Source: an optimization exercise on an open RTL-to-GDS flow (aim: small area and a short achievable clock period). Production flows keep margins and buffers that such runs may drop.
Where RTL was checked, it was by simulation tests only, not by an equivalence proof against the original.
Some runs may be left out. An edit can pass the tests and still lose a function that they never use.
No functional check of the RTL was part of runs 5, 6, 9 to 11 and 15.

==> design/flow/design.v <==
typedef enum logic [23:0] {
    RED      = {8'hFF, 8'h00, 8'h00},
    GREEN    = {8'h00, 8'hFF, 8'h00},
    BLUE     = {8'h00, 8'h00, 8'hFF},
    CYAN     = {8'h00, 8'hFF, 8'hCC},
    PURPLE   = {8'h99, 8'h00, 8'hFF},
    YELLOW   = {8'hFF, 8'hFF, 8'h00},
    BLACK    = {8'h00, 8'h00, 8'h00},
    WHITE    = {8'hFF, 8'hFF, 8'hFF}
} color_t;
typedef enum logic [2:0] {
    LEFTTOP  = 3'b001,   
    WALL     = 3'b010,   
    RIGHTTOP = 3'b011,   
    EQUAL    = 3'b100,   
    RIGHTBOT = 3'b101,   
    LEFTBOT  = 3'b110    
} shape_t;
module mastermindVGA (
    input  logic        CLOCK_50,
    output logic [7:0]  VGA_R, VGA_G, VGA_B,
    output logic        VGA_BLANK_N, VGA_SYNC_N,
    output logic        VGA_VS, VGA_HS,
    input  logic [3:0]  numGames,
    input  logic        loadNumGames,
    input  logic [3:0]  roundNumber,
    input  logic [11:0] guess,
    input  logic        loadGuess,
    input  logic [3:0]  znarly, zood,
    input  logic        loadZnarlyZood,
    input  logic        clearGame,
    input  logic [11:0] masterPattern,
    input  logic        displayMasterPattern,
    input  logic        reset
    );
    logic [7:0][3:0][2:0] memGuess;
    logic [7:0][3:0]      memZnarly;
    logic [7:0][3:0]      memZood;
    logic [3:0]           memNumGames;
    logic [3:0][2:0]      master;
    logic [9:0]           x, y;
    logic                 blank;
    logic [2:0]           shapeSel;
    logic [3:0]           numValue;
    logic [1:0]           masterIdx, guessIdxX;
    logic [2:0]           guessIdxY;
    logic [3:0]           gIdxX, gIdxY;
    logic                 inGameZoneX, inGameZoneY;
    logic                 isNum, isCredit, isRound;
    logic                 isMaster, isZZ, isShape;
    color_t               zzColor, shapeColor;
    color_t               color;
    integer               i, j;
    logic                 clk;
    localparam X0 = 10'd169;
    localparam X1 = 10'd481;
    localparam Y0 = 10'd10;
    localparam Y1 = 10'd468;
    localparam GSIDE = 10'd52;     
    localparam ZZ_X = 10'd429;     
    localparam MASTER_Y = 10'd426;  
    assign clk = CLOCK_50;
    assign master = masterPattern;
    vga vgaCounter (
            .row        (y),
            .col        (x),
            .HS         (VGA_HS),
            .VS         (VGA_VS),
            .*);
    assign VGA_BLANK_N           = ~blank;
    assign VGA_SYNC_N            = 1'b0;
    assign {VGA_R, VGA_G, VGA_B} = color;
    registerAZ #(4) numGamesReg (
            .Q      (memNumGames),
            .D      (numGames),
            .clr    (1'b0),
            .en     (loadNumGames),
            .*);
    always_ff @(posedge clk, posedge reset) begin
        if (reset)
            memGuess <= 96'b0;
        else if (clearGame)
            memGuess <= 96'b0;
        else if (loadGuess)
            for (i = 0; i < 8; i = i + 1)
                if (roundNumber == i)
                    memGuess[i] <= guess;
    end
    always_ff @(posedge clk, posedge reset) begin
        if (reset) begin
            memZnarly <= 32'b0;
            memZood <= 32'b0;
        end
        else if (clearGame) begin
            memZnarly <= 32'b0;
            memZood <= 32'b0;
        end
        else if (loadZnarlyZood) begin
            for (j = 0; j < 8; j = j + 1)
                if (roundNumber == j) begin
                    memZood[j]   <= zood;
                    memZnarly[j] <= znarly;
                end
        end
    end
    range_check gameFieldX (
            .val        (x),
            .low        (X0),
            .high       (X1),
            .is_between (inGameZoneX)
            );
    range_check gameFieldY (
            .val        (y),
            .low        (Y0),
            .high       (Y1),
            .is_between (inGameZoneY)
            );
    always_comb begin
        color = BLACK;
        if (inGameZoneX & inGameZoneY) begin
            if (isRound & isNum)
                color = WHITE;
            else if (isCredit & isNum)
                color = CYAN;
            else if (isZZ)
                color = zzColor;
            else if (isMaster & displayMasterPattern)
                color = shapeColor;
            else if (isShape)
                color = shapeColor;
        end
    end
    assign gIdxX     = (inGameZoneX ? ((x - X0) / GSIDE) : 4'b1111);
    assign gIdxY     = (inGameZoneY ? ((y - Y0) / GSIDE) : 4'b1111);
    assign isRound   = ((gIdxX == 4'd0) & (gIdxY < 4'd8));
    assign isZZ      = ((gIdxX == 4'd5) & (gIdxY < 4'd8));
    assign isCredit  = ((gIdxX == 4'd5) & (gIdxY == 4'd8));
    assign isMaster  = ((gIdxX > 4'd0) & (gIdxX < 4'd5) & (gIdxY == 4'd8));
    assign isShape   = ((gIdxX > 4'd0) & (gIdxX < 4'd5) & (gIdxY < 4'd8));
    assign numValue  = (isCredit ? memNumGames : gIdxY);
    assign shapeSel  = (isMaster ? master[masterIdx] : memGuess[guessIdxY][guessIdxX]);
    assign masterIdx = (isMaster ? ~(gIdxX - 1'b1) : 2'b0);
    assign guessIdxX = (isShape  ? ~(gIdxX - 1'b1) : 2'b0);
    assign guessIdxY = (isShape  ? gIdxY : 4'b0);
    drawNumber numDrawer (
            .inNum  (isNum),
            .x      (x),
            .y      (y),
            .posX   (X0 + (gIdxX * GSIDE)),
            .posY   (Y0 + (gIdxY * GSIDE)),
            .value  (numValue)
            );
    drawShape shapeDrawer (
            .color  (shapeColor),
            .x      (x),
            .y      (y),
            .posX   (X0 + (gIdxX * GSIDE)),
            .posY   (Y0 + (gIdxY * GSIDE)),
            .shape  (shapeSel)
            );
    drawZnarlyZood zzDrawer (
            .color  (zzColor),
            .znarly (memZnarly[gIdxY]),
            .zood   (memZood[gIdxY]),
            .x      (x),
            .y      (y),
            .posX   (ZZ_X),
            .posY   (Y0 + (gIdxY * GSIDE))
            );
endmodule
module drawNumber
    #(parameter LINEWIDTH = 10'd4, PADDING = 10'd10, SIDE = 10'd42) (
    output logic        inNum,
    input  logic [9:0]  x, y,
    input  logic [9:0]  posX, posY,
    input  logic [2:0]  value
    );
    logic   [6:0] isSegX, isSegY, isSeg;
    assign isSeg = (isSegX & isSegY);
    always_comb begin
        inNum = 1'b0;
        case (value)
            3'd0: begin
                if (isSeg[5:0])
                    inNum = 1'b1;
            end
            3'd1: begin
                if (isSeg[2:1])
                    inNum = 1'b1;
            end
            3'd2: begin
                if (isSeg[0] | isSeg[1] | isSeg[6] | isSeg[4] | isSeg[3])
                    inNum = 1'b1;
            end
            3'd3: begin
                if (isSeg[3:0] || isSeg[6])
                    inNum = 1'b1;
            end
            3'd4: begin
                if (isSeg[6:5] || isSeg[2:1])
                    inNum = 1'b1;
            end
            3'd5: begin
                if (isSeg[6:5] || isSeg[3:2] || isSeg[0])
                    inNum = 1'b1;
            end
            3'd6: begin
                if (isSeg[6:2] || isSeg[0])
                    inNum = 1'b1;
            end
            3'd7: begin
                if (isSeg[2:0])
                    inNum = 1'b1;
            end
        endcase
    end
    offset_check #(10) segCheckX0 (
            .val        (x),
            .low        (posX + PADDING),
            .delta      (SIDE - (2*PADDING)),
            .is_between (isSegX[0]));
    offset_check #(10) segCheckY0 (
            .val        (y),
            .low        (posY + PADDING),
            .delta      (LINEWIDTH),
            .is_between (isSegY[0]));
    offset_check #(10) segCheckX1 (
            .val        (x),
            .low        (posX + (SIDE - PADDING) - LINEWIDTH),
            .delta      (LINEWIDTH),
            .is_between (isSegX[1]));
    offset_check #(10) segCheckY1 (
            .val        (y),
            .low        (posY + PADDING),
            .delta      ((SIDE - (PADDING*2))/2),
            .is_between (isSegY[1]));
    offset_check #(10) segCheckX2 (
            .val        (x),
            .low        (posX + (SIDE - PADDING) - LINEWIDTH),
            .delta      (LINEWIDTH),
            .is_between (isSegX[2]));
    offset_check #(10) segCheckY2 (
            .val        (y),
            .low        (posY + PADDING + ((SIDE - (2*PADDING))/2)),
            .delta      ((SIDE - (PADDING*2))/2),
            .is_between (isSegY[2]));
    offset_check #(10) segCheckX3 (
            .val        (x),
            .low        (posX + PADDING),
            .delta      (SIDE - (2*PADDING)),
            .is_between (isSegX[3]));
    offset_check #(10) segCheckY3 (
            .val        (y),
            .low        (posY + (SIDE - PADDING) - LINEWIDTH),
            .delta      (LINEWIDTH),
            .is_between (isSegY[3]));
    offset_check #(10) segCheckX4 (
            .val        (x),
            .low        (posX + PADDING),
            .delta      (LINEWIDTH),
            .is_between (isSegX[4]));
    offset_check #(10) segCheckY4 (
            .val        (y),
            .low        (posY + PADDING + ((SIDE - (2*PADDING))/2)),
            .delta      ((SIDE - (PADDING*2))/2),
            .is_between (isSegY[4]));
    offset_check #(10) segCheckX5 (
            .val        (x),
            .low        (posX + PADDING),
            .delta      (LINEWIDTH),
            .is_between (isSegX[5]));
    offset_check #(10) segCheckY5 (
            .val        (y),
            .low        (posY + PADDING),
            .delta      ((SIDE - (PADDING*2))/2),
            .is_between (isSegY[5]));
    offset_check #(10) segCheckX6 (
            .val        (x),
            .low        (posX + PADDING),
            .delta      (SIDE - (2*PADDING)),
            .is_between (isSegX[6]));
    offset_check #(10) segCheckY6 (
            .val        (y),
            .low        (posY + (SIDE/2) - LINEWIDTH/2),
            .delta      (LINEWIDTH),
            .is_between (isSegY[6]));
endmodule
module drawZnarlyZood
    #(parameter WIDTH = 10'd26, PADDING = 10'd16) (
    output color_t        color,
    input  logic   [3:0]  znarly, zood,
    input  logic   [9:0]  x, y,
    input  logic   [9:0]  posX, posY
    );
    logic   [3:0] inBoxX, inBoxY;
    offset_check #(10) squareCheckX0 (
            .val        (x),
            .low        (posX),
            .delta      (PADDING),
            .is_between (inBoxX[0]));
    offset_check #(10) squareCheckY0 (
            .val        (y),
            .low        (posY),
            .delta      (PADDING),
            .is_between (inBoxY[0]));
    offset_check #(10) squareCheckX1 (
            .val        (x),
            .low        (posX + WIDTH),
            .delta      (PADDING),
            .is_between (inBoxX[1]));
    offset_check #(10) squareCheckY1 (
            .val        (y),
            .low        (posY),
            .delta      (PADDING),
            .is_between (inBoxY[1]));
    offset_check #(10) squareCheckX2 (
            .val        (x),
            .low        (posX),
            .delta      (PADDING),
            .is_between (inBoxX[2]));
    offset_check #(10) squareCheckY2 (
            .val        (y),
            .low        (posY + WIDTH),
            .delta      (PADDING),
            .is_between (inBoxY[2]));
    offset_check #(10) squareCheckX3 (
            .val        (x),
            .low        (posX + WIDTH),
            .delta      (PADDING),
            .is_between (inBoxX[3]));
    offset_check #(10) squareCheckY3 (
            .val        (y),
            .low        (posY + WIDTH),
            .delta      (PADDING),
            .is_between (inBoxY[3]));
    always_comb begin
        color = BLACK;
        if (inBoxX[0] & inBoxY[0]) begin
            if (znarly > 3'd0)
                color = RED;
            else if (zood > 3'd3)
                color = WHITE;
        end
        else if (inBoxX[1] & inBoxY[1]) begin
            if (znarly > 3'd1)
                color = RED;
            else if (zood > 3'd2)
                color = WHITE;
        end
        else if (inBoxX[2] & inBoxY[2]) begin
            if (znarly > 3'd2)
                color = RED;
            else if (zood > 3'd1)
                color = WHITE;
        end
        else if (inBoxX[3] & inBoxY[3]) begin
            if (znarly > 3'd3)
                color = RED;
            else if (zood > 3'd0)
                color = WHITE;
        end
    end
endmodule
module drawShape
    #(parameter LINEWIDTH = 10'd15, SIDE = 10'd42) (
    output color_t        color,
    input  logic   [9:0]  x, y,
    input  logic   [9:0]  posX, posY,
    input  logic   [2:0]  shape
    );
    color_t shapeColor;
    shape_t shapeType;
    logic   inBoxX, inBoxY;
    logic   inTopStick, inBottomStick, inLeftStick, inRightStick;
    offset_check #(10) squareCheckX (
            .val        (x),
            .low        (posX),
            .delta      (SIDE),
            .is_between (inBoxX));
    offset_check #(10) squareCheckY (
            .val        (y),
            .low        (posY),
            .delta      (SIDE),
            .is_between (inBoxY));
    offset_check #(10) topStick (
            .val        (y),
            .low        (posY),
            .delta      (LINEWIDTH),
            .is_between (inTopStick));
    offset_check #(10) bottomStick (
            .val        (y),
            .low        (posY + SIDE - LINEWIDTH),
            .delta      (LINEWIDTH),
            .is_between (inBottomStick));
    offset_check #(10) leftStick (
            .val        (x),
            .low        (posX),
            .delta      (LINEWIDTH),
            .is_between (inLeftStick));
    offset_check #(10) rightStick (
            .val        (x),
            .low        (posX + SIDE - LINEWIDTH),
            .delta      (LINEWIDTH),
            .is_between (inRightStick));
    assign color = shapeColor;
    assign shapeType = shape_t'(shape);
    always_comb begin
        shapeColor = BLACK;
        if (inBoxX & inBoxY) begin
            if ((shapeType == WALL) & (inLeftStick | inRightStick)) begin
                shapeColor = RED;
            end
            else if ((shapeType == LEFTTOP) & (inLeftStick | inTopStick)) begin
                shapeColor = BLUE;
            end
            else if ((shapeType == RIGHTTOP) & (inRightStick | inTopStick)) begin
                shapeColor = CYAN;
            end
            else if ((shapeType == RIGHTBOT) & (inRightStick | inBottomStick)) begin
                shapeColor = GREEN;
            end
            else if ((shapeType == LEFTBOT) & (inLeftStick | inBottomStick)) begin
                shapeColor = YELLOW;
            end
            else if ((shapeType == EQUAL) & (inBottomStick | inTopStick)) begin
                shapeColor = PURPLE;
            end
        end
    end
endmodule
module vga (
    output logic [9:0] row, col,
    output logic       HS, VS, blank,
    input  logic       CLOCK_50, reset
    );
    logic [10:0] col_count;
    logic        col_clear, col_enable;
    logic [9:0]  row_count;
    logic        row_clear, row_enable;
    logic        h_blank, v_blank;
    simple_counter #(10) row_counter(
            .Q      (row_count), 
            .en     (row_enable), 
            .clr    (row_clear),
            .clk    (CLOCK_50),
            .reset  (reset)
            );
    assign row        = row_count;
    assign row_clear  = (row_count >= 10'd520);
    assign row_enable = (col_count == 11'd1599);
    assign VS         = (row_count < 10'd490) | (row_count > 10'd491);
    assign v_blank    = (row_count >= 10'd480);
    simple_counter #(11) col_counter(
            .Q      (col_count), 
            .en     (col_enable), 
            .clr    (col_clear),
            .clk    (CLOCK_50),
            .reset  (reset)
            );
    assign col        = col_count[10:1];
    assign col_clear  = (col_count >= 11'd1599);
    assign col_enable = 1'b1;
    assign HS         = (col_count < 11'd1312) | (col_count > 11'd1503);
    assign h_blank    = col_count > 11'd1279;
    assign blank      = h_blank | v_blank;
endmodule
module range_check
    #(parameter WIDTH = 4'd10) (
    input  logic [WIDTH-1:0] val, low, high,
    output logic             is_between
    );
    assign is_between = (val >= low) & (val <= high);
endmodule
module offset_check
    #(parameter WIDTH = 4'd10) (
    input  logic [WIDTH-1:0] val, low, delta,
    output logic             is_between
    );
    assign is_between = ((val >= low) & (val < (low+delta)));
endmodule
module simple_counter
    #(parameter WIDTH = 4'd8) (
    output logic [WIDTH-1:0] Q,
    input  logic             clk, en, clr, reset
    );
    always_ff @(posedge clk, posedge reset)
        if (reset)
            Q <= 'b0;
        else if (clr)
            Q <= 'b0;
        else if (en)
            Q <= (Q + 1'b1);
endmodule
module registerAZ
    #(parameter WIDTH = 4'd8) (
    output logic [WIDTH-1:0] Q,
    input  logic [WIDTH-1:0] D,
    input  logic             clk, en, clr, reset
    );
    always_ff @(posedge clk, posedge reset) begin
        if (reset)
            Q <= 'b0;
        else if (clr)
            Q <= 'b0;
        else if (en)
            Q <= D;
    end
endmodule
module comparator
  #(parameter   WIDTH = 8)
  (output logic             AltB, AeqB, AgtB,
   input  logic [WIDTH-1:0] A, B);
  assign AeqB = (A == B);
  assign AltB = (A <  B);
  assign AgtB = (A >  B);
endmodule
module adder
  #(parameter WIDTH=8)
  (input  logic [WIDTH-1:0] A, B,
   input  logic             Cin,
   output logic [WIDTH-1:0] Sum,
   output logic             Cout);
   assign {Cout, Sum} = A + B + Cin;
endmodule
module decoder
  #(parameter WIDTH=8)
  (input  logic [$clog2(WIDTH)-1:0] I,
   input  logic                     en,
   output logic [WIDTH-1:0]         D);
  always_comb begin
    D = 0;
    if (en)
      D = 1'b1 << I;
  end
endmodule
module register
  #(parameter WIDTH=8)
  (input  logic [WIDTH-1:0] D,
   input  logic             en, clr, clk,
   output logic [WIDTH-1:0] Q,
   input  logic             reset);
  always_ff @(posedge clk, posedge reset)
    if (reset)
      Q <= 0;
    else if (en)
      Q <= D;
    else if (clr)
      Q <= 0;
endmodule
`default_nettype none
module topCoinAccept(
	input logic [1:0] CoinValue,
	input logic CoinInserted, reset, CLOCK_50, startGameNow, masterLoaded, gamePlaying,
	output logic ready,
	output logic [3:0] NumGames
	);
	logic drop, gt, lt, adderIn, en_reg;
	logic [3:0] numGamesIn;
	assign en_reg = startGameNow | drop;
	assign ready = gt&masterLoaded&(~gamePlaying);  
	assign numGamesIn = (startGameNow) ? NumGames - 1 : (drop & lt) ? NumGames + 1 : NumGames;
	coinAccept ca(.*);
	register #(4) r1(numGamesIn, en_reg, reset, CLOCK_50, NumGames, reset);
	comparator #(4) c1(, , gt, NumGames, 0);
	comparator #(4) c2(lt,,, NumGames, 7);
endmodule
module coinAccept(
    input logic reset, CoinInserted, CLOCK_50,
	 input logic [1:0] CoinValue,
	 output logic drop
	 );
	 logic [1:0] coin;
	 logic prevCoinInserted, prevPrevCoinInserted, goNow;
	 assign coin = CoinValue;
   enum logic [2:0] {d0ch0 = 3'd0, d0ch1 = 3'd1, d0ch2 = 3'd2, d0ch3 = 3'd3, 
                     d1ch0 = 3'd4, d1ch1 = 3'd5, d1ch2 = 3'd6, d1ch3 = 3'd7}
                     currState, nextState;
    always_comb
        case(currState)
            d0ch0, d1ch0: unique case(coin)
                2'd0: nextState = d0ch0;
                2'd1: nextState = goNow ? d0ch1 : d0ch0;
                2'd2: nextState = goNow ? d0ch3 : d0ch0;
                2'd3: nextState = goNow ? d1ch1 : d0ch0;
                endcase
            d0ch1, d1ch1: unique case(coin)
                2'd0: nextState = d0ch1; 
                2'd1: nextState = goNow ? d0ch2 : d0ch1;
                2'd2: nextState = goNow ? d1ch0 : d0ch1;
                2'd3: nextState = goNow ? d1ch2 : d0ch1;
                endcase
            d0ch2, d1ch2: unique case(coin)
                2'd0: nextState = d0ch2;
                2'd1: nextState = goNow ? d0ch3 : d0ch2;
                2'd2: nextState = goNow ? d1ch1 : d0ch2;
                2'd3: nextState = goNow ? d1ch3 : d0ch2;
                endcase
            d0ch3, d1ch3: unique case(coin)
                2'd0: nextState = d0ch3;
                2'd1: nextState = goNow ? d1ch0 : d0ch3;
                2'd2: nextState = goNow ? d1ch2 : d0ch3;
                2'd3: nextState = goNow ? d1ch0 : d0ch3;
                endcase
            default: nextState = d0ch0;
        endcase
    always_comb
        case(currState)
            d0ch0, d0ch1, d0ch2, d0ch3: drop = 0;
            d1ch0, d1ch1, d1ch2, d1ch3: drop = 1;
            default: drop = 0;
        endcase
    always_ff @(posedge CLOCK_50, posedge reset) begin
       if (reset == 1) begin
         currState <= d0ch0;
         prevCoinInserted <= 0;
         prevPrevCoinInserted <= 0;
         goNow <= 0;
       end
       else begin
         currState <= nextState;
			prevCoinInserted <= CoinInserted;
			prevPrevCoinInserted <= prevCoinInserted;
			goNow <= prevCoinInserted & ~prevPrevCoinInserted;
		end
	end
endmodule
`default_nettype none
module loadMaster(
	input logic [2:0] LoadShape,
	input logic [1:0] ShapeLocation,
	input logic LoadShapeNow, reset, CLOCK_50, gamePlaying, resetMaster,
	output logic [2:0] master0, master1, master2, master3,
	output logic masterLoaded, clearMaster
	);
	logic [3:0] decOut;
	logic load0, load1, load2, load3, timeToLoad, resetM, prevPrevReset, prevReset;
	assign resetM = clearMaster | resetMaster;
	assign timeToLoad = LSN & ~gamePlaying;
	assign load0 = timeToLoad&decOut[0]&(master0 == 3'd0);
	assign load1 = timeToLoad&decOut[1]&(master1 == 3'd0);
	assign load2 = timeToLoad&decOut[2]&(master2 == 3'd0);
	assign load3 = timeToLoad&decOut[3]&(master3 == 3'd0);
	assign masterLoaded = (master0 != 3'd0) & (master1 != 3'd0) & (master2 != 3'd0) & (master3 != 3'd0);
	register #(3) m0(LoadShape, load0, resetM, CLOCK_50, master0, reset);
	register #(3) m1(LoadShape, load1, resetM, CLOCK_50, master1, reset);
	register #(3) m2(LoadShape, load2, resetM, CLOCK_50, master2, reset);
	register #(3) m3(LoadShape, load3, resetM, CLOCK_50, master3, reset);
	decoder  #(4) d1(ShapeLocation, 1, decOut);
	logic prevLSN, prevPrevLSN, LSN;
	always_ff @(posedge CLOCK_50, posedge reset)
       if (reset) begin
         prevReset <= 1;
         prevPrevReset <= 0;
         clearMaster <= 0;
         prevLSN <= 0;
         prevPrevLSN <= 0;
         LSN <= 0;
       end
       else begin
			prevReset <= 0;
			prevPrevReset<= prevReset;
			clearMaster <= prevReset & ~prevPrevReset;
			prevLSN <= LoadShapeNow;
			prevPrevLSN <= prevLSN;
			LSN <= prevLSN & ~prevPrevLSN;
		end
endmodule
module GradeZnarly(
	input logic GradeZnarlyNow, CLOCK_50, reset, gamePlaying,
	input logic [2:0] guess0, guess1, guess2, guess3,
	input logic [2:0] master0, master1, master2, master3,
	input logic [3:0] RoundNumber,
	output logic [3:0] Znarly,
	output logic GameWonOut,
	output logic [3:0] seenOutZnarly
	);
	logic [3:0] rsrl, seen;
	logic eq0, eq1, eq2, eq3, eqgw;
	assign seen = {eq3, eq2, eq1, eq0};
	assign rsrl = (gamePlaying) ? eq0+eq1+eq2+eq3 : 0;
	comparator #(4) gm0(, eq0, , guess0, master0);
	comparator #(4) gm1(, eq1, , guess1, master1);
	comparator #(4) gm2(, eq2, , guess2, master2);
	comparator #(4) gm3(, eq3, , guess3, master3);
	comparator #(4) gw(, eqgw, , rsrl, 4);
	always @(posedge CLOCK_50, posedge reset) 
		if (reset)begin
			Znarly <= 0;
			GameWonOut <= 0;
			seenOutZnarly <= 0;
		end
		else if (GradeZnarlyNow)begin
			Znarly <= rsrl;
			GameWonOut <= eqgw;
			seenOutZnarly <= seen;
		end
		else if (~gamePlaying)begin
			Znarly <= 0;
			GameWonOut <= eqgw;
			seenOutZnarly <= 0;
		end
endmodule
module GradeZood(
	input logic GradeZoodNow, CLOCK_50, reset, clearMaster,
	input logic [2:0] master0, master1, master2, master3,
	input logic [2:0] guess0, guess1, guess2, guess3,
	input logic [3:0] seenOutZnarly,
	output logic [3:0] seenOutZood,
	output logic zoodDone
	);
	logic [3:0] seenOutZoodReg, zoodFinal;
	logic [2:0] guessAtIndex;
	logic [1:0] index;
	logic indexDone, gradeZoodIndexNow, changeSOZ, resetSeenOutZoodReg;
	GradeZoodIndex idg(.*);
	enum logic [2:0] {waiting = 3'd0, changeZ = 3'd5, done=3'd6,  check0 = 3'd1, check1 = 3'd2, check2 = 3'd3, check3 = 3'd4} currentState, nextState;
	always_comb
		case (currentState)
			waiting: nextState = (~GradeZoodNow) ? waiting : (seenOutZnarly[0] == 0) ? check0 : (seenOutZnarly[1] == 0) ? check1 : (seenOutZnarly[2] == 0) ? check2 : (seenOutZnarly[3] == 0) ? check3 : changeZ;
			check0: nextState = (~indexDone) ? check0 : (seenOutZnarly[1] == 0) ? check1 : (seenOutZnarly[2] == 0) ? check2 : (seenOutZnarly[3] == 0) ? check3 : changeZ;
			check1: nextState = (~indexDone) ? check1 : (seenOutZnarly[2] == 0) ? check2 : (seenOutZnarly[3] == 0) ? check3 : changeZ;
			check2: nextState = (~indexDone) ? check2 : (seenOutZnarly[3] == 0) ? check3 : changeZ;
			check3: nextState = (~indexDone) ? check3 : changeZ;
			changeZ: nextState = done;
			done: nextState = waiting;
			default: nextState = waiting;
		endcase
	always_comb begin
			changeSOZ = 0;
			index = 0;
			zoodDone = 0;
			gradeZoodIndexNow = 1;
			guessAtIndex = 0;
			resetSeenOutZoodReg = 0;
			case (currentState)
				waiting: begin
					resetSeenOutZoodReg = 1;
					index = 0;
					gradeZoodIndexNow = 0;
					end
				check0: begin 
					index = 0;
					guessAtIndex = guess0;
					end
				check1: begin 
					index = 1;
					guessAtIndex = guess1;
					end
				check2: begin 
					index = 2;
					guessAtIndex = guess2;
					end
				check3: begin 
					index = 3;
					guessAtIndex = guess3;
					end
				changeZ: begin
					changeSOZ = 1;
					gradeZoodIndexNow = 0;
					end
				done: begin 
					zoodDone = 1;
					gradeZoodIndexNow = 0;
					end
			endcase
		end
		always_ff @(posedge CLOCK_50, posedge reset)
        if (reset) begin
            currentState <= waiting;
            seenOutZood <= 0;
            zoodFinal <= 0;
        end
        else  begin 
		      if (changeSOZ) begin
					seenOutZood <= zoodFinal;
				end
				else if (resetSeenOutZoodReg)
					zoodFinal <= 0;
				currentState <= nextState;
				zoodFinal <= seenOutZoodReg;
		  end
endmodule
module GradeZoodIndex(
	input logic gradeZoodIndexNow, CLOCK_50, reset, clearMaster, resetSeenOutZoodReg,
	input logic [2:0] guessAtIndex,
	input logic [2:0] master0, master1, master2, master3,
	input logic [1:0] index,
	input logic [3:0] seenOutZood, zoodFinal, seenOutZnarly,
	output logic [3:0] seenOutZoodReg,
	output logic indexDone
	);
	logic seenMatch, seenMatchReg;  
	logic  resetZGT, timeToLoad;
	logic [1:0] updateIndex;
	logic [3:0] seenInternal;
	enum logic [2:0] {waiting = 3'd0, done=3'd5,  check0 = 3'd1, check1 = 3'd2, check2 = 3'd3, check3 = 3'd4} currentState, nextState;
	zoodGradeTracker zgt(.*);
	always_comb
		case (currentState)
			waiting: nextState = (~gradeZoodIndexNow) ? waiting : (index == 0 | zoodFinal[0]) ? check1 : check0;
			check0: nextState = (index == 1 | zoodFinal[1]) ? check2 : check1;
			check1: nextState = (index == 2 | zoodFinal[2]) ? check3 : check2;
			check2: nextState = (index == 3 | zoodFinal[3]) ? done : check3;
			check3: nextState = done;
			done: nextState = waiting;
			default: nextState = waiting;
		endcase
	always_comb begin
		seenMatch = 0;
		indexDone = 0;
		resetZGT = 0;
		updateIndex = 0;
		timeToLoad = 1;
		case (currentState)
			waiting: begin
				resetZGT = 1;
				timeToLoad = 0;
				end
			check0: begin 
				seenMatch = ((~seenMatchReg & (guessAtIndex == master0) & ~seenOutZnarly[0]) | seenOutZoodReg[0]) ? 1 : 0;
				updateIndex = 0;
				end
			check1: begin 
				seenMatch = ((~seenMatchReg & (guessAtIndex == master1) & ~seenOutZnarly[1]) | seenOutZoodReg[1]) ? 1 : 0;
				updateIndex = 1;
				end
			check2: begin 
				seenMatch = ((~seenMatchReg & (guessAtIndex == master2) & ~seenOutZnarly[2]) | seenOutZoodReg[2]) ? 1 : 0;
				updateIndex = 2;
				end
			check3: begin
				seenMatch = ((~seenMatchReg & (guessAtIndex == master3) & ~seenOutZnarly[3]) | seenOutZoodReg[3]) ? 1 : 0;
				updateIndex = 3;
				end
			done: begin 
				indexDone = 1;
				timeToLoad = 0;
				end
	   endcase
	end
		always_ff @(posedge CLOCK_50, posedge reset)
        if (reset) begin
            currentState <= waiting;
				seenMatchReg <= 0;
				end
        else begin 
				currentState <= nextState;
				if (resetZGT)
					seenMatchReg <= 0;
				else if (seenMatchReg == 0)
					seenMatchReg <= seenMatch;
		end
endmodule
module zoodGradeTracker(
	input logic CLOCK_50, reset, seenMatch, timeToLoad, resetSeenOutZoodReg, clearMaster,
	input logic [1:0] updateIndex,
	output logic [3:0] seenOutZoodReg);
	logic [3:0] decOut;
	logic l0, l1, l2, l3, so0, so1, so2, so3, resetM;
	assign resetM = clearMaster | resetSeenOutZoodReg;
	assign l0 = timeToLoad&decOut[0];
	assign l1 = timeToLoad&decOut[1];
	assign l2 = timeToLoad&decOut[2];
	assign l3 = timeToLoad&decOut[3];
	assign seenOutZoodReg = {so3, so2, so1, so0};
	register #(1) m0(seenMatch, l0, resetM, CLOCK_50, so0, reset);
	register #(1) m1(seenMatch, l1, resetM, CLOCK_50, so1, reset);
	register #(1) m2(seenMatch, l2, resetM, CLOCK_50, so2, reset);
	register #(1) m3(seenMatch, l3, resetM, CLOCK_50, so3, reset);
	decoder  #(4) d1(updateIndex, 1, decOut);
endmodule
module GradeGuessTop(
	input logic [11:0] Guess,
	input logic [2:0] master0, master1, master2, master3,
	input logic CLOCK_50, reset, GradeIt, gamePlaying, resetMaster, clearMaster,
	output logic [3:0] Znarly, Zood, RoundNumber,
	output logic GameWonOut, GameOver,
	output logic [3:0] seenOutZood,
	output logic [6:0] HEX7, HEX6, HEX5, HEX4
	);
	logic GradeZnarlyNow, GradeZoodNow, loadGuessNow, zoodDone, clr;
	logic [2:0] guess0, guess1, guess2, guess3;
	logic [3:0] seenOutZnarly, resetRegister;
	logic zn0, zn1, zn2, zn3, IncRoundNumber;
	logic [3:0] SOZood, sum;
	assign {zn3, zn2, zn1, zn0} = seenOutZood;
	assign SOZood = zn3+zn2+zn1+zn0;
	assign Zood = (gamePlaying) ? SOZood : 0;
	assign clr = clearMaster | resetMaster;
	BCDtoSevenSegment wtf234234(HEX6, seenOutZood);
	BCDtoSevenSegment fuckinA(HEX5, seenOutZnarly);
   BCDtoSevenSegment wtf2(HEX4, 0);
	BCDtoSevenSegment wtf3(HEX7, 0);
	GradeZnarly     gzn(.*);
	GradeZood       gz0(.*);
	guessControlFsm gcfsm(.*);
	loadGuess       lg(.*);
	register #(4)   rn(sum, IncRoundNumber, clr, CLOCK_50, RoundNumber, reset);
	adder #(4)      ad(1, RoundNumber, 0, sum, );
	assign GameOver = GameWonOut | (RoundNumber == 8);
endmodule
module guessControlFsm(
	input logic GradeIt, CLOCK_50, reset, gamePlaying, zoodDone,
	output logic loadGuessNow, GradeZnarlyNow, GradeZoodNow, IncRoundNumber
	);
	enum logic [2:0] {waitingS = 3'd0, loadGuessS = 3'd1, gradeZnarlyS = 3'd2, gradeZoodS = 3'd3, doneS = 3'd4}
                     currState, nextState;
	 logic prevGradeIt, prevPrevGradeIt, GradeItNow;
    always_comb begin
		  IncRoundNumber = 0;
        case(currState)
            waitingS: begin 
					nextState = (GradeItNow) ? loadGuessS : waitingS;
					loadGuessNow = 0;
					GradeZnarlyNow = 0;
					GradeZoodNow = 0;
					IncRoundNumber = 0;
				end
				loadGuessS: begin
					nextState = gradeZnarlyS;
					loadGuessNow = 1;
					GradeZnarlyNow = 0;
					GradeZoodNow = 0;
					IncRoundNumber = 0;
				end
				gradeZnarlyS: begin
					nextState = gradeZoodS;
					loadGuessNow = 0;
					GradeZnarlyNow = 1;
					GradeZoodNow = 0;
					IncRoundNumber = 0;
				end
				gradeZoodS: begin
					nextState = zoodDone ? doneS : gradeZoodS;
					loadGuessNow = 0;
					GradeZnarlyNow = 0;
					GradeZoodNow = 1;
					IncRoundNumber = 0;
				end
				doneS: begin
					nextState = waitingS;
					loadGuessNow = 0;
					GradeZnarlyNow = 0;
					GradeZoodNow = 0;
					IncRoundNumber = 1;
				end
				default: begin
					nextState = waitingS;
					loadGuessNow = 0;
					GradeZnarlyNow = 0;
					GradeZoodNow = 0;
					IncRoundNumber = 0;
				end
        endcase
	 end
    always_ff @(posedge CLOCK_50, posedge reset)
        if (reset) begin
            currState <= waitingS;
            prevGradeIt <= 0;
            prevPrevGradeIt <= 0;
            GradeItNow <= 0;
        end
        else begin
            currState <= nextState;
				prevGradeIt <= GradeIt;
				prevPrevGradeIt <= prevGradeIt;
				GradeItNow <= prevGradeIt & ~prevPrevGradeIt & gamePlaying;
			end
endmodule
module loadGuess(
	input logic [11:0] Guess,
	input logic loadGuessNow, clearMaster, CLOCK_50, resetMaster, reset,
	output logic [2:0] guess0, guess1, guess2, guess3
	);
	logic resetG;
	assign resetG = clearMaster | resetMaster;
	register #(3) g0(Guess[2:0],  loadGuessNow, resetG, CLOCK_50, guess0, reset);
	register #(3) g1(Guess[5:3],  loadGuessNow, resetG, CLOCK_50, guess1, reset);
	register #(3) g2(Guess[8:6],  loadGuessNow, resetG, CLOCK_50, guess2, reset);
	register #(3) g3(Guess[11:9], loadGuessNow, resetG, CLOCK_50, guess3, reset);
endmodule
`default_nettype none
module game_playing(
	input logic ready, StartGame, GameOver, CLOCK_50, reset, GameWonOut,
	output logic startGameNow, gamePlaying, resetMaster, GameWon
	);
	enum logic [1:0] {waitingtoplay = 2'd0, ingame = 2'd1, backtowaiting = 2'd2}
                     currState, nextState;
	 logic GameWonInt;
    always_comb
        case(currState)
            waitingtoplay: nextState = (startGameNow) ? ingame : waitingtoplay;
				ingame: nextState = (GameOver) ? backtowaiting : ingame;
				backtowaiting: nextState = waitingtoplay;
            default: nextState = waitingtoplay;
        endcase
    always_comb begin
        case(currState)
				waitingtoplay: begin gamePlaying = 0; resetMaster = 0; GameWonInt = GameWon; end
				ingame: begin gamePlaying = 1; resetMaster = 0; GameWonInt = 0; end
				backtowaiting: begin gamePlaying = 0; resetMaster = 1; GameWonInt = GameWonOut; end
            default: begin gamePlaying = 0; resetMaster = 0; GameWonInt = 0; end
        endcase
    end
	 logic prevstartGame, prevprevstartGame;
    always_ff @(posedge CLOCK_50, posedge reset) begin
       if (reset == 1) begin
         GameWon <= 0;
			currState <= waitingtoplay;
			prevstartGame <= 0;
			prevprevstartGame <= 0;
			startGameNow <= 0;
			end
       else begin
			GameWon <= GameWonInt;
         currState <= nextState;
			prevstartGame <= StartGame;
			prevprevstartGame <= prevstartGame;
			startGameNow <= prevstartGame & ~prevprevstartGame & ready;
		end
	end
endmodule
`default_nettype none
module chipInterface(
	input logic [17:0] SW,
	input logic [3:1] KEY,
	input logic KEY0,
	input logic CLOCK_50,
	output logic [6:0] HEX0, HEX1, HEX2, HEX3, HEX4, HEX5, HEX6, HEX7,
	output logic [7:0] LEDG,
	output logic [7:0] VGA_R, VGA_G, VGA_B,
	output logic VGA_BLANK_N, VGA_SYNC_N,
	output logic VGA_VS, VGA_HS
);
	logic CoinInserted, StartGame, GradeIt, LoadShapeNow, GameWon, reset, debug;
	logic LoadNumGames, LoadGuess, LoadZnarlyZood, clearGame, displayMasterPattern;
	logic [1:0] CoinValue, ShapeLocation;
	logic [2:0] LoadShape;
	logic [3:0] NumGames, RoundNumber, Znarly, Zood, seenOutZood;
	logic [11:0] Guess, masterPattern;
	logic masterLoaded, ready, GameOver, gamePlaying, startGameNow, resetMaster, clearMaster, GameWonOut;
	logic [2:0] master0, master1, master2, master3;
	assign CoinValue = SW[17:16];
	assign CoinInserted = ~KEY[1];
	assign StartGame = ~KEY[2];
	assign Guess = SW[11:0];
	assign GradeIt = ~KEY[3];
	assign LoadShape = SW[2:0];
	assign ShapeLocation = SW[4:3];
	assign LoadShapeNow = ~KEY[3];
	assign debug = SW[15];
	assign reset = ~KEY0;
	assign LEDG[0] = GameWon;
	assign LEDG[1] = GameOver;
	assign LEDG[2] = gamePlaying;
	assign LEDG[7:3] = 5'b0;
	assign LoadNumGames = 1;
	assign LoadGuess = gamePlaying;
	assign LoadZnarlyZood = gamePlaying;
	assign clearGame = resetMaster;
	assign masterPattern = {master3, master2, master1, master0};
	assign displayMasterPattern = debug;
	BCDtoSevenSegment zn(HEX3, Znarly);
	BCDtoSevenSegment zo(HEX2, Zood);
	BCDtoSevenSegment rn(HEX1, RoundNumber);
	BCDtoSevenSegment ng(HEX0, NumGames);
	topCoinAccept  tca(.*);
	loadMaster     lms(.*);
	GradeGuessTop  ggt(.*);
	game_playing   igp(.*);
	mastermindVGA mm(CLOCK_50, VGA_R, VGA_G, VGA_B, VGA_BLANK_N,
							VGA_SYNC_N, VGA_VS, VGA_HS,
							NumGames, LoadNumGames, RoundNumber, Guess,
							LoadGuess, Znarly, Zood, LoadZnarlyZood, 
							clearGame, masterPattern, displayMasterPattern, reset);
endmodule
module BCDtoSevenSegment
(output logic [6:0] segment,
input logic [3:0] bcd);
	logic w, x, y, z;
	assign {w, x, y, z} = bcd;
	assign segment[6] = ~w&~x&~y | ~w&x&y&z;
	assign segment[5] = w&x | y&z | w&y |  ~x&y | ~w&~x&z;
	assign segment[4] = z | w&y | x&~y;
	assign segment[3] = z&w | w&y | x&y&z | x&~y&~z | ~y&z&~x;
	assign segment[2] = w&x | w&y | ~x&y&~z;
	assign segment[1] = w&x | w&y | x&~y&z | x&y&~z;
	assign segment[0] = w&x | w&y | x&~y&~z | ~w&~x&~y&z;
endmodule
==> design/flow/run.sh <==
#!/bin/bash
# synth_recipe.tcl (not shown) runs the flow's synth.tcl, then flattens the netlist and writes it again
# the make line also repeats each setting of config.mk as NAME=value (left out here)
make -C /OpenROAD-flow-scripts/flow DESIGN_CONFIG=/design/flow/config.mk WORK_HOME=/design/flow/orfs CLKGATE_MAP_FILE= SYNTH_SCRIPT=/design/flow/synth_recipe.tcl finish
==> design/flow/config.mk <==
export PLATFORM = sky130hd
export DESIGN_NAME = chipInterface
export DESIGN_NICKNAME = chipInterface
export VERILOG_FILES = /design/flow/design.v
export SDC_FILE = /design/flow/constraint.sdc
export NUM_CORES = 4
export LEC_CHECK = 0
export CAP_MARGIN = 20
export CORE_MARGIN = 2
export CORE_UTILIZATION = 40
export SLEW_MARGIN = 20
==> design/flow/constraint.sdc <==
create_clock -name core_clock -period 20.0 [get_ports {CLOCK_50}]
set_input_delay 4.0000 -clock core_clock [delete_from_list [all_inputs] [get_ports {CLOCK_50}]]
set_output_delay 4.0000 -clock core_clock [all_outputs]
set_load 0.01 [all_outputs]
Run 1, power grid:
(1.5 px per um) Pins as bars on the die edge. Tap cells in gray.
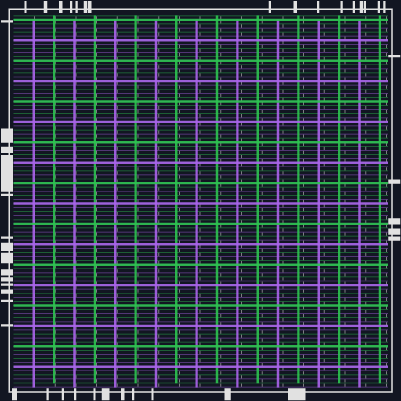
Purple marks VSS. Green marks VDD.
The core has 91 rows. 18 straps on met4.

Run 1, cells colored by class:
(2 px per um)
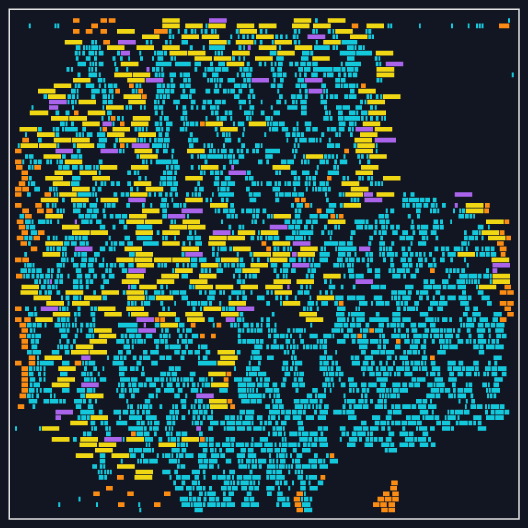
Orange marks remaining buffers and delay cells, cells 139, share of their area 4.9%. Purple marks clock drivers and dummy loads, cells 57, share of their area 4.2%. Yellow marks registers, cells 249, share of their area 24%. Cyan marks remaining logic cells, cells 2620, share of their area 67%.

Run 1, clock network drawn from the DEF:
(1.5 px per um)
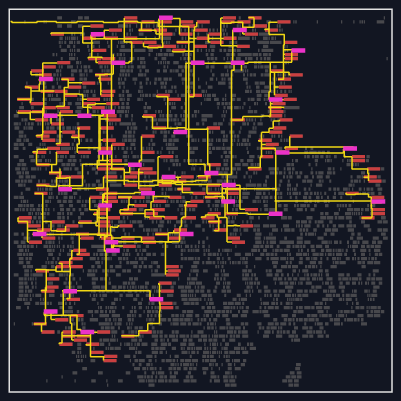
Red marks flip-flops, count 249. Yellow marks clock wires, length 4090 um. Magenta marks clock-net drivers, count 34.
There are 35 routed clock nets.

==> impl_metrics.csv, run 1 <==
group,metric,value,unit
timing,holdWs,0.3711,ns
yosys,synthCells,3059,
worst_setup_path,crit_top_cell,"buf_4",
final_layout,seq_area,6232,sq um
yosys,netlist.area_leader.share,24.80,%
worst_setup_path,cp-end-kind,"output pin",
worst_setup_path,crit_type,"flop to output pin",
yosys,async_flop_share,100.0,%
final_layout,multi_input_area,17390,sq um
place,portBuffers,91,
route,wl_met2,36.63,mm
place,dp_hpwl,57.85,mm
route,wirelength,80.78,mm
worst_setup_path,critPathTopFamily,"compound AO/OA/AOI/OAI gates",
floorplanning,core,61830,sq um
place,place.gp.congestion,0.9481,
worst_setup_path,cpPeakStageDelay,0.81,ns
route,routed-via-count,23110,
yosys,ys.flop_type,"dfrtp_1",
grt,grt_pass1_vias,22416,
worst_setup_path,crit_fanout,47,
worst_setup_path,cp-start-kind,"flop",
clocking,cts_max_level,2,
worst_setup_path,r2r_setup_slack,16.89,ns
final_layout,nFillCells,6129,
timing,fin_crit,16.88,ns
route,antenna_left,0,
place,placed_area,26400,sq um
timing,worst_pin_slew,1.090,ns
grt,antenna_found_initial,2,
yosys,ys_seq_area_share,24.91,%
final_layout,area_growth_syn_to_layout,9.956,%
worst_setup_path,slowest_stage,"ha_2",
run_status,status,"timing/DRC/antenna clean",
final_layout,instances_no_fill,3902,
worst_setup_path,arrival,12.88,ns
route,routed.top_layer,"met4",
yosys,synth_seq_cells,249,
clocking,numCtsBuffers,34,
floorplanning,die_x,254.1,um
route,wl_met1,36.71,mm
grt,grtUsageTotal,24.99,%
timing,rsz0062_at_grt,"no",
clocking,insertion_delay,0.55,ns
route,dr_wl_met3,5.071,mm
timing,hold_viol_final,0,
grt,grt_max_degree,157,
yosys,synth.distinct_cells,121,
final_layout,stdcell_area,27510,sq um
clocking,tritoncts,"done",
final_layout,antenna-diode-count,0,
timing,setup_violations,0,
yosys,avgSynthCellArea,8.180,sq um
clocking,hold_buffers,0,
yosys,syn_area,25020,sq um
yosys,synthTopCellsByCount,"358 x nand2_1, 278 x o21ai_0, 248 x dfrtp_1, 245 x ha_1, 201 x nor2_1",
floorplanning,dieArea,64570,sq um
clocking,cts_setup_buffers,0,
timing,setup_tns,0,ns
place,post-place-cells,3845,
worst_setup_path,crit_required,16.00,ns
final_layout,drive_gt1_share,7.047,%
final_layout,fin_nets,3319,
worst_setup_path,worst-path-buf-inv,7,
floorplanning,start_util,40.47,%
yosys,synth_edf_count,0,
yosys,synthTopCellsByArea,"dfrtp_1 25%, ha_1 12%, o21ai_0 5.6%",
route,vias_per_cell,5.923,
clocking,cts_resized,0,
timing,drv_slew,0,
clocking,cts_buffer_depth,3,
clocking,clock-sinks,249,
grt,grt_pass1_wl,128.2,mm
yosys,yosysMostFrequentCell,"nand2_1",
timing,fin_skew,0.02010,ns
floorplanning,num_rows,91,
clocking,root_buffer,"clkbuf_16",
timing,slew_headroom,26.56,%
min_path,hp-class,"flop to flop",
timing,min_period_over_period,84.38,%
yosys,synth_largest_area_cell,"dfrtp_1",
route,drc_errors,0,
yosys,ys_warn_count,39,
route,drt_iter0_markers,1898,
floorplanning,io_pins,115,
clocking,clk_pin_slew_worst_paths,0.05,ns
route,first_pass_iters,5,
route,wl_per_cell,20.70,um
floorplanning,die_y,254.1,um
grt,grt-ovfl-total,0,
run,drv_cap,0,
timing,clock.fmax,0.05926,GHz
==> run 1: worst register-to-register path, stage by stage (launching register included) <==
cell,delay [ns]
dfrtp_1,0.85
nand2_1,0.24
nor2_1,0.34
nand3_1,0.46
inv_1,0.23
and3_1,0.21
nand3_1,0.17
or3_1,0.38
a21oi_1,0.14
==> run 1: registers in the layout (all words and copies together) (netlist names), 4 cells and up <==
name / cells
tca.r1.Q: 4
mm.memGuess: 96
mm.vgaCounter.row_counter.Q: 10
ggt.rn.Q: 4
ggt.gz0.seenOutZood: 4
ggt.gz0.zoodFinal: 4
mm.vgaCounter.col_counter.Q: 11
mm.memZood: 24
ggt.gzn.seenOutZnarly: 4
mm.memZnarly: 24
==> run 1: per-layer routing <==
layer / global-route usage [%] / vias up
li1: - / 11009
met1: 34.66 / 11166
met2: 40.21 / 791
met3: 3.278 / 144
met4: 8.017 / 0
met5: 0 / -
==> run 1: final timing paths <==
path | to | cells past startpoint | startpoint
setup reg to reg | mm.vgaCounter.row_counter.Q[7] | 8 | mm.vgaCounter.col_counter.Q[4]
min in group asynchronous | mm.vgaCounter.row_counter.Q[5] | 1 | KEY0
setup / recovery | VGA_R[0] | 36 | mm.vgaCounter.col_counter.Q[2]
hold / removal | tca.ca.prevPrevCoinInserted | 0 | tca.ca.prevCoinInserted
max in group asynchronous | tca.ca.prevPrevCoinInserted | 2 | KEY0
hold reg to reg | tca.ca.prevPrevCoinInserted | 0 | tca.ca.prevCoinInserted
==> run 1: stage by stage <==
stage | worst slack [ns] | util, %
floorplan | 6.153 | -
global placement | 3.942 | 42.71
detailed placement | 3.712 | 42.71
CTS | 3.087 | 44.48
global route | 2.091 | 44.50
finish | 3.124 | 44.50
==> run 1: final cells by class <==
| cell class | instances | share of cell area, % |
|---|---|---|
| clock buffers | 45 | 3.461 |
| clock inverters | 12 | 0.5366 |
| multi-input cells | 2498 | 63.20 |
| well taps | 837 | 3.806 |
| inverters | 122 | 1.664 |
| flip-flops and latches | 249 | 22.65 |
| repair buffers | 139 | 4.684 |
==> run 1: cells by family (layout without fill, tap and decap cells) <==
kind of cell / after synthesis / after routing / synth area share, %
compound gates: 895 / 895 / 24.19
xor+xnor: 199 / 199 / 7.161
fa+ha+maj: 253 / 253 / 12.85
buf+inv: 331 / 318 / 6.036
flops: 249 / 249 / 24.91
mux: 106 / 106 / 5.130
other cells: 2 / 21 / 0.03001
simple gates: 1024 / 1024 / 19.70
==> run 1: cells in the final DEF, fill, tap and decap left out, types with 22 or more instances in the layout <==
cell,n
nand2_1,357
o21ai_0,278
dfrtp_1,248
ha_1,244
nor2_1,200
a21oi_1,147
xnor2_1,120
inv_1,116
nor3_1,100
clkdlybuf4s50_1,90
nand3_1,81
xor2_1,74
a21o_1,69
mux2i_1,63
nand2b_1,51
nor2b_1,48
buf_4,47
a211oi_1,39
o21a_1,35
clkbuf_16,34
or3_1,26
o211ai_1,25
mux2_2,24
a31oi_1,23
nand4_1,23
nor4_1,23
o31ai_1,22
Run 1, clock tree after CTS:
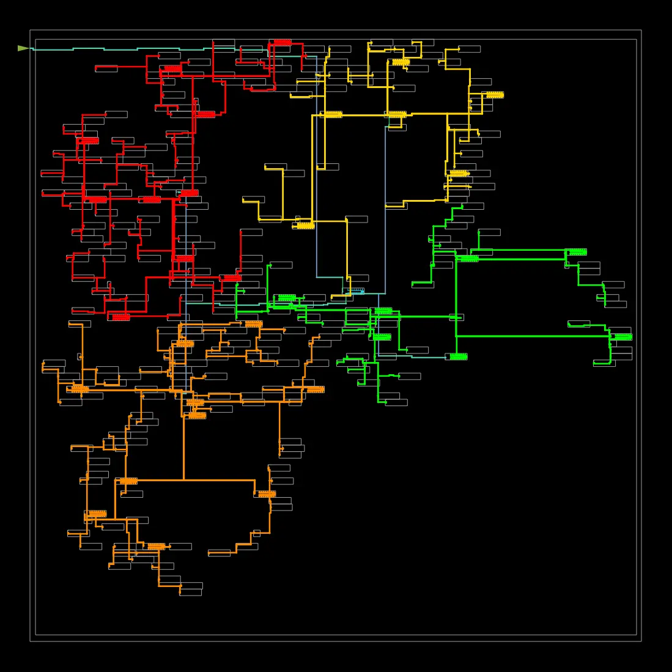

--- run 2 (changed files replaced; the others as in run 1) ---
removed: design/flow/run.sh
==> design/flow/design.v <==
`default_nettype none
module GradeZood(
	input logic GradeZoodNow, CLOCK_50, reset,
	input logic [2:0] master0, master1, master2, master3,
	input logic [2:0] guess0, guess1, guess2, guess3,
	input logic [3:0] seenOutZnarly,
	output logic [3:0] seenOutZood,
	output logic zoodDone
	);
	logic [3:0] seenOutZoodReg, zoodFinal;
	logic [2:0] guessAtIndex;
	logic [1:0] index;
	logic indexDone, gradeZoodIndexNow, changeSOZ, resetSeenOutZoodReg;
	GradeZoodIndex idg(.*);
	localparam logic [2:0] waiting = 3'd0, changeZ = 3'd5, done = 3'd6, check0 = 3'd1, check1 = 3'd2, check2 = 3'd3, check3 = 3'd4;
	logic [2:0] currentState, nextState;
	always_comb
		case (currentState)
			waiting: nextState = (~GradeZoodNow) ? waiting : (seenOutZnarly[0] == 0) ? check0 : (seenOutZnarly[1] == 0) ? check1 : (seenOutZnarly[2] == 0) ? check2 : (seenOutZnarly[3] == 0) ? check3 : changeZ;
			check0: nextState = (~indexDone) ? check0 : (seenOutZnarly[1] == 0) ? check1 : (seenOutZnarly[2] == 0) ? check2 : (seenOutZnarly[3] == 0) ? check3 : changeZ;
			check1: nextState = (~indexDone) ? check1 : (seenOutZnarly[2] == 0) ? check2 : (seenOutZnarly[3] == 0) ? check3 : changeZ;
			check2: nextState = (~indexDone) ? check2 : (seenOutZnarly[3] == 0) ? check3 : changeZ;
			check3: nextState = (~indexDone) ? check3 : changeZ;
			changeZ: nextState = done;
			done: nextState = waiting;
			default: nextState = waiting;
		endcase
	always_comb begin
		changeSOZ = 0;
		index = 0;
		zoodDone = 0;
		gradeZoodIndexNow = 1;
		guessAtIndex = 0;
		resetSeenOutZoodReg = 0;
		case (currentState)
			waiting: begin
				resetSeenOutZoodReg = 1;
				gradeZoodIndexNow = 0;
			end
			check0: begin index = 0; guessAtIndex = guess0; end
			check1: begin index = 1; guessAtIndex = guess1; end
			check2: begin index = 2; guessAtIndex = guess2; end
			check3: begin index = 3; guessAtIndex = guess3; end
			changeZ: begin changeSOZ = 1; gradeZoodIndexNow = 0; end
			done: begin zoodDone = 1; gradeZoodIndexNow = 0; end
			default: ;
		endcase
	end
	always_ff @(posedge CLOCK_50, posedge reset)
		if (reset) begin
			currentState <= waiting;
			seenOutZood <= 0;
			zoodFinal <= 0;
		end
		else begin
			if (changeSOZ)
				seenOutZood <= zoodFinal;
			currentState <= nextState;
			zoodFinal <= seenOutZoodReg;
		end
endmodule
module GradeZoodIndex(
	input logic gradeZoodIndexNow, CLOCK_50, reset, resetSeenOutZoodReg,
	input logic [2:0] guessAtIndex,
	input logic [2:0] master0, master1, master2, master3,
	input logic [1:0] index,
	input logic [3:0] zoodFinal, seenOutZnarly,
	output logic [3:0] seenOutZoodReg,
	output logic indexDone
	);
	logic seenMatch, seenMatchReg;
	logic resetZGT, timeToLoad;
	logic [1:0] updateIndex;
	localparam logic [2:0] waiting = 3'd0, done = 3'd5, check0 = 3'd1, check1 = 3'd2, check2 = 3'd3, check3 = 3'd4;
	logic [2:0] currentState, nextState;
	always_comb
		case (currentState)
			waiting: nextState = (~gradeZoodIndexNow) ? waiting : (index == 0 | zoodFinal[0]) ? check1 : check0;
			check0: nextState = (index == 1 | zoodFinal[1]) ? check2 : check1;
			check1: nextState = (index == 2 | zoodFinal[2]) ? check3 : check2;
			check2: nextState = (index == 3 | zoodFinal[3]) ? done : check3;
			check3: nextState = done;
			done: nextState = waiting;
			default: nextState = waiting;
		endcase
	always_comb begin
		seenMatch = 0;
		indexDone = 0;
		resetZGT = 0;
		updateIndex = 0;
		timeToLoad = 1;
		case (currentState)
			waiting: begin resetZGT = 1; timeToLoad = 0; end
			check0: begin
				seenMatch = (~seenMatchReg & (guessAtIndex == master0) & ~seenOutZnarly[0]) | seenOutZoodReg[0];
				updateIndex = 0;
			end
			check1: begin
				seenMatch = (~seenMatchReg & (guessAtIndex == master1) & ~seenOutZnarly[1]) | seenOutZoodReg[1];
				updateIndex = 1;
			end
			check2: begin
				seenMatch = (~seenMatchReg & (guessAtIndex == master2) & ~seenOutZnarly[2]) | seenOutZoodReg[2];
				updateIndex = 2;
			end
			check3: begin
				seenMatch = (~seenMatchReg & (guessAtIndex == master3) & ~seenOutZnarly[3]) | seenOutZoodReg[3];
				updateIndex = 3;
			end
			done: begin indexDone = 1; timeToLoad = 0; end
			default: ;
		endcase
	end
	always_ff @(posedge CLOCK_50, posedge reset)
		if (reset) begin
			currentState <= waiting;
			seenMatchReg <= 0;
			seenOutZoodReg <= 0;
		end
		else begin
			currentState <= nextState;
			if (resetZGT)
				seenMatchReg <= 0;
			else if (seenMatchReg == 0)
				seenMatchReg <= seenMatch;
			for (int k = 0; k < 4; k++)
				if (timeToLoad && updateIndex == k)
					seenOutZoodReg[k] <= seenMatch;
				else if (resetSeenOutZoodReg)
					seenOutZoodReg[k] <= 1'b0;
		end
endmodule
`default_nettype none
module chipInterface(
	input logic [17:0] SW,
	input logic [3:1] KEY,
	input logic KEY0,
	input logic CLOCK_50,
	output logic [6:0] HEX0, HEX1, HEX2, HEX3, HEX4, HEX5, HEX6, HEX7,
	output logic [7:0] LEDG,
	output logic [7:0] VGA_R, VGA_G, VGA_B,
	output logic VGA_BLANK_N, VGA_SYNC_N,
	output logic VGA_VS, VGA_HS
);
	logic clk, reset;
	assign clk = CLOCK_50;
	assign reset = ~KEY0;
	function automatic logic [6:0] bcd7(input logic [3:0] bcd);
		logic w, x, y, z;
		{w, x, y, z} = bcd;
		bcd7[6] = ~w&~x&~y | ~w&x&y&z;
		bcd7[5] = w&x | y&z | w&y | ~x&y | ~w&~x&z;
		bcd7[4] = z | w&y | x&~y;
		bcd7[3] = z&w | w&y | x&y&z | x&~y&~z | ~y&z&~x;
		bcd7[2] = w&x | w&y | ~x&y&~z;
		bcd7[1] = w&x | w&y | x&~y&z | x&y&~z;
		bcd7[0] = w&x | w&y | x&~y&~z | ~w&~x&~y&z;
	endfunction
	function automatic logic [2:0] popc(input logic [3:0] v);
		popc = {2'b0, v[0]} + {2'b0, v[1]} + {2'b0, v[2]} + {2'b0, v[3]};
	endfunction
	logic c1, c2, goNow;
	logic s1, s2, startGameNow;
	logic k1, k2, LSN, GradeItNow;
	logic gamePlaying, resetMaster, GameWon, GameOver, GameWonOut, ready, masterLoaded;
	always_ff @(posedge clk, posedge reset)
		if (reset) begin
			c1 <= 0; c2 <= 0; goNow <= 0;
			s1 <= 0; s2 <= 0; startGameNow <= 0;
			k1 <= 0; k2 <= 0; LSN <= 0; GradeItNow <= 0;
		end
		else begin
			c1 <= ~KEY[1]; c2 <= c1; goNow <= c1 & ~c2;
			s1 <= ~KEY[2]; s2 <= s1; startGameNow <= s1 & ~s2 & ready;
			k1 <= ~KEY[3]; k2 <= k1; LSN <= k1 & ~k2;
			GradeItNow <= k1 & ~k2 & gamePlaying;
		end
	always_ff @(posedge clk, posedge reset)
		if (reset) begin
			gamePlaying <= 0;
			resetMaster <= 0;
			GameWon <= 0;
		end
		else begin
			gamePlaying <= (~gamePlaying & ~resetMaster & startGameNow) | (gamePlaying & ~GameOver);
			resetMaster <= gamePlaying & GameOver;
			GameWon <= (~gamePlaying & ~resetMaster & GameWon) | (resetMaster & GameWonOut);
		end
	logic [2:0] cs, csNext;
	logic [2:0] NumGames;
	logic drop;
	assign drop = cs[2];
	always_comb begin
		csNext = {1'b0, cs[1:0]};
		if (goNow)
			case ({cs[1:0], SW[17:16]})
				4'b00_01: csNext = 3'd1;
				4'b00_10: csNext = 3'd3;
				4'b00_11: csNext = 3'd5;
				4'b01_01: csNext = 3'd2;
				4'b01_10: csNext = 3'd4;
				4'b01_11: csNext = 3'd6;
				4'b10_01: csNext = 3'd3;
				4'b10_10: csNext = 3'd5;
				4'b10_11: csNext = 3'd7;
				4'b11_01: csNext = 3'd4;
				4'b11_10: csNext = 3'd6;
				4'b11_11: csNext = 3'd4;
				default: ;
			endcase
	end
	always_ff @(posedge clk, posedge reset)
		if (reset) begin
			cs <= 0;
			NumGames <= 0;
		end
		else begin
			cs <= csNext;
			if (startGameNow)
				NumGames <= NumGames - 3'd1;
			else if (drop & (NumGames != 3'd7))
				NumGames <= NumGames + 3'd1;
		end
	assign ready = (NumGames != 3'd0) & masterLoaded & ~gamePlaying;
	logic [3:0][2:0] master, masterD;
	assign masterLoaded = (master[0] != 0) & (master[1] != 0) & (master[2] != 0) & (master[3] != 0);
	always_comb
		for (int k = 0; k < 4; k++)
			if (LSN & ~gamePlaying & (SW[4:3] == k) & (master[k] == 0))
				masterD[k] = SW[2:0];
			else if (resetMaster)
				masterD[k] = 3'd0;
			else
				masterD[k] = master[k];
	always_ff @(posedge clk, posedge reset)
		if (reset) master <= 0;
		else master <= masterD;
	logic loadGuessNow, GradeZnarlyNow, GradeZoodNow, IncRoundNumber, zoodDone;
	logic [2:0] gst, gstNext;
	localparam logic [2:0] G_WAIT = 3'd0, G_LOAD = 3'd1, G_ZN = 3'd2, G_ZO = 3'd3, G_DONE = 3'd4;
	always_comb begin
		case (gst)
			G_WAIT: gstNext = GradeItNow ? G_LOAD : G_WAIT;
			G_LOAD: gstNext = G_ZN;
			G_ZN:   gstNext = G_ZO;
			G_ZO:   gstNext = zoodDone ? G_DONE : G_ZO;
			default: gstNext = G_WAIT;
		endcase
		loadGuessNow   = (gst == G_LOAD);
		GradeZnarlyNow = (gst == G_ZN);
		GradeZoodNow   = (gst == G_ZO);
		IncRoundNumber = (gst == G_DONE);
	end
	logic [3:0][2:0] guess;
	logic [3:0] RoundNumber;
	logic [2:0] Znarly;
	logic [3:0] seenOutZnarly, seenOutZood, eq;
	logic [2:0] rsrl;
	always_comb
		for (int k = 0; k < 4; k++)
			eq[k] = (guess[k] == master[k]);
	assign rsrl = gamePlaying ? popc(eq) : 3'd0;
	always_ff @(posedge clk, posedge reset)
		if (reset) begin
			gst <= G_WAIT;
			guess <= 0;
			RoundNumber <= 0;
			Znarly <= 0;
			GameWonOut <= 0;
			seenOutZnarly <= 0;
		end
		else begin
			gst <= gstNext;
			if (loadGuessNow) guess <= SW[11:0];
			else if (resetMaster) guess <= 0;
			if (IncRoundNumber) RoundNumber <= RoundNumber + 4'd1;
			else if (resetMaster) RoundNumber <= 0;
			if (GradeZnarlyNow) begin
				Znarly <= rsrl;
				GameWonOut <= (rsrl == 3'd4);
				seenOutZnarly <= eq;
			end
			else if (~gamePlaying) begin
				Znarly <= 0;
				GameWonOut <= 0;
				seenOutZnarly <= 0;
			end
		end
	assign GameOver = GameWonOut | (RoundNumber == 4'd8);
	GradeZood gz0(
		.GradeZoodNow (GradeZoodNow), .CLOCK_50 (clk), .reset (reset),
		.master0 (master[0]), .master1 (master[1]), .master2 (master[2]), .master3 (master[3]),
		.guess0 (guess[0]), .guess1 (guess[1]), .guess2 (guess[2]), .guess3 (guess[3]),
		.seenOutZnarly (seenOutZnarly), .seenOutZood (seenOutZood), .zoodDone (zoodDone));
	logic [2:0] zoodCount, Zood;
	assign zoodCount = popc(seenOutZood);
	assign Zood = gamePlaying ? zoodCount : 3'd0;
	assign HEX0 = bcd7({1'b0, NumGames});
	assign HEX1 = bcd7(RoundNumber);
	assign HEX2 = bcd7({1'b0, Zood});
	assign HEX3 = bcd7({1'b0, Znarly});
	assign HEX4 = bcd7(4'd0);
	assign HEX5 = bcd7(seenOutZnarly);
	assign HEX6 = bcd7(seenOutZood);
	assign HEX7 = bcd7(4'd0);
	assign LEDG = {5'b0, gamePlaying, GameOver, GameWon};
	mastermindVGA vga(
		.clk (clk), .reset (reset),
		.SW (SW), .gamePlaying (gamePlaying), .clearGame (resetMaster),
		.RoundNumber (RoundNumber), .Znarly (Znarly), .zoodCount (zoodCount),
		.NumGames (NumGames), .masterD (masterD),
		.VGA_R (VGA_R), .VGA_G (VGA_G), .VGA_B (VGA_B),
		.VGA_BLANK_N (VGA_BLANK_N), .VGA_SYNC_N (VGA_SYNC_N),
		.VGA_VS (VGA_VS), .VGA_HS (VGA_HS));
endmodule
module mastermindVGA(
	input logic clk, reset,
	input logic [17:0] SW,
	input logic gamePlaying, clearGame,
	input logic [3:0] RoundNumber,
	input logic [2:0] Znarly, zoodCount,
	input logic [2:0] NumGames,
	input logic [3:0][2:0] masterD,
	output logic [7:0] VGA_R, VGA_G, VGA_B,
	output logic VGA_BLANK_N, VGA_SYNC_N,
	output logic VGA_VS, VGA_HS
	);
	localparam logic [4:0] C_BLACK = 5'b00000, C_RED = 5'b11000, C_BLUE = 5'b00011,
		C_CYAN = 5'b00101, C_GREEN = 5'b00100, C_YELLOW = 5'b11100,
		C_PURPLE = 5'b01011, C_WHITE = 5'b11111;
	function automatic logic [4:0] shapeColor(input logic [2:0] shape,
		input logic top, bottom, left, right);
		shapeColor = C_BLACK;
		case (shape)
			3'd2: if (left | right) shapeColor = C_RED;
			3'd1: if (left | top) shapeColor = C_BLUE;
			3'd3: if (right | top) shapeColor = C_CYAN;
			3'd5: if (right | bottom) shapeColor = C_GREEN;
			3'd6: if (left | bottom) shapeColor = C_YELLOW;
			3'd4: if (bottom | top) shapeColor = C_PURPLE;
			default: ;
		endcase
	endfunction
	function automatic logic [3:0] zzEncode(input logic [2:0] n, z);
		logic [2:0] w;
		w = (z < 3'd4 - n) ? z : 3'd4 - n;
		case (n)
			3'd0: zzEncode = {1'b0, w};
			3'd1: zzEncode = 4'd5 + {1'b0, w};
			3'd2: zzEncode = 4'd9 + {1'b0, w};
			3'd3: zzEncode = 4'd12 + {1'b0, w};
			default: zzEncode = 4'd14;
		endcase
	endfunction
	function automatic logic [7:0] zzDecode(input logic [3:0] c);
		case (c)
			4'd0:  zzDecode = 8'b0000_0000;
			4'd1:  zzDecode = 8'b1000_0000;
			4'd2:  zzDecode = 8'b1100_0000;
			4'd3:  zzDecode = 8'b1110_0000;
			4'd4:  zzDecode = 8'b1111_0000;
			4'd5:  zzDecode = 8'b0000_0001;
			4'd6:  zzDecode = 8'b1000_0001;
			4'd7:  zzDecode = 8'b1100_0001;
			4'd8:  zzDecode = 8'b1110_0001;
			4'd9:  zzDecode = 8'b0000_0011;
			4'd10: zzDecode = 8'b1000_0011;
			4'd11: zzDecode = 8'b1100_0011;
			4'd12: zzDecode = 8'b0000_0111;
			4'd13: zzDecode = 8'b1000_0111;
			default: zzDecode = 8'b0000_1111;
		endcase
	endfunction
	logic       ph;
	logic [3:0] gx, gy;
	logic [5:0] dx, dy;
	logic       lineEnd, rowAdv;
	assign lineEnd = ph & (gx == 4'd12) & (dx == 6'd6);             
	assign rowAdv  = lineEnd | ((gy == 4'd9) & (dy == 6'd42));      
	always_ff @(posedge clk, posedge reset)
		if (reset) begin
			ph <= 1'b1; gx <= 4'd12; dx <= 6'd7;     
			gy <= 4'd9; dy <= 6'd43;                 
		end
		else begin
			ph <= ~ph;
			if (ph) begin
				if ((gx == 4'd15) & (dx == 6'd19)) begin gx <= 4'd0; dx <= 6'd0; end
				else if (dx == 6'd51) begin gx <= gx + 4'd1; dx <= 6'd0; end
				else dx <= dx + 6'd1;
			end
			if (rowAdv) begin
				if ((gy == 4'd10) & (dy == 6'd0)) begin gy <= 4'd0; dy <= 6'd0; end
				else if (dy == 6'd51) begin gy <= gy + 4'd1; dy <= 6'd0; end
				else dy <= dy + 6'd1;
			end
		end
	logic [7:0]       rowValid;
	logic [7:0][15:0] rowData;
	logic [3:0]       zzIn;
	assign zzIn = zzEncode(Znarly, zoodCount);
	always_ff @(posedge clk, posedge reset)
		if (reset) rowValid <= 8'd0;
		else if (clearGame) rowValid <= 8'd0;
		else if (gamePlaying)
			for (int r = 0; r < 8; r++)
				if (RoundNumber == r) rowValid[r] <= 1'b1;
	always_ff @(posedge clk)
		if (gamePlaying)
			for (int r = 0; r < 8; r++)
				if (RoundNumber == r) rowData[r] <= {SW[11:0], zzIn};
	logic [15:0] rowNext;
	logic [2:0]  shapeG, shapeM, numValue;
	logic [7:0]  zzSq;
	logic        zoneX, zoneY;
	logic        segXa, segXr, segXl, segY0, segYup, segYlo, segY3, segY6;
	logic [6:0]  isSeg;
	logic        isNum, inBox, top, bottom, left, right;
	logic [3:0]  boxX, boxY;
	logic [4:0]  zzColor, nmColor, msColor;
	always_comb begin
		if (clearGame) rowNext = 16'd0;
		else if (gamePlaying & (RoundNumber == gy)) rowNext = {SW[11:0], zzIn};
		else if (rowValid[gy[2:0]]) rowNext = rowData[gy[2:0]];
		else rowNext = 16'd0;
	end
	always_comb begin
		case (gx[1:0])
			2'd1: begin shapeG = rowNext[15:13]; shapeM = masterD[3]; end
			2'd2: begin shapeG = rowNext[12:10]; shapeM = masterD[2]; end
			2'd3: begin shapeG = rowNext[9:7];   shapeM = masterD[1]; end
			default: begin shapeG = rowNext[6:4]; shapeM = masterD[0]; end
		endcase
	end
	assign zoneX = (gx <= 4'd5);
	assign zoneY = (gy <= 4'd8);
	assign segXa  = (dx >= 6'd10) & (dx < 6'd32);
	assign segXr  = (dx >= 6'd28) & (dx < 6'd32);
	assign segXl  = (dx >= 6'd10) & (dx < 6'd14);
	assign segY0  = (dy >= 6'd10) & (dy < 6'd14);
	assign segYup = (dy >= 6'd10) & (dy < 6'd21);
	assign segYlo = (dy >= 6'd21) & (dy < 6'd32);
	assign segY3  = (dy >= 6'd28) & (dy < 6'd32);
	assign segY6  = (dy >= 6'd19) & (dy < 6'd23);
	assign isSeg  = {segXa & segY6, segXl & segYup, segXl & segYlo, segXa & segY3,
	                 segXr & segYlo, segXr & segYup, segXa & segY0};
	assign numValue = (gx == 4'd5) ? NumGames : gy[2:0];
	always_comb
		case (numValue)
			3'd0: isNum = |isSeg[5:0];
			3'd1: isNum = |isSeg[2:1];
			3'd2: isNum = isSeg[0] | isSeg[1] | isSeg[6] | isSeg[4] | isSeg[3];
			3'd3: isNum = (|isSeg[3:0]) | isSeg[6];
			3'd4: isNum = (|isSeg[6:5]) | (|isSeg[2:1]);
			3'd5: isNum = (|isSeg[6:5]) | (|isSeg[3:2]) | isSeg[0];
			3'd6: isNum = (|isSeg[6:2]) | isSeg[0];
			default: isNum = |isSeg[2:0];
		endcase
	assign inBox  = (dx < 6'd42) & (dy < 6'd42);
	assign top    = (dy < 6'd15);
	assign bottom = (dy >= 6'd27);
	assign left   = (dx < 6'd15);
	assign right  = (dx >= 6'd27);
	assign boxX = {dx >= 6'd26, dx < 6'd16, dx >= 6'd26, dx < 6'd16};
	assign boxY = {dy >= 6'd26, dy >= 6'd26, dy < 6'd16, dy < 6'd16};
	assign zzSq = zzDecode(rowNext[3:0]);
	always_comb begin
		zzColor = C_BLACK;
		for (int k = 3; k >= 0; k--)
			if (boxX[k] & boxY[k] & inBox)
				zzColor = zzSq[k] ? C_RED : zzSq[k+4] ? C_WHITE : C_BLACK;
	end
	always_comb begin
		nmColor = C_BLACK;
		msColor = C_BLACK;
		if (zoneX & zoneY) begin
			if (gy == 4'd8) begin
				if ((gx == 4'd5) & isNum) nmColor = C_CYAN;
				else if ((gx != 4'd0) & (gx != 4'd5) & inBox)
					msColor = shapeColor(shapeM, top, bottom, left, right);
			end
			else begin
				if (gx == 4'd0) begin
					if (isNum) nmColor = C_WHITE;
				end
				else if (gx == 4'd5) nmColor = zzColor;
				else if (inBox) nmColor = shapeColor(shapeG, top, bottom, left, right);
			end
		end
	end
	logic [4:0] nmReg, msReg, col;
	logic       hsReg, vsReg, blankReg;
	always_ff @(posedge clk, posedge reset)
		if (reset) begin
			nmReg <= 0; msReg <= 0;
			hsReg <= 1'b1; vsReg <= 1'b1; blankReg <= 1'b0;
		end
		else begin
			nmReg <= nmColor;
			msReg <= msColor;
			hsReg <= ~(((gx == 4'd9) & (dx >= 6'd19)) | (gx == 4'd10) | ((gx == 4'd11) & (dx <= 6'd10)));
			vsReg <= ~((gy == 4'd9) & ((dy == 6'd12) | (dy == 6'd13)));
			blankReg <= ((gx == 4'd9) & (dx >= 6'd3)) | (gx == 4'd10) | (gx == 4'd11) |
			            ((gx == 4'd12) & (dx <= 6'd6)) |
			            ((gy == 4'd9) & (dy >= 6'd2) & (dy <= 6'd42));
		end
	assign col = nmReg | (SW[15] ? msReg : 5'd0);
	assign VGA_R = {col[3], col[4], col[4], col[3], col[3], col[4], col[4], col[3]};
	assign VGA_G = {8{col[2]}};
	assign VGA_B = {col[0], col[0], col[1], col[1], col[0], col[0], col[1], col[1]};
	assign VGA_HS = hsReg;
	assign VGA_VS = vsReg;
	assign VGA_BLANK_N = ~blankReg;
	assign VGA_SYNC_N = 1'b0;
endmodule
==> design/flow/flow/run.sh <==
#!/bin/bash
set -euo pipefail
bash standard.sh 'BUFFER_PORTS_ARGS=-buffer_cell sky130_fd_sc_hd__buf_1' finish > standard_flow.log 2>&1
==> design/flow/standard.sh <==
#!/bin/bash
# synth_recipe.tcl (not shown) runs the flow's synth.tcl, then flattens the netlist and writes it again
# the make line also repeats each setting of config.mk as NAME=value (left out here)
make -C /OpenROAD-flow-scripts/flow DESIGN_CONFIG=/design/flow/config.mk WORK_HOME=/design/flow/orfs CLKGATE_MAP_FILE= SYNTH_SCRIPT=/design/flow/synth_recipe.tcl "${@:-finish}"
==> design/flow/config.mk <==
export PLATFORM = sky130hd
export DESIGN_NAME = chipInterface
export DESIGN_NICKNAME = chipInterface
export VERILOG_FILES = /design/flow/design.v
export SDC_FILE = /design/flow/constraint.sdc
export NUM_CORES = 4
export LEC_CHECK = 0
export ABC_AREA = 1
export CAP_MARGIN = 20
export CORE_MARGIN = 2
export CORE_UTILIZATION = 40
export CTS_BUF_LIST = sky130_fd_sc_hd__clkbuf_8
export SLEW_MARGIN = 20
Run 2, clock tree after CTS:
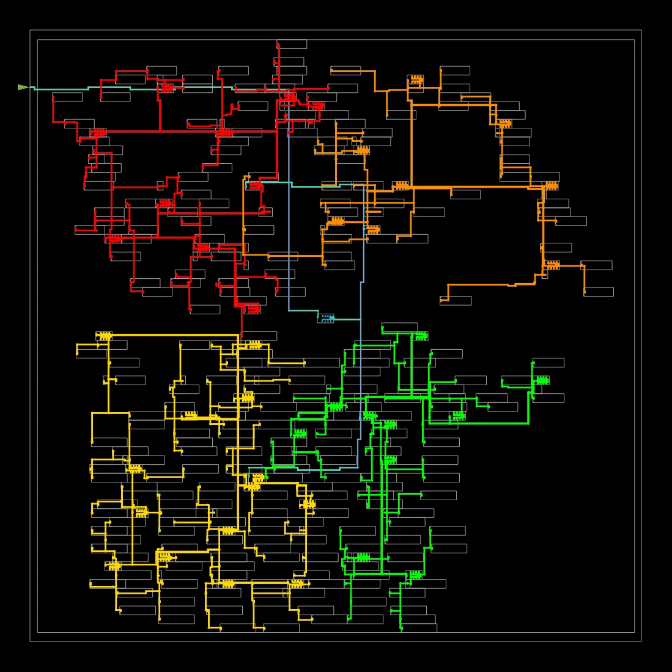
num sequential: 247
CTS Buf Count: 43

Run 2, path with the least slack:
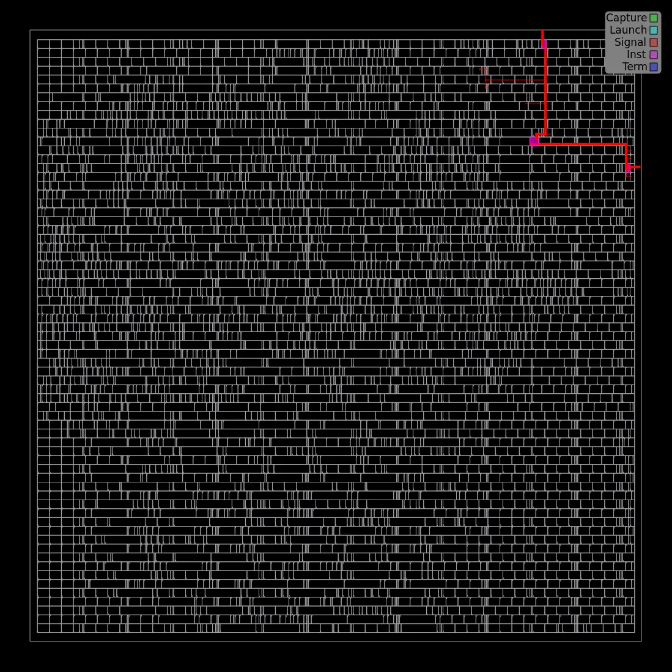
Period minus WS final: 8.653 ns
Final Worst Setup Slack: 11.35 ns
Layout Cells excl Fill: 2118
Setup TNS: 0 ns

==> run 2 against run 1 <==
Against the previous run:
- critical path depth fell by 33
- worst setup slack better by 8.2 ns
- synthesized cell count is 49% lower
- wire length is 57% lower
- global-route usage decreased by 5.5 points
- register-to-register slack worse by 1.3 ns
- via count shrank 53%
- highest routed layer unchanged
==> impl_metrics.csv, run 2 <==
group,metric,value,unit
clocking,cts_buffer_depth,3,
route,drc_errors,0,
grt,grtUsageTotal,19.45,%
clocking,tritoncts,"done",
min_path,hp-class,"flop to flop",
place,place.gp.congestion,0.8815,
final_layout,fin_nets,1695,
yosys,ys_warn_count,4,
min_path,hold_path.startpoint,"k1",
clocking,clock-sinks,247,
grt,grt_pass1_vias,10362,
route,wl_per_cell,16.33,um
worst_setup_path,r2r_setup_slack,15.61,ns
yosys,ys_seq_area_share,50.53,%
yosys,synthTopCellsByArea,"edfxtp_1 28%, dfrtp_1 19%, nand2_1 6.5%",
clocking,insertion_delay,0.59,ns
floorplanning,num_rows,67,
timing,drv_slew,0,
yosys,synth_largest_area_cell,"edfxtp_1",
route,antenna_left,0,
floorplanning,io_pins,115,
timing,fin_skew,0.03657,ns
final_layout,top_register,"vga.rowData",
route,routed.top_layer,"met4",
yosys,ys.flop_type,"edfxtp_1",
route,dr_wl_met3,2.141,mm
place,portBuffers,91,
clocking,cts_max_level,2,
yosys,synthCells,1555,
floorplanning,die_y,187.9,um
route,drt_iter0_markers,883,
timing,slew_headroom,38.55,%
final_layout,antenna-diode-count,0,
timing,rsz0062_at_grt,"no",
worst_setup_path,cp-start-kind,"input port",
clocking,root_buffer,"clkbuf_8",
timing,setup_violations,0,
floorplanning,start_util,40.46,%
yosys,netlist.area_leader.share,28.40,%
route,vias_per_cell,5.177,
final_layout,nFillCells,3298,
final_layout,area_growth_syn_to_layout,9.883,%
worst_setup_path,arrival,4.65,ns
timing,min_period_over_period,43.27,%
grt,grt_max_degree,75,
floorplanning,dieArea,35320,sq um
yosys,synth_edf_count,128,
worst_setup_path,r2r_cells,28,
final_layout,final_cell_mix,"235 x nand2_1, 224 x nor2_1, 214 x inv_1",
grt,antenna_found_initial,0,
route,wl_met1,15.88,mm
yosys,async_flop_share,48.18,%
worst_setup_path,r2r-start,"gz0.seenOutZood[0]",
yosys,avgSynthCellArea,8.704,sq um
timing,worst_pin_slew,0.9168,ns
final_layout,drive_gt1_share,8.144,%
grt,grt_pass1_wl,54.91,mm
worst_setup_path,r2r-end,"vga.nmReg[3]",
worst_setup_path,crit_type,"input port to output pin",
clocking,cts_resized,0,
yosys,synth.distinct_cells,62,
route,wirelength,34.58,mm
final_layout,largest_registers,"vga.rowData (128), guess (12), master (12)",
floorplanning,die_x,187.9,um
run_status,status,"timing/DRC/antenna clean",
timing,clock.fmax,0.1156,GHz
yosys,synthTopCellsByCount,"235 x nand2_1, 224 x nor2_1, 193 x inv_1, 128 x edfxtp_1, 122 x o21ai_0",
floorplanning,core,33450,sq um
timing,hold_viol_final,0,
timing,holdWs,0.3712,ns
final_layout,largest_reg_flops,128,
run,drv_cap,0,
worst_setup_path,crit_required,16.00,ns
clocking,hold_buffers,0,
worst_setup_path,cp-end-kind,"output pin",
route,wl_met2,15.78,mm
yosys,yosysMostFrequentCell,"nand2_1",
yosys,syn_area,13530,sq um
Run 2, metal layers overlaid:
(3 px per um) Two of the layers only.
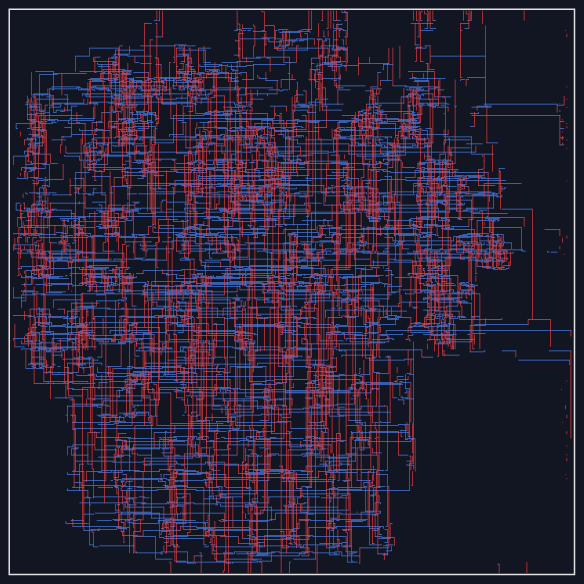
Red marks M2, wire length 15800 um. Blue marks M1, wire length 15900 um.

[run 2: cell types whose count changed in the layout (fill, tap and decap cells not counted), sizes merged, moves of 63 or more]
cell and change:
edfxtp +128, nor3 -65, o21ai -158, clkdlybuf4s50 -90, ha -211, nand2 -114, xnor2 -110, mux2i -63
inv +106, a21oi -103, dfrtp -143, a21o -64
[run 2: per-layer routing]
metal	global-route usage [%]	vias up
met1	26.67	5187
met5	0	-
met2	31.42	378
met4	5.815	0
li1	-	5347
met3	3.612	53
[run 2: how the worst max path moves through the flow]
| stage | end | start | slack (ns) |
|---|---|---|---|
| after floorplan | VGA_G[1] | SW[15] | 11.60 |
| after global placement | VGA_G[7] | SW[15] | 11.33 |
| after detailed placement | VGA_G[6] | SW[15] | 11.31 |
| after CTS | VGA_G[6] | SW[15] | 11.30 |
| after global routing | VGA_G[2] | SW[15] | 11.25 |
| final | VGA_G[2] | SW[15] | 11.35 |
[run 2: logic make-up after synthesis]
kind of cell | count (synthesis) | share of synthesized area (%)
buffers and inverters | 297 | 10.18
other | 2 | 0.05549
AOI/OAI and AO/OA | 302 | 13.66
DFF | 247 | 50.53
and+or+nand+nor | 641 | 20.11
xor gates and xnor gates | 29 | 1.877
adders and majority gates | 37 | 3.587
[run 2: area by class of cell]
class / count / area (sq um) / share of cell area (%)
inverter: 208 / 792.0 / 5.326
timing repair buffer: 106 / 457.9 / 3.079
tap: 448 / 560.5 / 3.769
clock inverter: 34 / 163.9 / 1.102
clock buffer: 46 / 633.1 / 4.257
multi-input combinational: 1029 / 5425 / 36.48
sequential: 247 / 6839 / 45.99
[run 2: through the flow]
step,std cells,setup WS [ns],utilization [%],instance area (sq um)
2_1_floorplan,1573,11.60,-,13600
3_3_place_gp,2038,11.33,42.08,14070
3_5_place_dp,2038,11.31,42.08,14070
4_1_cts,2118,11.30,44.46,14870
5_1_grt,2118,11.25,44.46,14870
6_report,2118,11.35,44.46,14870
[run 2: critical path: stages]
cell	delay [ns]
buf_1	0.20
a21o_1	0.27
buf_1	0.18
Run 2, clock network drawn from the DEF:
(2 px per um)
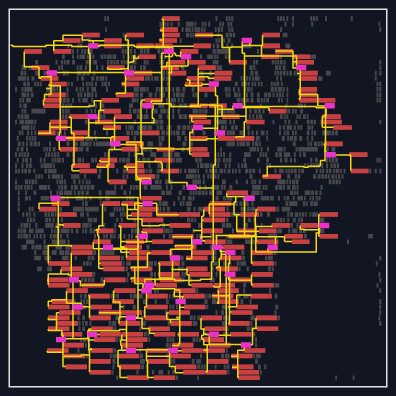

## Run 3: what changed since run 2
--- a/design/flow/config.mk
+++ b/design/flow/config.mk
@@ -10,4 +10,4 @@
 export CORE_MARGIN = 2
 export CORE_UTILIZATION = 40
-export CTS_BUF_LIST = sky130_fd_sc_hd__clkbuf_8
+export CTS_BUF_LIST = sky130_fd_sc_hd__clkbuf_4
 export SLEW_MARGIN = 20
Run 3, clock network drawn from the DEF:
(2 px per um)
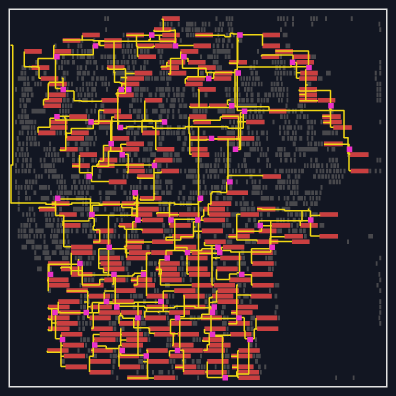
Magenta marks clock-net drivers, count 66. Red marks flip-flops, count 247. Yellow marks clock wires, length 3620 um.
There are 67 routed clock nets.

Run 3, cells colored by class:
(2 px per um)
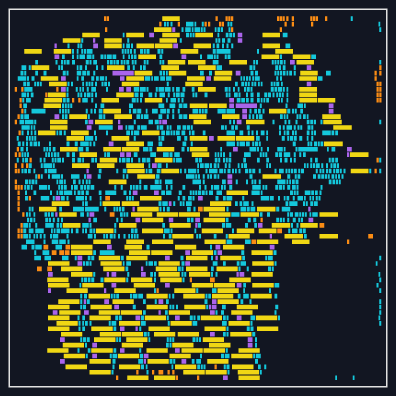
Cyan marks remaining logic cells, cells 1237, share of their area 43%. Orange marks remaining buffers and delay cells, cells 106, share of their area 3.2%. Purple marks clock drivers and dummy loads, cells 116, share of their area 5.8%. Yellow marks registers, cells 247, share of their area 48%.

==> run 3 against run 2 <==
Against the previous run:
- critical path depth unchanged
- worst setup slack unchanged
- wire length down 0.15%
- flip-flop and latch count is the same
- highest routed layer unchanged
- area after synthesis unchanged
- sequential share of layout area is 0.10 points lower
==> impl_metrics.csv, run 3 <==
group,metric,value,unit
timing,slew_headroom,38.26,%
clocking,tritoncts,"done",
min_path,hp-class,"flop to flop",
worst_setup_path,worst-path-buf-inv,2,
timing,clock.fmax,0.1156,GHz
floorplanning,dieArea,35320,sq um
worst_setup_path,critPathTopFamily,"buffers and inverters",
grt,antenna_found_initial,2,
yosys,ys_warn_count,4,
worst_setup_path,slowest_stage,"a21o_1",
route,wirelength,34.52,mm
yosys,synthTopCellsByCount,"235 x nand2_1, 224 x nor2_1, 193 x inv_1, 128 x edfxtp_1, 122 x o21ai_0",
run,drv_cap,0,
yosys,synth_edf_count,128,
route,vias_per_cell,5.117,
worst_setup_path,crit_top_cell,"buf_1",
timing,setup_tns,0,ns
floorplanning,num_rows,67,
yosys,netlist.area_leader.share,28.40,%
worst_setup_path,crit_fanout,8,
grt,grt_pass1_vias,10578,
final_layout,largest_reg_flops,128,
worst_setup_path,crit_type,"input port to output pin",
final_layout,multi_input_area,5425,sq um
yosys,synth_seq_cells,247,
worst_setup_path,cpPeakStageDelay,0.27,ns
grt,grtUsageTotal,19.72,%
final_layout,final_cell_mix,"235 x nand2_1, 224 x nor2_1, 193 x inv_1",
run_status,status,"timing/DRC/antenna clean",
clocking,clk_pin_slew_worst_paths,0.06,ns
timing,setup_violations,0,
final_layout,drive_gt1_share,10.43,%
route,first_pass_iters,6,
worst_setup_path,cp-end-kind,"output pin",
floorplanning,die_y,187.9,um
worst_setup_path,crit_required,16.00,ns
clocking,cts_setup_buffers,0,
timing,fin_skew,0.04148,ns
yosys,async_flop_share,48.18,%
yosys,synthTopCellsByArea,"edfxtp_1 28%, dfrtp_1 19%, nand2_1 6.5%",
final_layout,area_growth_syn_to_layout,10.13,%
grt,grt-ovfl-total,0,
clocking,cts_buffer_depth,3,
yosys,avgSynthCellArea,8.704,sq um
yosys,synth.distinct_cells,62,
clocking,hold_buffers,0,
yosys,synth_largest_area_cell,"edfxtp_1",
route,drc_errors,0,
final_layout,largest_registers,"vga.rowData (128), guess (12), master (12)",
timing,fin_crit,8.653,ns
yosys,ys.flop_type,"edfxtp_1",
final_layout,top_register,"vga.rowData",
yosys,yosysMostFrequentCell,"nand2_1",
grt,grt_pass1_wl,55.43,mm
final_layout,seq_area,6839,sq um
route,wl_per_cell,16.01,um
grt,grt_max_degree,75,
floorplanning,io_pins,115,
final_layout,nFillCells,3319,
place,portBuffers,91,
route,antenna_left,0,
yosys,ys_seq_area_share,50.53,%
place,place.gp.congestion,0.8815,
Run 3, clock tree after CTS:
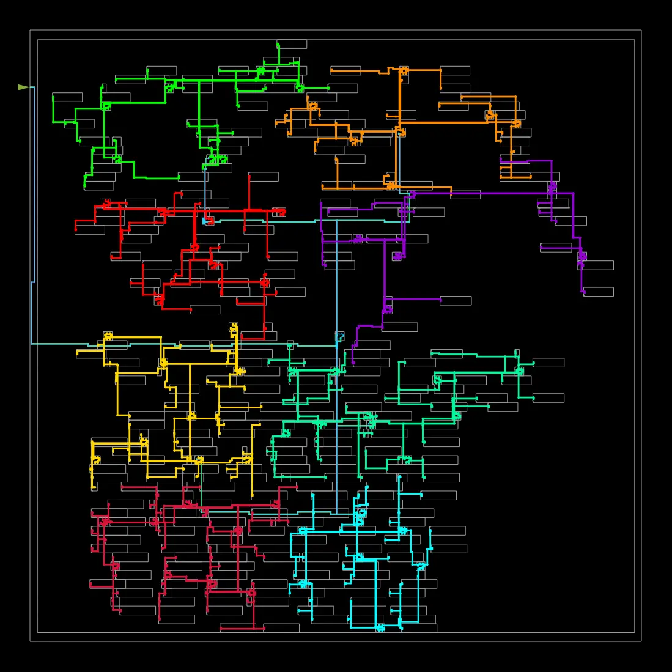
CTS Buf Count: 66
Root Buffer: clkbuf_4
H-tree level count: 3
CTS sink cnt: 247

## run 3: cell counts after synthesis
No cell type changed its count.
## run 3: metal layers
layer | track usage, % | vias up | wire length (um)
li1 | - | 5433 | -
met1 | 26.56 | 5145 | 15480
met2 | 31.75 | 396 | 15960
met3 | 4.230 | 59 | 2384
met4 | 6.451 | 0 | 700
met5 | 0 | - | 0
## run 3: logic make-up (layout without fill, tap and decap cells)
logic type / after synthesis / after routing / share of synthesized area [%]
AND/OR/NAND/NOR: 641 / 641 / 20.11
XOR/XNOR: 29 / 29 / 1.877
AO/OA/AOI/OAI: 302 / 302 / 13.66
adder cells (fa/ha/maj): 37 / 37 / 3.587
buffers and inverters: 297 / 430 / 10.18
flip-flops: 247 / 247 / 50.53
other: 2 / 22 / 0.05549
## run 3: path summary, 6_finish.rpt
kind,from,to,slack [ns],depth (start not counted)
worst max-delay path,SW[15],VGA_G[2],11.35,3
worst min-delay path,k1,k2,0.37,0
worst max register to register,gz0.seenOutZood[0],vga.nmReg[3],15.63,28
worst min register to register,k1,k2,0.37,0
max in group asynchronous,KEY0,k1,15.20,3
min in group asynchronous,KEY0,vga.nmReg[2],3.24,1
## run 3: worst reg2reg max path: cells and delay by family (launching register included)
kind,cells,cell delay (ns)
flip-flops,1,0.48
adder cells (fa/ha/maj),4,1.24
AND/OR/NAND/NOR,20,2.25
buffers and inverters,2,0.09
AO/OA/AOI/OAI,2,0.17
## run 3: metrics by stage
stage	setup WS, ns	std cells	area [sq um]	hold WS, ns
floorplan	11.60	1573	13600	0.3537
global placement	11.33	2038	14070	0.3574
detailed placement	11.31	2038	14070	0.3604
CTS	11.30	2154	14900	0.3742
global route	11.25	2156	14910	0.3810
finish	11.35	2156	14910	0.3712
## run 3: layout make-up
type | count | share of cell area [%]
clock inverters | 28 | 1.108
clock buffers | 88 | 4.432
diodes | 2 | 0.03358
well taps | 448 | 3.761
repair buffers | 106 | 3.072
multi-input cells | 1029 | 36.40
flip-flops and latches | 247 | 45.88
inverters | 208 | 5.314
Run 3, metal layers overlaid:
(3 px per um) Two of the layers only.
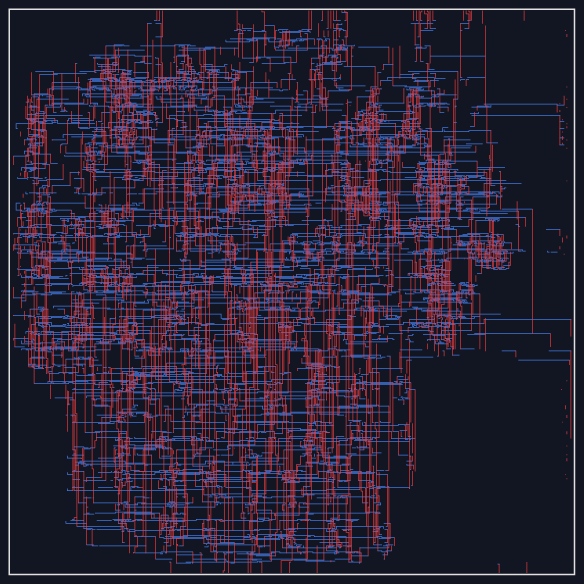

## Run 4: what changed since run 3
==> design/flow/run.sh (new file) <==
#!/bin/bash
# synth_recipe.tcl (not shown) runs the flow's synth.tcl, then flattens the netlist and writes it again
# the make line also repeats each setting of config.mk as NAME=value (left out here)
make -C /OpenROAD-flow-scripts/flow DESIGN_CONFIG=/design/flow/config.mk WORK_HOME=/design/flow/orfs CLKGATE_MAP_FILE= SYNTH_SCRIPT=/design/flow/synth_recipe.tcl finish
--- a/design/flow/config.mk
+++ b/design/flow/config.mk
@@ -6,8 +6,6 @@
 export NUM_CORES = 4
 export LEC_CHECK = 0
-export ABC_AREA = 1
 export CAP_MARGIN = 20
 export CORE_MARGIN = 2
 export CORE_UTILIZATION = 40
-export CTS_BUF_LIST = sky130_fd_sc_hd__clkbuf_4
 export SLEW_MARGIN = 20
removed: design/flow/flow/run.sh
removed: design/flow/standard.sh
Run 4, metal layers overlaid:
(3 px per um) Two of the layers only.
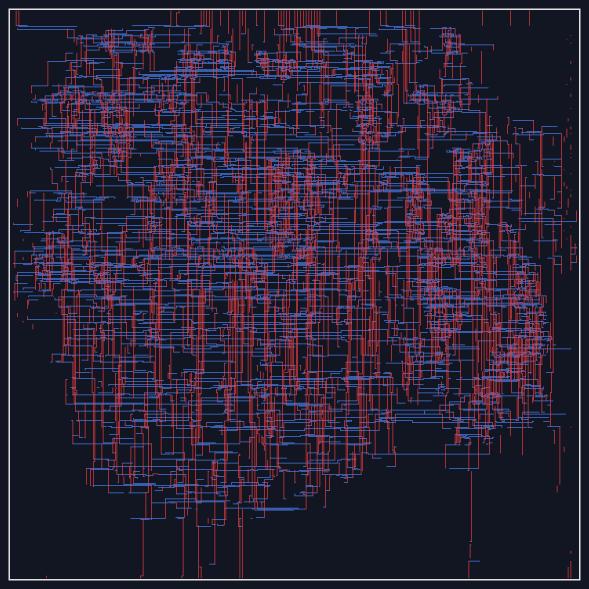
Red marks M2, wire length 16000 um. Blue marks M1, wire length 15300 um.

Run 4, cells colored by class:
(2 px per um)
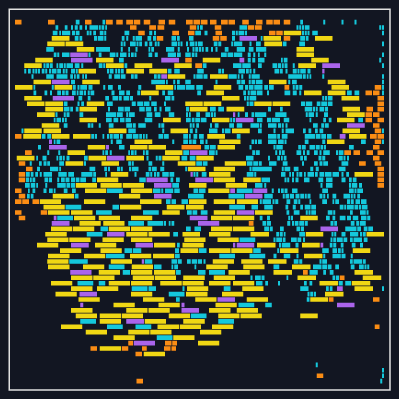
Purple marks clock drivers and dummy loads, cells 50, share of their area 6.4%. Yellow marks registers, cells 247, share of their area 45%. Orange marks remaining buffers and delay cells, cells 101, share of their area 6.6%. Cyan marks remaining logic cells, cells 946, share of their area 42%.

Run 4, clock tree after CTS:
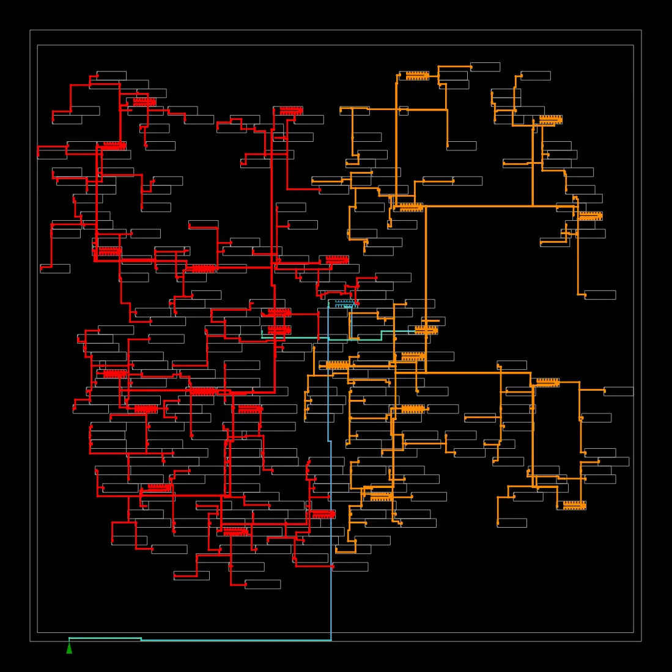
CTS Buf Count: 27
H-tree level count: 1
Root Buffer: clkbuf_16

==> run 4 against run 3 <==
Against the previous run:
- synthesized cell count is 17% lower
- non-clock buffer count is 5 lower
- register-to-register slack worse by 0.89 ns
- wire length is 2.3% lower
- worst hold slack better by 0.0027 ns
- critical path depth stayed put
- first-iteration DRC count is 5.8% higher
- critical path type unchanged
==> impl_metrics.csv, run 4 <==
group,metric,value,unit
yosys,synth_seq_cells,247,
final_layout,final_cell_mix,"128 x edfxtp_1, 125 x nand2_1, 104 x dfrtp_1",
final_layout,largest_registers,"vga.rowData (128), guess (12), master (12)",
yosys,synthTopCellsByCount,"128 x edfxtp_1, 125 x nand2_1, 105 x dfrtp_1, 92 x nor2_1, 73 x o21ai_0",
clocking,cts_resized,0,
grt,grt_max_degree,74,
clocking,tritoncts,"done",
min_path,hp-class,"flop to flop",
route,drt_iter0_markers,880,
yosys,synthTopCellsByArea,"edfxtp_1 28%, dfrtp_1 19%, mux4_2 4.4%",
worst_setup_path,crit_type,"input port to output pin",
yosys,synth_top_family_by_area,"compound AO/OA/AOI/OAI gates",
yosys,synth_edf_count,128,
final_layout,area_growth_syn_to_layout,14.21,%
final_layout,instances_no_fill,1792,
timing,clock.fmax,0.1063,GHz
route,drc_errors,0,
yosys,synth_largest_area_cell,"edfxtp_1",
floorplanning,num_rows,67,
timing,setup_tns,0,ns
floorplanning,die_y,189.7,um
clocking,hold_buffers,0,
worst_setup_path,arrival,5.41,ns
clocking,clock-sinks,247,
grt,grt_pass1_vias,9594,
clocking,clk_pin_slew_worst_paths,0.06,ns
route,wirelength,33.75,mm
final_layout,largest_reg_flops,128,
yosys,synth.area.mux_share,8.386,%
worst_setup_path,r2r-start,"gz0.seenOutZood[0]",
worst_setup_path,r2r-end,"vga.nmReg[4]",
timing,hold_viol_final,0,
floorplanning,die_x,189.7,um
final_layout,drive_gt1_share,10.57,%
worst_setup_path,setup.worst_path.end,"VGA_G[7]",
yosys,async_flop_share,48.18,%
run_status,status,"timing/DRC/antenna clean",
worst_setup_path,r2r_setup_slack,14.74,ns
yosys,syn_area,13790,sq um
timing,drv_slew,0,
floorplanning,start_util,40.91,%
place,dp_hpwl,23.01,mm
yosys,synthSimpleGateAreaFrac,14.18,%
route,routed-via-count,9964,
yosys,ys_warn_count,4,
clocking,cts_setup_buffers,0,
worst_setup_path,crit_fanout,8,
final_layout,fin_nets,1383,
grt,grtUsageTotal,18.91,%
[run 4: cell types whose count changed after synthesis, moves of 26 or more]
| cell | previous run | this run |
|---|---|---|
| o211ai_1 | 32 | 6 |
| inv_1 | 193 | 57 |
| nand3_1 | 101 | 39 |
| nand2_1 | 235 | 125 |
| mux2i_1 | 0 | 27 |
| o21ai_0 | 122 | 73 |
| mux4_2 | 0 | 27 |
| nor2_1 | 224 | 92 |
| o22ai_1 | 40 | 13 |
| clkbuf_1 | 20 | 49 |
| nor2b_1 | 0 | 26 |
[run 4: logic make-up after synthesis]
| family | count (synthesis) |
|---|---|
| buffers and inverters | 173 |
| XOR/XNOR | 46 |
| flip-flops | 247 |
| other | 2 |
| AO/OA/AOI/OAI | 302 |
| adder cells (fa/ha/maj) | 37 |
| multiplexers | 76 |
| AND/OR/NAND/NOR | 406 |
[run 4: layout make-up]
type | instances | area, sq um | share of cell area (%)
clock buffer | 29 | 683.2 | 4.338
clock inverter | 21 | 282.8 | 1.796
inverter | 59 | 221.5 | 1.406
multi-input combinational | 887 | 6155 | 39.09
sequential | 247 | 6840 | 43.44
tap | 448 | 560.5 | 3.560
timing repair buffer | 101 | 1003 | 6.373
[run 4: worst min path at each step]
stage | start | to | depth (start not counted)
2_1_floorplan | s1 | s2 | 0
3_3_place_gp | c1 | c2 | 0
3_5_place_dp | k1 | k2 | 0
4_1_cts | k1 | k2 | 0
5_1_grt | k1 | k2 | 0
6_report | k1 | k2 | 0
[run 4: through the flow]
stage               hold slack (ns)  instance area (sq um)  setup WS (ns)  utilization (%)
floorplan                    0.3463                  13850          11.60                -
global placement             0.3536                  14740          10.59            43.74
detailed placement           0.3616                  14740          10.56            43.74
CTS                          0.3760                  15710          10.55            46.61
global route                 0.3852                  15750          10.52            46.73
finish                       0.3739                  15750          10.59            46.73
[run 4: worst max-delay path, stage by stage]
cell and delay [ns]:
clkdlybuf4s50_1 0.57, a21o_1 0.26, clkdlybuf4s50_1 0.58
[run 4: metal layers]
layer / track usage (%) / up-vias / routed length (um)
met5: 0 / - / 0
met4: 4.353 / 0 / 618
met3: 2.767 / 44 / 1898
met2: 30.91 / 319 / 15970
met1: 26.73 / 4909 / 15260
li1: - / 4692 / -
Run 4, clock network drawn from the DEF:
(2 px per um)
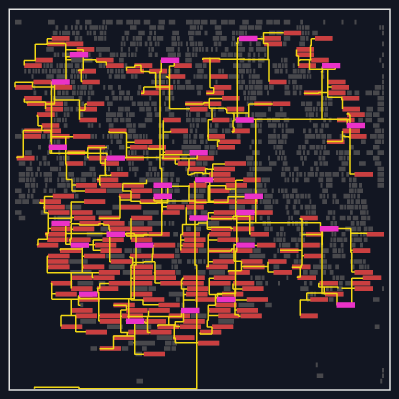

## Run 5: what changed since run 4
--- a/design/flow/design.v
+++ b/design/flow/design.v
@@ -307,5 +307,5 @@
 	mastermindVGA vga(
 		.clk (clk), .reset (reset),
-		.SW (SW), .gamePlaying (gamePlaying), .clearGame (resetMaster),
+		.SW (SW), .gamePlaying (gamePlaying), .clearGame (resetMaster), .IncRoundNumber (IncRoundNumber),
 		.RoundNumber (RoundNumber), .Znarly (Znarly), .zoodCount (zoodCount),
 		.NumGames (NumGames), .masterD (masterD),
@@ -317,5 +317,5 @@
 	input logic clk, reset,
 	input logic [17:0] SW,
-	input logic gamePlaying, clearGame,
+	input logic gamePlaying, clearGame, IncRoundNumber,
 	input logic [3:0] RoundNumber,
 	input logic [2:0] Znarly, zoodCount,
@@ -396,8 +396,24 @@
 			end
 		end
+	function automatic logic [3:0] cellBits(input logic [15:0] r16, input logic [2:0] idx);
+		case (idx)
+			3'd1: cellBits = {1'b0, r16[15:13]};
+			3'd2: cellBits = {1'b0, r16[12:10]};
+			3'd3: cellBits = {1'b0, r16[9:7]};
+			3'd4: cellBits = {1'b0, r16[6:4]};
+			default: cellBits = r16[3:0];
+		endcase
+	endfunction
 	logic [7:0]       rowValid;
-	logic [7:0][15:0] rowData;
-	logic [3:0]       zzIn;
+	logic [7:0][15:0] ring;
+	logic [2:0]       p, pendRow, tgt;
+	logic [15:0]      L, portIn, rowIn;
+	logic             pending, commitNow;
+	logic [3:0]       zzIn, C;
 	assign zzIn = zzEncode(Znarly, zoodCount);
+	assign rowIn = {SW[11:0], zzIn};
+	assign commitNow = pending & (p == pendRow);
+	assign portIn = commitNow ? L : ring[0];
+	assign tgt = (dx >= 6'd42) ? gx[2:0] + 3'd1 : gx[2:0];
 	always_ff @(posedge clk, posedge reset)
 		if (reset) rowValid <= 8'd0;
@@ -406,9 +422,23 @@
 			for (int r = 0; r < 8; r++)
 				if (RoundNumber == r) rowValid[r] <= 1'b1;
-	always_ff @(posedge clk)
-		if (gamePlaying)
-			for (int r = 0; r < 8; r++)
-				if (RoundNumber == r) rowData[r] <= {SW[11:0], zzIn};
-	logic [15:0] rowNext;
+	always_ff @(posedge clk, posedge reset)
+		if (reset) begin
+			p <= 3'd0;
+			pending <= 1'b0;
+		end
+		else begin
+			p <= p + 3'd1;
+			if (clearGame) pending <= 1'b0;
+			else if (IncRoundNumber & gamePlaying & ~RoundNumber[3]) pending <= 1'b1;
+			else if (commitNow) pending <= 1'b0;
+		end
+	always_ff @(posedge clk) begin
+		ring[6:0] <= ring[7:1];
+		ring[7] <= portIn;
+		if (IncRoundNumber & gamePlaying) pendRow <= RoundNumber[2:0];
+		if (gamePlaying & (~pending | commitNow)) L <= rowIn;
+		if (p == gy[2:0]) C <= cellBits(portIn, tgt);
+	end
+	logic [3:0]  cbits;
 	logic [2:0]  shapeG, shapeM, numValue;
 	logic [7:0]  zzSq;
@@ -420,15 +450,17 @@
 	logic [4:0]  zzColor, nmColor, msColor;
 	always_comb begin
-		if (clearGame) rowNext = 16'd0;
-		else if (gamePlaying & (RoundNumber == gy)) rowNext = {SW[11:0], zzIn};
-		else if (rowValid[gy[2:0]]) rowNext = rowData[gy[2:0]];
-		else rowNext = 16'd0;
+		if (clearGame) cbits = 4'd0;
+		else if (gamePlaying & (RoundNumber == gy)) cbits = cellBits(rowIn, gx[2:0]);
+		else if (~rowValid[gy[2:0]]) cbits = 4'd0;
+		else if (pending & (pendRow == gy[2:0])) cbits = cellBits(L, gx[2:0]);
+		else cbits = C;
 	end
+	assign shapeG = cbits[2:0];
 	always_comb begin
 		case (gx[1:0])
-			2'd1: begin shapeG = rowNext[15:13]; shapeM = masterD[3]; end
-			2'd2: begin shapeG = rowNext[12:10]; shapeM = masterD[2]; end
-			2'd3: begin shapeG = rowNext[9:7];   shapeM = masterD[1]; end
-			default: begin shapeG = rowNext[6:4]; shapeM = masterD[0]; end
+			2'd1: shapeM = masterD[3];
+			2'd2: shapeM = masterD[2];
+			2'd3: shapeM = masterD[1];
+			default: shapeM = masterD[0];
 		endcase
 	end
@@ -464,5 +496,5 @@
 	assign boxX = {dx >= 6'd26, dx < 6'd16, dx >= 6'd26, dx < 6'd16};
 	assign boxY = {dy >= 6'd26, dy >= 6'd26, dy < 6'd16, dy < 6'd16};
-	assign zzSq = zzDecode(rowNext[3:0]);
+	assign zzSq = zzDecode(cbits);
 	always_comb begin
 		zzColor = C_BLACK;
==> design/flow/flow/run.sh (new file) <==
#!/bin/bash
set -euo pipefail
CTS="-sink_clustering_enable -repair_clock_nets -buf_list sky130_fd_sc_hd__clkbuf_8 -sink_clustering_size 20 -sink_clustering_max_diameter 80 -dont_use_dummy_load"
bash standard.sh 'BUFFER_PORTS_ARGS=-buffer_cell sky130_fd_sc_hd__buf_1' "CTS_ARGS=$CTS" finish > standard_flow.log 2>&1
==> design/flow/standard.sh (new file) <==
#!/bin/bash
# synth_recipe.tcl (not shown) runs the flow's synth.tcl, then flattens the netlist and writes it again
# the make line also repeats each setting of config.mk as NAME=value (left out here)
make -C /OpenROAD-flow-scripts/flow DESIGN_CONFIG=/design/flow/config.mk WORK_HOME=/design/flow/orfs CLKGATE_MAP_FILE= SYNTH_SCRIPT=/design/flow/synth_recipe.tcl "${@:-finish}"
--- a/design/flow/config.mk
+++ b/design/flow/config.mk
@@ -6,4 +6,5 @@
 export NUM_CORES = 4
 export LEC_CHECK = 0
+export ABC_AREA = 1
 export CAP_MARGIN = 20
 export CORE_MARGIN = 2
removed: design/flow/run.sh
Run 5, clock network drawn from the DEF:
(2 px per um)
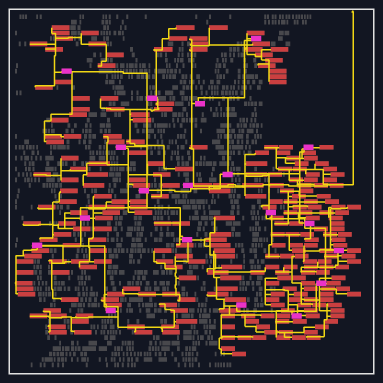
Magenta marks clock-net drivers, count 19. Yellow marks clock wires, length 3040 um. Red marks flip-flops, count 274.
There are 20 routed clock nets. Position of the flops: all over the die.

Run 5, metal layers overlaid:
(3 px per um) Two of the layers only.
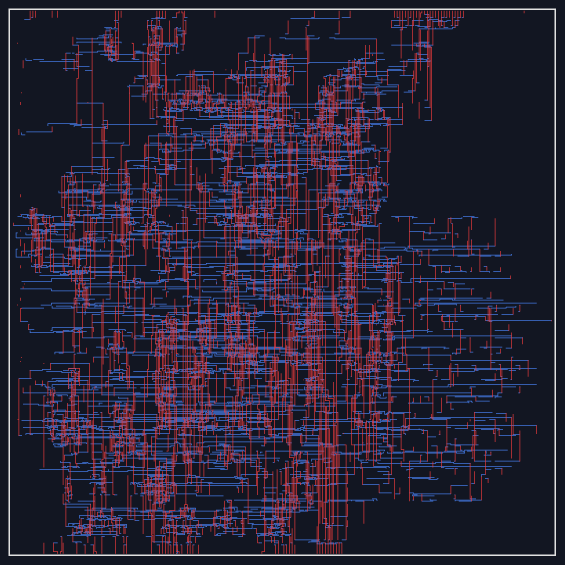
Blue marks M1, wire length 13400 um. Red marks M2, wire length 13100 um.

==> run 5 against run 4 <==
Against the previous run:
- worst hold slack lost 0.038 ns
- still clean
- count of clock-buffer cells in the layout shrank 10
- wire length shrank 17%
- cell count grew 7.8%
- maximum frequency grew 9.5%
- sequential share of layout area grew 4.1 points
==> impl_metrics.csv, run 5 <==
group,metric,value,unit
place,dp_hpwl,21.45,mm
final_layout,fin_nets,1599,
run_status,status,"timing/DRC/antenna clean",
timing,hold_viol_final,0,
clocking,cts_setup_buffers,0,
yosys,yosysMostFrequentCell,"nand2_1",
floorplanning,core,31310,sq um
route,wl_per_cell,14.58,um
final_layout,largest_registers,"vga.ring (128), vga.L (16)",
final_layout,final_common_cell,"nand2_1",
clocking,numCtsBuffers,19,
yosys,ys.flop_type,"dfxtp_1",
final_layout,final_cell_mix,"237 x nand2_1, 214 x inv_1, 128 x dfxtp_1",
worst_setup_path,crit_type,"input port to output pin",
grt,grt_max_degree,66,
final_layout,drive_gt1_share,5.886,%
route,first_pass_iters,5,
yosys,ys_seq_area_share,50.36,%
yosys,ys_warn_count,4,
floorplanning,dieArea,32950,sq um
timing,postLayoutSetupSlackWorst,11.41,ns
worst_setup_path,arrival,4.59,ns
place,place.gp.congestion,0.9101,
floorplanning,die_y,181.5,um
worst_setup_path,crit_required,16.00,ns
yosys,synth_seq_cells,274,
timing,rsz0062_at_grt,"no",
grt,grt_pass1_wl,46.23,mm
route,vias_per_cell,5.007,
min_path,hp-class,"flop to flop",
yosys,synthTopCellsByCount,"237 x nand2_1, 214 x inv_1, 128 x dfxtp_1, 117 x nor2_1, 109 x dfrtp_1",
worst_setup_path,cp-start-kind,"input port",
route,wirelength,28.16,mm
yosys,syn_area,12610,sq um
final_layout,nFillCells,3118,
route,drt_iter0_markers,620,
place,portBuffers,91,
clocking,cts_max_level,1,
Run 5, path with the least slack:
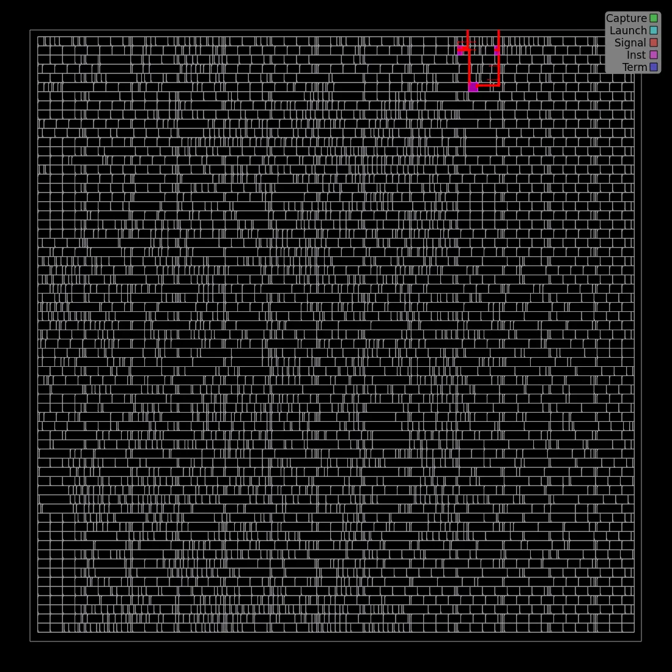
Period minus WS final: 8.592 ns
utilization after layout: 42.61%

==> run 5: changes by cell type after synthesis, sizes merged, moves of 35 or more <==
cell	change
dfxtp	+128
o22ai	+35
nand3	+72
clkbuf	-39
inv	+169
edfxtp	-105
nand2	+123
==> run 5: per-stage QoR <==
stage	hold slack (ns)	area, sq um	instances
5_1_grt	0.3420	13340	1931
3_5_place_dp	0.3121	13080	1912
2_1_floorplan	0.3096	12670	1483
4_1_cts	0.3380	13340	1931
3_3_place_gp	0.3095	13080	1912
6_report	0.3358	13340	1931
==> run 5: per-layer routing <==
layer	wire length (um)	up-vias	global-route usage, %	share of wire [%]
li1	-	4864	-	-
met1	13410	4581	23.69	48
met2	13150	175	28.61	47
met3	962	49	2.086	3.4
met4	635	0	4.293	2.3
met5	0	-	0	0
==> run 5: critical path, cell delays in order <==
cell	delay, ns
buf_1	0.17
a21o_1	0.25
buf_1	0.18
==> run 5: path summary, 6_finish.rpt <==
kind / cells after the start / endpoint / from / slack, ns
min in group asynchronous: 1 / vga.msReg[3] / KEY0 / 3.57
worst max-delay path: 3 / VGA_G[5] / SW[15] / 11.41
worst min register to register: 0 / vga.ring[33] / vga.ring[49] / 0.34
worst min-delay path: 0 / vga.ring[33] / vga.ring[49] / 0.34
worst max register to register: 27 / vga.nmReg[4] / gz0.seenOutZood[0] / 15.42
max in group asynchronous: 2 / gz0.currentState[1] / KEY0 / 15.01
==> run 5: layout make-up <==
cell class	count	area share, %
tap	402	3.770
sequential	274	47.58
clock buffer	19	1.960
timing repair buffer	94	2.757
multi-input combinational	914	37.46
inverter	228	6.470
==> run 5: kinds of logic (layout without fill, tap and decap cells) <==
family / Yosys count / count (layout) / synth area share [%]
and+or+nand+nor: 564 / 564 / 20.12
buffers and inverters: 295 / 341 / 10.52
DFF: 274 / 274 / 50.36
AOI/OAI and AO/OA: 247 / 247 / 11.65
adders and majority gates: 45 / 45 / 4.645
xor gates and xnor gates: 38 / 38 / 2.640
other: 2 / 20 / 0.05958
Run 5, clock tree after CTS:
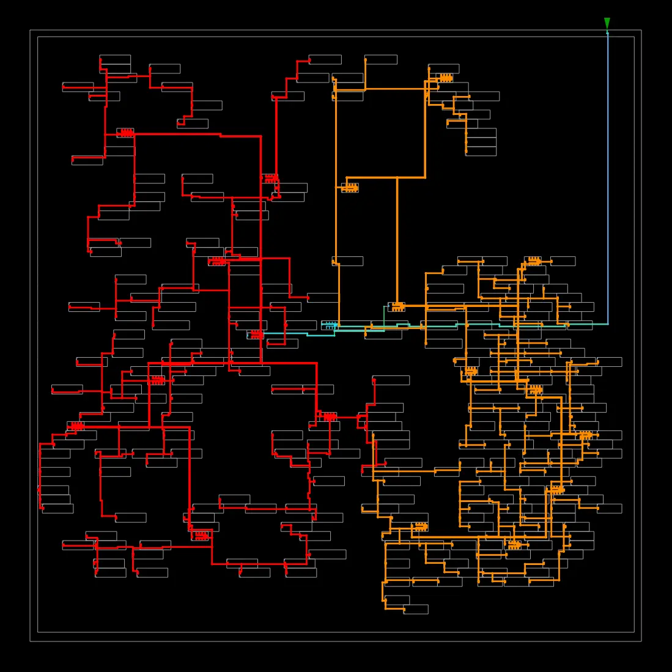

## Run 6: what changed since run 5
==> design/flow/flow/run.sh (replaced) <==
#!/bin/bash
set -euo pipefail
CTS="-sink_clustering_enable -repair_clock_nets -buf_list sky130_fd_sc_hd__clkbuf_16 -sink_clustering_size 40 -sink_clustering_max_diameter 80 -dont_use_dummy_load"
bash standard.sh 'BUFFER_PORTS_ARGS=-buffer_cell sky130_fd_sc_hd__buf_1' "CTS_ARGS=$CTS" finish > standard_flow.log 2>&1
Run 6, clock tree after CTS:
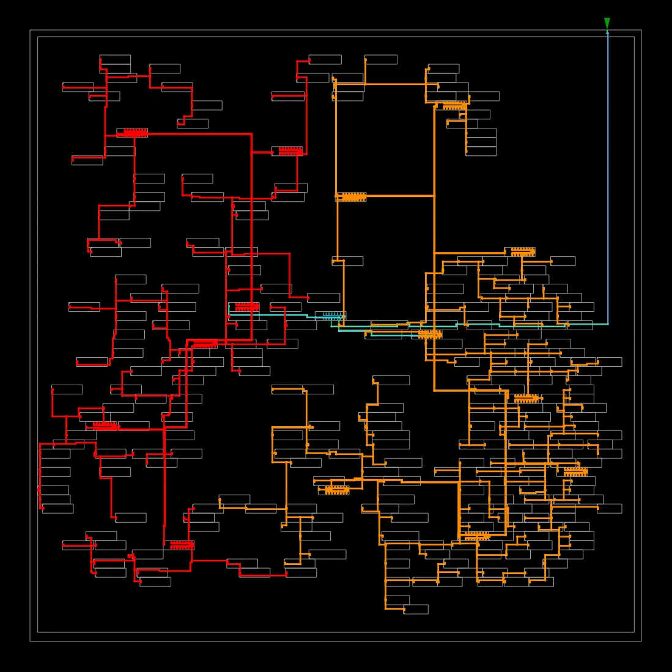
num sequential: 274
CTS sink cnt: 274
CTS Buf Count: 15

Run 6, path with the least slack:
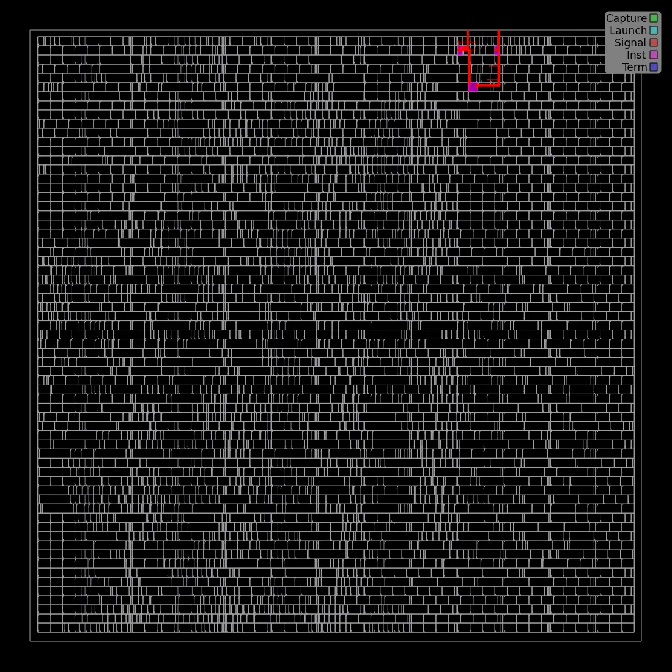
Layout Cells excl Fill: 1927
Period minus WS final: 8.592 ns
utilization after layout: 42.98%

==> run 6 against run 5 <==
Against the previous run:
- die area is the same
- highest routed layer unchanged
- worst setup slack is essentially flat
- cell count shrank 0.21%
- flip-flop and latch count is the same
==> impl_metrics.csv, run 6 <==
group,metric,value,unit
final_layout,largest_registers,"vga.ring (128), vga.L (16)",
place,post-place-cells,1912,
final_layout,drive_gt1_share,5.639,%
timing,min_period_over_period,42.96,%
yosys,yosysMostFrequentCell,"nand2_1",
timing,drv_slew,0,
floorplanning,num_rows,65,
worst_setup_path,worstSetupStartpoint,"SW[15]",
worst_setup_path,cp-end-kind,"output pin",
yosys,ys_warn_count,4,
floorplanning,die_y,181.5,um
timing,fin_skew,0.07020,ns
route,vias_per_cell,4.996,
worst_setup_path,r2r_cells,27,
yosys,synthTopCellsByArea,"dfrtp_1 22%, dfxtp_1 20%, nand2_1 7.1%",
timing,postLayoutSetupSlackWorst,11.41,ns
worst_setup_path,setup.worst_path.end,"VGA_G[5]",
floorplanning,start_util,40.26,%
run_status,status,"timing/DRC/antenna clean",
worst_setup_path,slowest_stage,"a21o_1",
route,routed-via-count,9627,
yosys,synth_seq_cells,274,
final_layout,multi_input_area,4999,sq um
timing,setup_tns,0,ns
grt,grt_pass1_wl,46.25,mm
place,place.gp.congestion,0.9101,
floorplanning,dieArea,32950,sq um
floorplanning,core,31310,sq um
worst_setup_path,crit_fanout,8,
timing,slew_headroom,34.52,%
final_layout,seq_area,6349,sq um
yosys,synth_edf_count,23,
final_layout,antenna-diode-count,0,
yosys,avgSynthCellArea,8.605,sq um
final_layout,area_growth_syn_to_layout,6.750,%
floorplanning,io_pins,115,
yosys,ys.flop_type,"dfxtp_1",
place,placed_area,13080,sq um
timing,rsz0062_at_grt,"no",
route,wirelength,28.23,mm
worst_setup_path,cp.depth,3,
final_layout,nFillCells,3112,
timing,clock.fmax,0.1164,GHz
place,dp_hpwl,21.45,mm
worst_setup_path,crit_type,"input port to output pin",
final_layout,final_common_cell,"nand2_1",
grt,grt-ovfl-total,0,
yosys,synthTopCellsByCount,"237 x nand2_1, 214 x inv_1, 128 x dfxtp_1, 117 x nor2_1, 109 x dfrtp_1",
worst_setup_path,crit_top_cell,"buf_1",
place,portBuffers,91,
worst_setup_path,arrival,4.59,ns
grt,grt_max_degree,66,
yosys,netlist.area_leader.share,21.64,%
grt,grt_pass1_vias,9033,
clocking,cts_resized,0,
worst_setup_path,worst-path-buf-inv,2,
timing,holdWs,0.3172,ns
route,wl_per_cell,14.65,um
clocking,cts_buffer_depth,3,
final_layout,fin_nets,1595,
worst_setup_path,critPathTopFamily,"buffers and inverters",
grt,antenna_found_initial,0,
yosys,ys_seq_area_share,50.36,%
worst_setup_path,path_cells,"buf_1 > a21o_1 > buf_1",
min_path,hp-class,"flop to flop",
clocking,clk_pin_slew_worst_paths,0.11,ns
worst_setup_path,r2r-start,"gz0.seenOutZood[0]",
worst_setup_path,cpPeakStageDelay,0.25,ns
clocking,tritoncts,"done",
yosys,synthCells,1465,
yosys,synth.distinct_cells,62,
final_layout,largest_reg_flops,128,
worst_setup_path,r2r-end,"vga.nmReg[4]",
final_layout,stdcell_area,13460,sq um
route,drt_iter0_markers,617,
timing,hold_viol_final,0,
final_layout,final_cell_mix,"237 x nand2_1, 214 x inv_1, 128 x dfxtp_1",
floorplanning,die_x,181.5,um
route,antenna_left,0,
clocking,cts_max_level,1,
yosys,async_flop_share,44.89,%
route,first_pass_iters,5,
yosys,syn_area,12610,sq um
worst_setup_path,crit_required,16.00,ns
final_layout,top_register,"vga.ring",
route,drc_errors,0,
worst_setup_path,r2r_setup_slack,15.47,ns
grt,grtUsageTotal,17.17,%
yosys,synth_largest_area_cell,"dfrtp_1",
Run 6, cells colored by class:
(2 px per um)
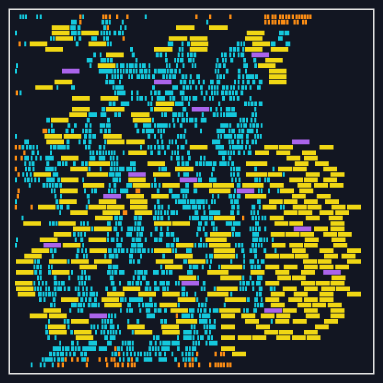
Yellow marks registers, cells 274, share of their area 49%. Cyan marks remaining logic cells, cells 1142, share of their area 45%. Purple marks clock-net drivers, cells 15, share of their area 2.9%. Orange marks remaining buffers and delay cells, cells 94, share of their area 2.8%.

## run 6: kinds of logic after synthesis
logic type | share of synthesized area, %
buffers and inverters | 10.52
adders and majority gates | 4.645
xor gates and xnor gates | 2.640
and+or+nand+nor | 20.12
other | 0.05958
DFF | 50.36
AOI/OAI and AO/OA | 11.65
## run 6: area by class of cell
type,count,share of cell area (%)
well taps,402,3.738
flip-flops and latches,274,47.18
clock buffers,15,2.789
multi-input cells,914,37.15
inverters,228,6.416
repair buffers,94,2.734
## run 6: routing by layer
metal | vias up | wire (um) | track usage (%)
met5 | - | 0 | 0
met1 | 4544 | 13550 | 23.87
met4 | 0 | 583 | 4.195
met2 | 180 | 13110 | 28.66
met3 | 40 | 995 | 2.026
li1 | 4863 | - | -
## run 6: worst min-delay path by stage
stage | start | end | slack [ns] | cells after the start
after floorplan | vga.ring[16] | vga.ring[0] | 0.31 | 0
after global placement | vga.ring[102] | vga.ring[86] | 0.31 | 0
after detailed placement | vga.ring[70] | vga.ring[54] | 0.31 | 0
after CTS | vga.ring[113] | vga.ring[97] | 0.32 | 0
after global routing | vga.ring[113] | vga.ring[97] | 0.32 | 0
final | vga.ring[113] | vga.ring[97] | 0.32 | 0
Run 6, metal layers overlaid:
(3 px per um) Two of the layers only.
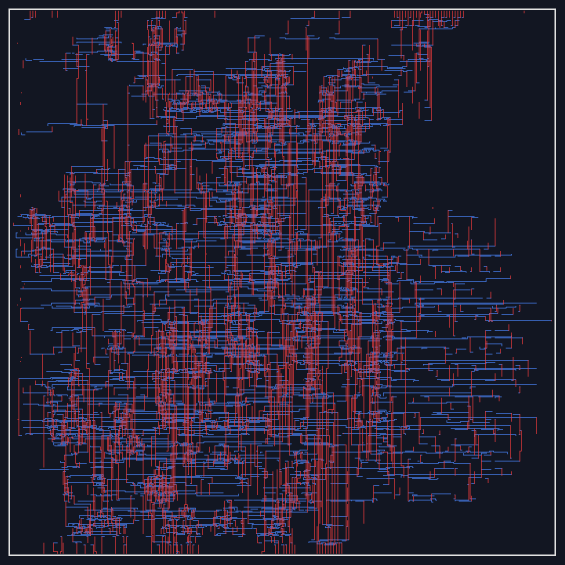

## Run 7: what changed since run 6
--- a/design/flow/design.v
+++ b/design/flow/design.v
@@ -157,4 +157,9 @@
 		bcd7[0] = w&x | w&y | x&~y&~z | ~w&~x&~y&z;
 	endfunction
+	function automatic logic [6:0] bcd7to4(input logic [2:0] v);
+		logic x, y, z;
+		{x, y, z} = v;
+		bcd7to4 = {~x & ~y, y | z, x | z, x | (z & ~y), y & ~z, 1'b0, x | (z & ~y)};
+	endfunction
 	function automatic logic [2:0] popc(input logic [3:0] v);
 		popc = {2'b0, v[0]} + {2'b0, v[1]} + {2'b0, v[2]} + {2'b0, v[3]};
@@ -287,5 +292,5 @@
 			end
 		end
-	assign GameOver = GameWonOut | (RoundNumber == 4'd8);
+	assign GameOver = GameWonOut | RoundNumber[3];    
 	GradeZood gz0(
 		.GradeZoodNow (GradeZoodNow), .CLOCK_50 (clk), .reset (reset),
@@ -297,7 +302,7 @@
 	assign Zood = gamePlaying ? zoodCount : 3'd0;
 	assign HEX0 = bcd7({1'b0, NumGames});
-	assign HEX1 = bcd7(RoundNumber);
-	assign HEX2 = bcd7({1'b0, Zood});
-	assign HEX3 = bcd7({1'b0, Znarly});
+	assign HEX1 = RoundNumber[3] ? 7'b0 : bcd7({1'b0, RoundNumber[2:0]});
+	assign HEX2 = bcd7to4(Zood);
+	assign HEX3 = bcd7to4(Znarly);
 	assign HEX4 = bcd7(4'd0);
 	assign HEX5 = bcd7(seenOutZnarly);
==> design/flow/flow/run.sh (replaced) <==
#!/bin/bash
set -euo pipefail
MARGIN=11.8
CTS="-sink_clustering_enable -repair_clock_nets -buf_list sky130_fd_sc_hd__clkbuf_8 -sink_clustering_size 15 -sink_clustering_max_diameter 60 -dont_use_dummy_load"
bash standard.sh 'BUFFER_PORTS_ARGS=-buffer_cell sky130_fd_sc_hd__buf_1' "CTS_ARGS=$CTS" "SETUP_SLACK_MARGIN=$MARGIN" finish > standard_flow.log 2>&1
Run 7, metal layers overlaid:
(3 px per um) Two of the layers only.
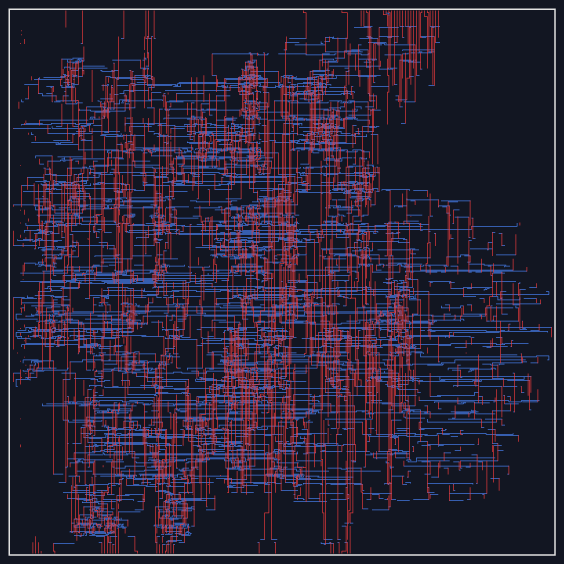
Blue marks M1, wire length 13700 um. Red marks M2, wire length 13600 um.

Run 7, power grid:
(2 px per um) Pins as bars on the die edge. Tap cells in gray.
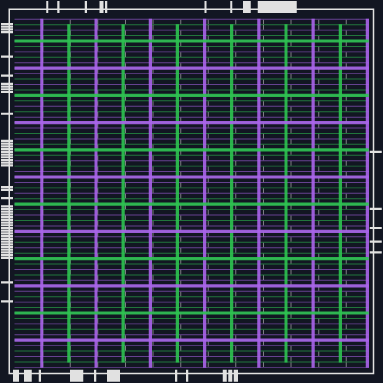
Purple marks VSS. Green marks VDD.
65 met1 rails follow the rows. 12 straps on met5. The core has 64 rows. 115 signal pins sit on the boundary. 396 tap cells.

==> run 7 against run 6 <==
Against the previous run:
- area after synthesis decreased by 0.12%
- utilization increased by 1.2 points
- worst hold slack worse by 0.0027 ns
- cell count shrank 1.6%
- clock skew fell by 0.0097 ns
- flip-flop and latch count did not move
- critical path depth unchanged
- sequential share of layout area down 0.59 points
- largest cell class unchanged
==> impl_metrics.csv, run 7 <==
group,metric,value,unit
final_layout,fin_nets,1569,
yosys,avgSynthCellArea,8.792,sq um
timing,postLayoutSetupSlackWorst,11.51,ns
final_layout,final_common_cell,"nand2_1",
yosys,synth_largest_area_cell,"dfrtp_1",
final_layout,top_register,"vga.ring",
route,wirelength,29.31,mm
yosys,synthSimpleGateAreaFrac,19.40,%
worst_setup_path,r2r_setup_slack,15.30,ns
timing,drv_slew,0,
worst_setup_path,arrival,4.49,ns
timing,worst_pin_slew,0.9602,ns
worst_setup_path,r2r_cells,27,
timing,setup_violations,0,
clocking,clock-sinks,274,
route,first_pass_iters,5,
grt,grt-ovfl-total,0,
timing,fin_skew,0.06051,ns
clocking,hold_buffers,0,
route,wl_per_cell,15.46,um
yosys,synthTopCellsByArea,"dfrtp_1 22%, dfxtp_1 20%, nand2_1 6.8%",
place,placed_area,13070,sq um
yosys,synth_compound_area_share,12.50,%
route,drt_iter0_markers,610,
clocking,cts_buffer_depth,3,
timing,setup_tns,0,ns
yosys,yosysMostFrequentCell,"nand2_1",
yosys,netlist.area_leader.share,21.66,%
worst_setup_path,crit_required,16.00,ns
final_layout,largest_registers,"vga.ring (128), vga.L (16)",
clocking,insertion_delay,0.57,ns
clocking,tritoncts,"done",
yosys,ys.flop_type,"dfxtp_1",
yosys,synth_top_family_by_area,"simple AND/OR/NAND/NOR gates",
clocking,cts_max_level,1,
place,place.gp.congestion,0.9051,
route,vias_per_cell,5.078,
floorplanning,die_y,181.4,um
timing,hold_viol_final,0,
yosys,ys_seq_area_share,50.42,%
clocking,cts_setup_buffers,0,
min_path,hp-class,"flop to flop",
run_status,status,"timing/DRC/antenna clean",
Run 7, clock tree after CTS:
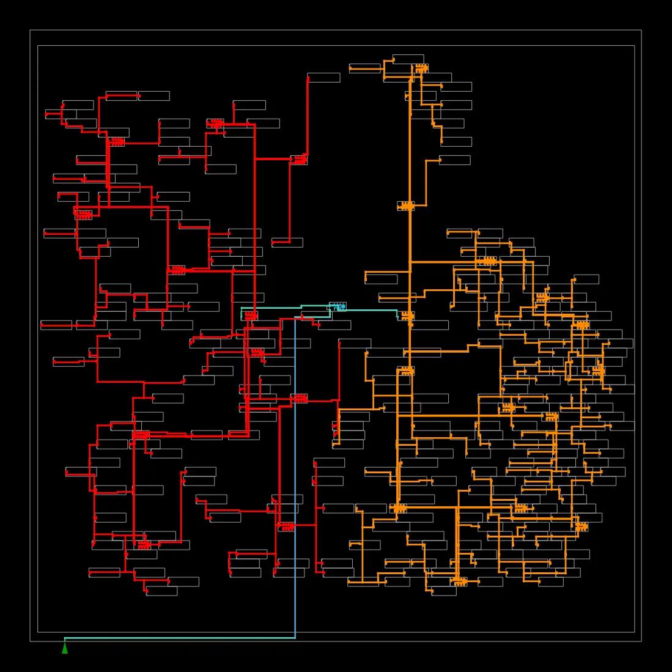
CTS Buf Count: 26
Root Buffer: clkbuf_8

## run 7: cell types whose count changed in the layout (fill, tap and decap cells not counted), moves of 6 or more
cell / before / now
buf_1: 90 / 63
clkbuf_8: 0 / 26
buf_6: 0 / 24
nand3_1: 105 / 81
clkbuf_16: 15 / 0
o22ai_1: 48 / 34
o21ai_0: 88 / 77
inv_1: 214 / 204
nand2_1: 237 / 228
nand2_2: 10 / 19
a21oi_1: 52 / 60
nor3_1: 29 / 23
## run 7: logic make-up after synthesis
family,count (synthesis)
and+or+nand+nor,533
buffers and inverters,287
DFF,274
AOI/OAI and AO/OA,253
adders and majority gates,44
xor gates and xnor gates,39
other,2
## run 7: per-layer routing
layer | GRT usage, % | vias to the layer above | part of all wire (%)
met2 | 29.66 | 224 | 46
li1 | - | 4758 | -
met5 | 0 | - | 0
met3 | 2.246 | 37 | 4.7
met1 | 24.44 | 4608 | 47
met4 | 4.780 | 0 | 2.1
## run 7: what timing repair did
item	4_1_cts	5_1_grt
endpoints found under the setup margin	24	24
pin swaps	1	1
endpoints found under the hold margin	0	0
gates resized for setup	52	1
## run 7: worst paths after layout
check	from	end
max reg2reg	gz0.seenOutZood[0]	vga.nmReg[1]
max	SW[15]	VGA_G[5]
max in group asynchronous	KEY0	vga.nmReg[4]
min reg2reg	vga.ring[38]	vga.ring[22]
min in group asynchronous	KEY0	gz0.seenOutZood[2]
min	vga.ring[38]	vga.ring[22]
## run 7: per-stage QoR
| step | std cells | hold WS [ns] |
|---|---|---|
| 3_3_place_gp | 1870 | 0.3096 |
| 2_1_floorplan | 1452 | 0.3096 |
| 4_1_cts | 1896 | 0.3214 |
| 3_5_place_dp | 1870 | 0.3121 |
| 5_1_grt | 1896 | 0.3343 |
| 6_report | 1896 | 0.3145 |
## run 7: final cells by class
| type | count | area (sq um) |
|---|---|---|
| fill | 3064 | 17200 |
| sequential | 274 | 6349 |
| multi-input combinational | 891 | 5051 |
| inverter | 217 | 818.3 |
| timing repair buffer | 92 | 556.8 |
| tap | 396 | 495.5 |
| clock buffer | 26 | 357.8 |
## run 7: critical path, cell delays in order
cell	delay (ns)
buf_12	0.11
a21o_4	0.24
buf_6	0.13
Run 7, cells colored by class:
(2 px per um)
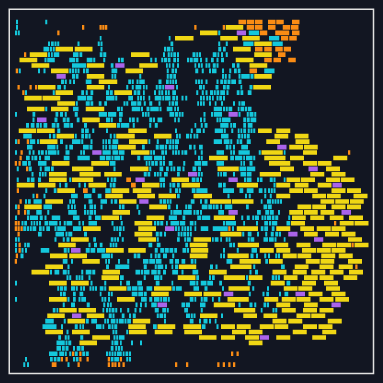

## Run 8: what changed since run 7
==> design/flow/flow/run.sh (replaced) <==
#!/bin/bash
set -euo pipefail
MARGIN=0
CTS="-sink_clustering_enable -repair_clock_nets -buf_list sky130_fd_sc_hd__clkbuf_8 -sink_clustering_size 15 -sink_clustering_max_diameter 60 -dont_use_dummy_load"
bash standard.sh 'BUFFER_PORTS_ARGS=-buffer_cell sky130_fd_sc_hd__buf_1' "CTS_ARGS=$CTS" "SETUP_SLACK_MARGIN=$MARGIN" finish > standard_flow.log 2>&1
Run 8, cells colored by class:
(2 px per um)
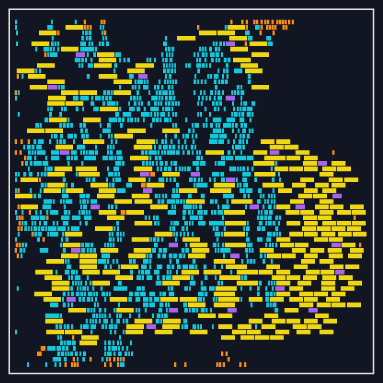
Cyan marks remaining logic cells, cells 1108, share of their area 45%. Purple marks clock-net drivers, cells 27, share of their area 2.9%. Orange marks remaining buffers and delay cells, cells 93, share of their area 2.8%. Yellow marks registers, cells 274, share of their area 49%.

Run 8, clock network drawn from the DEF:
(2 px per um)
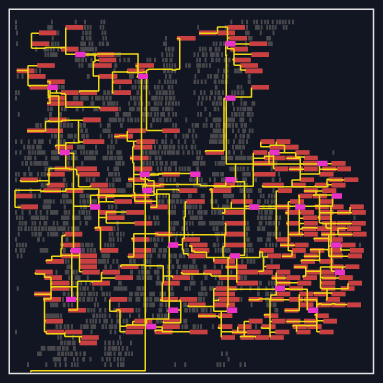
Magenta marks clock-net drivers, count 27. Yellow marks clock wires, length 3220 um. Red marks flip-flops, count 274.
Position of the flops: all over the die. There are 28 routed clock nets.

==> run 8 against run 7 <==
Against the previous run:
- worst hold slack worse by 0.014 ns
- synthesized cell count unchanged
- worst setup slack worse by 0.13 ns
- count of clock-buffer cells in the layout rose by 1
- sequential share of layout area rose by 0.73 points
- global-route usage is 0.49 points lower
- clock skew shrank 0.0093 ns
- wire length shrank 4.2%
- largest cell class unchanged
- highest routed layer unchanged
==> impl_metrics.csv, run 8 <==
group,metric,value,unit
run_status,status,"timing/DRC/antenna clean",
route,wl_met1,13.23,mm
route,vias_per_cell,4.981,
route,drc_errors,0,
final_layout,area_growth_syn_to_layout,6.569,%
worst_setup_path,cp-end-kind,"output pin",
route,wl_per_cell,14.79,um
grt,grtUsageTotal,17.27,%
route,first_pass_iters,5,
yosys,synth-xor-area-share,2.713,%
timing,setup_violations,0,
final_layout,largest_reg_flops,128,
timing,fin_skew,0.05118,ns
timing,fin_crit,8.617,ns
timing,min_period_over_period,43.09,%
floorplanning,die_y,181.4,um
place,post-place-cells,1871,
floorplanning,start_util,40.84,%
yosys,synth_largest_area_cell,"dfrtp_1",
yosys,synth.distinct_cells,66,
worst_setup_path,r2r_setup_slack,15.34,ns
min_path,hold_path.startpoint,"vga.ring[113]",
route,wl_met2,12.67,mm
clocking,cts_setup_buffers,0,
yosys,synth_edf_count,23,
yosys,netlist.area_leader.share,21.66,%
final_layout,nFillCells,3037,
final_layout,final_common_cell,"nand2_1",
floorplanning,io_pins,115,
timing,worst_pin_slew,0.9462,ns
final_layout,top_register,"vga.ring",
yosys,async_flop_share,44.89,%
min_path,hp-class,"flop to flop",
place,place.gp.congestion,0.8936,
yosys,synthSimpleGateAreaFrac,19.40,%
yosys,synthTopCellsByArea,"dfrtp_1 22%, dfxtp_1 20%, nand2_1 6.8%",
clocking,tritoncts,"done",
worst_setup_path,crit_required,16.00,ns
clocking,clk_pin_slew_worst_paths,0.09,ns
clocking,cts_max_level,1,
floorplanning,dieArea,32910,sq um
final_layout,largest_registers,"vga.ring (128), vga.L (16)",
floorplanning,num_rows,64,
route,wirelength,28.10,mm
min_path,whs_path_depth,0,
clocking,clock-sinks,274,
grt,grt_pass1_wl,46.43,mm
grt,grt-ovfl-total,0,
route,dr_wl_met3,1.395,mm
worst_setup_path,arrival,4.62,ns
yosys,synthTopCellsByCount,"228 x nand2_1, 204 x inv_1, 128 x dfxtp_1, 120 x nor2_1, 109 x dfrtp_1",
floorplanning,core,30830,sq um
timing,drv_slew,0,
final_layout,seq_area,6349,sq um
clocking,cts_buffer_depth,3,
final_layout,multi_input_area,5014,sq um
worst_setup_path,cp-start-kind,"input port",
route,drt_iter0_markers,520,
final_layout,fin_nets,1571,
Run 8, power grid:
(2 px per um) Pins as bars on the die edge. Tap cells in gray.
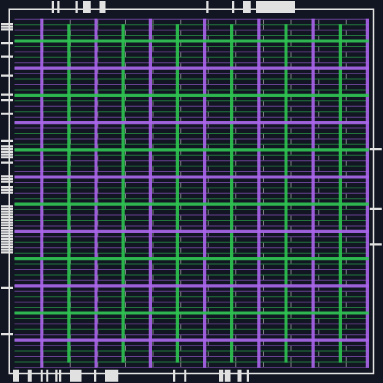
Green marks VDD. Purple marks VSS.
12 straps on met5. The core has 64 rows. 13 straps on met4. 396 tap cells. 65 met1 rails follow the rows.

-- run 8: per-layer routing --
metal	GRT usage (%)	up-vias
met5	0	-
li1	-	4766
met3	2.547	56
met1	23.93	4384
met4	5.691	0
met2	27.86	252
-- run 8: area by class of cell --
class,instances,area share (%)
diodes,1,0.01865
clock buffers,27,2.769
inverters,217,6.098
multi-input cells,891,37.36
flip-flops and latches,274,47.31
well taps,396,3.693
repair buffers,93,2.742
-- run 8: through the flow --
| step | hold slack (ns) |
|---|---|
| 2_1_floorplan | 0.3096 |
| 3_3_place_gp | 0.3099 |
| 3_5_place_dp | 0.3121 |
| 4_1_cts | 0.2994 |
| 5_1_grt | 0.2926 |
| 6_report | 0.3009 |
-- run 8: logic make-up after synthesis --
| logic type | Yosys count |
|---|---|
| flip-flops | 274 |
| AND/OR/NAND/NOR | 533 |
| buffers and inverters | 287 |
| other | 2 |
| AO/OA/AOI/OAI | 253 |
| adder cells (fa/ha/maj) | 44 |
| XOR/XNOR | 39 |
-- run 8: worst max path at each step --
stage | cells after the start | endpoint | slack [ns] | from
after detailed placement | 3 | VGA_G[6] | 11.38 | SW[15]
after CTS | 3 | VGA_G[6] | 11.38 | SW[15]
after global routing | 3 | VGA_G[0] | 11.31 | SW[15]
after floorplan | 2 | VGA_G[1] | 11.60 | SW[15]
after global placement | 3 | VGA_G[6] | 11.42 | SW[15]
final | 3 | VGA_G[6] | 11.38 | SW[15]
-- run 8: critical path: cells and delay by family --
| family | cells | cell delay [ns] |
|---|---|---|
| AOI/OAI and AO/OA | 1 | 0.26 |
| buffers and inverters | 2 | 0.35 |
Run 8, path with the least slack:
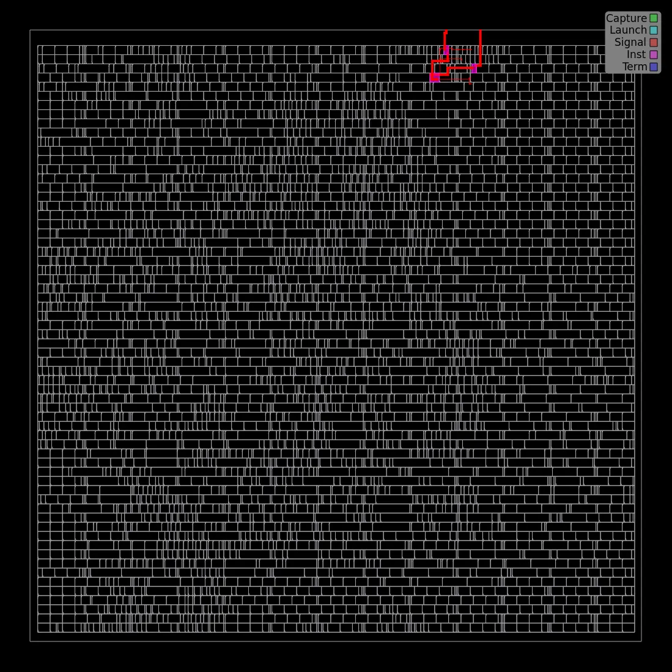

## Run 9: what changed since run 8
--- a/design/flow/design.v
+++ b/design/flow/design.v
@@ -378,7 +378,11 @@
 	endfunction
 	logic       ph;
-	logic [3:0] gx, gy;
-	logic [5:0] dx, dy;
+	logic [3:0] gx, gy, ngx, ngy;
+	logic [5:0] dx, dy, ndx, ndy;
 	logic       lineEnd, rowAdv;
+	assign ngx = gx;
+	assign ndx = dx;
+	assign ngy = gy;
+	assign ndy = dy;
 	assign lineEnd = ph & (gx == 4'd12) & (dx == 6'd6);             
 	assign rowAdv  = lineEnd | ((gy == 4'd9) & (dy == 6'd42));      
@@ -410,28 +414,24 @@
 		endcase
 	endfunction
-	logic [7:0]       rowValid;
 	logic [7:0][15:0] ring;
 	logic [2:0]       p, pendRow, tgt;
 	logic [15:0]      L, portIn, rowIn;
-	logic             pending, commitNow;
+	logic             pending, commitNow, w0, rowValid;
 	logic [3:0]       zzIn, C;
 	assign zzIn = zzEncode(Znarly, zoodCount);
 	assign rowIn = {SW[11:0], zzIn};
+	assign p = {dx[1:0], ph};
+	assign pendRow = RoundNumber[2:0] - 3'd1;
 	assign commitNow = pending & (p == pendRow);
 	assign portIn = commitNow ? L : ring[0];
-	assign tgt = (dx >= 6'd42) ? gx[2:0] + 3'd1 : gx[2:0];
-	always_ff @(posedge clk, posedge reset)
-		if (reset) rowValid <= 8'd0;
-		else if (clearGame) rowValid <= 8'd0;
-		else if (gamePlaying)
-			for (int r = 0; r < 8; r++)
-				if (RoundNumber == r) rowValid[r] <= 1'b1;
+	assign tgt = (ndx >= 6'd42) ? ngx[2:0] + 3'd1 : ngx[2:0];
+	assign rowValid = gamePlaying & (ngy < RoundNumber) & (w0 | (ngy != 4'd0));
 	always_ff @(posedge clk, posedge reset)
 		if (reset) begin
-			p <= 3'd0;
+			w0 <= 1'b0;
 			pending <= 1'b0;
 		end
 		else begin
-			p <= p + 3'd1;
+			w0 <= gamePlaying & (w0 | (RoundNumber == 4'd0));
 			if (clearGame) pending <= 1'b0;
 			else if (IncRoundNumber & gamePlaying & ~RoundNumber[3]) pending <= 1'b1;
@@ -441,7 +441,6 @@
 		ring[6:0] <= ring[7:1];
 		ring[7] <= portIn;
-		if (IncRoundNumber & gamePlaying) pendRow <= RoundNumber[2:0];
 		if (gamePlaying & (~pending | commitNow)) L <= rowIn;
-		if (p == gy[2:0]) C <= cellBits(portIn, tgt);
+		if (p == ngy[2:0]) C <= cellBits(portIn, tgt);
 	end
 	logic [3:0]  cbits;
@@ -453,15 +452,16 @@
 	logic        isNum, inBox, top, bottom, left, right;
 	logic [3:0]  boxX, boxY;
-	logic [4:0]  zzColor, nmColor, msColor;
+	logic [4:0]  zzColor, shapeColorNext, colorNext;
+	logic        masterNext;
 	always_comb begin
 		if (clearGame) cbits = 4'd0;
-		else if (gamePlaying & (RoundNumber == gy)) cbits = cellBits(rowIn, gx[2:0]);
-		else if (~rowValid[gy[2:0]]) cbits = 4'd0;
-		else if (pending & (pendRow == gy[2:0])) cbits = cellBits(L, gx[2:0]);
+		else if (gamePlaying & (RoundNumber == ngy)) cbits = cellBits(rowIn, ngx[2:0]);
+		else if (~rowValid) cbits = 4'd0;
+		else if (pending & (pendRow == ngy[2:0])) cbits = cellBits(L, ngx[2:0]);
 		else cbits = C;
 	end
 	assign shapeG = cbits[2:0];
 	always_comb begin
-		case (gx[1:0])
+		case (ngx[1:0])
 			2'd1: shapeM = masterD[3];
 			2'd2: shapeM = masterD[2];
@@ -470,17 +470,17 @@
 		endcase
 	end
-	assign zoneX = (gx <= 4'd5);
-	assign zoneY = (gy <= 4'd8);
-	assign segXa  = (dx >= 6'd10) & (dx < 6'd32);
-	assign segXr  = (dx >= 6'd28) & (dx < 6'd32);
-	assign segXl  = (dx >= 6'd10) & (dx < 6'd14);
-	assign segY0  = (dy >= 6'd10) & (dy < 6'd14);
-	assign segYup = (dy >= 6'd10) & (dy < 6'd21);
-	assign segYlo = (dy >= 6'd21) & (dy < 6'd32);
-	assign segY3  = (dy >= 6'd28) & (dy < 6'd32);
-	assign segY6  = (dy >= 6'd19) & (dy < 6'd23);
+	assign zoneX = (ngx <= 4'd5);
+	assign zoneY = (ngy <= 4'd8);
+	assign segXa  = (ndx >= 6'd10) & (ndx < 6'd32);
+	assign segXr  = (ndx >= 6'd28) & (ndx < 6'd32);
+	assign segXl  = (ndx >= 6'd10) & (ndx < 6'd14);
+	assign segY0  = (ndy >= 6'd10) & (ndy < 6'd14);
+	assign segYup = (ndy >= 6'd10) & (ndy < 6'd21);
+	assign segYlo = (ndy >= 6'd21) & (ndy < 6'd32);
+	assign segY3  = (ndy >= 6'd28) & (ndy < 6'd32);
+	assign segY6  = (ndy >= 6'd19) & (ndy < 6'd23);
 	assign isSeg  = {segXa & segY6, segXl & segYup, segXl & segYlo, segXa & segY3,
 	                 segXr & segYlo, segXr & segYup, segXa & segY0};
-	assign numValue = (gx == 4'd5) ? NumGames : gy[2:0];
+	assign numValue = (ngx == 4'd5) ? NumGames : ngy[2:0];
 	always_comb
 		case (numValue)
@@ -494,11 +494,11 @@
 			default: isNum = |isSeg[2:0];
 		endcase
-	assign inBox  = (dx < 6'd42) & (dy < 6'd42);
-	assign top    = (dy < 6'd15);
-	assign bottom = (dy >= 6'd27);
-	assign left   = (dx < 6'd15);
-	assign right  = (dx >= 6'd27);
-	assign boxX = {dx >= 6'd26, dx < 6'd16, dx >= 6'd26, dx < 6'd16};
-	assign boxY = {dy >= 6'd26, dy >= 6'd26, dy < 6'd16, dy < 6'd16};
+	assign inBox  = (ndx < 6'd42) & (ndy < 6'd42);
+	assign top    = (ndy < 6'd15);
+	assign bottom = (ndy >= 6'd27);
+	assign left   = (ndx < 6'd15);
+	assign right  = (ndx >= 6'd27);
+	assign boxX = {ndx >= 6'd26, ndx < 6'd16, ndx >= 6'd26, ndx < 6'd16};
+	assign boxY = {ndy >= 6'd26, ndy >= 6'd26, ndy < 6'd16, ndy < 6'd16};
 	assign zzSq = zzDecode(cbits);
 	always_comb begin
@@ -508,32 +508,30 @@
 				zzColor = zzSq[k] ? C_RED : zzSq[k+4] ? C_WHITE : C_BLACK;
 	end
+	assign shapeColorNext = inBox ? shapeColor((ngy == 4'd8) ? shapeM : shapeG, top, bottom, left, right) : C_BLACK;
+	assign masterNext = zoneX & (ngy == 4'd8) & (ngx != 4'd0) & (ngx != 4'd5);
 	always_comb begin
-		nmColor = C_BLACK;
-		msColor = C_BLACK;
+		colorNext = C_BLACK;
 		if (zoneX & zoneY) begin
-			if (gy == 4'd8) begin
-				if ((gx == 4'd5) & isNum) nmColor = C_CYAN;
-				else if ((gx != 4'd0) & (gx != 4'd5) & inBox)
-					msColor = shapeColor(shapeM, top, bottom, left, right);
+			if (ngx == 4'd5) begin
+				if (ngy == 4'd8) colorNext = isNum ? C_CYAN : C_BLACK;
+				else colorNext = zzColor;
 			end
-			else begin
-				if (gx == 4'd0) begin
-					if (isNum) nmColor = C_WHITE;
-				end
-				else if (gx == 4'd5) nmColor = zzColor;
-				else if (inBox) nmColor = shapeColor(shapeG, top, bottom, left, right);
+			else if (ngx == 4'd0) begin
+				if ((ngy != 4'd8) & isNum) colorNext = C_WHITE;
 			end
+			else colorNext = shapeColorNext;
 		end
 	end
-	logic [4:0] nmReg, msReg, col;
-	logic       hsReg, vsReg, blankReg;
+	logic [4:0] colorReg, col;
+	logic       notMaster, hsReg, vsReg, blankReg;
 	always_ff @(posedge clk, posedge reset)
 		if (reset) begin
-			nmReg <= 0; msReg <= 0;
+			colorReg <= C_BLACK;
+			notMaster <= 1'b1;
 			hsReg <= 1'b1; vsReg <= 1'b1; blankReg <= 1'b0;
 		end
 		else begin
-			nmReg <= nmColor;
-			msReg <= msColor;
+			colorReg <= colorNext;
+			notMaster <= ~masterNext;
 			hsReg <= ~(((gx == 4'd9) & (dx >= 6'd19)) | (gx == 4'd10) | ((gx == 4'd11) & (dx <= 6'd10)));
 			vsReg <= ~((gy == 4'd9) & ((dy == 6'd12) | (dy == 6'd13)));
@@ -542,5 +540,5 @@
 			            ((gy == 4'd9) & (dy >= 6'd2) & (dy <= 6'd42));
 		end
-	assign col = nmReg | (SW[15] ? msReg : 5'd0);
+	assign col = colorReg & {5{notMaster | SW[15]}};
 	assign VGA_R = {col[3], col[4], col[4], col[3], col[3], col[4], col[4], col[3]};
 	assign VGA_G = {8{col[2]}};
==> design/flow/flow/run.sh (replaced) <==
#!/bin/bash
set -euo pipefail
MARGIN=0
CTS="-sink_clustering_enable -repair_clock_nets -buf_list sky130_fd_sc_hd__clkbuf_8 -sink_clustering_size 18 -sink_clustering_max_diameter 60 -dont_use_dummy_load"
bash standard.sh 'BUFFER_PORTS_ARGS=-buffer_cell sky130_fd_sc_hd__buf_1' "CTS_ARGS=$CTS" "SETUP_SLACK_MARGIN=$MARGIN" finish > standard_flow.log 2>&1
Run 9, path with the least slack:
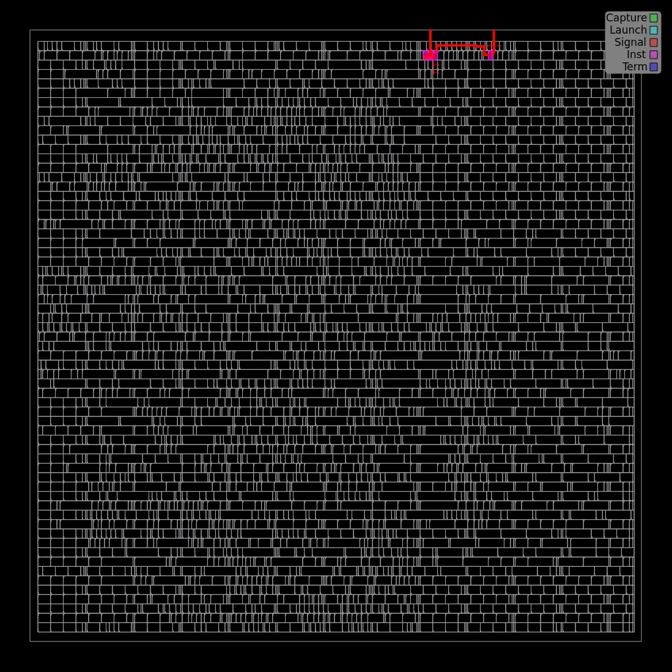
Final Worst Setup Slack: 11.34 ns
Period minus WS final: 8.658 ns
Layout Cells excl Fill: 1861
utilization after layout: 43.24%

Run 9, cells colored by class:
(3 px per um)
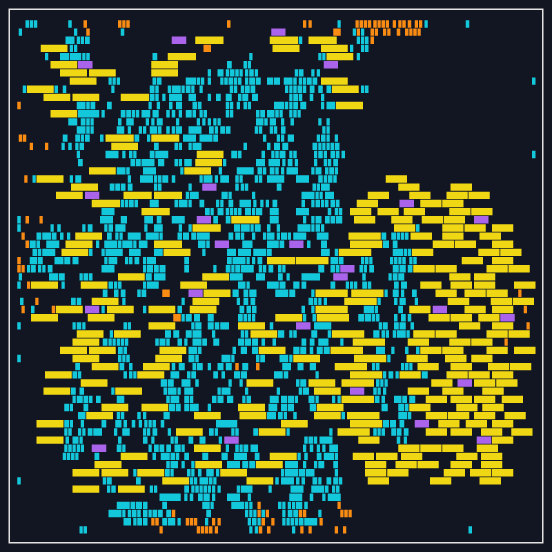
Cyan marks remaining logic cells, cells 1098, share of their area 46%. Orange marks remaining buffers and delay cells, cells 92, share of their area 2.9%. Purple marks clock-net drivers, cells 24, share of their area 2.7%. Yellow marks registers, cells 257, share of their area 48%.

Run 9, power grid:
(2 px per um) Pins as bars on the die edge. Tap cells in gray.
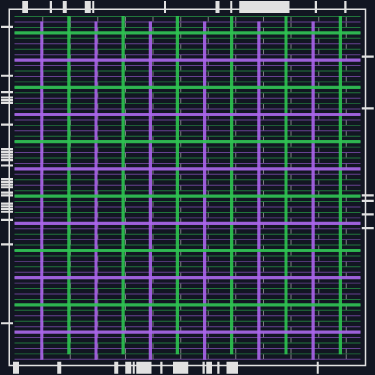
Green marks VDD. Purple marks VSS.
390 tap cells. 12 straps on met4. The core has 63 rows.

==> run 9 against run 8 <==
Against the previous run:
- clock skew rose by 0.0070 ns
- worst hold slack better by 0.028 ns
- utilization decreased by 0.28 points
- count of clock-buffer cells in the layout decreased by 3
- still clean
- register-to-register slack better by 0.31 ns
- non-clock buffer count is 1 lower
- global-route usage rose by 0.20 points
==> impl_metrics.csv, run 9 <==
group,metric,value,unit
run_status,status,"timing/DRC/antenna clean",
worst_setup_path,arrival,4.66,ns
grt,antenna_found_initial,0,
clocking,cts_buffer_depth,3,
worst_setup_path,crit_fanout,8,
timing,slew_headroom,42.92,%
floorplanning,start_util,40.56,%
floorplanning,die_x,177.4,um
run,drv_cap,0,
yosys,ys_seq_area_share,49.15,%
route,wirelength,27.03,mm
final_layout,area_growth_syn_to_layout,6.598,%
floorplanning,num_rows,63,
grt,grt_pass1_wl,44.15,mm
yosys,avgSynthCellArea,8.569,sq um
yosys,ys_warn_count,4,
floorplanning,die_y,177.4,um
route,antenna_left,0,
yosys,ys.flop_type,"dfxtp_1",
clocking,tritoncts,"done",
worst_setup_path,crit_required,16.00,ns
route,wl_per_cell,14.52,um
route,vias_per_cell,4.916,
worst_setup_path,crit_type,"input port to output pin",
clocking,cts_setup_buffers,0,
timing,holdWs,0.3292,ns
yosys,netlist.area_leader.share,21.31,%
timing,setup_violations,0,
final_layout,antenna-diode-count,0,
timing,fin_skew,0.05822,ns
route,drt_iter0_markers,604,
clocking,cts_max_level,1,
grt,grt_max_degree,61,
route,drc_errors,0,
min_path,hold_path.startpoint,"vga.ring[86]",
place,dp_hpwl,20.93,mm
clocking,insertion_delay,0.57,ns
clocking,root_buffer,"clkbuf_8",
place,portBuffers,89,
place,place.gp.congestion,0.9268,
floorplanning,core,29640,sq um
yosys,synth_edf_count,20,
clocking,clock-sinks,257,
place,dp_slack,11.34,ns
worst_setup_path,cp-end-kind,"output pin",
timing,drv_slew,0,
final_layout,stdcell_area,12820,sq um
floorplanning,io_pins,115,
timing,min_period_over_period,43.29,%
timing,rsz0062_at_grt,"no",
timing,worst_pin_slew,0.8496,ns
final_layout,final_cell_mix,"244 x nand2_1, 205 x inv_1, 128 x dfxtp_1",
floorplanning,dieArea,31460,sq um
yosys,syn_area,12020,sq um
yosys,synth_largest_area_cell,"dfxtp_1",
final_layout,largest_registers,"vga.ring (128), vga.L (16)",
clocking,numCtsBuffers,24,
route,routed-via-count,9149,
grt,grt-ovfl-total,0,
final_layout,final_common_cell,"nand2_1",
worst_setup_path,r2r-start,"gz0.seenOutZood[0]",
clocking,clk_pin_slew_worst_paths,0.10,ns
yosys,synthCells,1403,
clocking,cts_resized,0,
yosys,synthTopCellsByArea,"dfxtp_1 21%, dfrtp_1 20%, nand2_1 7.6%",
worst_setup_path,cp-start-kind,"input port",
min_path,hp-class,"flop to flop",
clocking,hold_buffers,0,
timing,hold_viol_final,0,
timing,clock.fmax,0.1155,GHz
place,post-place-cells,1837,
worst_setup_path,worstSetupStartpoint,"SW[15]",
yosys,synth_seq_cells,257,
grt,grt_pass1_vias,8738,
yosys,yosysMostFrequentCell,"nand2_1",
final_layout,top_register,"vga.ring",
yosys,synth.distinct_cells,64,
route,first_pass_iters,5,
## run 9: critical path, cell delays in order
cell    delay, ns
buf_1        0.07
nor2_1       0.07
nor2_1       0.32
buf_1        0.20
## run 9: final cells by class
type	instances	area (sq um)
Clock buffer	24	330.3
Fill cell	3006	16820
Inverter	227	857.1
Multi-Input combinational cell	871	4871
Sequential cell	257	5909
Tap cell	390	488.0
Timing Repair Buffer	92	360.3
## run 9: cells by family after synthesis
logic type,share of synthesized area (%)
DFF,49.15
AOI/OAI and AO/OA,11.09
adders and majority gates,5.079
buffers and inverters,10.96
other,0.06246
and+or+nand+nor,20.61
xor gates and xnor gates,3.049
## run 9: worst paths after layout
kind	end	slack, ns	depth (start not counted)
min in group asynchronous	master[2]	3.53	1
hold reg to reg	vga.ring[70]	0.33	0
setup / recovery	VGA_G[7]	11.34	4
setup reg to reg	vga.colorReg[2]	15.65	29
max in group asynchronous	vga.dx[3]	15.20	2
hold / removal	vga.ring[70]	0.33	0
## run 9: metal layers
| metal | vias to the layer above | track usage (%) | wire, um |
|---|---|---|---|
| li1 | 4628 | - | - |
| met1 | 4251 | 24.23 | 12680 |
| met2 | 222 | 28.73 | 12450 |
| met3 | 48 | 2.207 | 1182 |
| met4 | 0 | 4.918 | 718 |
| met5 | - | 0 | 0 |
Run 9, clock tree after CTS:
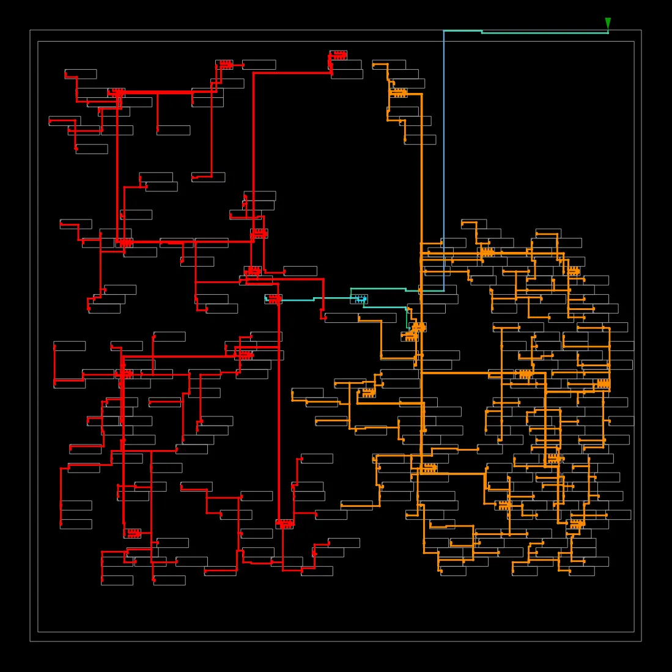

## Run 10: what changed since run 9
--- a/design/flow/design.v
+++ b/design/flow/design.v
@@ -9,4 +9,5 @@
 	);
 	logic [3:0] seenOutZoodReg, zoodFinal;
+	assign zoodFinal = seenOutZoodReg;
 	logic [2:0] guessAtIndex;
 	logic [1:0] index;
@@ -51,5 +52,4 @@
 			currentState <= waiting;
 			seenOutZood <= 0;
-			zoodFinal <= 0;
 		end
 		else begin
@@ -57,5 +57,4 @@
 				seenOutZood <= zoodFinal;
 			currentState <= nextState;
-			zoodFinal <= seenOutZoodReg;
 		end
 endmodule
Run 10, clock tree after CTS:
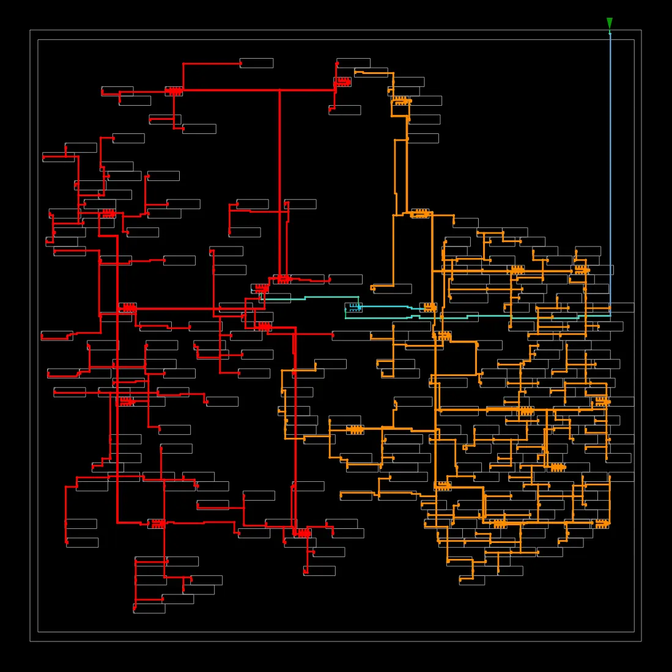
CTS sink cnt: 253
num sequential: 253
CTS Buf Count: 24

Run 10, clock network drawn from the DEF:
(2 px per um)
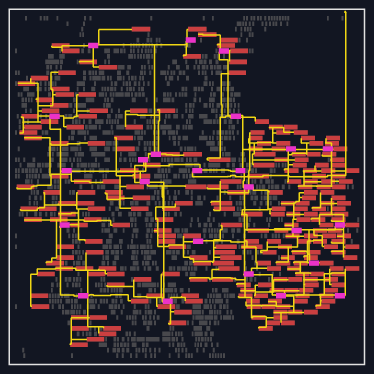
Red marks flip-flops, count 253. Magenta marks clock-net drivers, count 24. Yellow marks clock wires, length 3030 um.
There are 25 routed clock nets.

Run 10, metal layers overlaid:
(3 px per um) Two of the layers only.
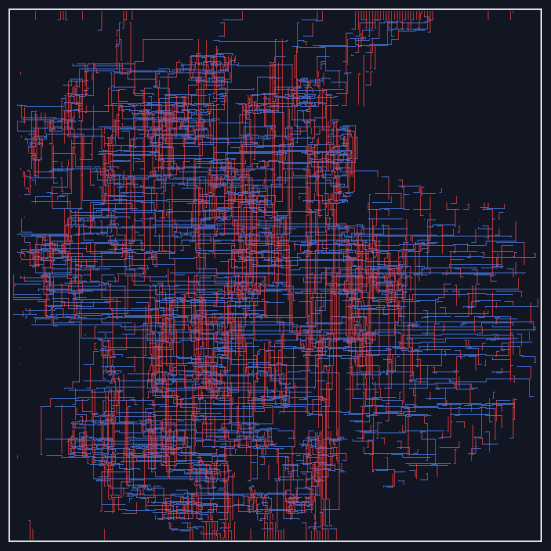
Red marks M2, wire length 12300 um. Blue marks M1, wire length 13100 um.

==> run 10 against run 9 <==
Against the previous run:
- still clean
- non-clock buffer count grew 1
- clock skew shrank 0.00087 ns
- first-iteration DRC count is 2.8% lower
- die area down 0.56%
- worst setup slack improved by 0.0084 ns
- utilization shrank 0.054 points
- critical path type unchanged
==> impl_metrics.csv, run 10 <==
group,metric,value,unit
run_status,status,"timing/DRC/antenna clean",
place,dp_hpwl,20.86,mm
yosys,synthTopCellsByCount,"274 x nand2_1, 193 x inv_1, 128 x dfxtp_1, 120 x nor2_1, 90 x dfrtp_1",
timing,rsz0062_at_grt,"no",
floorplanning,die_y,176.9,um
grt,grt_pass1_wl,44.94,mm
route,wl_per_cell,14.55,um
yosys,ys_seq_area_share,48.60,%
timing,setup_tns,0,ns
final_layout,largest_registers,"vga.ring (128), vga.L (16)",
clocking,cts_setup_buffers,0,
clocking,hold_buffers,0,
grt,antenna_found_initial,0,
route,wirelength,27.34,mm
yosys,synth.distinct_cells,60,
timing,min_period_over_period,43.25,%
final_layout,largest_reg_flops,128,
final_layout,antenna-diode-count,0,
timing,drv_slew,0,
yosys,synthCells,1418,
timing,clock.fmax,0.1156,GHz
grt,grt_max_degree,66,
final_layout,drive_gt1_share,9.268,%
clocking,clk_pin_slew_worst_paths,0.10,ns
floorplanning,start_util,40.44,%
clocking,root_buffer,"clkbuf_8",
clocking,cts_max_level,1,
grt,grt-ovfl-total,0,
route,antenna_left,0,
yosys,ys_warn_count,4,
yosys,async_flop_share,41.50,%
yosys,avgSynthCellArea,8.430,sq um
yosys,syn_area,11950,sq um
clocking,insertion_delay,0.54,ns
clocking,cts_resized,0,
worst_setup_path,crit_required,16.00,ns
-- run 10: cell count changes after synthesis, moves of 5 or more --
cell / change
nand3_2: +5
inv_1: -12
nor2_2: +5
o21ai_0: -14
xor2_1: -5
o21ai_1: +5
nand2_2: +5
nor2_1: +6
nand2_1: +30
nand4_1: -6
o22ai_1: -7
inv_2: +9
-- run 10: layout make-up --
cell class | instances | area share, %
Clock buffer | 24 | 2.587
Inverter | 221 | 6.518
Multi-Input combinational cell | 898 | 38.68
Sequential cell | 253 | 45.51
Tap cell | 390 | 3.822
Timing Repair Buffer | 93 | 2.882
-- run 10: through the flow --
step / instances / worst slack (ns) / utilization, % / area (sq um)
global route: 1879 / 11.18 / 43.19 / 12770
global placement: 1855 / 11.35 / 42.07 / 12440
detailed placement: 1855 / 11.33 / 42.07 / 12440
CTS: 1879 / 11.33 / 43.19 / 12770
finish: 1879 / 11.35 / 43.19 / 12770
floorplan: 1438 / 11.35 / - / 12030
-- run 10: logic make-up after synthesis --
logic type / Yosys count / share of synthesized area, %
other cells: 2 / 0.06282
xor+xnor: 34 / 2.491
fa+ha+maj: 47 / 5.108
buf+inv: 287 / 10.72
simple gates: 589 / 22.76
compound gates: 206 / 10.27
flops: 253 / 48.60
-- run 10: worst max-delay path, cell delays in order --
cell    delay (ns)
buf_1         0.07
nor2_1        0.08
nor2_1        0.31
buf_1         0.19
-- run 10: per-layer routing --
metal	part of all wire, %	up-vias	global-route usage [%]	wire (um)
met3	4.6	42	2.320	1266
li1	-	4644	-	-
met4	2.4	0	4.959	656
met2	45	236	28.35	12310
met1	48	4359	25.37	13110
met5	0	-	0	0
-- run 10: path summary, 6_finish.rpt --
kind | startpoint | end | slack (ns) | cells past startpoint
setup / recovery | SW[15] | VGA_G[4] | 11.35 | 4
hold / removal | vga.ring[51] | vga.ring[35] | 0.27 | 0
setup reg to reg | gz0.seenOutZood[0] | vga.colorReg[3] | 15.78 | 25
hold reg to reg | vga.ring[51] | vga.ring[35] | 0.27 | 0
max in group asynchronous | KEY0 | gz0.currentState[0] | 15.22 | 2
min in group asynchronous | KEY0 | RoundNumber[2] | 3.48 | 1
Run 10, path with the least slack:
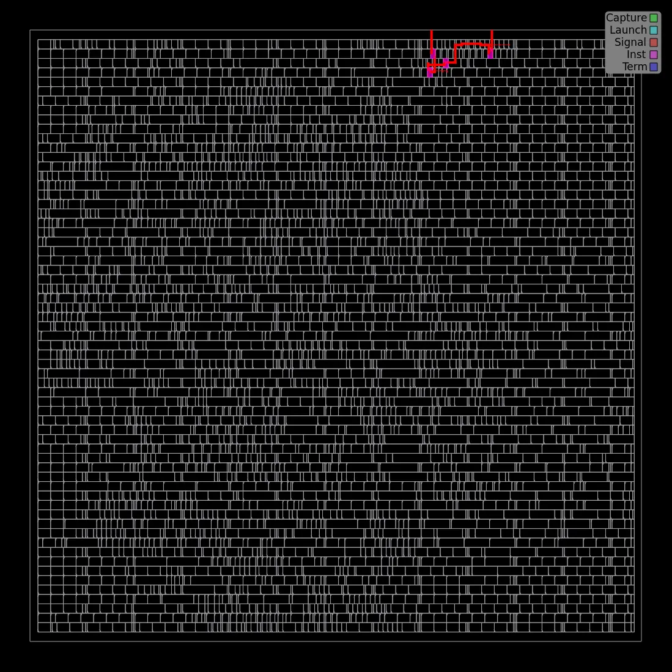

## Run 11: what changed since run 10
==> design/flow/flow/run.sh (replaced) <==
#!/bin/bash
set -euo pipefail
MARGIN=0
CTS="-sink_clustering_enable -repair_clock_nets -buf_list sky130_fd_sc_hd__clkbuf_8 -sink_clustering_size 18 -sink_clustering_max_diameter 60 -dont_use_dummy_load"
bash standard.sh 'BUFFER_PORTS_ARGS=-buffer_cell sky130_fd_sc_hd__buf_1' "CTS_ARGS=$CTS" "SETUP_SLACK_MARGIN=$MARGIN" RECOVER_POWER=100 finish > standard_flow.log 2>&1
Run 11, path with the least slack:
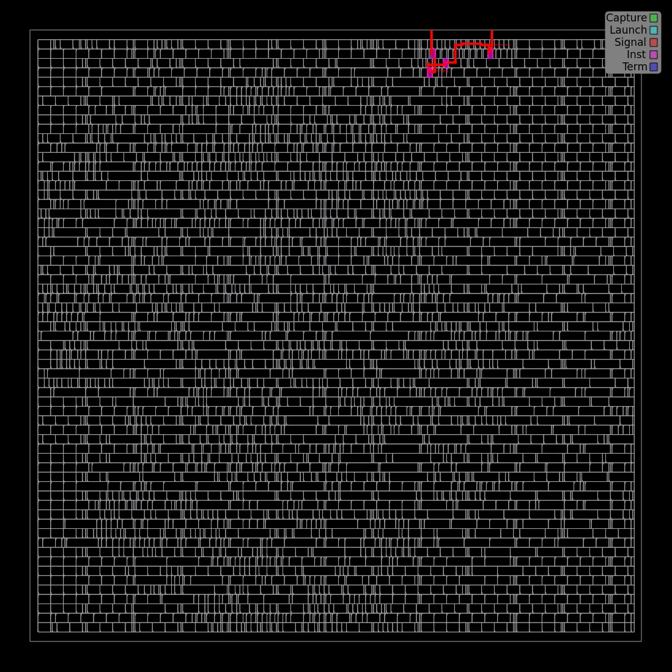
utilization after layout: 42.99%
Layout Cells excl Fill: 1879

Run 11, clock tree after CTS:
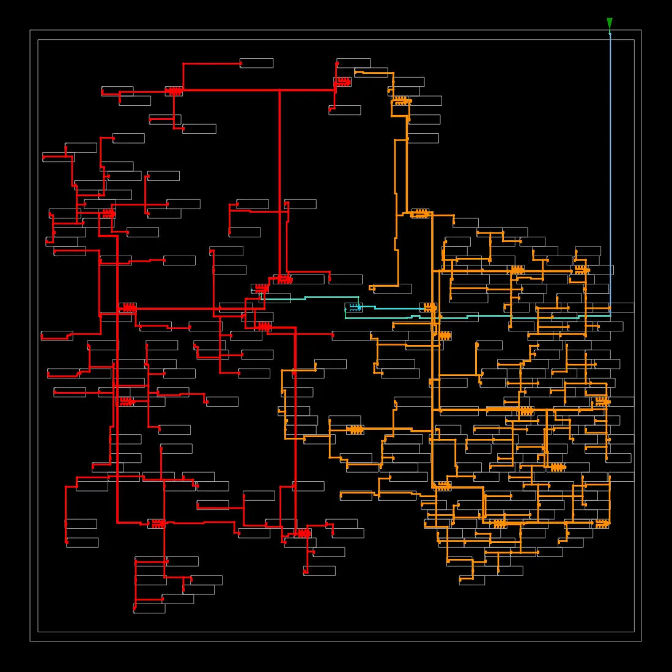

==> run 11 against run 10 <==
Against the previous run:
- the layout now fails its checks (capacitance limit, slew limit)
- count of clock-buffer cells in the layout stayed put
- cell count stayed put
- clock skew is essentially flat
- critical endpoint unchanged
==> impl_metrics.csv, run 11 <==
group,metric,value,unit
worst_setup_path,crit_fanout,8,
final_layout,final_cell_mix,"278 x nand2_1, 195 x inv_1, 128 x dfxtp_1",
min_path,hp-class,"flop to flop",
yosys,ys_seq_area_share,48.60,%
run,drv_cap,2,
worst_setup_path,crit_required,16.00,ns
route,vias_per_cell,4.951,
floorplanning,num_rows,63,
yosys,avgSynthCellArea,8.430,sq um
grt,grt_max_degree,66,
floorplanning,start_util,40.44,%
route,antenna_left,0,
clocking,tritoncts,"done",
place,portBuffers,89,
worst_setup_path,r2r_cells,30,
worst_setup_path,cp-end-kind,"output pin",
timing,setup_tns,0,ns
grt,grtUsageTotal,17.79,%
timing,setup_violations,0,
yosys,yosysMostFrequentCell,"nand2_1",
floorplanning,die_y,176.9,um
route,drc_errors,0,
route,drt_iter0_markers,559,
clocking,cts_resized,0,
yosys,synthTopCellsByCount,"274 x nand2_1, 193 x inv_1, 128 x dfxtp_1, 120 x nor2_1, 90 x dfrtp_1",
min_path,hold_end,"vga.ring[35]",
yosys,synth_edf_count,20,
worst_setup_path,worst-path-buf-inv,2,
timing,min_period_over_period,43.25,%
grt,grt_pass1_wl,44.94,mm
worst_setup_path,slowest_stage,"nor2_1",
place,placed_area,12440,sq um
final_layout,drive_gt1_share,8.059,%
clocking,insertion_delay,0.54,ns
yosys,synthTopCellsByArea,"dfxtp_1 21%, dfrtp_1 19%, nand2_1 8.6%",
timing,slew_headroom,-134.5,%
run_status,status,"complete, but fails checks",
final_layout,stdcell_area,12710,sq um
yosys,netlist.area_leader.share,21.44,%
clocking,cts_max_level,1,
clocking,cts_buffer_depth,3,
clocking,cts_setup_buffers,0,
yosys,synthCells,1418,
route,routed-via-count,9302,
place,place.gp.congestion,0.9141,
worst_setup_path,critPathTopFamily,"simple AND/OR/NAND/NOR gates",
clocking,root_buffer,"clkbuf_8",
grt,antenna_found_initial,0,
final_layout,seq_area,5809,sq um
timing,fin_skew,0.05782,ns
worst_setup_path,path_cells,"buf_1 > nor2_1 > nor2_1 > buf_1",
run_status,so_faults,"capacitance limit, slew limit",
worst_setup_path,r2r_setup_slack,15.61,ns
timing,clock.fmax,0.1156,GHz
floorplanning,core,29560,sq um
floorplanning,die_x,176.9,um
clocking,numCtsBuffers,24,
min_path,hold_path.startpoint,"vga.ring[51]",
floorplanning,dieArea,31280,sq um
worst_setup_path,crit_type,"input port to output pin",
worst_setup_path,r2r-end,"vga.colorReg[2]",
final_layout,fin_nets,1561,
yosys,synth_largest_area_cell,"dfxtp_1",
final_layout,area_growth_syn_to_layout,6.311,%
yosys,async_flop_share,41.50,%
worst_setup_path,r2r-start,"gz0.seenOutZood[0]",
clocking,clock-sinks,253,
timing,drv_slew,108,
yosys,syn_area,11950,sq um
clocking,clk_pin_slew_worst_paths,0.10,ns
route,first_pass_iters,5,
Run 11, power grid:
(2 px per um) Pins as bars on the die edge. Tap cells in gray.
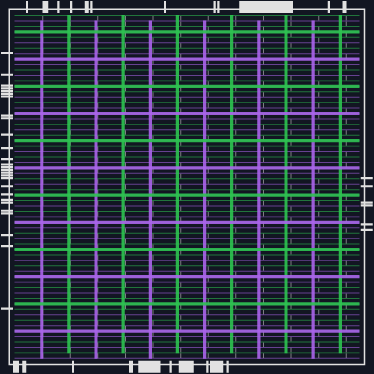
Green marks VDD. Purple marks VSS.
12 straps on met5. 390 tap cells. 115 signal pins sit on the boundary. 64 met1 rails follow the rows.

==> run 11: cell counts after synthesis <==
Identical to the previous run, type by type.
==> run 11: worst max-delay path by stage <==
stage / startpoint / to / slack [ns] / cells past startpoint
after floorplan: SW[15] / VGA_G[1] / 11.35 / 3
after global placement: SW[15] / VGA_G[1] / 11.35 / 4
after detailed placement: SW[15] / VGA_G[4] / 11.33 / 4
after CTS: SW[15] / VGA_G[4] / 11.33 / 4
after global routing: KEY0 / vga.blankReg / 10.48 / 2
final: SW[15] / VGA_G[4] / 11.35 / 4
==> run 11: cell families (layout without fill, tap and decap cells) <==
kind of cell	Yosys count	in the layout	synth area share, %
AND/OR/NAND/NOR	589	589	22.76
buffers and inverters	287	338	10.72
flip-flops	253	253	48.60
AO/OA/AOI/OAI	206	206	10.27
adder cells (fa/ha/maj)	47	47	5.108
XOR/XNOR	34	34	2.491
other	2	22	0.06282
==> run 11: stage by stage <==
stage          hold slack, ns  setup WS (ns)  utilization (%)  std cells
2_1_floorplan          0.3096          11.35                -       1438
3_3_place_gp           0.3098          11.35            42.07       1855
3_5_place_dp           0.3121          11.33            42.07       1855
4_1_cts                0.2753          11.33            43.19       1879
5_1_grt                0.2690          10.48            42.99       1879
6_report               0.2769          11.35            42.99       1879
==> run 11: metal layers <==
layer	GRT usage (%)	vias to the layer above	wire, um
met5	0	-	0
met4	4.959	0	704
met3	2.320	45	1260
met2	28.35	238	12280
met1	25.37	4368	13040
li1	-	4651	-
==> run 11: layout make-up <==
cell class                 instances  share of cell area [%]
sequential                       253                   45.71
clock buffer                      24                   2.599
multi-input combinational        898                   38.56
inverter                         221                   6.537
timing repair buffer              93                   2.747
tap                              390                   3.840
Run 11, cells colored by class:
(3 px per um)
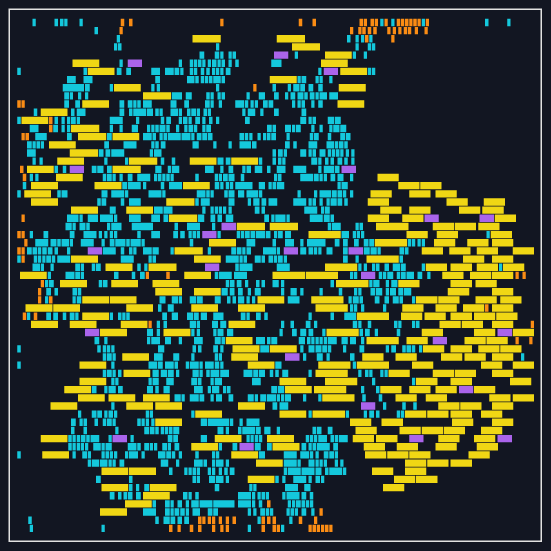

## Run 12: what changed since run 11
--- a/design/flow/design.v
+++ b/design/flow/design.v
@@ -413,5 +413,5 @@
 		endcase
 	endfunction
-	logic [7:0][15:0] ring;
+	logic [6:0][15:0] ring;
 	logic [2:0]       p, pendRow, tgt;
 	logic [15:0]      L, portIn, rowIn;
@@ -420,5 +420,4 @@
 	assign zzIn = zzEncode(Znarly, zoodCount);
 	assign rowIn = {SW[11:0], zzIn};
-	assign p = {dx[1:0], ph};
 	assign pendRow = RoundNumber[2:0] - 3'd1;
 	assign commitNow = pending & (p == pendRow);
@@ -430,7 +429,9 @@
 			w0 <= 1'b0;
 			pending <= 1'b0;
+			p <= 3'd0;
 		end
 		else begin
 			w0 <= gamePlaying & (w0 | (RoundNumber == 4'd0));
+			p <= (p == 3'd6) ? 3'd0 : p + 3'd1;
 			if (clearGame) pending <= 1'b0;
 			else if (IncRoundNumber & gamePlaying & ~RoundNumber[3]) pending <= 1'b1;
@@ -438,6 +439,6 @@
 		end
 	always_ff @(posedge clk) begin
-		ring[6:0] <= ring[7:1];
-		ring[7] <= portIn;
+		ring[5:0] <= ring[6:1];
+		ring[6] <= portIn;
 		if (gamePlaying & (~pending | commitNow)) L <= rowIn;
 		if (p == ngy[2:0]) C <= cellBits(portIn, tgt);
==> design/flow/flow/run.sh (replaced) <==
#!/bin/bash
set -euo pipefail
MARGIN=0
CTS="-sink_clustering_enable -repair_clock_nets -buf_list sky130_fd_sc_hd__clkbuf_8 -sink_clustering_size 18 -sink_clustering_max_diameter 60 -dont_use_dummy_load"
bash standard.sh 'BUFFER_PORTS_ARGS=-buffer_cell sky130_fd_sc_hd__buf_1' "CTS_ARGS=$CTS" "SETUP_SLACK_MARGIN=$MARGIN" finish > standard_flow.log 2>&1
--- a/design/flow/config.mk
+++ b/design/flow/config.mk
@@ -9,4 +9,4 @@
 export CAP_MARGIN = 20
 export CORE_MARGIN = 2
-export CORE_UTILIZATION = 40
+export CORE_UTILIZATION = 60
 export SLEW_MARGIN = 20
Run 12, cells colored by class:
(3 px per um)
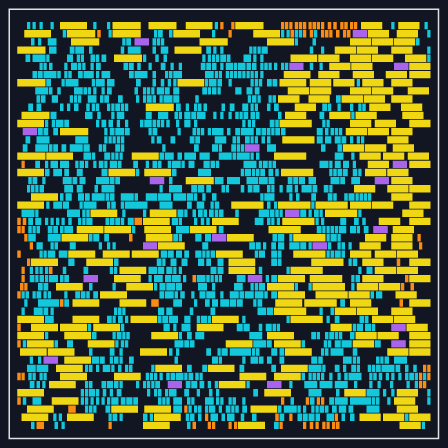
Purple marks clock-net drivers, cells 21, share of their area 2.4%. Yellow marks registers, cells 240, share of their area 47%. Orange marks remaining buffers and delay cells, cells 92, share of their area 3.0%. Cyan marks remaining logic cells, cells 1093, share of their area 47%.

Run 12, path with the least slack:
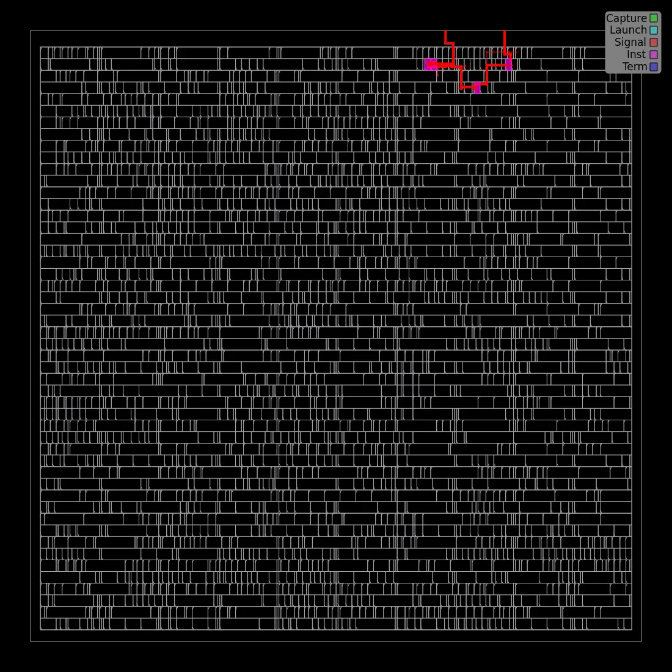
Layout Cells excl Fill: 1680
Period minus WS final: 8.653 ns
Final Worst Setup Slack: 11.35 ns
utilization after layout: 64.58%

Run 12, power grid:
(3 px per um) Pins as bars on the die edge. Tap cells in gray.
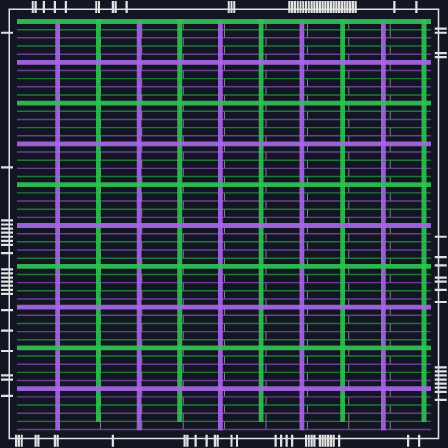
Green marks VDD. Purple marks VSS.
10 straps on met5. 10 straps on met4. 51 met1 rails follow the rows.

==> run 12 against run 11 <==
Against the previous run:
- the run now finishes clean
- synthesized cell count is 3.1% lower
- design area is 4.6% lower
- register-to-register slack worse by 0.03 ns
- cell count decreased by 11%
- via count is 3.0% lower
- worst hold slack improved by 0.013 ns
- critical endpoint is now VGA_G[5]
==> impl_metrics.csv, run 12 <==
group,metric,value,unit
run_status,status,"timing/DRC/antenna clean",
place,dp_hpwl,19.79,mm
grt,grt_busiest_layer,"met2",
floorplanning,die_y,142.6,um
timing,min_period_over_period,43.27,%
floorplanning,core,18770,sq um
clocking,cts_max_level,1,
floorplanning,die_x,142.6,um
timing,rsz0062_at_grt,"no",
route,routed-via-count,9025,
grt,grt_util_met1,37.18,%
timing,clock.fmax,0.1156,GHz
worst_setup_path,worst-path-buf-inv,2,
yosys,synth_seq_cells,240,
yosys,netlist.area_leader.share,20.20,%
grt,grt_use_met3,3.937,%
timing,hold_viol_final,0,
grt,grt_max_degree,56,
run,drv_cap,0,
route,first_pass_iters,5,
timing,worst_pin_slew,0.8681,ns
clocking,numCtsBuffers,21,
grt,grt_use_met2,40.49,%
clocking,clk_pin_slew_worst_paths,0.10,ns
worst_setup_path,crit_type,"input port to output pin",
final_layout,largest_reg_flops,112,
floorplanning,io_pins,115,
final_layout,fin_nets,1517,
final_layout,final_common_cell,"nand2_1",
yosys,syn_area,11520,sq um
worst_setup_path,critPathTopFamily,"simple AND/OR/NAND/NOR gates",
clocking,cts_setup_buffers,0,
final_layout,top_register,"vga.ring",
min_path,hp-class,"flop to flop",
timing,setup_tns,0,ns
floorplanning,dieArea,20320,sq um
floorplanning,start_util,61.38,%
yosys,synthTopCellsByCount,"227 x nand2_1, 219 x inv_1, 127 x nor2_1, 112 x dfxtp_1, 93 x dfrtp_1",
place,portBuffers,89,
yosys,ys_seq_area_share,48.30,%
clocking,cts_buffer_depth,3,
route,vias_per_cell,5.372,
worst_setup_path,cpPeakStageDelay,0.31,ns
yosys,synth_edf_count,20,
grt,grt_pass1_vias,8368,
final_layout,largest_registers,"vga.ring (112), vga.L (16)",
worst_setup_path,slowest_stage,"nor2_1",
clocking,cts_resized,0,
worst_setup_path,arrival,4.65,ns
clocking,tritoncts,"done",
grt,grtUsageTotal,25.79,%
yosys,synth.distinct_cells,58,
route,wirelength,25.88,mm
final_layout,area_growth_syn_to_layout,5.214,%
route,drt_iter0_markers,749,
worst_setup_path,path_cells,"buf_1 > nor2_1 > nor2_1 > buf_1",
route,wl_per_cell,15.40,um
route,antenna_left,0,
clocking,root_buffer,"clkbuf_8",
worst_setup_path,crit_fanout,8,
grt,antenna_found_initial,0,
clocking,insertion_delay,0.54,ns
yosys,async_flop_share,45.00,%
timing,fin_skew,0.04653,ns
place,place.gp.congestion,0.9448,
floorplanning,num_rows,50,
yosys,avgSynthCellArea,8.384,sq um
timing,drv_slew,0,
clocking,clock-sinks,240,
route,drc_errors,0,
timing,setup_violations,0,
worst_setup_path,cp-end-kind,"output pin",
worst_setup_path,crit_required,16.00,ns
final_layout,drive_gt1_share,6.639,%
yosys,synth_largest_area_cell,"dfrtp_1",
grt,grt-ovfl-total,0,
yosys,synthCells,1374,
timing,holdWs,0.2896,ns
final_layout,antenna-diode-count,0,
timing,slew_headroom,41.68,%
worst_setup_path,cp-start-kind,"input port",
final_layout,final_cell_mix,"227 x nand2_1, 219 x inv_1, 127 x nor2_1",
yosys,ys.flop_type,"dfxtp_1",
clocking,hold_buffers,0,
grt,grt_pass1_wl,41.79,mm
yosys,yosysMostFrequentCell,"nand2_1",
yosys,ys_warn_count,4,
yosys,synthTopCellsByArea,"dfrtp_1 20%, dfxtp_1 19%, nand2_1 7.4%",
## run 12: stage by stage
| stage | util (%) | setup slack [ns] | instance area, sq um | std cells |
|---|---|---|---|---|
| floorplan | - | 11.35 | 11590 | 1394 |
| global placement | 63.04 | 11.37 | 11830 | 1659 |
| detailed placement | 63.04 | 11.34 | 11830 | 1659 |
| CTS | 64.58 | 11.34 | 12120 | 1680 |
| global route | 64.58 | 11.26 | 12120 | 1680 |
| finish | 64.58 | 11.35 | 12120 | 1680 |
## run 12: kinds of logic (layout without fill, tap and decap cells)
logic type,Yosys count,in the layout,share of synthesized area (%)
AO/OA/AOI/OAI,228,228,11.88
XOR/XNOR,34,34,2.585
adder cells (fa/ha/maj),46,46,5.192
buffers and inverters,292,344,11.21
flip-flops,240,240,48.30
other,2,22,0.06519
AND/OR/NAND/NOR,532,532,20.77
## run 12: worst reg2reg max path: cells and delay by family, from the launching register on
family                   cells  cell delay (ns)
flip-flops                   1             0.49
adder cells (fa/ha/maj)      5             1.68
AND/OR/NAND/NOR             23             1.90
buffers and inverters        3             0.11
AO/OA/AOI/OAI                1             0.16
## run 12: worst paths after layout
path,startpoint,endpoint,slack [ns],depth (start not counted)
max,SW[15],VGA_G[5],11.35,4
min,vga.ring[31],vga.ring[15],0.29,0
max reg2reg,gz0.seenOutZood[0],vga.colorReg[3],15.58,32
min reg2reg,vga.ring[31],vga.ring[15],0.29,0
max in group asynchronous,KEY0,master[7],15.25,2
min in group asynchronous,KEY0,NumGames[2],3.53,1
## run 12: cell type report
cell class | instances | area, sq um
fillers | 1654 | 6648
flip-flops and latches | 240 | 5564
multi-input cells | 862 | 4740
inverters | 231 | 874.6
repair buffers | 92 | 360.3
well taps | 234 | 292.8
clock buffers | 21 | 289.0
## run 12: layer usage
layer	routed length, um	vias to the layer above
met3	1442	47
met2	11520	253
li1	-	4554
met1	12180	4171
met5	0	-
met4	737	0
Run 12, clock tree after CTS:
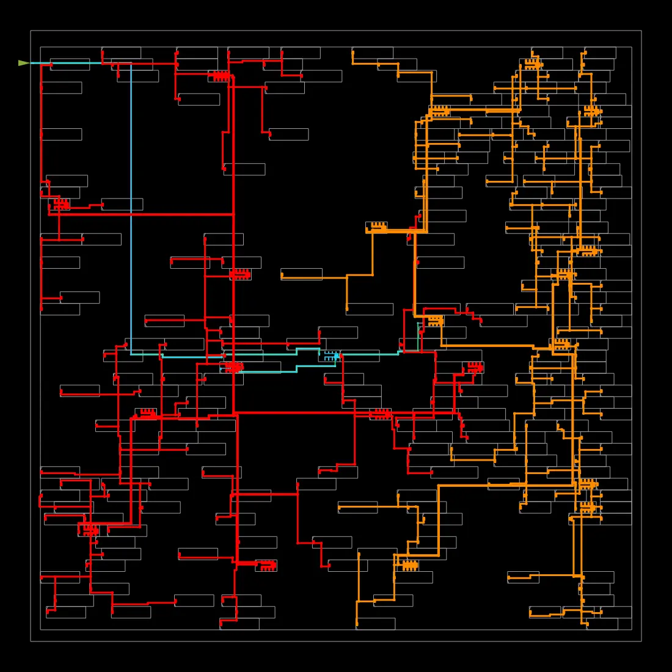

## Run 13: what changed since run 12
--- a/design/flow/config.mk
+++ b/design/flow/config.mk
@@ -9,4 +9,4 @@
 export CAP_MARGIN = 20
 export CORE_MARGIN = 2
-export CORE_UTILIZATION = 60
+export CORE_UTILIZATION = 75
 export SLEW_MARGIN = 20
Run 13, clock tree after CTS:
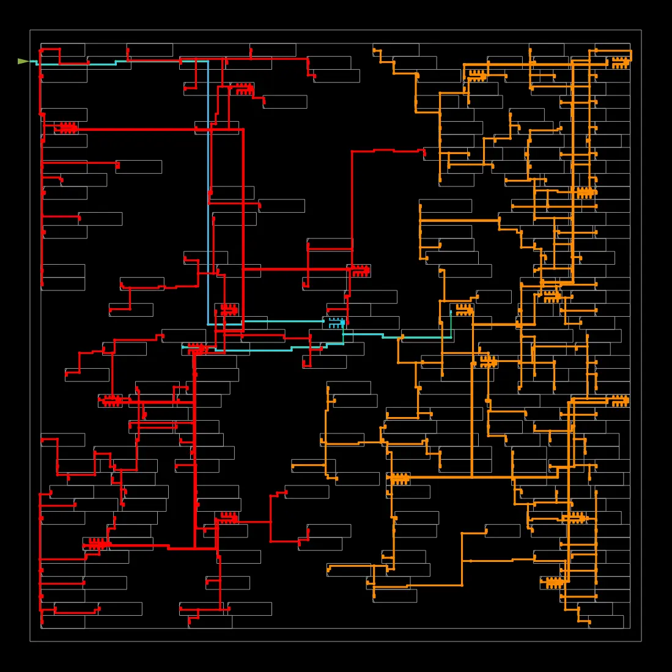
CTS Buf Count: 19
num sequential: 240
CTS sink cnt: 240

Run 13, path with the least slack:
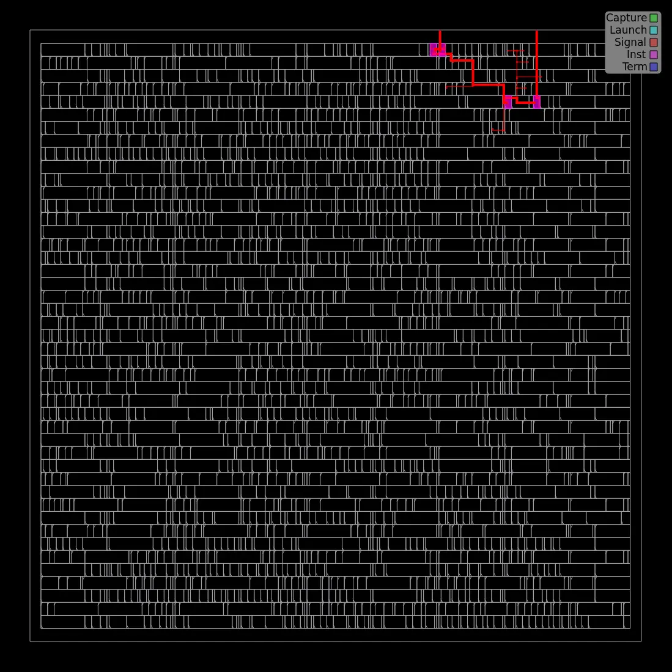
Period minus WS final: 8.715 ns
Final Worst Setup Slack: 11.28 ns

==> run 13 against run 12 <==
Against the previous run:
- still clean on timing, DRC and antenna
- worst setup slack worse by 0.062 ns
- die area is 19% lower
- utilization is 15 points higher
- worst hold slack better by 0.013 ns
- clock skew is 0.011 ns higher
- synthesized cell count stayed put
==> impl_metrics.csv, run 13 <==
group,metric,value,unit
run_status,status,"timing/DRC/antenna clean",
yosys,syn_area,11520,sq um
run,drv_cap,0,
floorplanning,core,15090,sq um
yosys,yosysMostFrequentCell,"nand2_1",
place,place.gp.congestion,1.025,
grt,grt_pass1_wl,42.74,mm
final_layout,largest_reg_flops,112,
final_layout,final_cell_mix,"227 x nand2_1, 219 x inv_1, 127 x nor2_1",
yosys,netlist.area_leader.share,20.20,%
clocking,cts_resized,0,
timing,drv_slew,0,
grt,antenna_found_initial,0,
final_layout,antenna-diode-count,0,
yosys,synthTopCellsByArea,"dfrtp_1 20%, dfxtp_1 19%, nand2_1 7.4%",
yosys,async_flop_share,45.00,%
final_layout,stdcell_area,12030,sq um
clocking,cts_setup_buffers,0,
clocking,tritoncts,"done",
floorplanning,dieArea,16370,sq um
route,drc_errors,0,
grt,grt_pass1_vias,8879,
grt,grtUsageTotal,32.31,%
final_layout,final_common_cell,"nand2_1",
clocking,hold_buffers,0,
grt,grt_max_degree,57,
worst_setup_path,arrival,4.72,ns
final_layout,fin_nets,1514,
clocking,insertion_delay,0.53,ns
yosys,synth_largest_area_cell,"dfrtp_1",
final_layout,largest_registers,"vga.ring (112), vga.L (16)",
route,wl_per_cell,16.09,um
min_path,hp-class,"flop to flop",
timing,hold_viol_final,0,
yosys,ys_warn_count,4,
clocking,clk_pin_slew_worst_paths,0.09,ns
final_layout,area_growth_syn_to_layout,4.410,%
floorplanning,die_x,127.9,um
yosys,synth.distinct_cells,58,
worst_setup_path,crit_required,16.00,ns
timing,slew_headroom,38.31,%
route,vias_per_cell,5.807,
yosys,synthCells,1374,
grt,grt-ovfl-total,0,
timing,rsz0062_at_grt,"no",
worst_setup_path,crit_fanout,8,
clocking,cts_buffer_depth,3,
timing,fin_skew,0.05712,ns
worst_setup_path,crit_type,"input port to output pin",
route,first_pass_iters,7,
yosys,synth_seq_cells,240,
floorplanning,num_rows,45,
floorplanning,start_util,76.34,%
route,routed-via-count,9471,
timing,setup_tns,0,ns
final_layout,top_register,"vga.ring",
floorplanning,io_pins,115,
place,dp_hpwl,19.68,mm
timing,clock.fmax,0.1147,GHz
yosys,synth_edf_count,20,
timing,setup_violations,0,
yosys,synthTopCellsByCount,"227 x nand2_1, 219 x inv_1, 127 x nor2_1, 112 x dfxtp_1, 93 x dfrtp_1",
timing,worst_pin_slew,0.9183,ns
timing,min_period_over_period,43.58,%
route,drt_iter0_markers,1224,
worst_setup_path,cp-end-kind,"output pin",
final_layout,nFillCells,1066,
route,antenna_left,0,
worst_setup_path,cp-start-kind,"input port",
yosys,ys_seq_area_share,48.30,%
clocking,root_buffer,"clkbuf_8",
clocking,cts_max_level,1,
floorplanning,die_y,127.9,um
place,portBuffers,89,
yosys,avgSynthCellArea,8.384,sq um
timing,holdWs,0.3025,ns
yosys,ys.flop_type,"dfxtp_1",
final_layout,drive_gt1_share,6.445,%
route,wirelength,26.24,mm
place,placed_area,11770,sq um
Run 13, clock network drawn from the DEF:
(3 px per um)
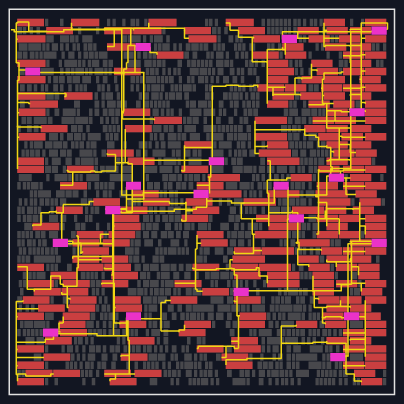
Magenta marks clock-net drivers, count 19. Red marks flip-flops, count 240. Yellow marks clock wires, length 2380 um.
Position of the flops: all over the die.

-- run 13: cell counts after synthesis --
No cell type changed its count.
-- run 13: worst paths after layout --
path | startpoint | end | slack [ns] | depth (start not counted)
worst max-delay path | SW[15] | VGA_G[5] | 11.28 | 4
worst min-delay path | vga.ring[76] | vga.ring[60] | 0.30 | 0
worst max register to register | gz0.seenOutZood[1] | vga.colorReg[3] | 15.59 | 32
worst min register to register | vga.ring[76] | vga.ring[60] | 0.30 | 0
max in group asynchronous | KEY0 | vga.colorReg[2] | 15.23 | 2
min in group asynchronous | KEY0 | guess[5] | 3.54 | 1
-- run 13: logic make-up (layout without fill, tap and decap cells) --
logic type,after synthesis,in the layout,synth area share [%]
buffers and inverters,292,341,11.21
other,2,22,0.06519
and+or+nand+nor,532,532,20.77
adders and majority gates,46,46,5.192
AOI/OAI and AO/OA,228,228,11.88
xor gates and xnor gates,34,34,2.585
DFF,240,240,48.30
-- run 13: layout make-up --
class | count | area [sq um] | area share, %
clock buffer | 19 | 261.5 | 2.174
inverter | 231 | 874.6 | 7.271
multi-input combinational | 862 | 4740 | 39.40
sequential | 240 | 5564 | 46.26
tap | 188 | 235.2 | 1.956
timing repair buffer | 91 | 352.8 | 2.934
-- run 13: critical path, cell delays in order --
cell,delay [ns]
buf_1,0.07
nor2_1,0.29
nor2_1,0.19
buf_1,0.17
-- run 13: per-layer routing --
layer / vias to the layer above / global-route usage (%) / part of all wire, %
li1: 4553 / - / -
met1: 4445 / 43.27 / 42
met2: 403 / 55.02 / 48
met3: 70 / 5.593 / 7.5
met4: 0 / 8.468 / 2.5
met5: - / 0 / 0
-- run 13: stage by stage --
| step | utilization, % | cells | setup WS, ns |
|---|---|---|---|
| after floorplan | - | 1394 | 11.35 |
| after global placement | 77.98 | 1612 | 11.37 |
| after detailed placement | 77.98 | 1612 | 11.29 |
| after CTS | 79.71 | 1631 | 11.29 |
| after global routing | 79.71 | 1631 | 11.22 |
| final | 79.71 | 1631 | 11.28 |
Run 13, cells colored by class:
(4 px per um)
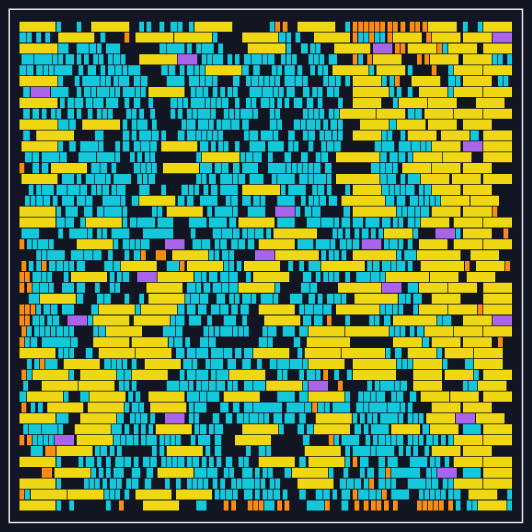

## Run 14: what changed since run 13
--- a/design/flow/config.mk
+++ b/design/flow/config.mk
@@ -9,4 +9,4 @@
 export CAP_MARGIN = 20
 export CORE_MARGIN = 2
-export CORE_UTILIZATION = 75
+export CORE_UTILIZATION = 40
 export SLEW_MARGIN = 20
Run 14, cells colored by class:
(3 px per um)
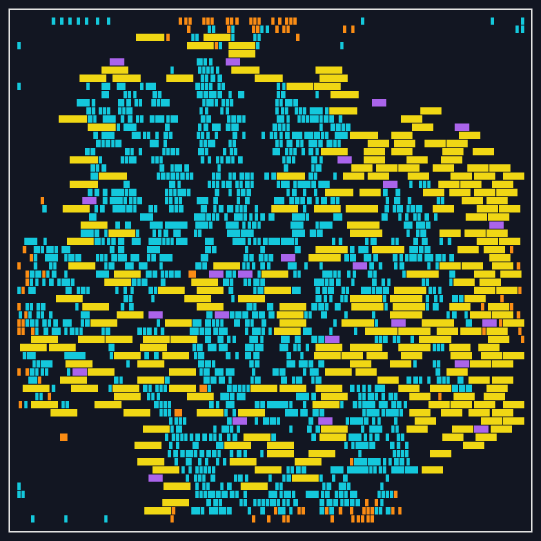
Purple marks clock-net drivers, cells 23, share of their area 2.7%. Yellow marks registers, cells 240, share of their area 47%. Orange marks remaining buffers and delay cells, cells 92, share of their area 3.0%. Cyan marks remaining logic cells, cells 1093, share of their area 47%.

Run 14, clock tree after CTS:
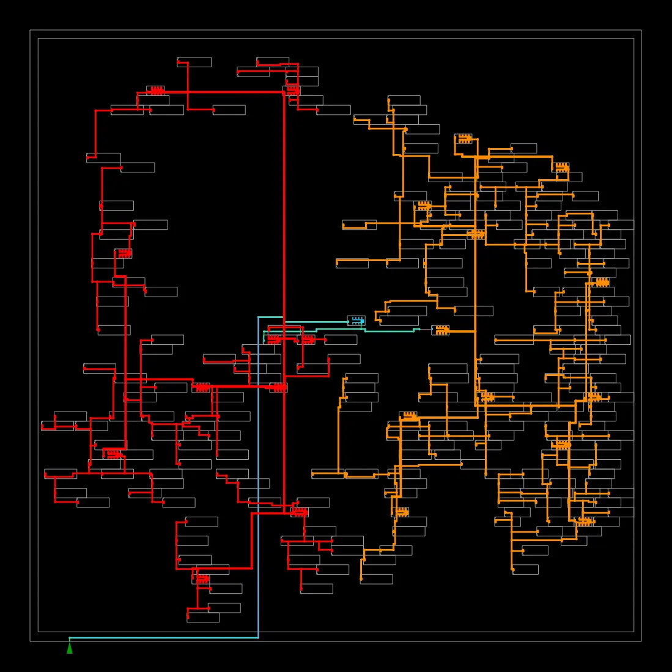
CTS Buf Count: 23

Run 14, metal layers overlaid:
(3 px per um) Two of the layers only.
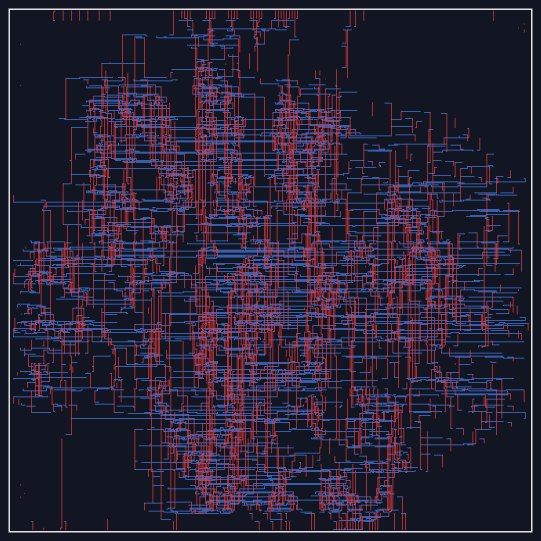
Red marks M2, wire length 12000 um. Blue marks M1, wire length 13000 um.

==> run 14 against run 13 <==
Against the previous run:
- still clean on timing, DRC and antenna
- worst setup slack better by 0.048 ns
- cell count rose by 12%
- non-clock buffer count is 1 higher
- maximum frequency up 0.55%
- critical path depth stayed put
- design area up 2.6%
- critical endpoint is now VGA_G[6]
- highest routed layer unchanged
==> impl_metrics.csv, run 14 <==
group,metric,value,unit
route,vias_per_cell,4.974,
place,place.gp.congestion,0.9079,
yosys,synthCells,1374,
timing,slew_headroom,39.26,%
yosys,synth_largest_area_cell,"dfrtp_1",
yosys,synthTopCellsByCount,"227 x nand2_1, 219 x inv_1, 127 x nor2_1, 112 x dfxtp_1, 93 x dfrtp_1",
place,placed_area,12020,sq um
clocking,cts_setup_buffers,0,
route,antenna_left,0,
yosys,yosysMostFrequentCell,"nand2_1",
timing,hold_viol_final,0,
yosys,syn_area,11520,sq um
final_layout,stdcell_area,12340,sq um
min_path,hp-class,"flop to flop",
floorplanning,core,28550,sq um
timing,worst_pin_slew,0.9042,ns
final_layout,largest_reg_flops,112,
grt,antenna_found_initial,0,
floorplanning,dieArea,30170,sq um
floorplanning,die_y,173.7,um
grt,grtUsageTotal,17.65,%
grt,grt_pass1_vias,8614,
clocking,tritoncts,"done",
place,portBuffers,89,
yosys,avgSynthCellArea,8.384,sq um
floorplanning,io_pins,115,
yosys,async_flop_share,45.00,%
clocking,cts_max_level,1,
floorplanning,num_rows,62,
final_layout,utilization,43.21,%
grt,grt_pass1_wl,43.60,mm
place,dp_slack,11.31,ns
clocking,clock-sinks,240,
yosys,synth_edf_count,20,
final_layout,fin_nets,1519,
route,drc_errors,0,
grt,grt_max_degree,72,
final_layout,nFillCells,2931,
yosys,synth_seq_cells,240,
timing,holdWs,0.2900,ns
final_layout,final_cell_mix,"227 x nand2_1, 219 x inv_1, 127 x nor2_1",
timing,fin_skew,0.05646,ns
yosys,synthTopCellsByArea,"dfrtp_1 20%, dfxtp_1 19%, nand2_1 7.4%",
timing,setup_tns,0,ns
run_status,status,"timing/DRC/antenna clean",
timing,rsz0062_at_grt,"no",
grt,grt-ovfl-total,0,
run,drv_cap,0,
route,routed-via-count,9112,
place,post-place-cells,1809,
final_layout,final_common_cell,"nand2_1",
worst_setup_path,crit_required,16.00,ns
route,wirelength,26.69,mm
route,first_pass_iters,5,
floorplanning,start_util,40.35,%
yosys,ys_seq_area_share,48.30,%
route,drt_iter0_markers,597,
yosys,netlist.area_leader.share,20.20,%
## run 14: cell counts after synthesis
No cell type changed its count.
## run 14: worst paths after layout
kind                            slack, ns  cells after the start         endpoint                from
worst max-delay path                11.33                      4         VGA_G[6]              SW[15]
worst min-delay path                 0.29                      0     vga.ring[17]        vga.ring[33]
worst max register to register      15.56                     32  vga.colorReg[3]  gz0.seenOutZood[0]
worst min register to register       0.29                      0     vga.ring[17]        vga.ring[33]
max in group asynchronous           15.22                      2        master[9]                KEY0
min in group asynchronous            3.45                      1               c2                KEY0
## run 14: logic make-up (layout without fill, tap and decap cells)
| family | count (synthesis) | after routing | share of synthesized area (%) |
|---|---|---|---|
| other | 2 | 22 | 0.06519 |
| DFF | 240 | 240 | 48.30 |
| and+or+nand+nor | 532 | 532 | 20.77 |
| xor gates and xnor gates | 34 | 34 | 2.585 |
| buffers and inverters | 292 | 346 | 11.21 |
| AOI/OAI and AO/OA | 228 | 228 | 11.88 |
| adders and majority gates | 46 | 46 | 5.192 |
## run 14: critical path: stages
cell and delay (ns):
buf_1 0.07, nor2_1 0.27, nor2_1 0.17, buf_1 0.16
## run 14: cell type report
type,instances,area (sq um),share of cell area (%)
flip-flops and latches,240,5564,45.11
inverters,231,874.6,7.090
clock buffers,23,316.6,2.566
repair buffers,92,360.3,2.921
multi-input cells,862,4740,38.42
well taps,384,480.5,3.895
## run 14: per-layer routing
| metal | global-route usage (%) | share of wire [%] |
|---|---|---|
| met4 | 4.237 | 2.1 |
| met3 | 2.412 | 4.5 |
| met1 | 25.05 | 49 |
| met5 | 0 | 0 |
| met2 | 28.65 | 45 |
Run 14, clock network drawn from the DEF:
(2 px per um)
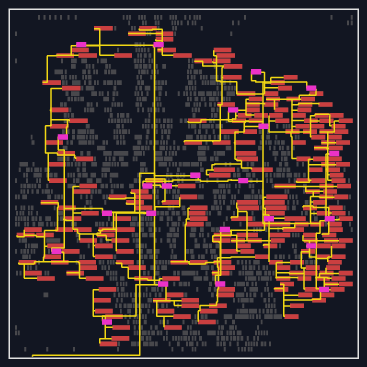

## Run 15: what changed since run 14
--- a/design/flow/design.v
+++ b/design/flow/design.v
@@ -9,5 +9,4 @@
 	);
 	logic [3:0] seenOutZoodReg, zoodFinal;
-	assign zoodFinal = seenOutZoodReg;
 	logic [2:0] guessAtIndex;
 	logic [1:0] index;
@@ -52,4 +51,5 @@
 			currentState <= waiting;
 			seenOutZood <= 0;
+			zoodFinal <= 0;
 		end
 		else begin
@@ -57,4 +57,5 @@
 				seenOutZood <= zoodFinal;
 			currentState <= nextState;
+			zoodFinal <= seenOutZoodReg;
 		end
 endmodule
@@ -376,31 +377,33 @@
 		endcase
 	endfunction
-	logic       ph;
+	logic       ph, nph;
 	logic [3:0] gx, gy, ngx, ngy;
 	logic [5:0] dx, dy, ndx, ndy;
 	logic       lineEnd, rowAdv;
-	assign ngx = gx;
-	assign ndx = dx;
-	assign ngy = gy;
-	assign ndy = dy;
 	assign lineEnd = ph & (gx == 4'd12) & (dx == 6'd6);             
 	assign rowAdv  = lineEnd | ((gy == 4'd9) & (dy == 6'd42));      
+	always_comb begin
+		nph = ~ph;
+		ngx = gx; ndx = dx;
+		ngy = gy; ndy = dy;
+		if (ph) begin
+			if ((gx == 4'd15) & (dx == 6'd19)) begin ngx = 4'd0; ndx = 6'd0; end
+			else if (dx == 6'd51) begin ngx = gx + 4'd1; ndx = 6'd0; end
+			else ndx = dx + 6'd1;
+		end
+		if (rowAdv) begin
+			if ((gy == 4'd10) & (dy == 6'd0)) begin ngy = 4'd0; ndy = 6'd0; end
+			else if (dy == 6'd51) begin ngy = gy + 4'd1; ndy = 6'd0; end
+			else ndy = dy + 6'd1;
+		end
+	end
 	always_ff @(posedge clk, posedge reset)
 		if (reset) begin
-			ph <= 1'b1; gx <= 4'd12; dx <= 6'd7;     
+			ph <= 1'b0; gx <= 4'd12; dx <= 6'd7;     
 			gy <= 4'd9; dy <= 6'd43;                 
 		end
 		else begin
-			ph <= ~ph;
-			if (ph) begin
-				if ((gx == 4'd15) & (dx == 6'd19)) begin gx <= 4'd0; dx <= 6'd0; end
-				else if (dx == 6'd51) begin gx <= gx + 4'd1; dx <= 6'd0; end
-				else dx <= dx + 6'd1;
-			end
-			if (rowAdv) begin
-				if ((gy == 4'd10) & (dy == 6'd0)) begin gy <= 4'd0; dy <= 6'd0; end
-				else if (dy == 6'd51) begin gy <= gy + 4'd1; dy <= 6'd0; end
-				else dy <= dy + 6'd1;
-			end
+			ph <= nph; gx <= ngx; dx <= ndx;
+			gy <= ngy; dy <= ndy;
 		end
 	function automatic logic [3:0] cellBits(input logic [15:0] r16, input logic [2:0] idx);
@@ -413,25 +416,28 @@
 		endcase
 	endfunction
-	logic [6:0][15:0] ring;
+	logic [7:0]       rowValid;
+	logic [7:0][15:0] ring;
 	logic [2:0]       p, pendRow, tgt;
 	logic [15:0]      L, portIn, rowIn;
-	logic             pending, commitNow, w0, rowValid;
+	logic             pending, commitNow;
 	logic [3:0]       zzIn, C;
 	assign zzIn = zzEncode(Znarly, zoodCount);
 	assign rowIn = {SW[11:0], zzIn};
-	assign pendRow = RoundNumber[2:0] - 3'd1;
 	assign commitNow = pending & (p == pendRow);
 	assign portIn = commitNow ? L : ring[0];
 	assign tgt = (ndx >= 6'd42) ? ngx[2:0] + 3'd1 : ngx[2:0];
-	assign rowValid = gamePlaying & (ngy < RoundNumber) & (w0 | (ngy != 4'd0));
+	always_ff @(posedge clk, posedge reset)
+		if (reset) rowValid <= 8'd0;
+		else if (clearGame) rowValid <= 8'd0;
+		else if (gamePlaying)
+			for (int r = 0; r < 8; r++)
+				if (RoundNumber == r) rowValid[r] <= 1'b1;
 	always_ff @(posedge clk, posedge reset)
 		if (reset) begin
-			w0 <= 1'b0;
-			pending <= 1'b0;
 			p <= 3'd0;
+			pending <= 1'b0;
 		end
 		else begin
-			w0 <= gamePlaying & (w0 | (RoundNumber == 4'd0));
-			p <= (p == 3'd6) ? 3'd0 : p + 3'd1;
+			p <= p + 3'd1;
 			if (clearGame) pending <= 1'b0;
 			else if (IncRoundNumber & gamePlaying & ~RoundNumber[3]) pending <= 1'b1;
@@ -439,6 +445,7 @@
 		end
 	always_ff @(posedge clk) begin
-		ring[5:0] <= ring[6:1];
-		ring[6] <= portIn;
+		ring[6:0] <= ring[7:1];
+		ring[7] <= portIn;
+		if (IncRoundNumber & gamePlaying) pendRow <= RoundNumber[2:0];
 		if (gamePlaying & (~pending | commitNow)) L <= rowIn;
 		if (p == ngy[2:0]) C <= cellBits(portIn, tgt);
@@ -457,5 +464,5 @@
 		if (clearGame) cbits = 4'd0;
 		else if (gamePlaying & (RoundNumber == ngy)) cbits = cellBits(rowIn, ngx[2:0]);
-		else if (~rowValid) cbits = 4'd0;
+		else if (~rowValid[ngy[2:0]]) cbits = 4'd0;
 		else if (pending & (pendRow == ngy[2:0])) cbits = cellBits(L, ngx[2:0]);
 		else cbits = C;
@@ -524,19 +531,13 @@
 	end
 	logic [4:0] colorReg, col;
-	logic       notMaster, hsReg, vsReg, blankReg;
+	logic       notMaster;
 	always_ff @(posedge clk, posedge reset)
 		if (reset) begin
 			colorReg <= C_BLACK;
 			notMaster <= 1'b1;
-			hsReg <= 1'b1; vsReg <= 1'b1; blankReg <= 1'b0;
 		end
 		else begin
 			colorReg <= colorNext;
 			notMaster <= ~masterNext;
-			hsReg <= ~(((gx == 4'd9) & (dx >= 6'd19)) | (gx == 4'd10) | ((gx == 4'd11) & (dx <= 6'd10)));
-			vsReg <= ~((gy == 4'd9) & ((dy == 6'd12) | (dy == 6'd13)));
-			blankReg <= ((gx == 4'd9) & (dx >= 6'd3)) | (gx == 4'd10) | (gx == 4'd11) |
-			            ((gx == 4'd12) & (dx <= 6'd6)) |
-			            ((gy == 4'd9) & (dy >= 6'd2) & (dy <= 6'd42));
 		end
 	assign col = colorReg & {5{notMaster | SW[15]}};
@@ -544,7 +545,9 @@
 	assign VGA_G = {8{col[2]}};
 	assign VGA_B = {col[0], col[0], col[1], col[1], col[0], col[0], col[1], col[1]};
-	assign VGA_HS = hsReg;
-	assign VGA_VS = vsReg;
-	assign VGA_BLANK_N = ~blankReg;
+	assign VGA_HS = ~(((gx == 4'd9) & (dx >= 6'd19)) | (gx == 4'd10) | ((gx == 4'd11) & (dx <= 6'd10)));
+	assign VGA_VS = ~((gy == 4'd9) & ((dy == 6'd12) | (dy == 6'd13)));
+	assign VGA_BLANK_N = ~(((gx == 4'd9) & (dx >= 6'd3)) | (gx == 4'd10) | (gx == 4'd11) |
+	                       ((gx == 4'd12) & (dx <= 6'd6)) |
+	                       ((gy == 4'd9) & (dy >= 6'd2) & (dy <= 6'd42)));
 	assign VGA_SYNC_N = 1'b0;
 endmodule
Run 15, clock network drawn from the DEF:
(2 px per um)
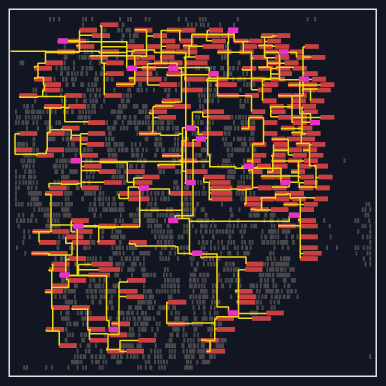
Yellow marks clock wires, length 3060 um. Red marks flip-flops, count 267. Magenta marks clock-net drivers, count 22.
Position of the flops: all over the die.

Run 15, path with the least slack:
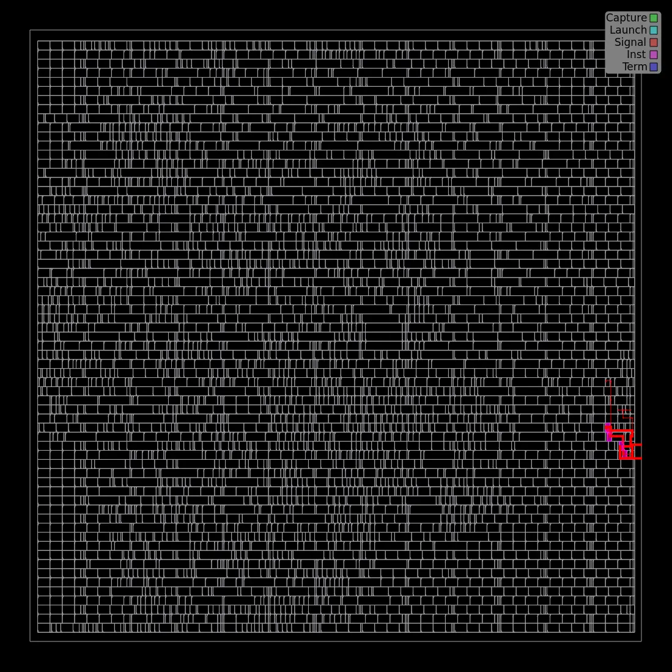
Layout Cells excl Fill: 1990
utilization after layout: 43.13%

==> run 15 against run 14 <==
Against the previous run:
- utilization fell by 0.082 points
- still clean
- wire length rose by 9.7%
- synthesized cell count rose by 10%
- critical endpoint is now VGA_G[1]
- sequential share of layout area up 0.24 points
- flip-flop and latch count grew 27
==> impl_metrics.csv, run 15 <==
group,metric,value,unit
yosys,synthAdderAreaFrac,4.677,%
floorplanning,die_x,182.8,um
yosys,yosysMostFrequentCell,"nand2_1",
final_layout,top_register,"vga.ring",
yosys,ys_warn_count,4,
yosys,synth_edf_count,23,
floorplanning,dieArea,33420,sq um
yosys,synth_largest_area_cell,"dfrtp_1",
yosys,synthSimpleGateAreaFrac,24.28,%
place,place.gp.congestion,0.8992,
yosys,ys.flop_type,"dfxtp_1",
worst_setup_path,cp-end-kind,"output pin",
final_layout,nFillCells,3198,
yosys,ys_seq_area_share,48.25,%
yosys,synth.distinct_cells,63,
floorplanning,die_y,182.8,um
timing,setup_violations,0,
route,drc_errors,0,
grt,grt_max_degree,78,
timing,drv_slew,0,
final_layout,largest_reg_flops,128,
grt,antenna_found_initial,0,
worst_setup_path,crit_type,"input port to output pin",
min_path,hp-class,"flop to flop",
yosys,netlist.area_leader.share,20.35,%
yosys,synthTopCellsByCount,"291 x nand2_1, 191 x inv_1, 128 x dfxtp_1, 123 x nor2_1, 108 x nand3_1",
yosys,syn_area,12790,sq um
final_layout,fin_nets,1659,
run_status,status,"timing/DRC/antenna clean",
worst_setup_path,crit_required,16.00,ns
clocking,cts_setup_buffers,0,
worst_setup_path,cp-start-kind,"input port",
clocking,tritoncts,"done",
route,first_pass_iters,5,
place,portBuffers,89,
clocking,cts_max_level,1,
route,vias_per_cell,4.981,
final_layout,drive_gt1_share,9.824,%
timing,hold_viol_final,0,
Run 15, metal layers overlaid:
(3 px per um) Two of the layers only.
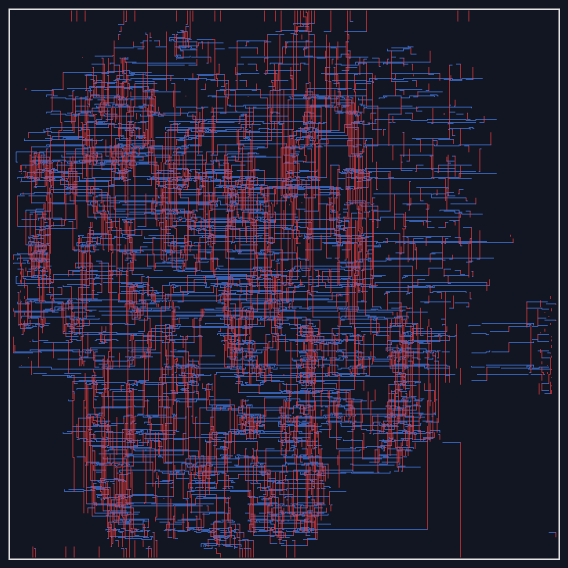
Red marks M2, wire length 13000 um. Blue marks M1, wire length 14000 um.

==> run 15: area by class of cell <==
cell class	instances	area (sq um)	share of cell area (%)
flip-flops and latches	267	6171	45.34
multi-input cells	981	5405	39.72
inverters	223	840.8	6.178
well taps	402	503.0	3.696
repair buffers	95	386.6	2.841
clock buffers	22	302.8	2.225
==> run 15: cells by family after synthesis <==
| kind of cell | after synthesis |
|---|---|
| AO/OA/AOI/OAI | 215 |
| XOR/XNOR | 36 |
| adder cells (fa/ha/maj) | 46 |
| buffers and inverters | 287 |
| flip-flops | 267 |
| other | 2 |
| AND/OR/NAND/NOR | 662 |
==> run 15: layer usage <==
layer,track usage (%),up-vias,wire (um)
met1,24.37,4609,13990
met2,28.27,227,12960
met4,5.920,0,953
li1,-,5022,-
met3,2.303,54,1358
met5,0,-,0
==> run 15: worst paths after layout <==
| kind | from | end | slack, ns | cells past startpoint |
|---|---|---|---|---|
| setup / recovery | SW[15] | VGA_G[1] | 11.33 | 4 |
| hold / removal | vga.ring[48] | vga.ring[32] | 0.30 | 0 |
| setup reg to reg | gz0.seenOutZood[0] | vga.colorReg[4] | 15.35 | 24 |
| hold reg to reg | vga.ring[48] | vga.ring[32] | 0.30 | 0 |
| max in group asynchronous | KEY0 | vga.dx[4] | 15.35 | 2 |
| min in group asynchronous | KEY0 | gz0.currentState[1] | 3.43 | 1 |
==> run 15: per-stage QoR <==
stage	hold WS [ns]	instances	area, sq um	utilization, %
detailed placement	0.3121	1968	13300	42.14
global route	0.3117	1990	13610	43.13
floorplan	0.3096	1535	12860	-
global placement	0.3097	1968	13300	42.14
finish	0.3013	1990	13610	43.13
CTS	0.2933	1990	13600	43.10
==> run 15: critical path: stages <==
cell	delay [ns]
buf_1	0.07
nor2_1	0.08
nor2_1	0.33
buf_1	0.20
Run 15, clock tree after CTS:
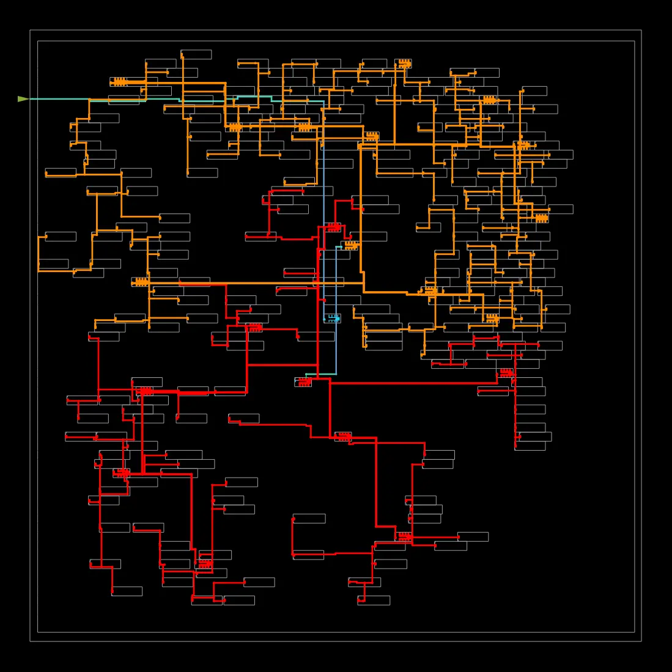

## Run 16: large edit since run 15, in outline
design/flow/design.v: 553 -> 531 lines; modules unchanged: 0
  GradeZood: edited, 60 -> 59 lines
  GradeZoodIndex: edited, 71 -> 67 lines
  chipInterface: edited, 187 -> 184 lines
  mastermindVGA: edited, 233 -> 219 lines
==> module GradeZoodIndex as of run 16 <==
module GradeZoodIndex(
	input logic gradeZoodIndexNow, CLOCK_50, reset, resetSeenOutZoodReg,
	input logic [2:0] guessAtIndex,
	input logic [2:0] master0, master1, master2, master3,
	input logic [1:0] index,
	input logic [3:0] zoodFinal, seenOutZnarly,
	output logic [3:0] seenOutZoodReg,
	output logic indexDone
	);
	logic seenMatch, seenMatchReg;
	logic resetZGT, timeToLoad;
	logic [1:0] updateIndex;
	localparam logic [2:0] waiting = 3'd0, done = 3'd5, check0 = 3'd1, check1 = 3'd2, check2 = 3'd3, check3 = 3'd4;
	logic [2:0] currentState, nextState;
	always_comb
		case (currentState)
			waiting: nextState = (~gradeZoodIndexNow) ? waiting : (index == 0 | zoodFinal[0]) ? check1 : check0;
			check0: nextState = (index == 1 | zoodFinal[1]) ? check2 : check1;
			check1: nextState = (index == 2 | zoodFinal[2]) ? check3 : check2;
			check2: nextState = (index == 3 | zoodFinal[3]) ? done : check3;
			check3: nextState = done;
			done: nextState = waiting;
			default: nextState = waiting;
		endcase
	always_comb begin
		seenMatch = 0;
		indexDone = 0;
		resetZGT = 0;
		updateIndex = 0;
		timeToLoad = 1;
		case (currentState)
			waiting: begin resetZGT = 1; timeToLoad = 0; end
			check0: begin
				seenMatch = (~seenMatchReg & (guessAtIndex == master0) & ~seenOutZnarly[0]) | seenOutZoodReg[0];
				updateIndex = 0;
			end
			check1: begin
				seenMatch = (~seenMatchReg & (guessAtIndex == master1) & ~seenOutZnarly[1]) | seenOutZoodReg[1];
				updateIndex = 1;
			end
			check2: begin
				seenMatch = (~seenMatchReg & (guessAtIndex == master2) & ~seenOutZnarly[2]) | seenOutZoodReg[2];
				updateIndex = 2;
			end
			check3: begin
				seenMatch = (~seenMatchReg & (guessAtIndex == master3) & ~seenOutZnarly[3]) | seenOutZoodReg[3];
				updateIndex = 3;
			end
			done: begin indexDone = 1; timeToLoad = 0; end
			default: ;
		endcase
	end
	always_ff @(posedge CLOCK_50, posedge reset)
		if (reset) currentState <= waiting;
		else currentState <= nextState;
	always_ff @(posedge CLOCK_50) begin
		if (resetZGT)
			seenMatchReg <= 0;
		else if (seenMatchReg == 0)
			seenMatchReg <= seenMatch;
		for (int k = 0; k < 4; k++)
			if (timeToLoad && updateIndex == k)
				seenOutZoodReg[k] <= seenMatch;
			else if (resetSeenOutZoodReg)
				seenOutZoodReg[k] <= 1'b0;
	end
endmodule
==> module GradeZood as of run 16 <==
module GradeZood(
	input logic GradeZoodNow, CLOCK_50, reset,
	input logic [2:0] master0, master1, master2, master3,
	input logic [2:0] guess0, guess1, guess2, guess3,
	input logic [3:0] seenOutZnarly,
	output logic [3:0] seenOutZood,
	output logic zoodDone
	);
	logic [3:0] seenOutZoodReg, zoodFinal;
	assign zoodFinal = seenOutZoodReg;
	logic [2:0] guessAtIndex;
	logic [1:0] index;
	logic indexDone, gradeZoodIndexNow, changeSOZ, resetSeenOutZoodReg;
	GradeZoodIndex idg(.*);
	localparam logic [2:0] waiting = 3'd0, changeZ = 3'd5, done = 3'd6, check0 = 3'd1, check1 = 3'd2, check2 = 3'd3, check3 = 3'd4;
	logic [2:0] currentState, nextState;
	always_comb
		case (currentState)
			waiting: nextState = (~GradeZoodNow) ? waiting : (seenOutZnarly[0] == 0) ? check0 : (seenOutZnarly[1] == 0) ? check1 : (seenOutZnarly[2] == 0) ? check2 : (seenOutZnarly[3] == 0) ? check3 : changeZ;
			check0: nextState = (~indexDone) ? check0 : (seenOutZnarly[1] == 0) ? check1 : (seenOutZnarly[2] == 0) ? check2 : (seenOutZnarly[3] == 0) ? check3 : changeZ;
			check1: nextState = (~indexDone) ? check1 : (seenOutZnarly[2] == 0) ? check2 : (seenOutZnarly[3] == 0) ? check3 : changeZ;
			check2: nextState = (~indexDone) ? check2 : (seenOutZnarly[3] == 0) ? check3 : changeZ;
			check3: nextState = (~indexDone) ? check3 : changeZ;
			changeZ: nextState = done;
			done: nextState = waiting;
			default: nextState = waiting;
		endcase
	always_comb begin
		changeSOZ = 0;
		index = 0;
		zoodDone = 0;
		gradeZoodIndexNow = 1;
		guessAtIndex = 0;
		resetSeenOutZoodReg = 0;
		case (currentState)
			waiting: begin
				resetSeenOutZoodReg = 1;
				gradeZoodIndexNow = 0;
			end
			check0: begin index = 0; guessAtIndex = guess0; end
			check1: begin index = 1; guessAtIndex = guess1; end
			check2: begin index = 2; guessAtIndex = guess2; end
			check3: begin index = 3; guessAtIndex = guess3; end
			changeZ: begin changeSOZ = 1; gradeZoodIndexNow = 0; end
			done: begin zoodDone = 1; gradeZoodIndexNow = 0; end
			default: ;
		endcase
	end
	always_ff @(posedge CLOCK_50, posedge reset)
		if (reset) begin
			currentState <= waiting;
			seenOutZood <= 0;
		end
		else begin
			if (changeSOZ)
				seenOutZood <= zoodFinal;
			currentState <= nextState;
		end
endmodule
==> design/flow/flow/run.sh (replaced) <==
#!/bin/bash
set -euo pipefail
MARGIN=0
CTS="-sink_clustering_enable -repair_clock_nets -buf_list sky130_fd_sc_hd__clkbuf_16 -sink_clustering_size 30 -sink_clustering_max_diameter 90 -dont_use_dummy_load"
bash standard.sh 'BUFFER_PORTS_ARGS=-buffer_cell sky130_fd_sc_hd__buf_1' "CTS_ARGS=$CTS" "SETUP_SLACK_MARGIN=$MARGIN" finish > standard_flow.log 2>&1
--- a/design/flow/config.mk
+++ b/design/flow/config.mk
@@ -9,4 +9,4 @@
 export CAP_MARGIN = 20
 export CORE_MARGIN = 2
-export CORE_UTILIZATION = 40
+export CORE_UTILIZATION = 60
 export SLEW_MARGIN = 20
Run 16, clock tree after CTS:
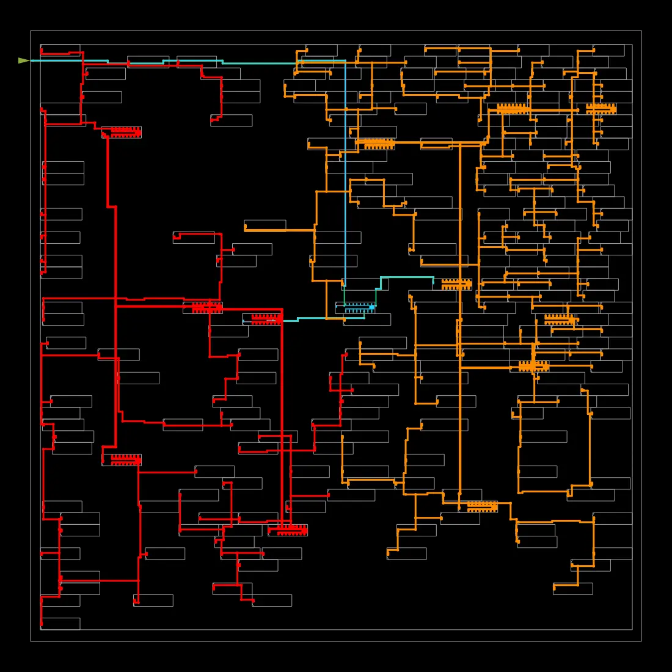
CTS Buf Count: 13
Root Buffer: clkbuf_16
CTS sink cnt: 237
num sequential: 237

Run 16, cells colored by class:
(3 px per um)
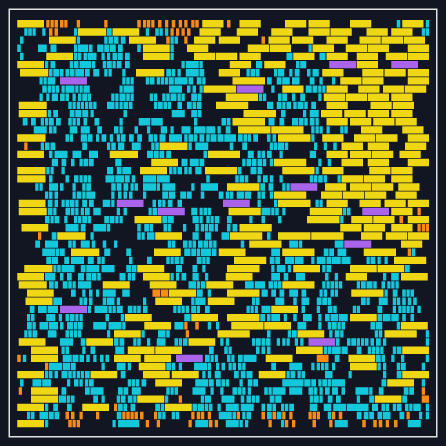
Yellow marks registers, cells 237, share of their area 47%. Purple marks clock-net drivers, cells 13, share of their area 2.8%. Orange marks remaining buffers and delay cells, cells 92, share of their area 3.1%. Cyan marks remaining logic cells, cells 1082, share of their area 47%.

Run 16, power grid:
(3 px per um) Pins as bars on the die edge. Tap cells in gray.
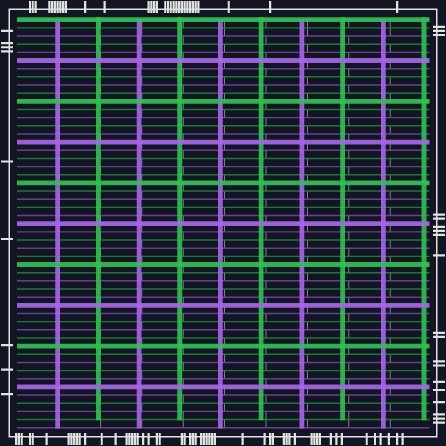
Purple marks VSS. Green marks VDD.
51 met1 rails follow the rows. 10 straps on met4.

==> run 16 against run 15 <==
Against the previous run:
- maximum frequency decreased by 0.33%
- die area down 40%
- clock skew is 0.021 ns lower
- non-clock buffer count shrank 3
- register-to-register slack lost 0.63 ns
- first-iteration DRC count is 0.80% higher
- largest cell class unchanged
==> impl_metrics.csv, run 16 <==
group,metric,value,unit
yosys,synthCells,1362,
route,wirelength,25.62,mm
worst_setup_path,crit_type,"input port to output pin",
worst_setup_path,cp-start-kind,"input port",
final_layout,largest_registers,"vga.ring (112), vga.L (16)",
floorplanning,core,18710,sq um
grt,antenna_found_initial,0,
floorplanning,die_x,142.0,um
yosys,netlist.area_leader.share,19.81,%
yosys,ys_warn_count,4,
floorplanning,die_y,142.0,um
clocking,clk_pin_slew_worst_paths,0.10,ns
worst_setup_path,crit_required,16.00,ns
grt,grt_pass1_wl,41.06,mm
route,first_pass_iters,5,
clocking,cts_buffer_depth,3,
grt,grtUsageTotal,25.46,%
route,routed.top_layer,"met4",
route,wl_per_cell,15.45,um
route,wl_met2,11.79,mm
yosys,async_flop_share,37.13,%
final_layout,final_cell_mix,"279 x nand2_1, 186 x inv_1, 113 x dfxtp_1",
place,placed_area,11720,sq um
timing,setup_tns,0,ns
timing,fin_skew,0.05758,ns
min_path,hp-class,"flop to flop",
worst_setup_path,arrival,4.70,ns
final_layout,stdcell_area,12050,sq um
timing,clock.fmax,0.1149,GHz
yosys,synth_largest_area_cell,"dfxtp_1",
clocking,cts_max_level,1,
floorplanning,start_util,61.05,%
floorplanning,num_rows,50,
yosys,ys.flop_type,"dfxtp_1",
place,portBuffers,89,
run,drv_cap,0,
timing,hold_viol_final,0,
place,dp_hpwl,19.65,mm
floorplanning,dieArea,20150,sq um
yosys,yosysMostFrequentCell,"nand2_1",
timing,setup_violations,0,
final_layout,top_register,"vga.ring",
route,routed-via-count,8960,
yosys,ys_seq_area_share,48.72,%
grt,grt_max_degree,78,
clocking,tritoncts,"done",
final_layout,largest_reg_flops,112,
final_layout,instances_no_fill,1658,
route,drc_errors,0,
final_layout,utilization,64.43,%
timing,holdWs,0.3299,ns
timing,min_period_over_period,43.50,%
worst_setup_path,crit_fanout,8,
route,antenna_left,0,
route,vias_per_cell,5.404,
place,place.gp.congestion,0.9206,
grt,grt-ovfl-total,0,
worst_setup_path,r2r_setup_slack,14.72,ns
clocking,cts_setup_buffers,0,
grt,grt_pass1_vias,8293,
yosys,syn_area,11420,sq um
yosys,synth_seq_cells,237,
route,dr_wl_met3,1.301,mm
final_layout,area_growth_syn_to_layout,5.544,%
route,drt_iter0_markers,628,
yosys,synthTopCellsByCount,"279 x nand2_1, 186 x inv_1, 113 x dfxtp_1, 111 x nor2_1, 98 x nand3_1",
yosys,synth.distinct_cells,59,
floorplanning,io_pins,115,
yosys,synth_edf_count,36,
final_layout,antenna-diode-count,0,
clocking,insertion_delay,0.49,ns
timing,fin_crit,8.700,ns
timing,rsz0062_at_grt,"no",
run_status,status,"timing/DRC/antenna clean",
final_layout,final_common_cell,"nand2_1",
final_layout,fin_nets,1499,
clocking,cts_resized,0,
place,post-place-cells,1645,
worst_setup_path,cp-end-kind,"output pin",
## run 16: path summary, 6_finish.rpt
kind	startpoint	to	cells after the start
max	SW[15]	VGA_G[6]	4
max reg2reg	seenOutZnarly[3]	vga.colorReg[2]	29
min in group asynchronous	KEY0	gz0.idg.currentState[1]	1
min reg2reg	vga.ring[48]	vga.ring[32]	0
min	vga.ring[48]	vga.ring[32]	0
max in group asynchronous	KEY0	vga.dy[4]	2
## run 16: cell families after synthesis
logic type / after synthesis / synth area share (%)
other: 2 / 0.06576
AND/OR/NAND/NOR: 587 / 22.63
AO/OA/AOI/OAI: 199 / 10.37
adder cells (fa/ha/maj): 50 / 5.675
XOR/XNOR: 30 / 2.301
buffers and inverters: 257 / 10.24
flip-flops: 237 / 48.72
## run 16: final cells by class
class	count	area, sq um
inverter	194	740.7
tap	234	292.8
clock buffer	13	325.3
fill	1676	6653
sequential	237	5564
multi-input combinational	888	4766
timing repair buffer	92	364.1
## run 16: layer usage
layer	global-route usage, %	up-vias
met4	8.474	0
met1	35.55	4140
met3	2.927	50
met5	0	-
li1	-	4506
met2	41.72	264
## run 16: metrics by stage
stage / setup WS, ns
floorplan: 11.35
global placement: 11.31
detailed placement: 11.26
CTS: 11.28
global route: 11.20
finish: 11.30
## run 16: critical path: stages
cell    delay, ns
buf_1        0.07
nor2_1       0.29
nor2_1       0.18
buf_1        0.16
Run 16, metal layers overlaid:
(4 px per um) Two of the layers only.
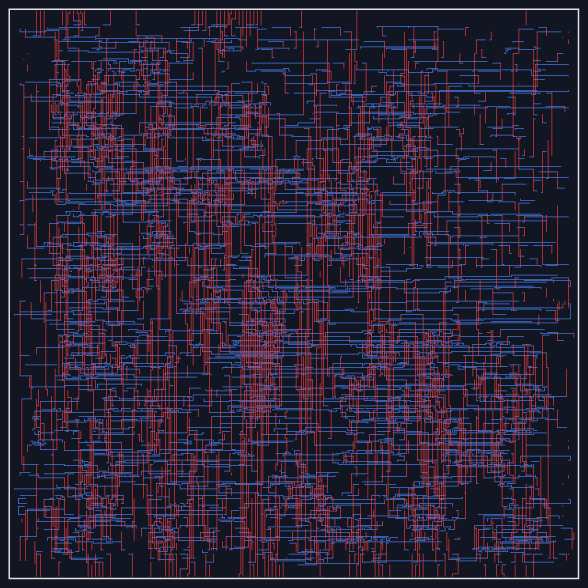

## Run 17: what changed since run 16
==> design/flow/flow/run.sh (replaced) <==
#!/bin/bash
set -euo pipefail
MARGIN=11.5
CTS="-sink_clustering_enable -repair_clock_nets -buf_list sky130_fd_sc_hd__clkbuf_8 -sink_clustering_size 18 -sink_clustering_max_diameter 60 -dont_use_dummy_load"
bash standard.sh 'BUFFER_PORTS_ARGS=-buffer_cell sky130_fd_sc_hd__buf_1' "CTS_ARGS=$CTS" "SETUP_SLACK_MARGIN=$MARGIN" finish > standard_flow.log 2>&1
Run 17, metal layers overlaid:
(4 px per um) Two of the layers only.
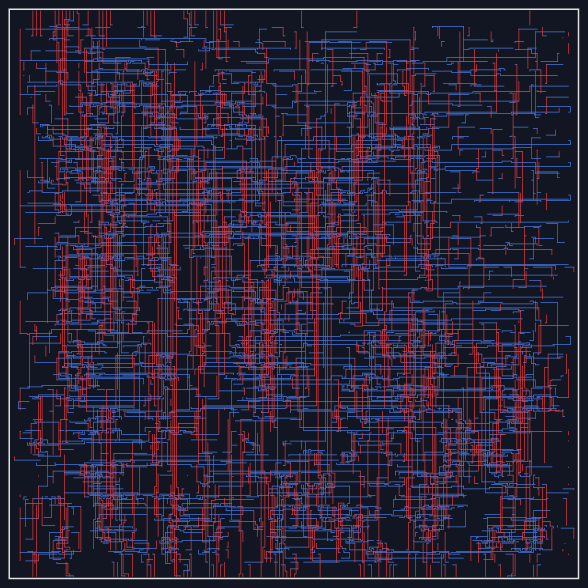
Red marks M2, wire length 11900 um. Blue marks M1, wire length 12000 um.

Run 17, path with the least slack:
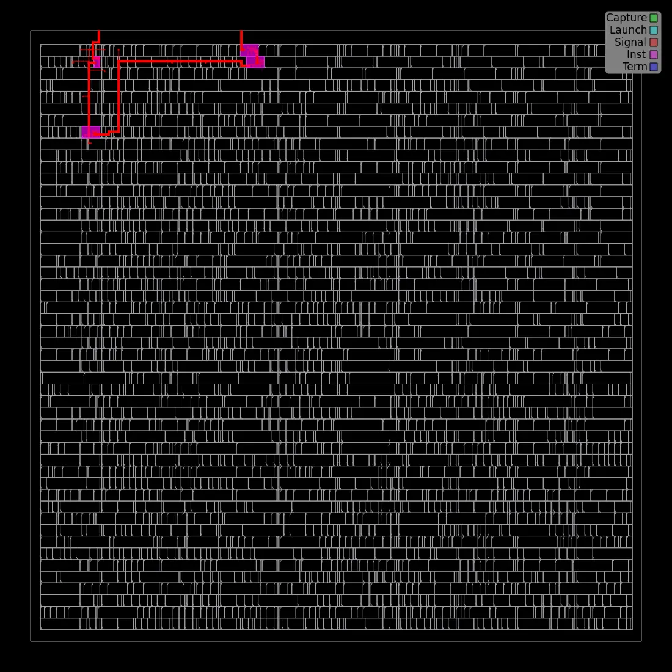
Period minus WS final: 8.533 ns
utilization after layout: 64.49%
Final Worst Setup Slack: 11.47 ns
Layout Cells excl Fill: 1665

==> run 17 against run 16 <==
Against the previous run:
- still clean
- worst hold slack worse by 0.022 ns
- worst setup slack better by 0.17 ns
- critical path depth unchanged
- global-route usage up 0.51 points
- wire length up 0.90%
- area after synthesis unchanged
- first-iteration DRC count down 5.6%
- largest cell class unchanged
==> impl_metrics.csv, run 17 <==
group,metric,value,unit
yosys,synth_largest_area_cell,"dfxtp_1",
yosys,synth.distinct_cells,59,
floorplanning,io_pins,115,
clocking,insertion_delay,0.55,ns
grt,grt_max_degree,71,
worst_setup_path,arrival,4.53,ns
grt,grt-ovfl-total,0,
final_layout,final_cell_mix,"279 x nand2_1, 186 x inv_1, 113 x dfxtp_1",
route,first_pass_iters,5,
clocking,clk_pin_slew_worst_paths,0.11,ns
clocking,cts_max_level,1,
yosys,ys_warn_count,4,
worst_setup_path,worstSetupStartpoint,"SW[15]",
timing,slew_headroom,22.86,%
route,wirelength,25.85,mm
route,routed-via-count,9007,
final_layout,largest_registers,"vga.ring (112), vga.L (16)",
worst_setup_path,r2r-start,"seenOutZnarly[3]",
clocking,clock-sinks,237,
floorplanning,start_util,61.05,%
floorplanning,core,18710,sq um
min_path,hold_path.startpoint,"vga.ring[53]",
clocking,tritoncts,"done",
yosys,synthCells,1362,
floorplanning,die_y,142.0,um
worst_setup_path,crit_required,16.00,ns
grt,grtUsageTotal,25.97,%
timing,setup_tns,0,ns
place,place.gp.congestion,0.9308,
place,dp_hpwl,19.55,mm
min_path,hp-class,"flop to flop",
timing,holdWs,0.3078,ns
yosys,ys.flop_type,"dfxtp_1",
yosys,async_flop_share,37.13,%
yosys,netlist.area_leader.share,19.81,%
grt,grt_pass1_wl,41.88,mm
final_layout,fin_nets,1506,
worst_setup_path,crit_fanout,8,
worst_setup_path,cp-end-kind,"output pin",
final_layout,final_common_cell,"nand2_1",
route,vias_per_cell,5.410,
final_layout,antenna-diode-count,0,
yosys,ys_seq_area_share,48.72,%
route,drt_iter0_markers,593,
worst_setup_path,r2r_setup_slack,14.70,ns
route,drc_errors,0,
place,portBuffers,89,
final_layout,area_growth_syn_to_layout,5.631,%
timing,min_period_over_period,42.66,%
run,drv_cap,0,
run_status,status,"timing/DRC/antenna clean",
yosys,synth_edf_count,36,
route,wl_per_cell,15.52,um
yosys,syn_area,11420,sq um
grt,antenna_found_initial,0,
grt,grt_pass1_vias,8233,
timing,setup_violations,0,
clocking,cts_buffer_depth,3,
yosys,synthTopCellsByCount,"279 x nand2_1, 186 x inv_1, 113 x dfxtp_1, 111 x nor2_1, 98 x nand3_1",
worst_setup_path,crit_type,"input port to output pin",
Run 17, clock tree after CTS:
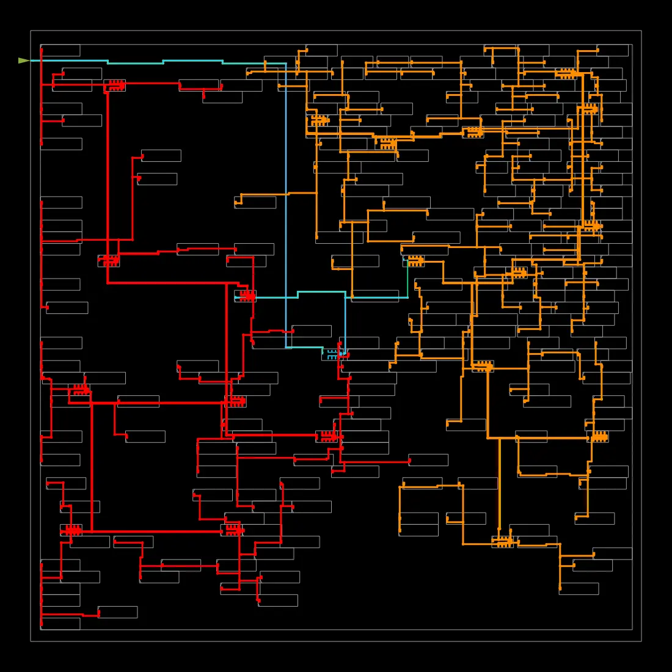
Root Buffer: clkbuf_8
CTS Buf Count: 20

-- run 17: changes by cell type in the layout (fill, tap and decap cells not counted), sizes merged --
cell / delta
clkbuf: +24
buf: -17
-- run 17: path summary, 6_finish.rpt --
| path | end | cells after the start |
|---|---|---|
| max | VGA_G[2] | 4 |
| min | vga.ring[37] | 0 |
| max reg2reg | vga.colorReg[2] | 29 |
| min reg2reg | vga.ring[37] | 0 |
| max in group asynchronous | vga.p[0] | 2 |
| min in group asynchronous | seenOutZnarly[2] | 1 |
-- run 17: worst max-delay path, cell delays in order --
cell and delay (ns):
buf_6 0.09, nor2_4 0.20, nor2_4 0.09, buf_1 0.14
-- run 17: repair_timing --
action	CTS	global route
pin swaps	1	0
endpoints found under the setup margin	24	24
resized for setup	12	17
hold buffers	0	0
buffers inserted	0	0
-- run 17: cells by family (layout without fill, tap and decap cells) --
group / after synthesis / count (layout) / share of synthesized area [%]
xor+xnor: 30 / 30 / 2.301
other cells: 2 / 22 / 0.06576
fa+ha+maj: 50 / 50 / 5.675
flops: 237 / 237 / 48.72
buf+inv: 257 / 306 / 10.24
compound gates: 199 / 199 / 10.37
simple gates: 587 / 587 / 22.63
-- run 17: layer usage --
layer	track usage [%]	wire (um)	up-vias
met5	0	0	-
met3	2.793	1162	48
met4	7.632	726	0
met2	42.23	11940	237
li1	-	-	4515
met1	37.09	12020	4207
-- run 17: area by class of cell --
class / instances / area [sq um]
clock buffers: 20 / 275.3
well taps: 234 / 292.8
inverters: 194 / 740.7
fillers: 1677 / 6643
flip-flops and latches: 237 / 5564
repair buffers: 92 / 404.1
multi-input cells: 888 / 4786
-- run 17: through the flow --
step | util [%] | instance area [sq um]
3_3_place_gp | 62.68 | 11720
6_report | 64.49 | 12060
3_5_place_dp | 62.68 | 11720
4_1_cts | 64.37 | 12040
5_1_grt | 64.49 | 12060
2_1_floorplan | - | 11500
Run 17, cells colored by class:
(3 px per um)
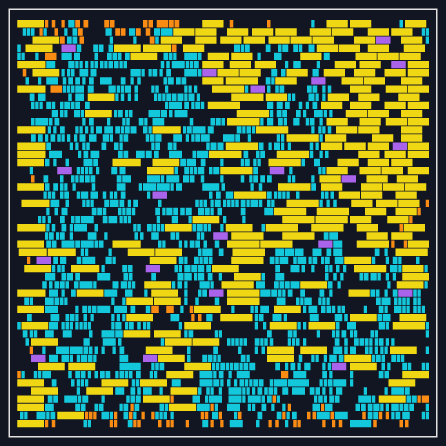

## Run 18: what changed since run 17
==> design/flow/flow/run.sh (replaced) <==
#!/bin/bash
set -euo pipefail
MARGIN=0
CTS="-sink_clustering_enable -repair_clock_nets -buf_list sky130_fd_sc_hd__clkbuf_8 -sink_clustering_size 18 -sink_clustering_max_diameter 60 -dont_use_dummy_load"
bash standard.sh 'BUFFER_PORTS_ARGS=-buffer_cell sky130_fd_sc_hd__buf_1' "CTS_ARGS=$CTS" "SETUP_SLACK_MARGIN=$MARGIN" finish > standard_flow.log 2>&1
Run 18, cells colored by class:
(3 px per um)
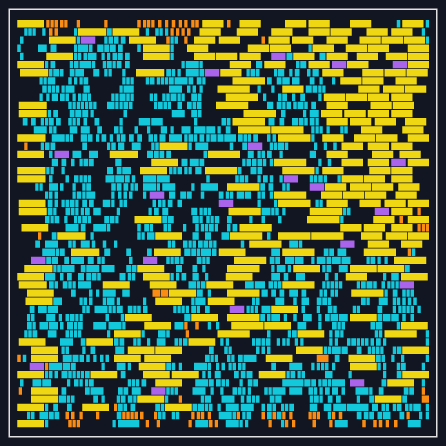
Cyan marks remaining logic cells, cells 1082, share of their area 47%. Yellow marks registers, cells 237, share of their area 47%. Purple marks clock-net drivers, cells 21, share of their area 2.5%. Orange marks remaining buffers and delay cells, cells 92, share of their area 3.1%.

Run 18, metal layers overlaid:
(4 px per um) Two of the layers only.
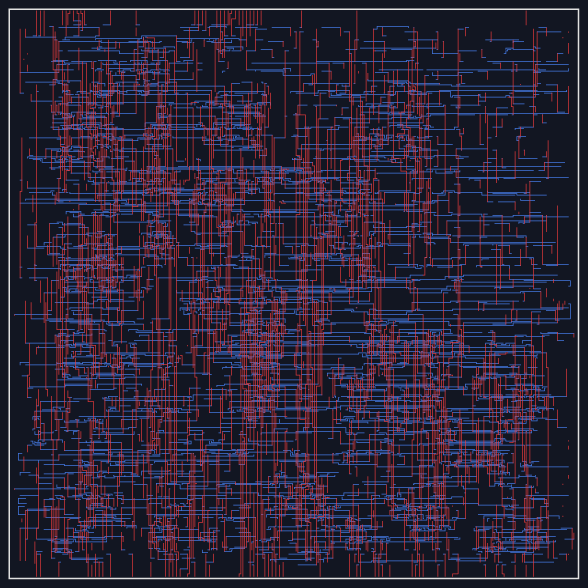
Blue marks M1, wire length 11600 um. Red marks M2, wire length 11800 um.

==> run 18 against run 17 <==
Against the previous run:
- critical endpoint is now VGA_G[6]
- die area is the same
- highest routed layer unchanged
- non-clock buffer count is the same
- critical path depth is the same
- utilization shrank 0.25 points
- still clean
- global-route usage shrank 0.40 points
- clock skew shrank 0.019 ns
- via count shrank 0.13%
==> impl_metrics.csv, run 18 <==
group,metric,value,unit
final_layout,area_growth_syn_to_layout,5.226,%
place,place.gp.congestion,0.9206,
place,placed_area,11720,sq um
clocking,cts_buffer_depth,3,
timing,worst_pin_slew,1.013,ns
timing,rsz0062_at_grt,"no",
clocking,cts_setup_buffers,0,
yosys,async_flop_share,37.13,%
final_layout,largest_reg_flops,112,
floorplanning,dieArea,20150,sq um
clocking,hold_buffers,0,
final_layout,stdcell_area,12020,sq um
worst_setup_path,cp-end-kind,"output pin",
final_layout,utilization,64.24,%
floorplanning,die_x,142.0,um
final_layout,final_cell_mix,"279 x nand2_1, 186 x inv_1, 113 x dfxtp_1",
yosys,synth_compound_area_share,10.36,%
place,portBuffers,89,
route,first_pass_iters,5,
final_layout,top_register,"vga.ring",
run,drv_cap,0,
route,drc_errors,0,
floorplanning,core,18710,sq um
final_layout,fin_nets,1507,
place,dp_slack,11.26,ns
worst_setup_path,r2r_cells,29,
worst_setup_path,arrival,4.71,ns
final_layout,antenna-diode-count,0,
yosys,synth-xor-area-share,2.301,%
timing,fin_skew,0.04505,ns
yosys,synthCells,1362,
grt,grt-ovfl-total,0,
yosys,netlist.area_leader.share,19.81,%
run_status,status,"timing/DRC/antenna clean",
yosys,ys_warn_count,4,
timing,postLayoutSetupSlackWorst,11.29,ns
yosys,ys_seq_area_share,48.72,%
worst_setup_path,r2r-start,"seenOutZnarly[3]",
yosys,syn_area,11420,sq um
final_layout,drive_gt1_share,5.936,%
clocking,clk_pin_slew_worst_paths,0.10,ns
clocking,clock-sinks,237,
worst_setup_path,crit_type,"input port to output pin",
yosys,synth_largest_area_cell,"dfxtp_1",
place,dp_hpwl,19.65,mm
clocking,cts_max_level,1,
final_layout,largest_registers,"vga.ring (112), vga.L (16)",
yosys,synthTopCellsByArea,"dfxtp_1 20%, dfrtp_1 16%, edfxtp_1 9.5%",
timing,slew_headroom,32.21,%
route,vias_per_cell,5.399,
clocking,root_buffer,"clkbuf_8",
timing,fin_crit,8.714,ns
floorplanning,die_y,142.0,um
yosys,synthSimpleGateAreaFrac,22.63,%
grt,grt_pass1_wl,41.17,mm
yosys,synthAdderAreaFrac,5.675,%
timing,hold_viol_final,0,
clocking,numCtsBuffers,21,
Run 18, clock network drawn from the DEF:
(3 px per um)
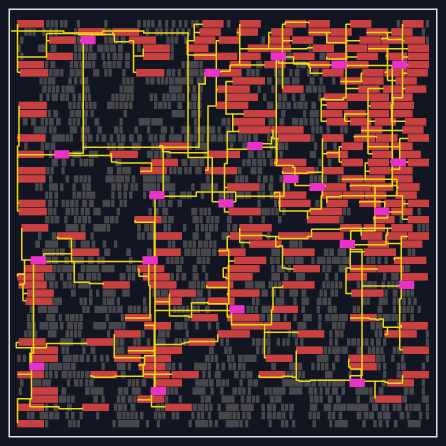
Yellow marks clock wires, length 2500 um. Magenta marks clock-net drivers, count 21. Red marks flip-flops, count 237.
Position of the flops: all over the die.

==> run 18: metrics by stage <==
| stage | instances |
|---|---|
| 6_report | 1666 |
| 5_1_grt | 1666 |
| 4_1_cts | 1666 |
| 3_5_place_dp | 1645 |
| 3_3_place_gp | 1645 |
| 2_1_floorplan | 1382 |
==> run 18: per-layer routing <==
metal,share of wire [%],up-vias,global-route usage (%)
met5,0,-,0
met4,3.2,0,9.053
met3,5.2,57,3.533
met2,46,253,41.59
met1,45,4165,35.36
li1,-,4520,-
==> run 18: kinds of logic (layout without fill, tap and decap cells) <==
logic type                 count (synthesis)  after routing
adders and majority gates                 50             50
other                                      2             22
AOI/OAI and AO/OA                        199            199
and+or+nand+nor                          587            587
DFF                                      237            237
xor gates and xnor gates                  30             30
buffers and inverters                    257            307
==> run 18: layout make-up <==
class	count	area, sq um
Fill cell	1702	6689
Sequential cell	237	5564
Multi-Input combinational cell	888	4766
Inverter	194	740.7
Timing Repair Buffer	92	364.1
Tap cell	234	292.8
Clock buffer	21	289.0
==> run 18: critical path, stage by stage <==
cell and delay, ns:
buf_1 0.07, nor2_1 0.30, nor2_1 0.18, buf_1 0.16
==> run 18: how the worst max path moves through the flow <==
stage	endpoint	slack (ns)	cells past startpoint
finish	VGA_G[6]	11.29	4
global route	VGA_G[2]	11.20	4
CTS	VGA_G[5]	11.28	4
detailed placement	VGA_G[5]	11.26	4
global placement	VGA_G[0]	11.31	4
floorplan	VGA_G[1]	11.35	3

==> layout pictures side by side <==
Path with the least slack.
shot_01.png
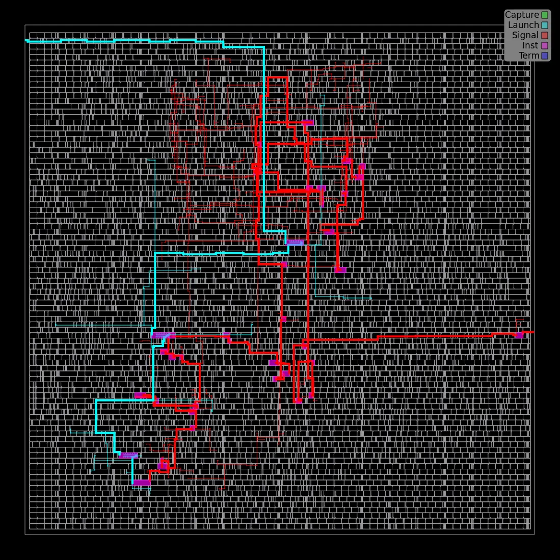
shot_02.png
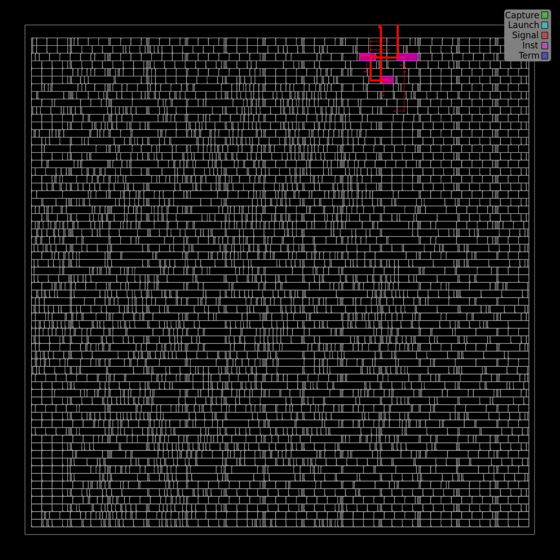
shot_03.png
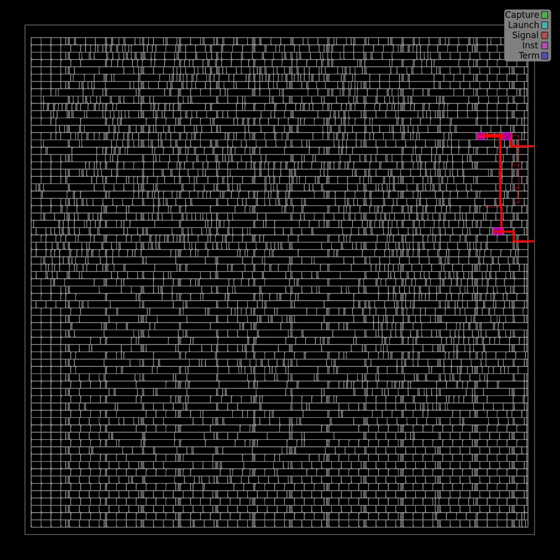
shot_04.png
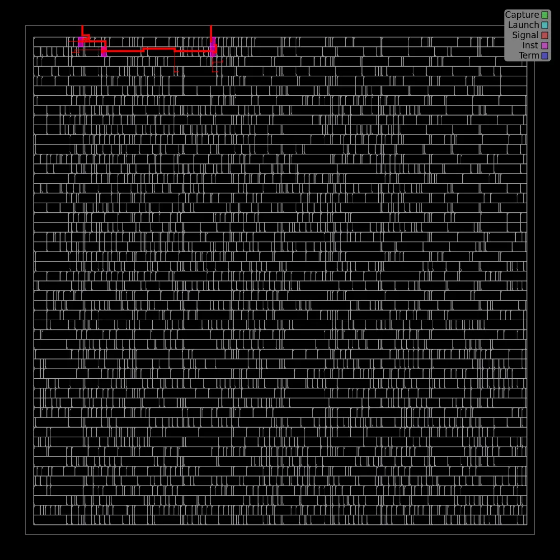
shot_01.png -> run 1
shot_03.png -> run 4
shot_02.png -> run 7
shot_04.png -> run 18
The one with the highest utilization is shot_04.png.
The one with the most cells is shot_01.png.


==> layout pictures side by side <==
Cells colored by class.
panel A
(2 px per um)
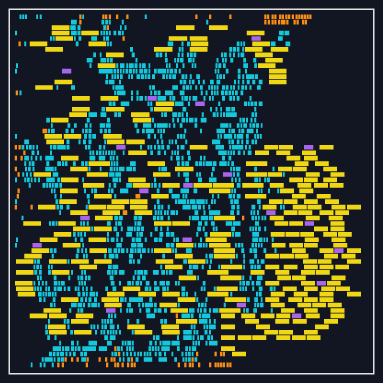
panel B
(2 px per um)
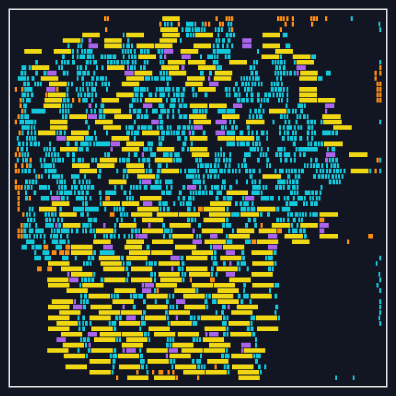
panel C
(2 px per um)
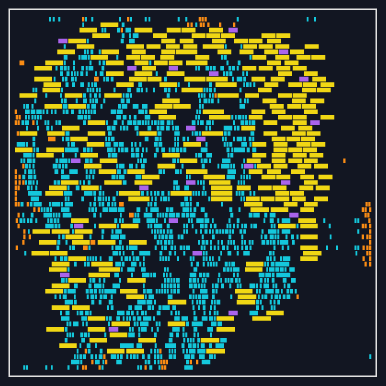
panel D
(3 px per um)
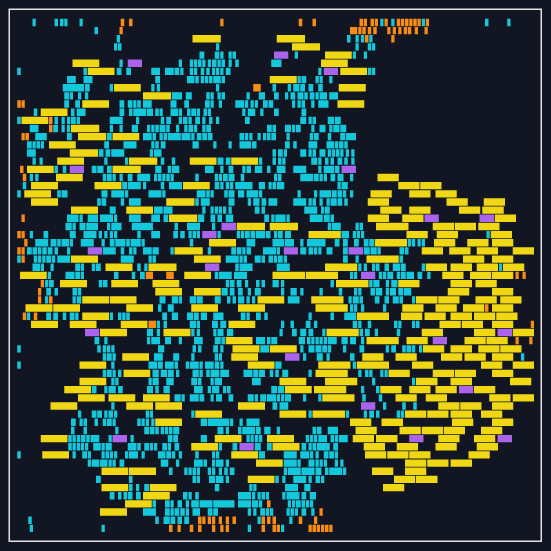
- panel B = run 2
- panel C = run 15
- panel A = run 5
- panel D = run 10

[afterwards: timing with drivers on the ports]
The results above use ideal ports. As a check the final layouts listed here were re-extracted and re-timed, cells and wires unchanged.
Step 1 sets driving cells, clkbuf_16 on the clock port and buf_2 on the other inputs (assumed; they add their load-dependent delay and slew).
Step 2 times the ports against the registers' clock, not the clock port: input delays grow and output delays shrink by t, the midpoint of the rising clock arrivals with the driver on.
Three values: no drivers, after step 1, after step 2; two values: the first two.
| run | shift t [ns] | setup WS [ns] | worst hold slack (ns) |
|---|---|---|---|
| run 1 | 0.607 | 3.124 / 3.063 / 3.670 | 0.371 / 0.371 / 0.371 |
| run 2 | 0.613 | 11.347 / 11.326 / 11.326 | 0.371 / 0.371 / 0.371 |
| run 3 | 0.708 | 11.347 / 11.326 / 11.326 | 0.371 / 0.371 / 0.371 |
| run 4 | 0.597 | 10.590 / 10.558 / 10.558 | 0.374 / 0.374 / 0.374 |
| run 5 | 0.570 | 11.408 / 11.383 / 11.383 | 0.336 / 0.336 / 0.336 |
| run 6 | 0.538 | 11.408 / 11.383 / 11.383 | 0.317 / 0.317 / 0.317 |
| run 7 | 0.583 | 11.511 / 11.462 / 11.462 | 0.314 / 0.314 / 0.314 |
| run 8 | 0.586 | 11.383 / 11.360 / 11.360 | 0.301 / 0.301 / 0.301 |
| run 9 | 0.575 | 11.342 / 11.317 / 11.317 | 0.329 / 0.329 / 0.329 |
| run 10 | 0.566 | 11.350 / 11.327 / 11.327 | 0.274 / 0.274 / 0.274 |
| run 11 | 0.567 | 11.351 / 11.327 / 11.060 | 0.277 / 0.277 / 0.277 |
| run 12 | 0.565 | 11.347 / 11.314 / 11.314 | 0.290 / 0.290 / 0.290 |
| run 13 | 0.545 | 11.285 / 11.265 / 11.265 | 0.303 / 0.303 / 0.303 |
| run 14 | 0.570 | 11.332 / 11.311 / 11.311 | 0.290 / 0.290 / 0.290 |
| run 15 | 0.577 | 11.329 / 11.302 / 11.302 | 0.301 / 0.301 / 0.301 |
| run 16 | 0.504 | 11.300 / 11.280 / 11.280 | 0.330 / 0.330 / 0.330 |
| run 17 | 0.560 | 11.468 / 11.437 / 11.437 | 0.308 / 0.308 / 0.308 |
| run 18 | 0.557 | 11.286 / 11.266 / 11.266 | 0.306 / 0.306 / 0.306 |
The setup slack of run 11, which loses most, moves by -0.024 ns with the drivers and by -0.291 ns with both steps. The worst setup slack also covers recovery checks on asynchronous resets.
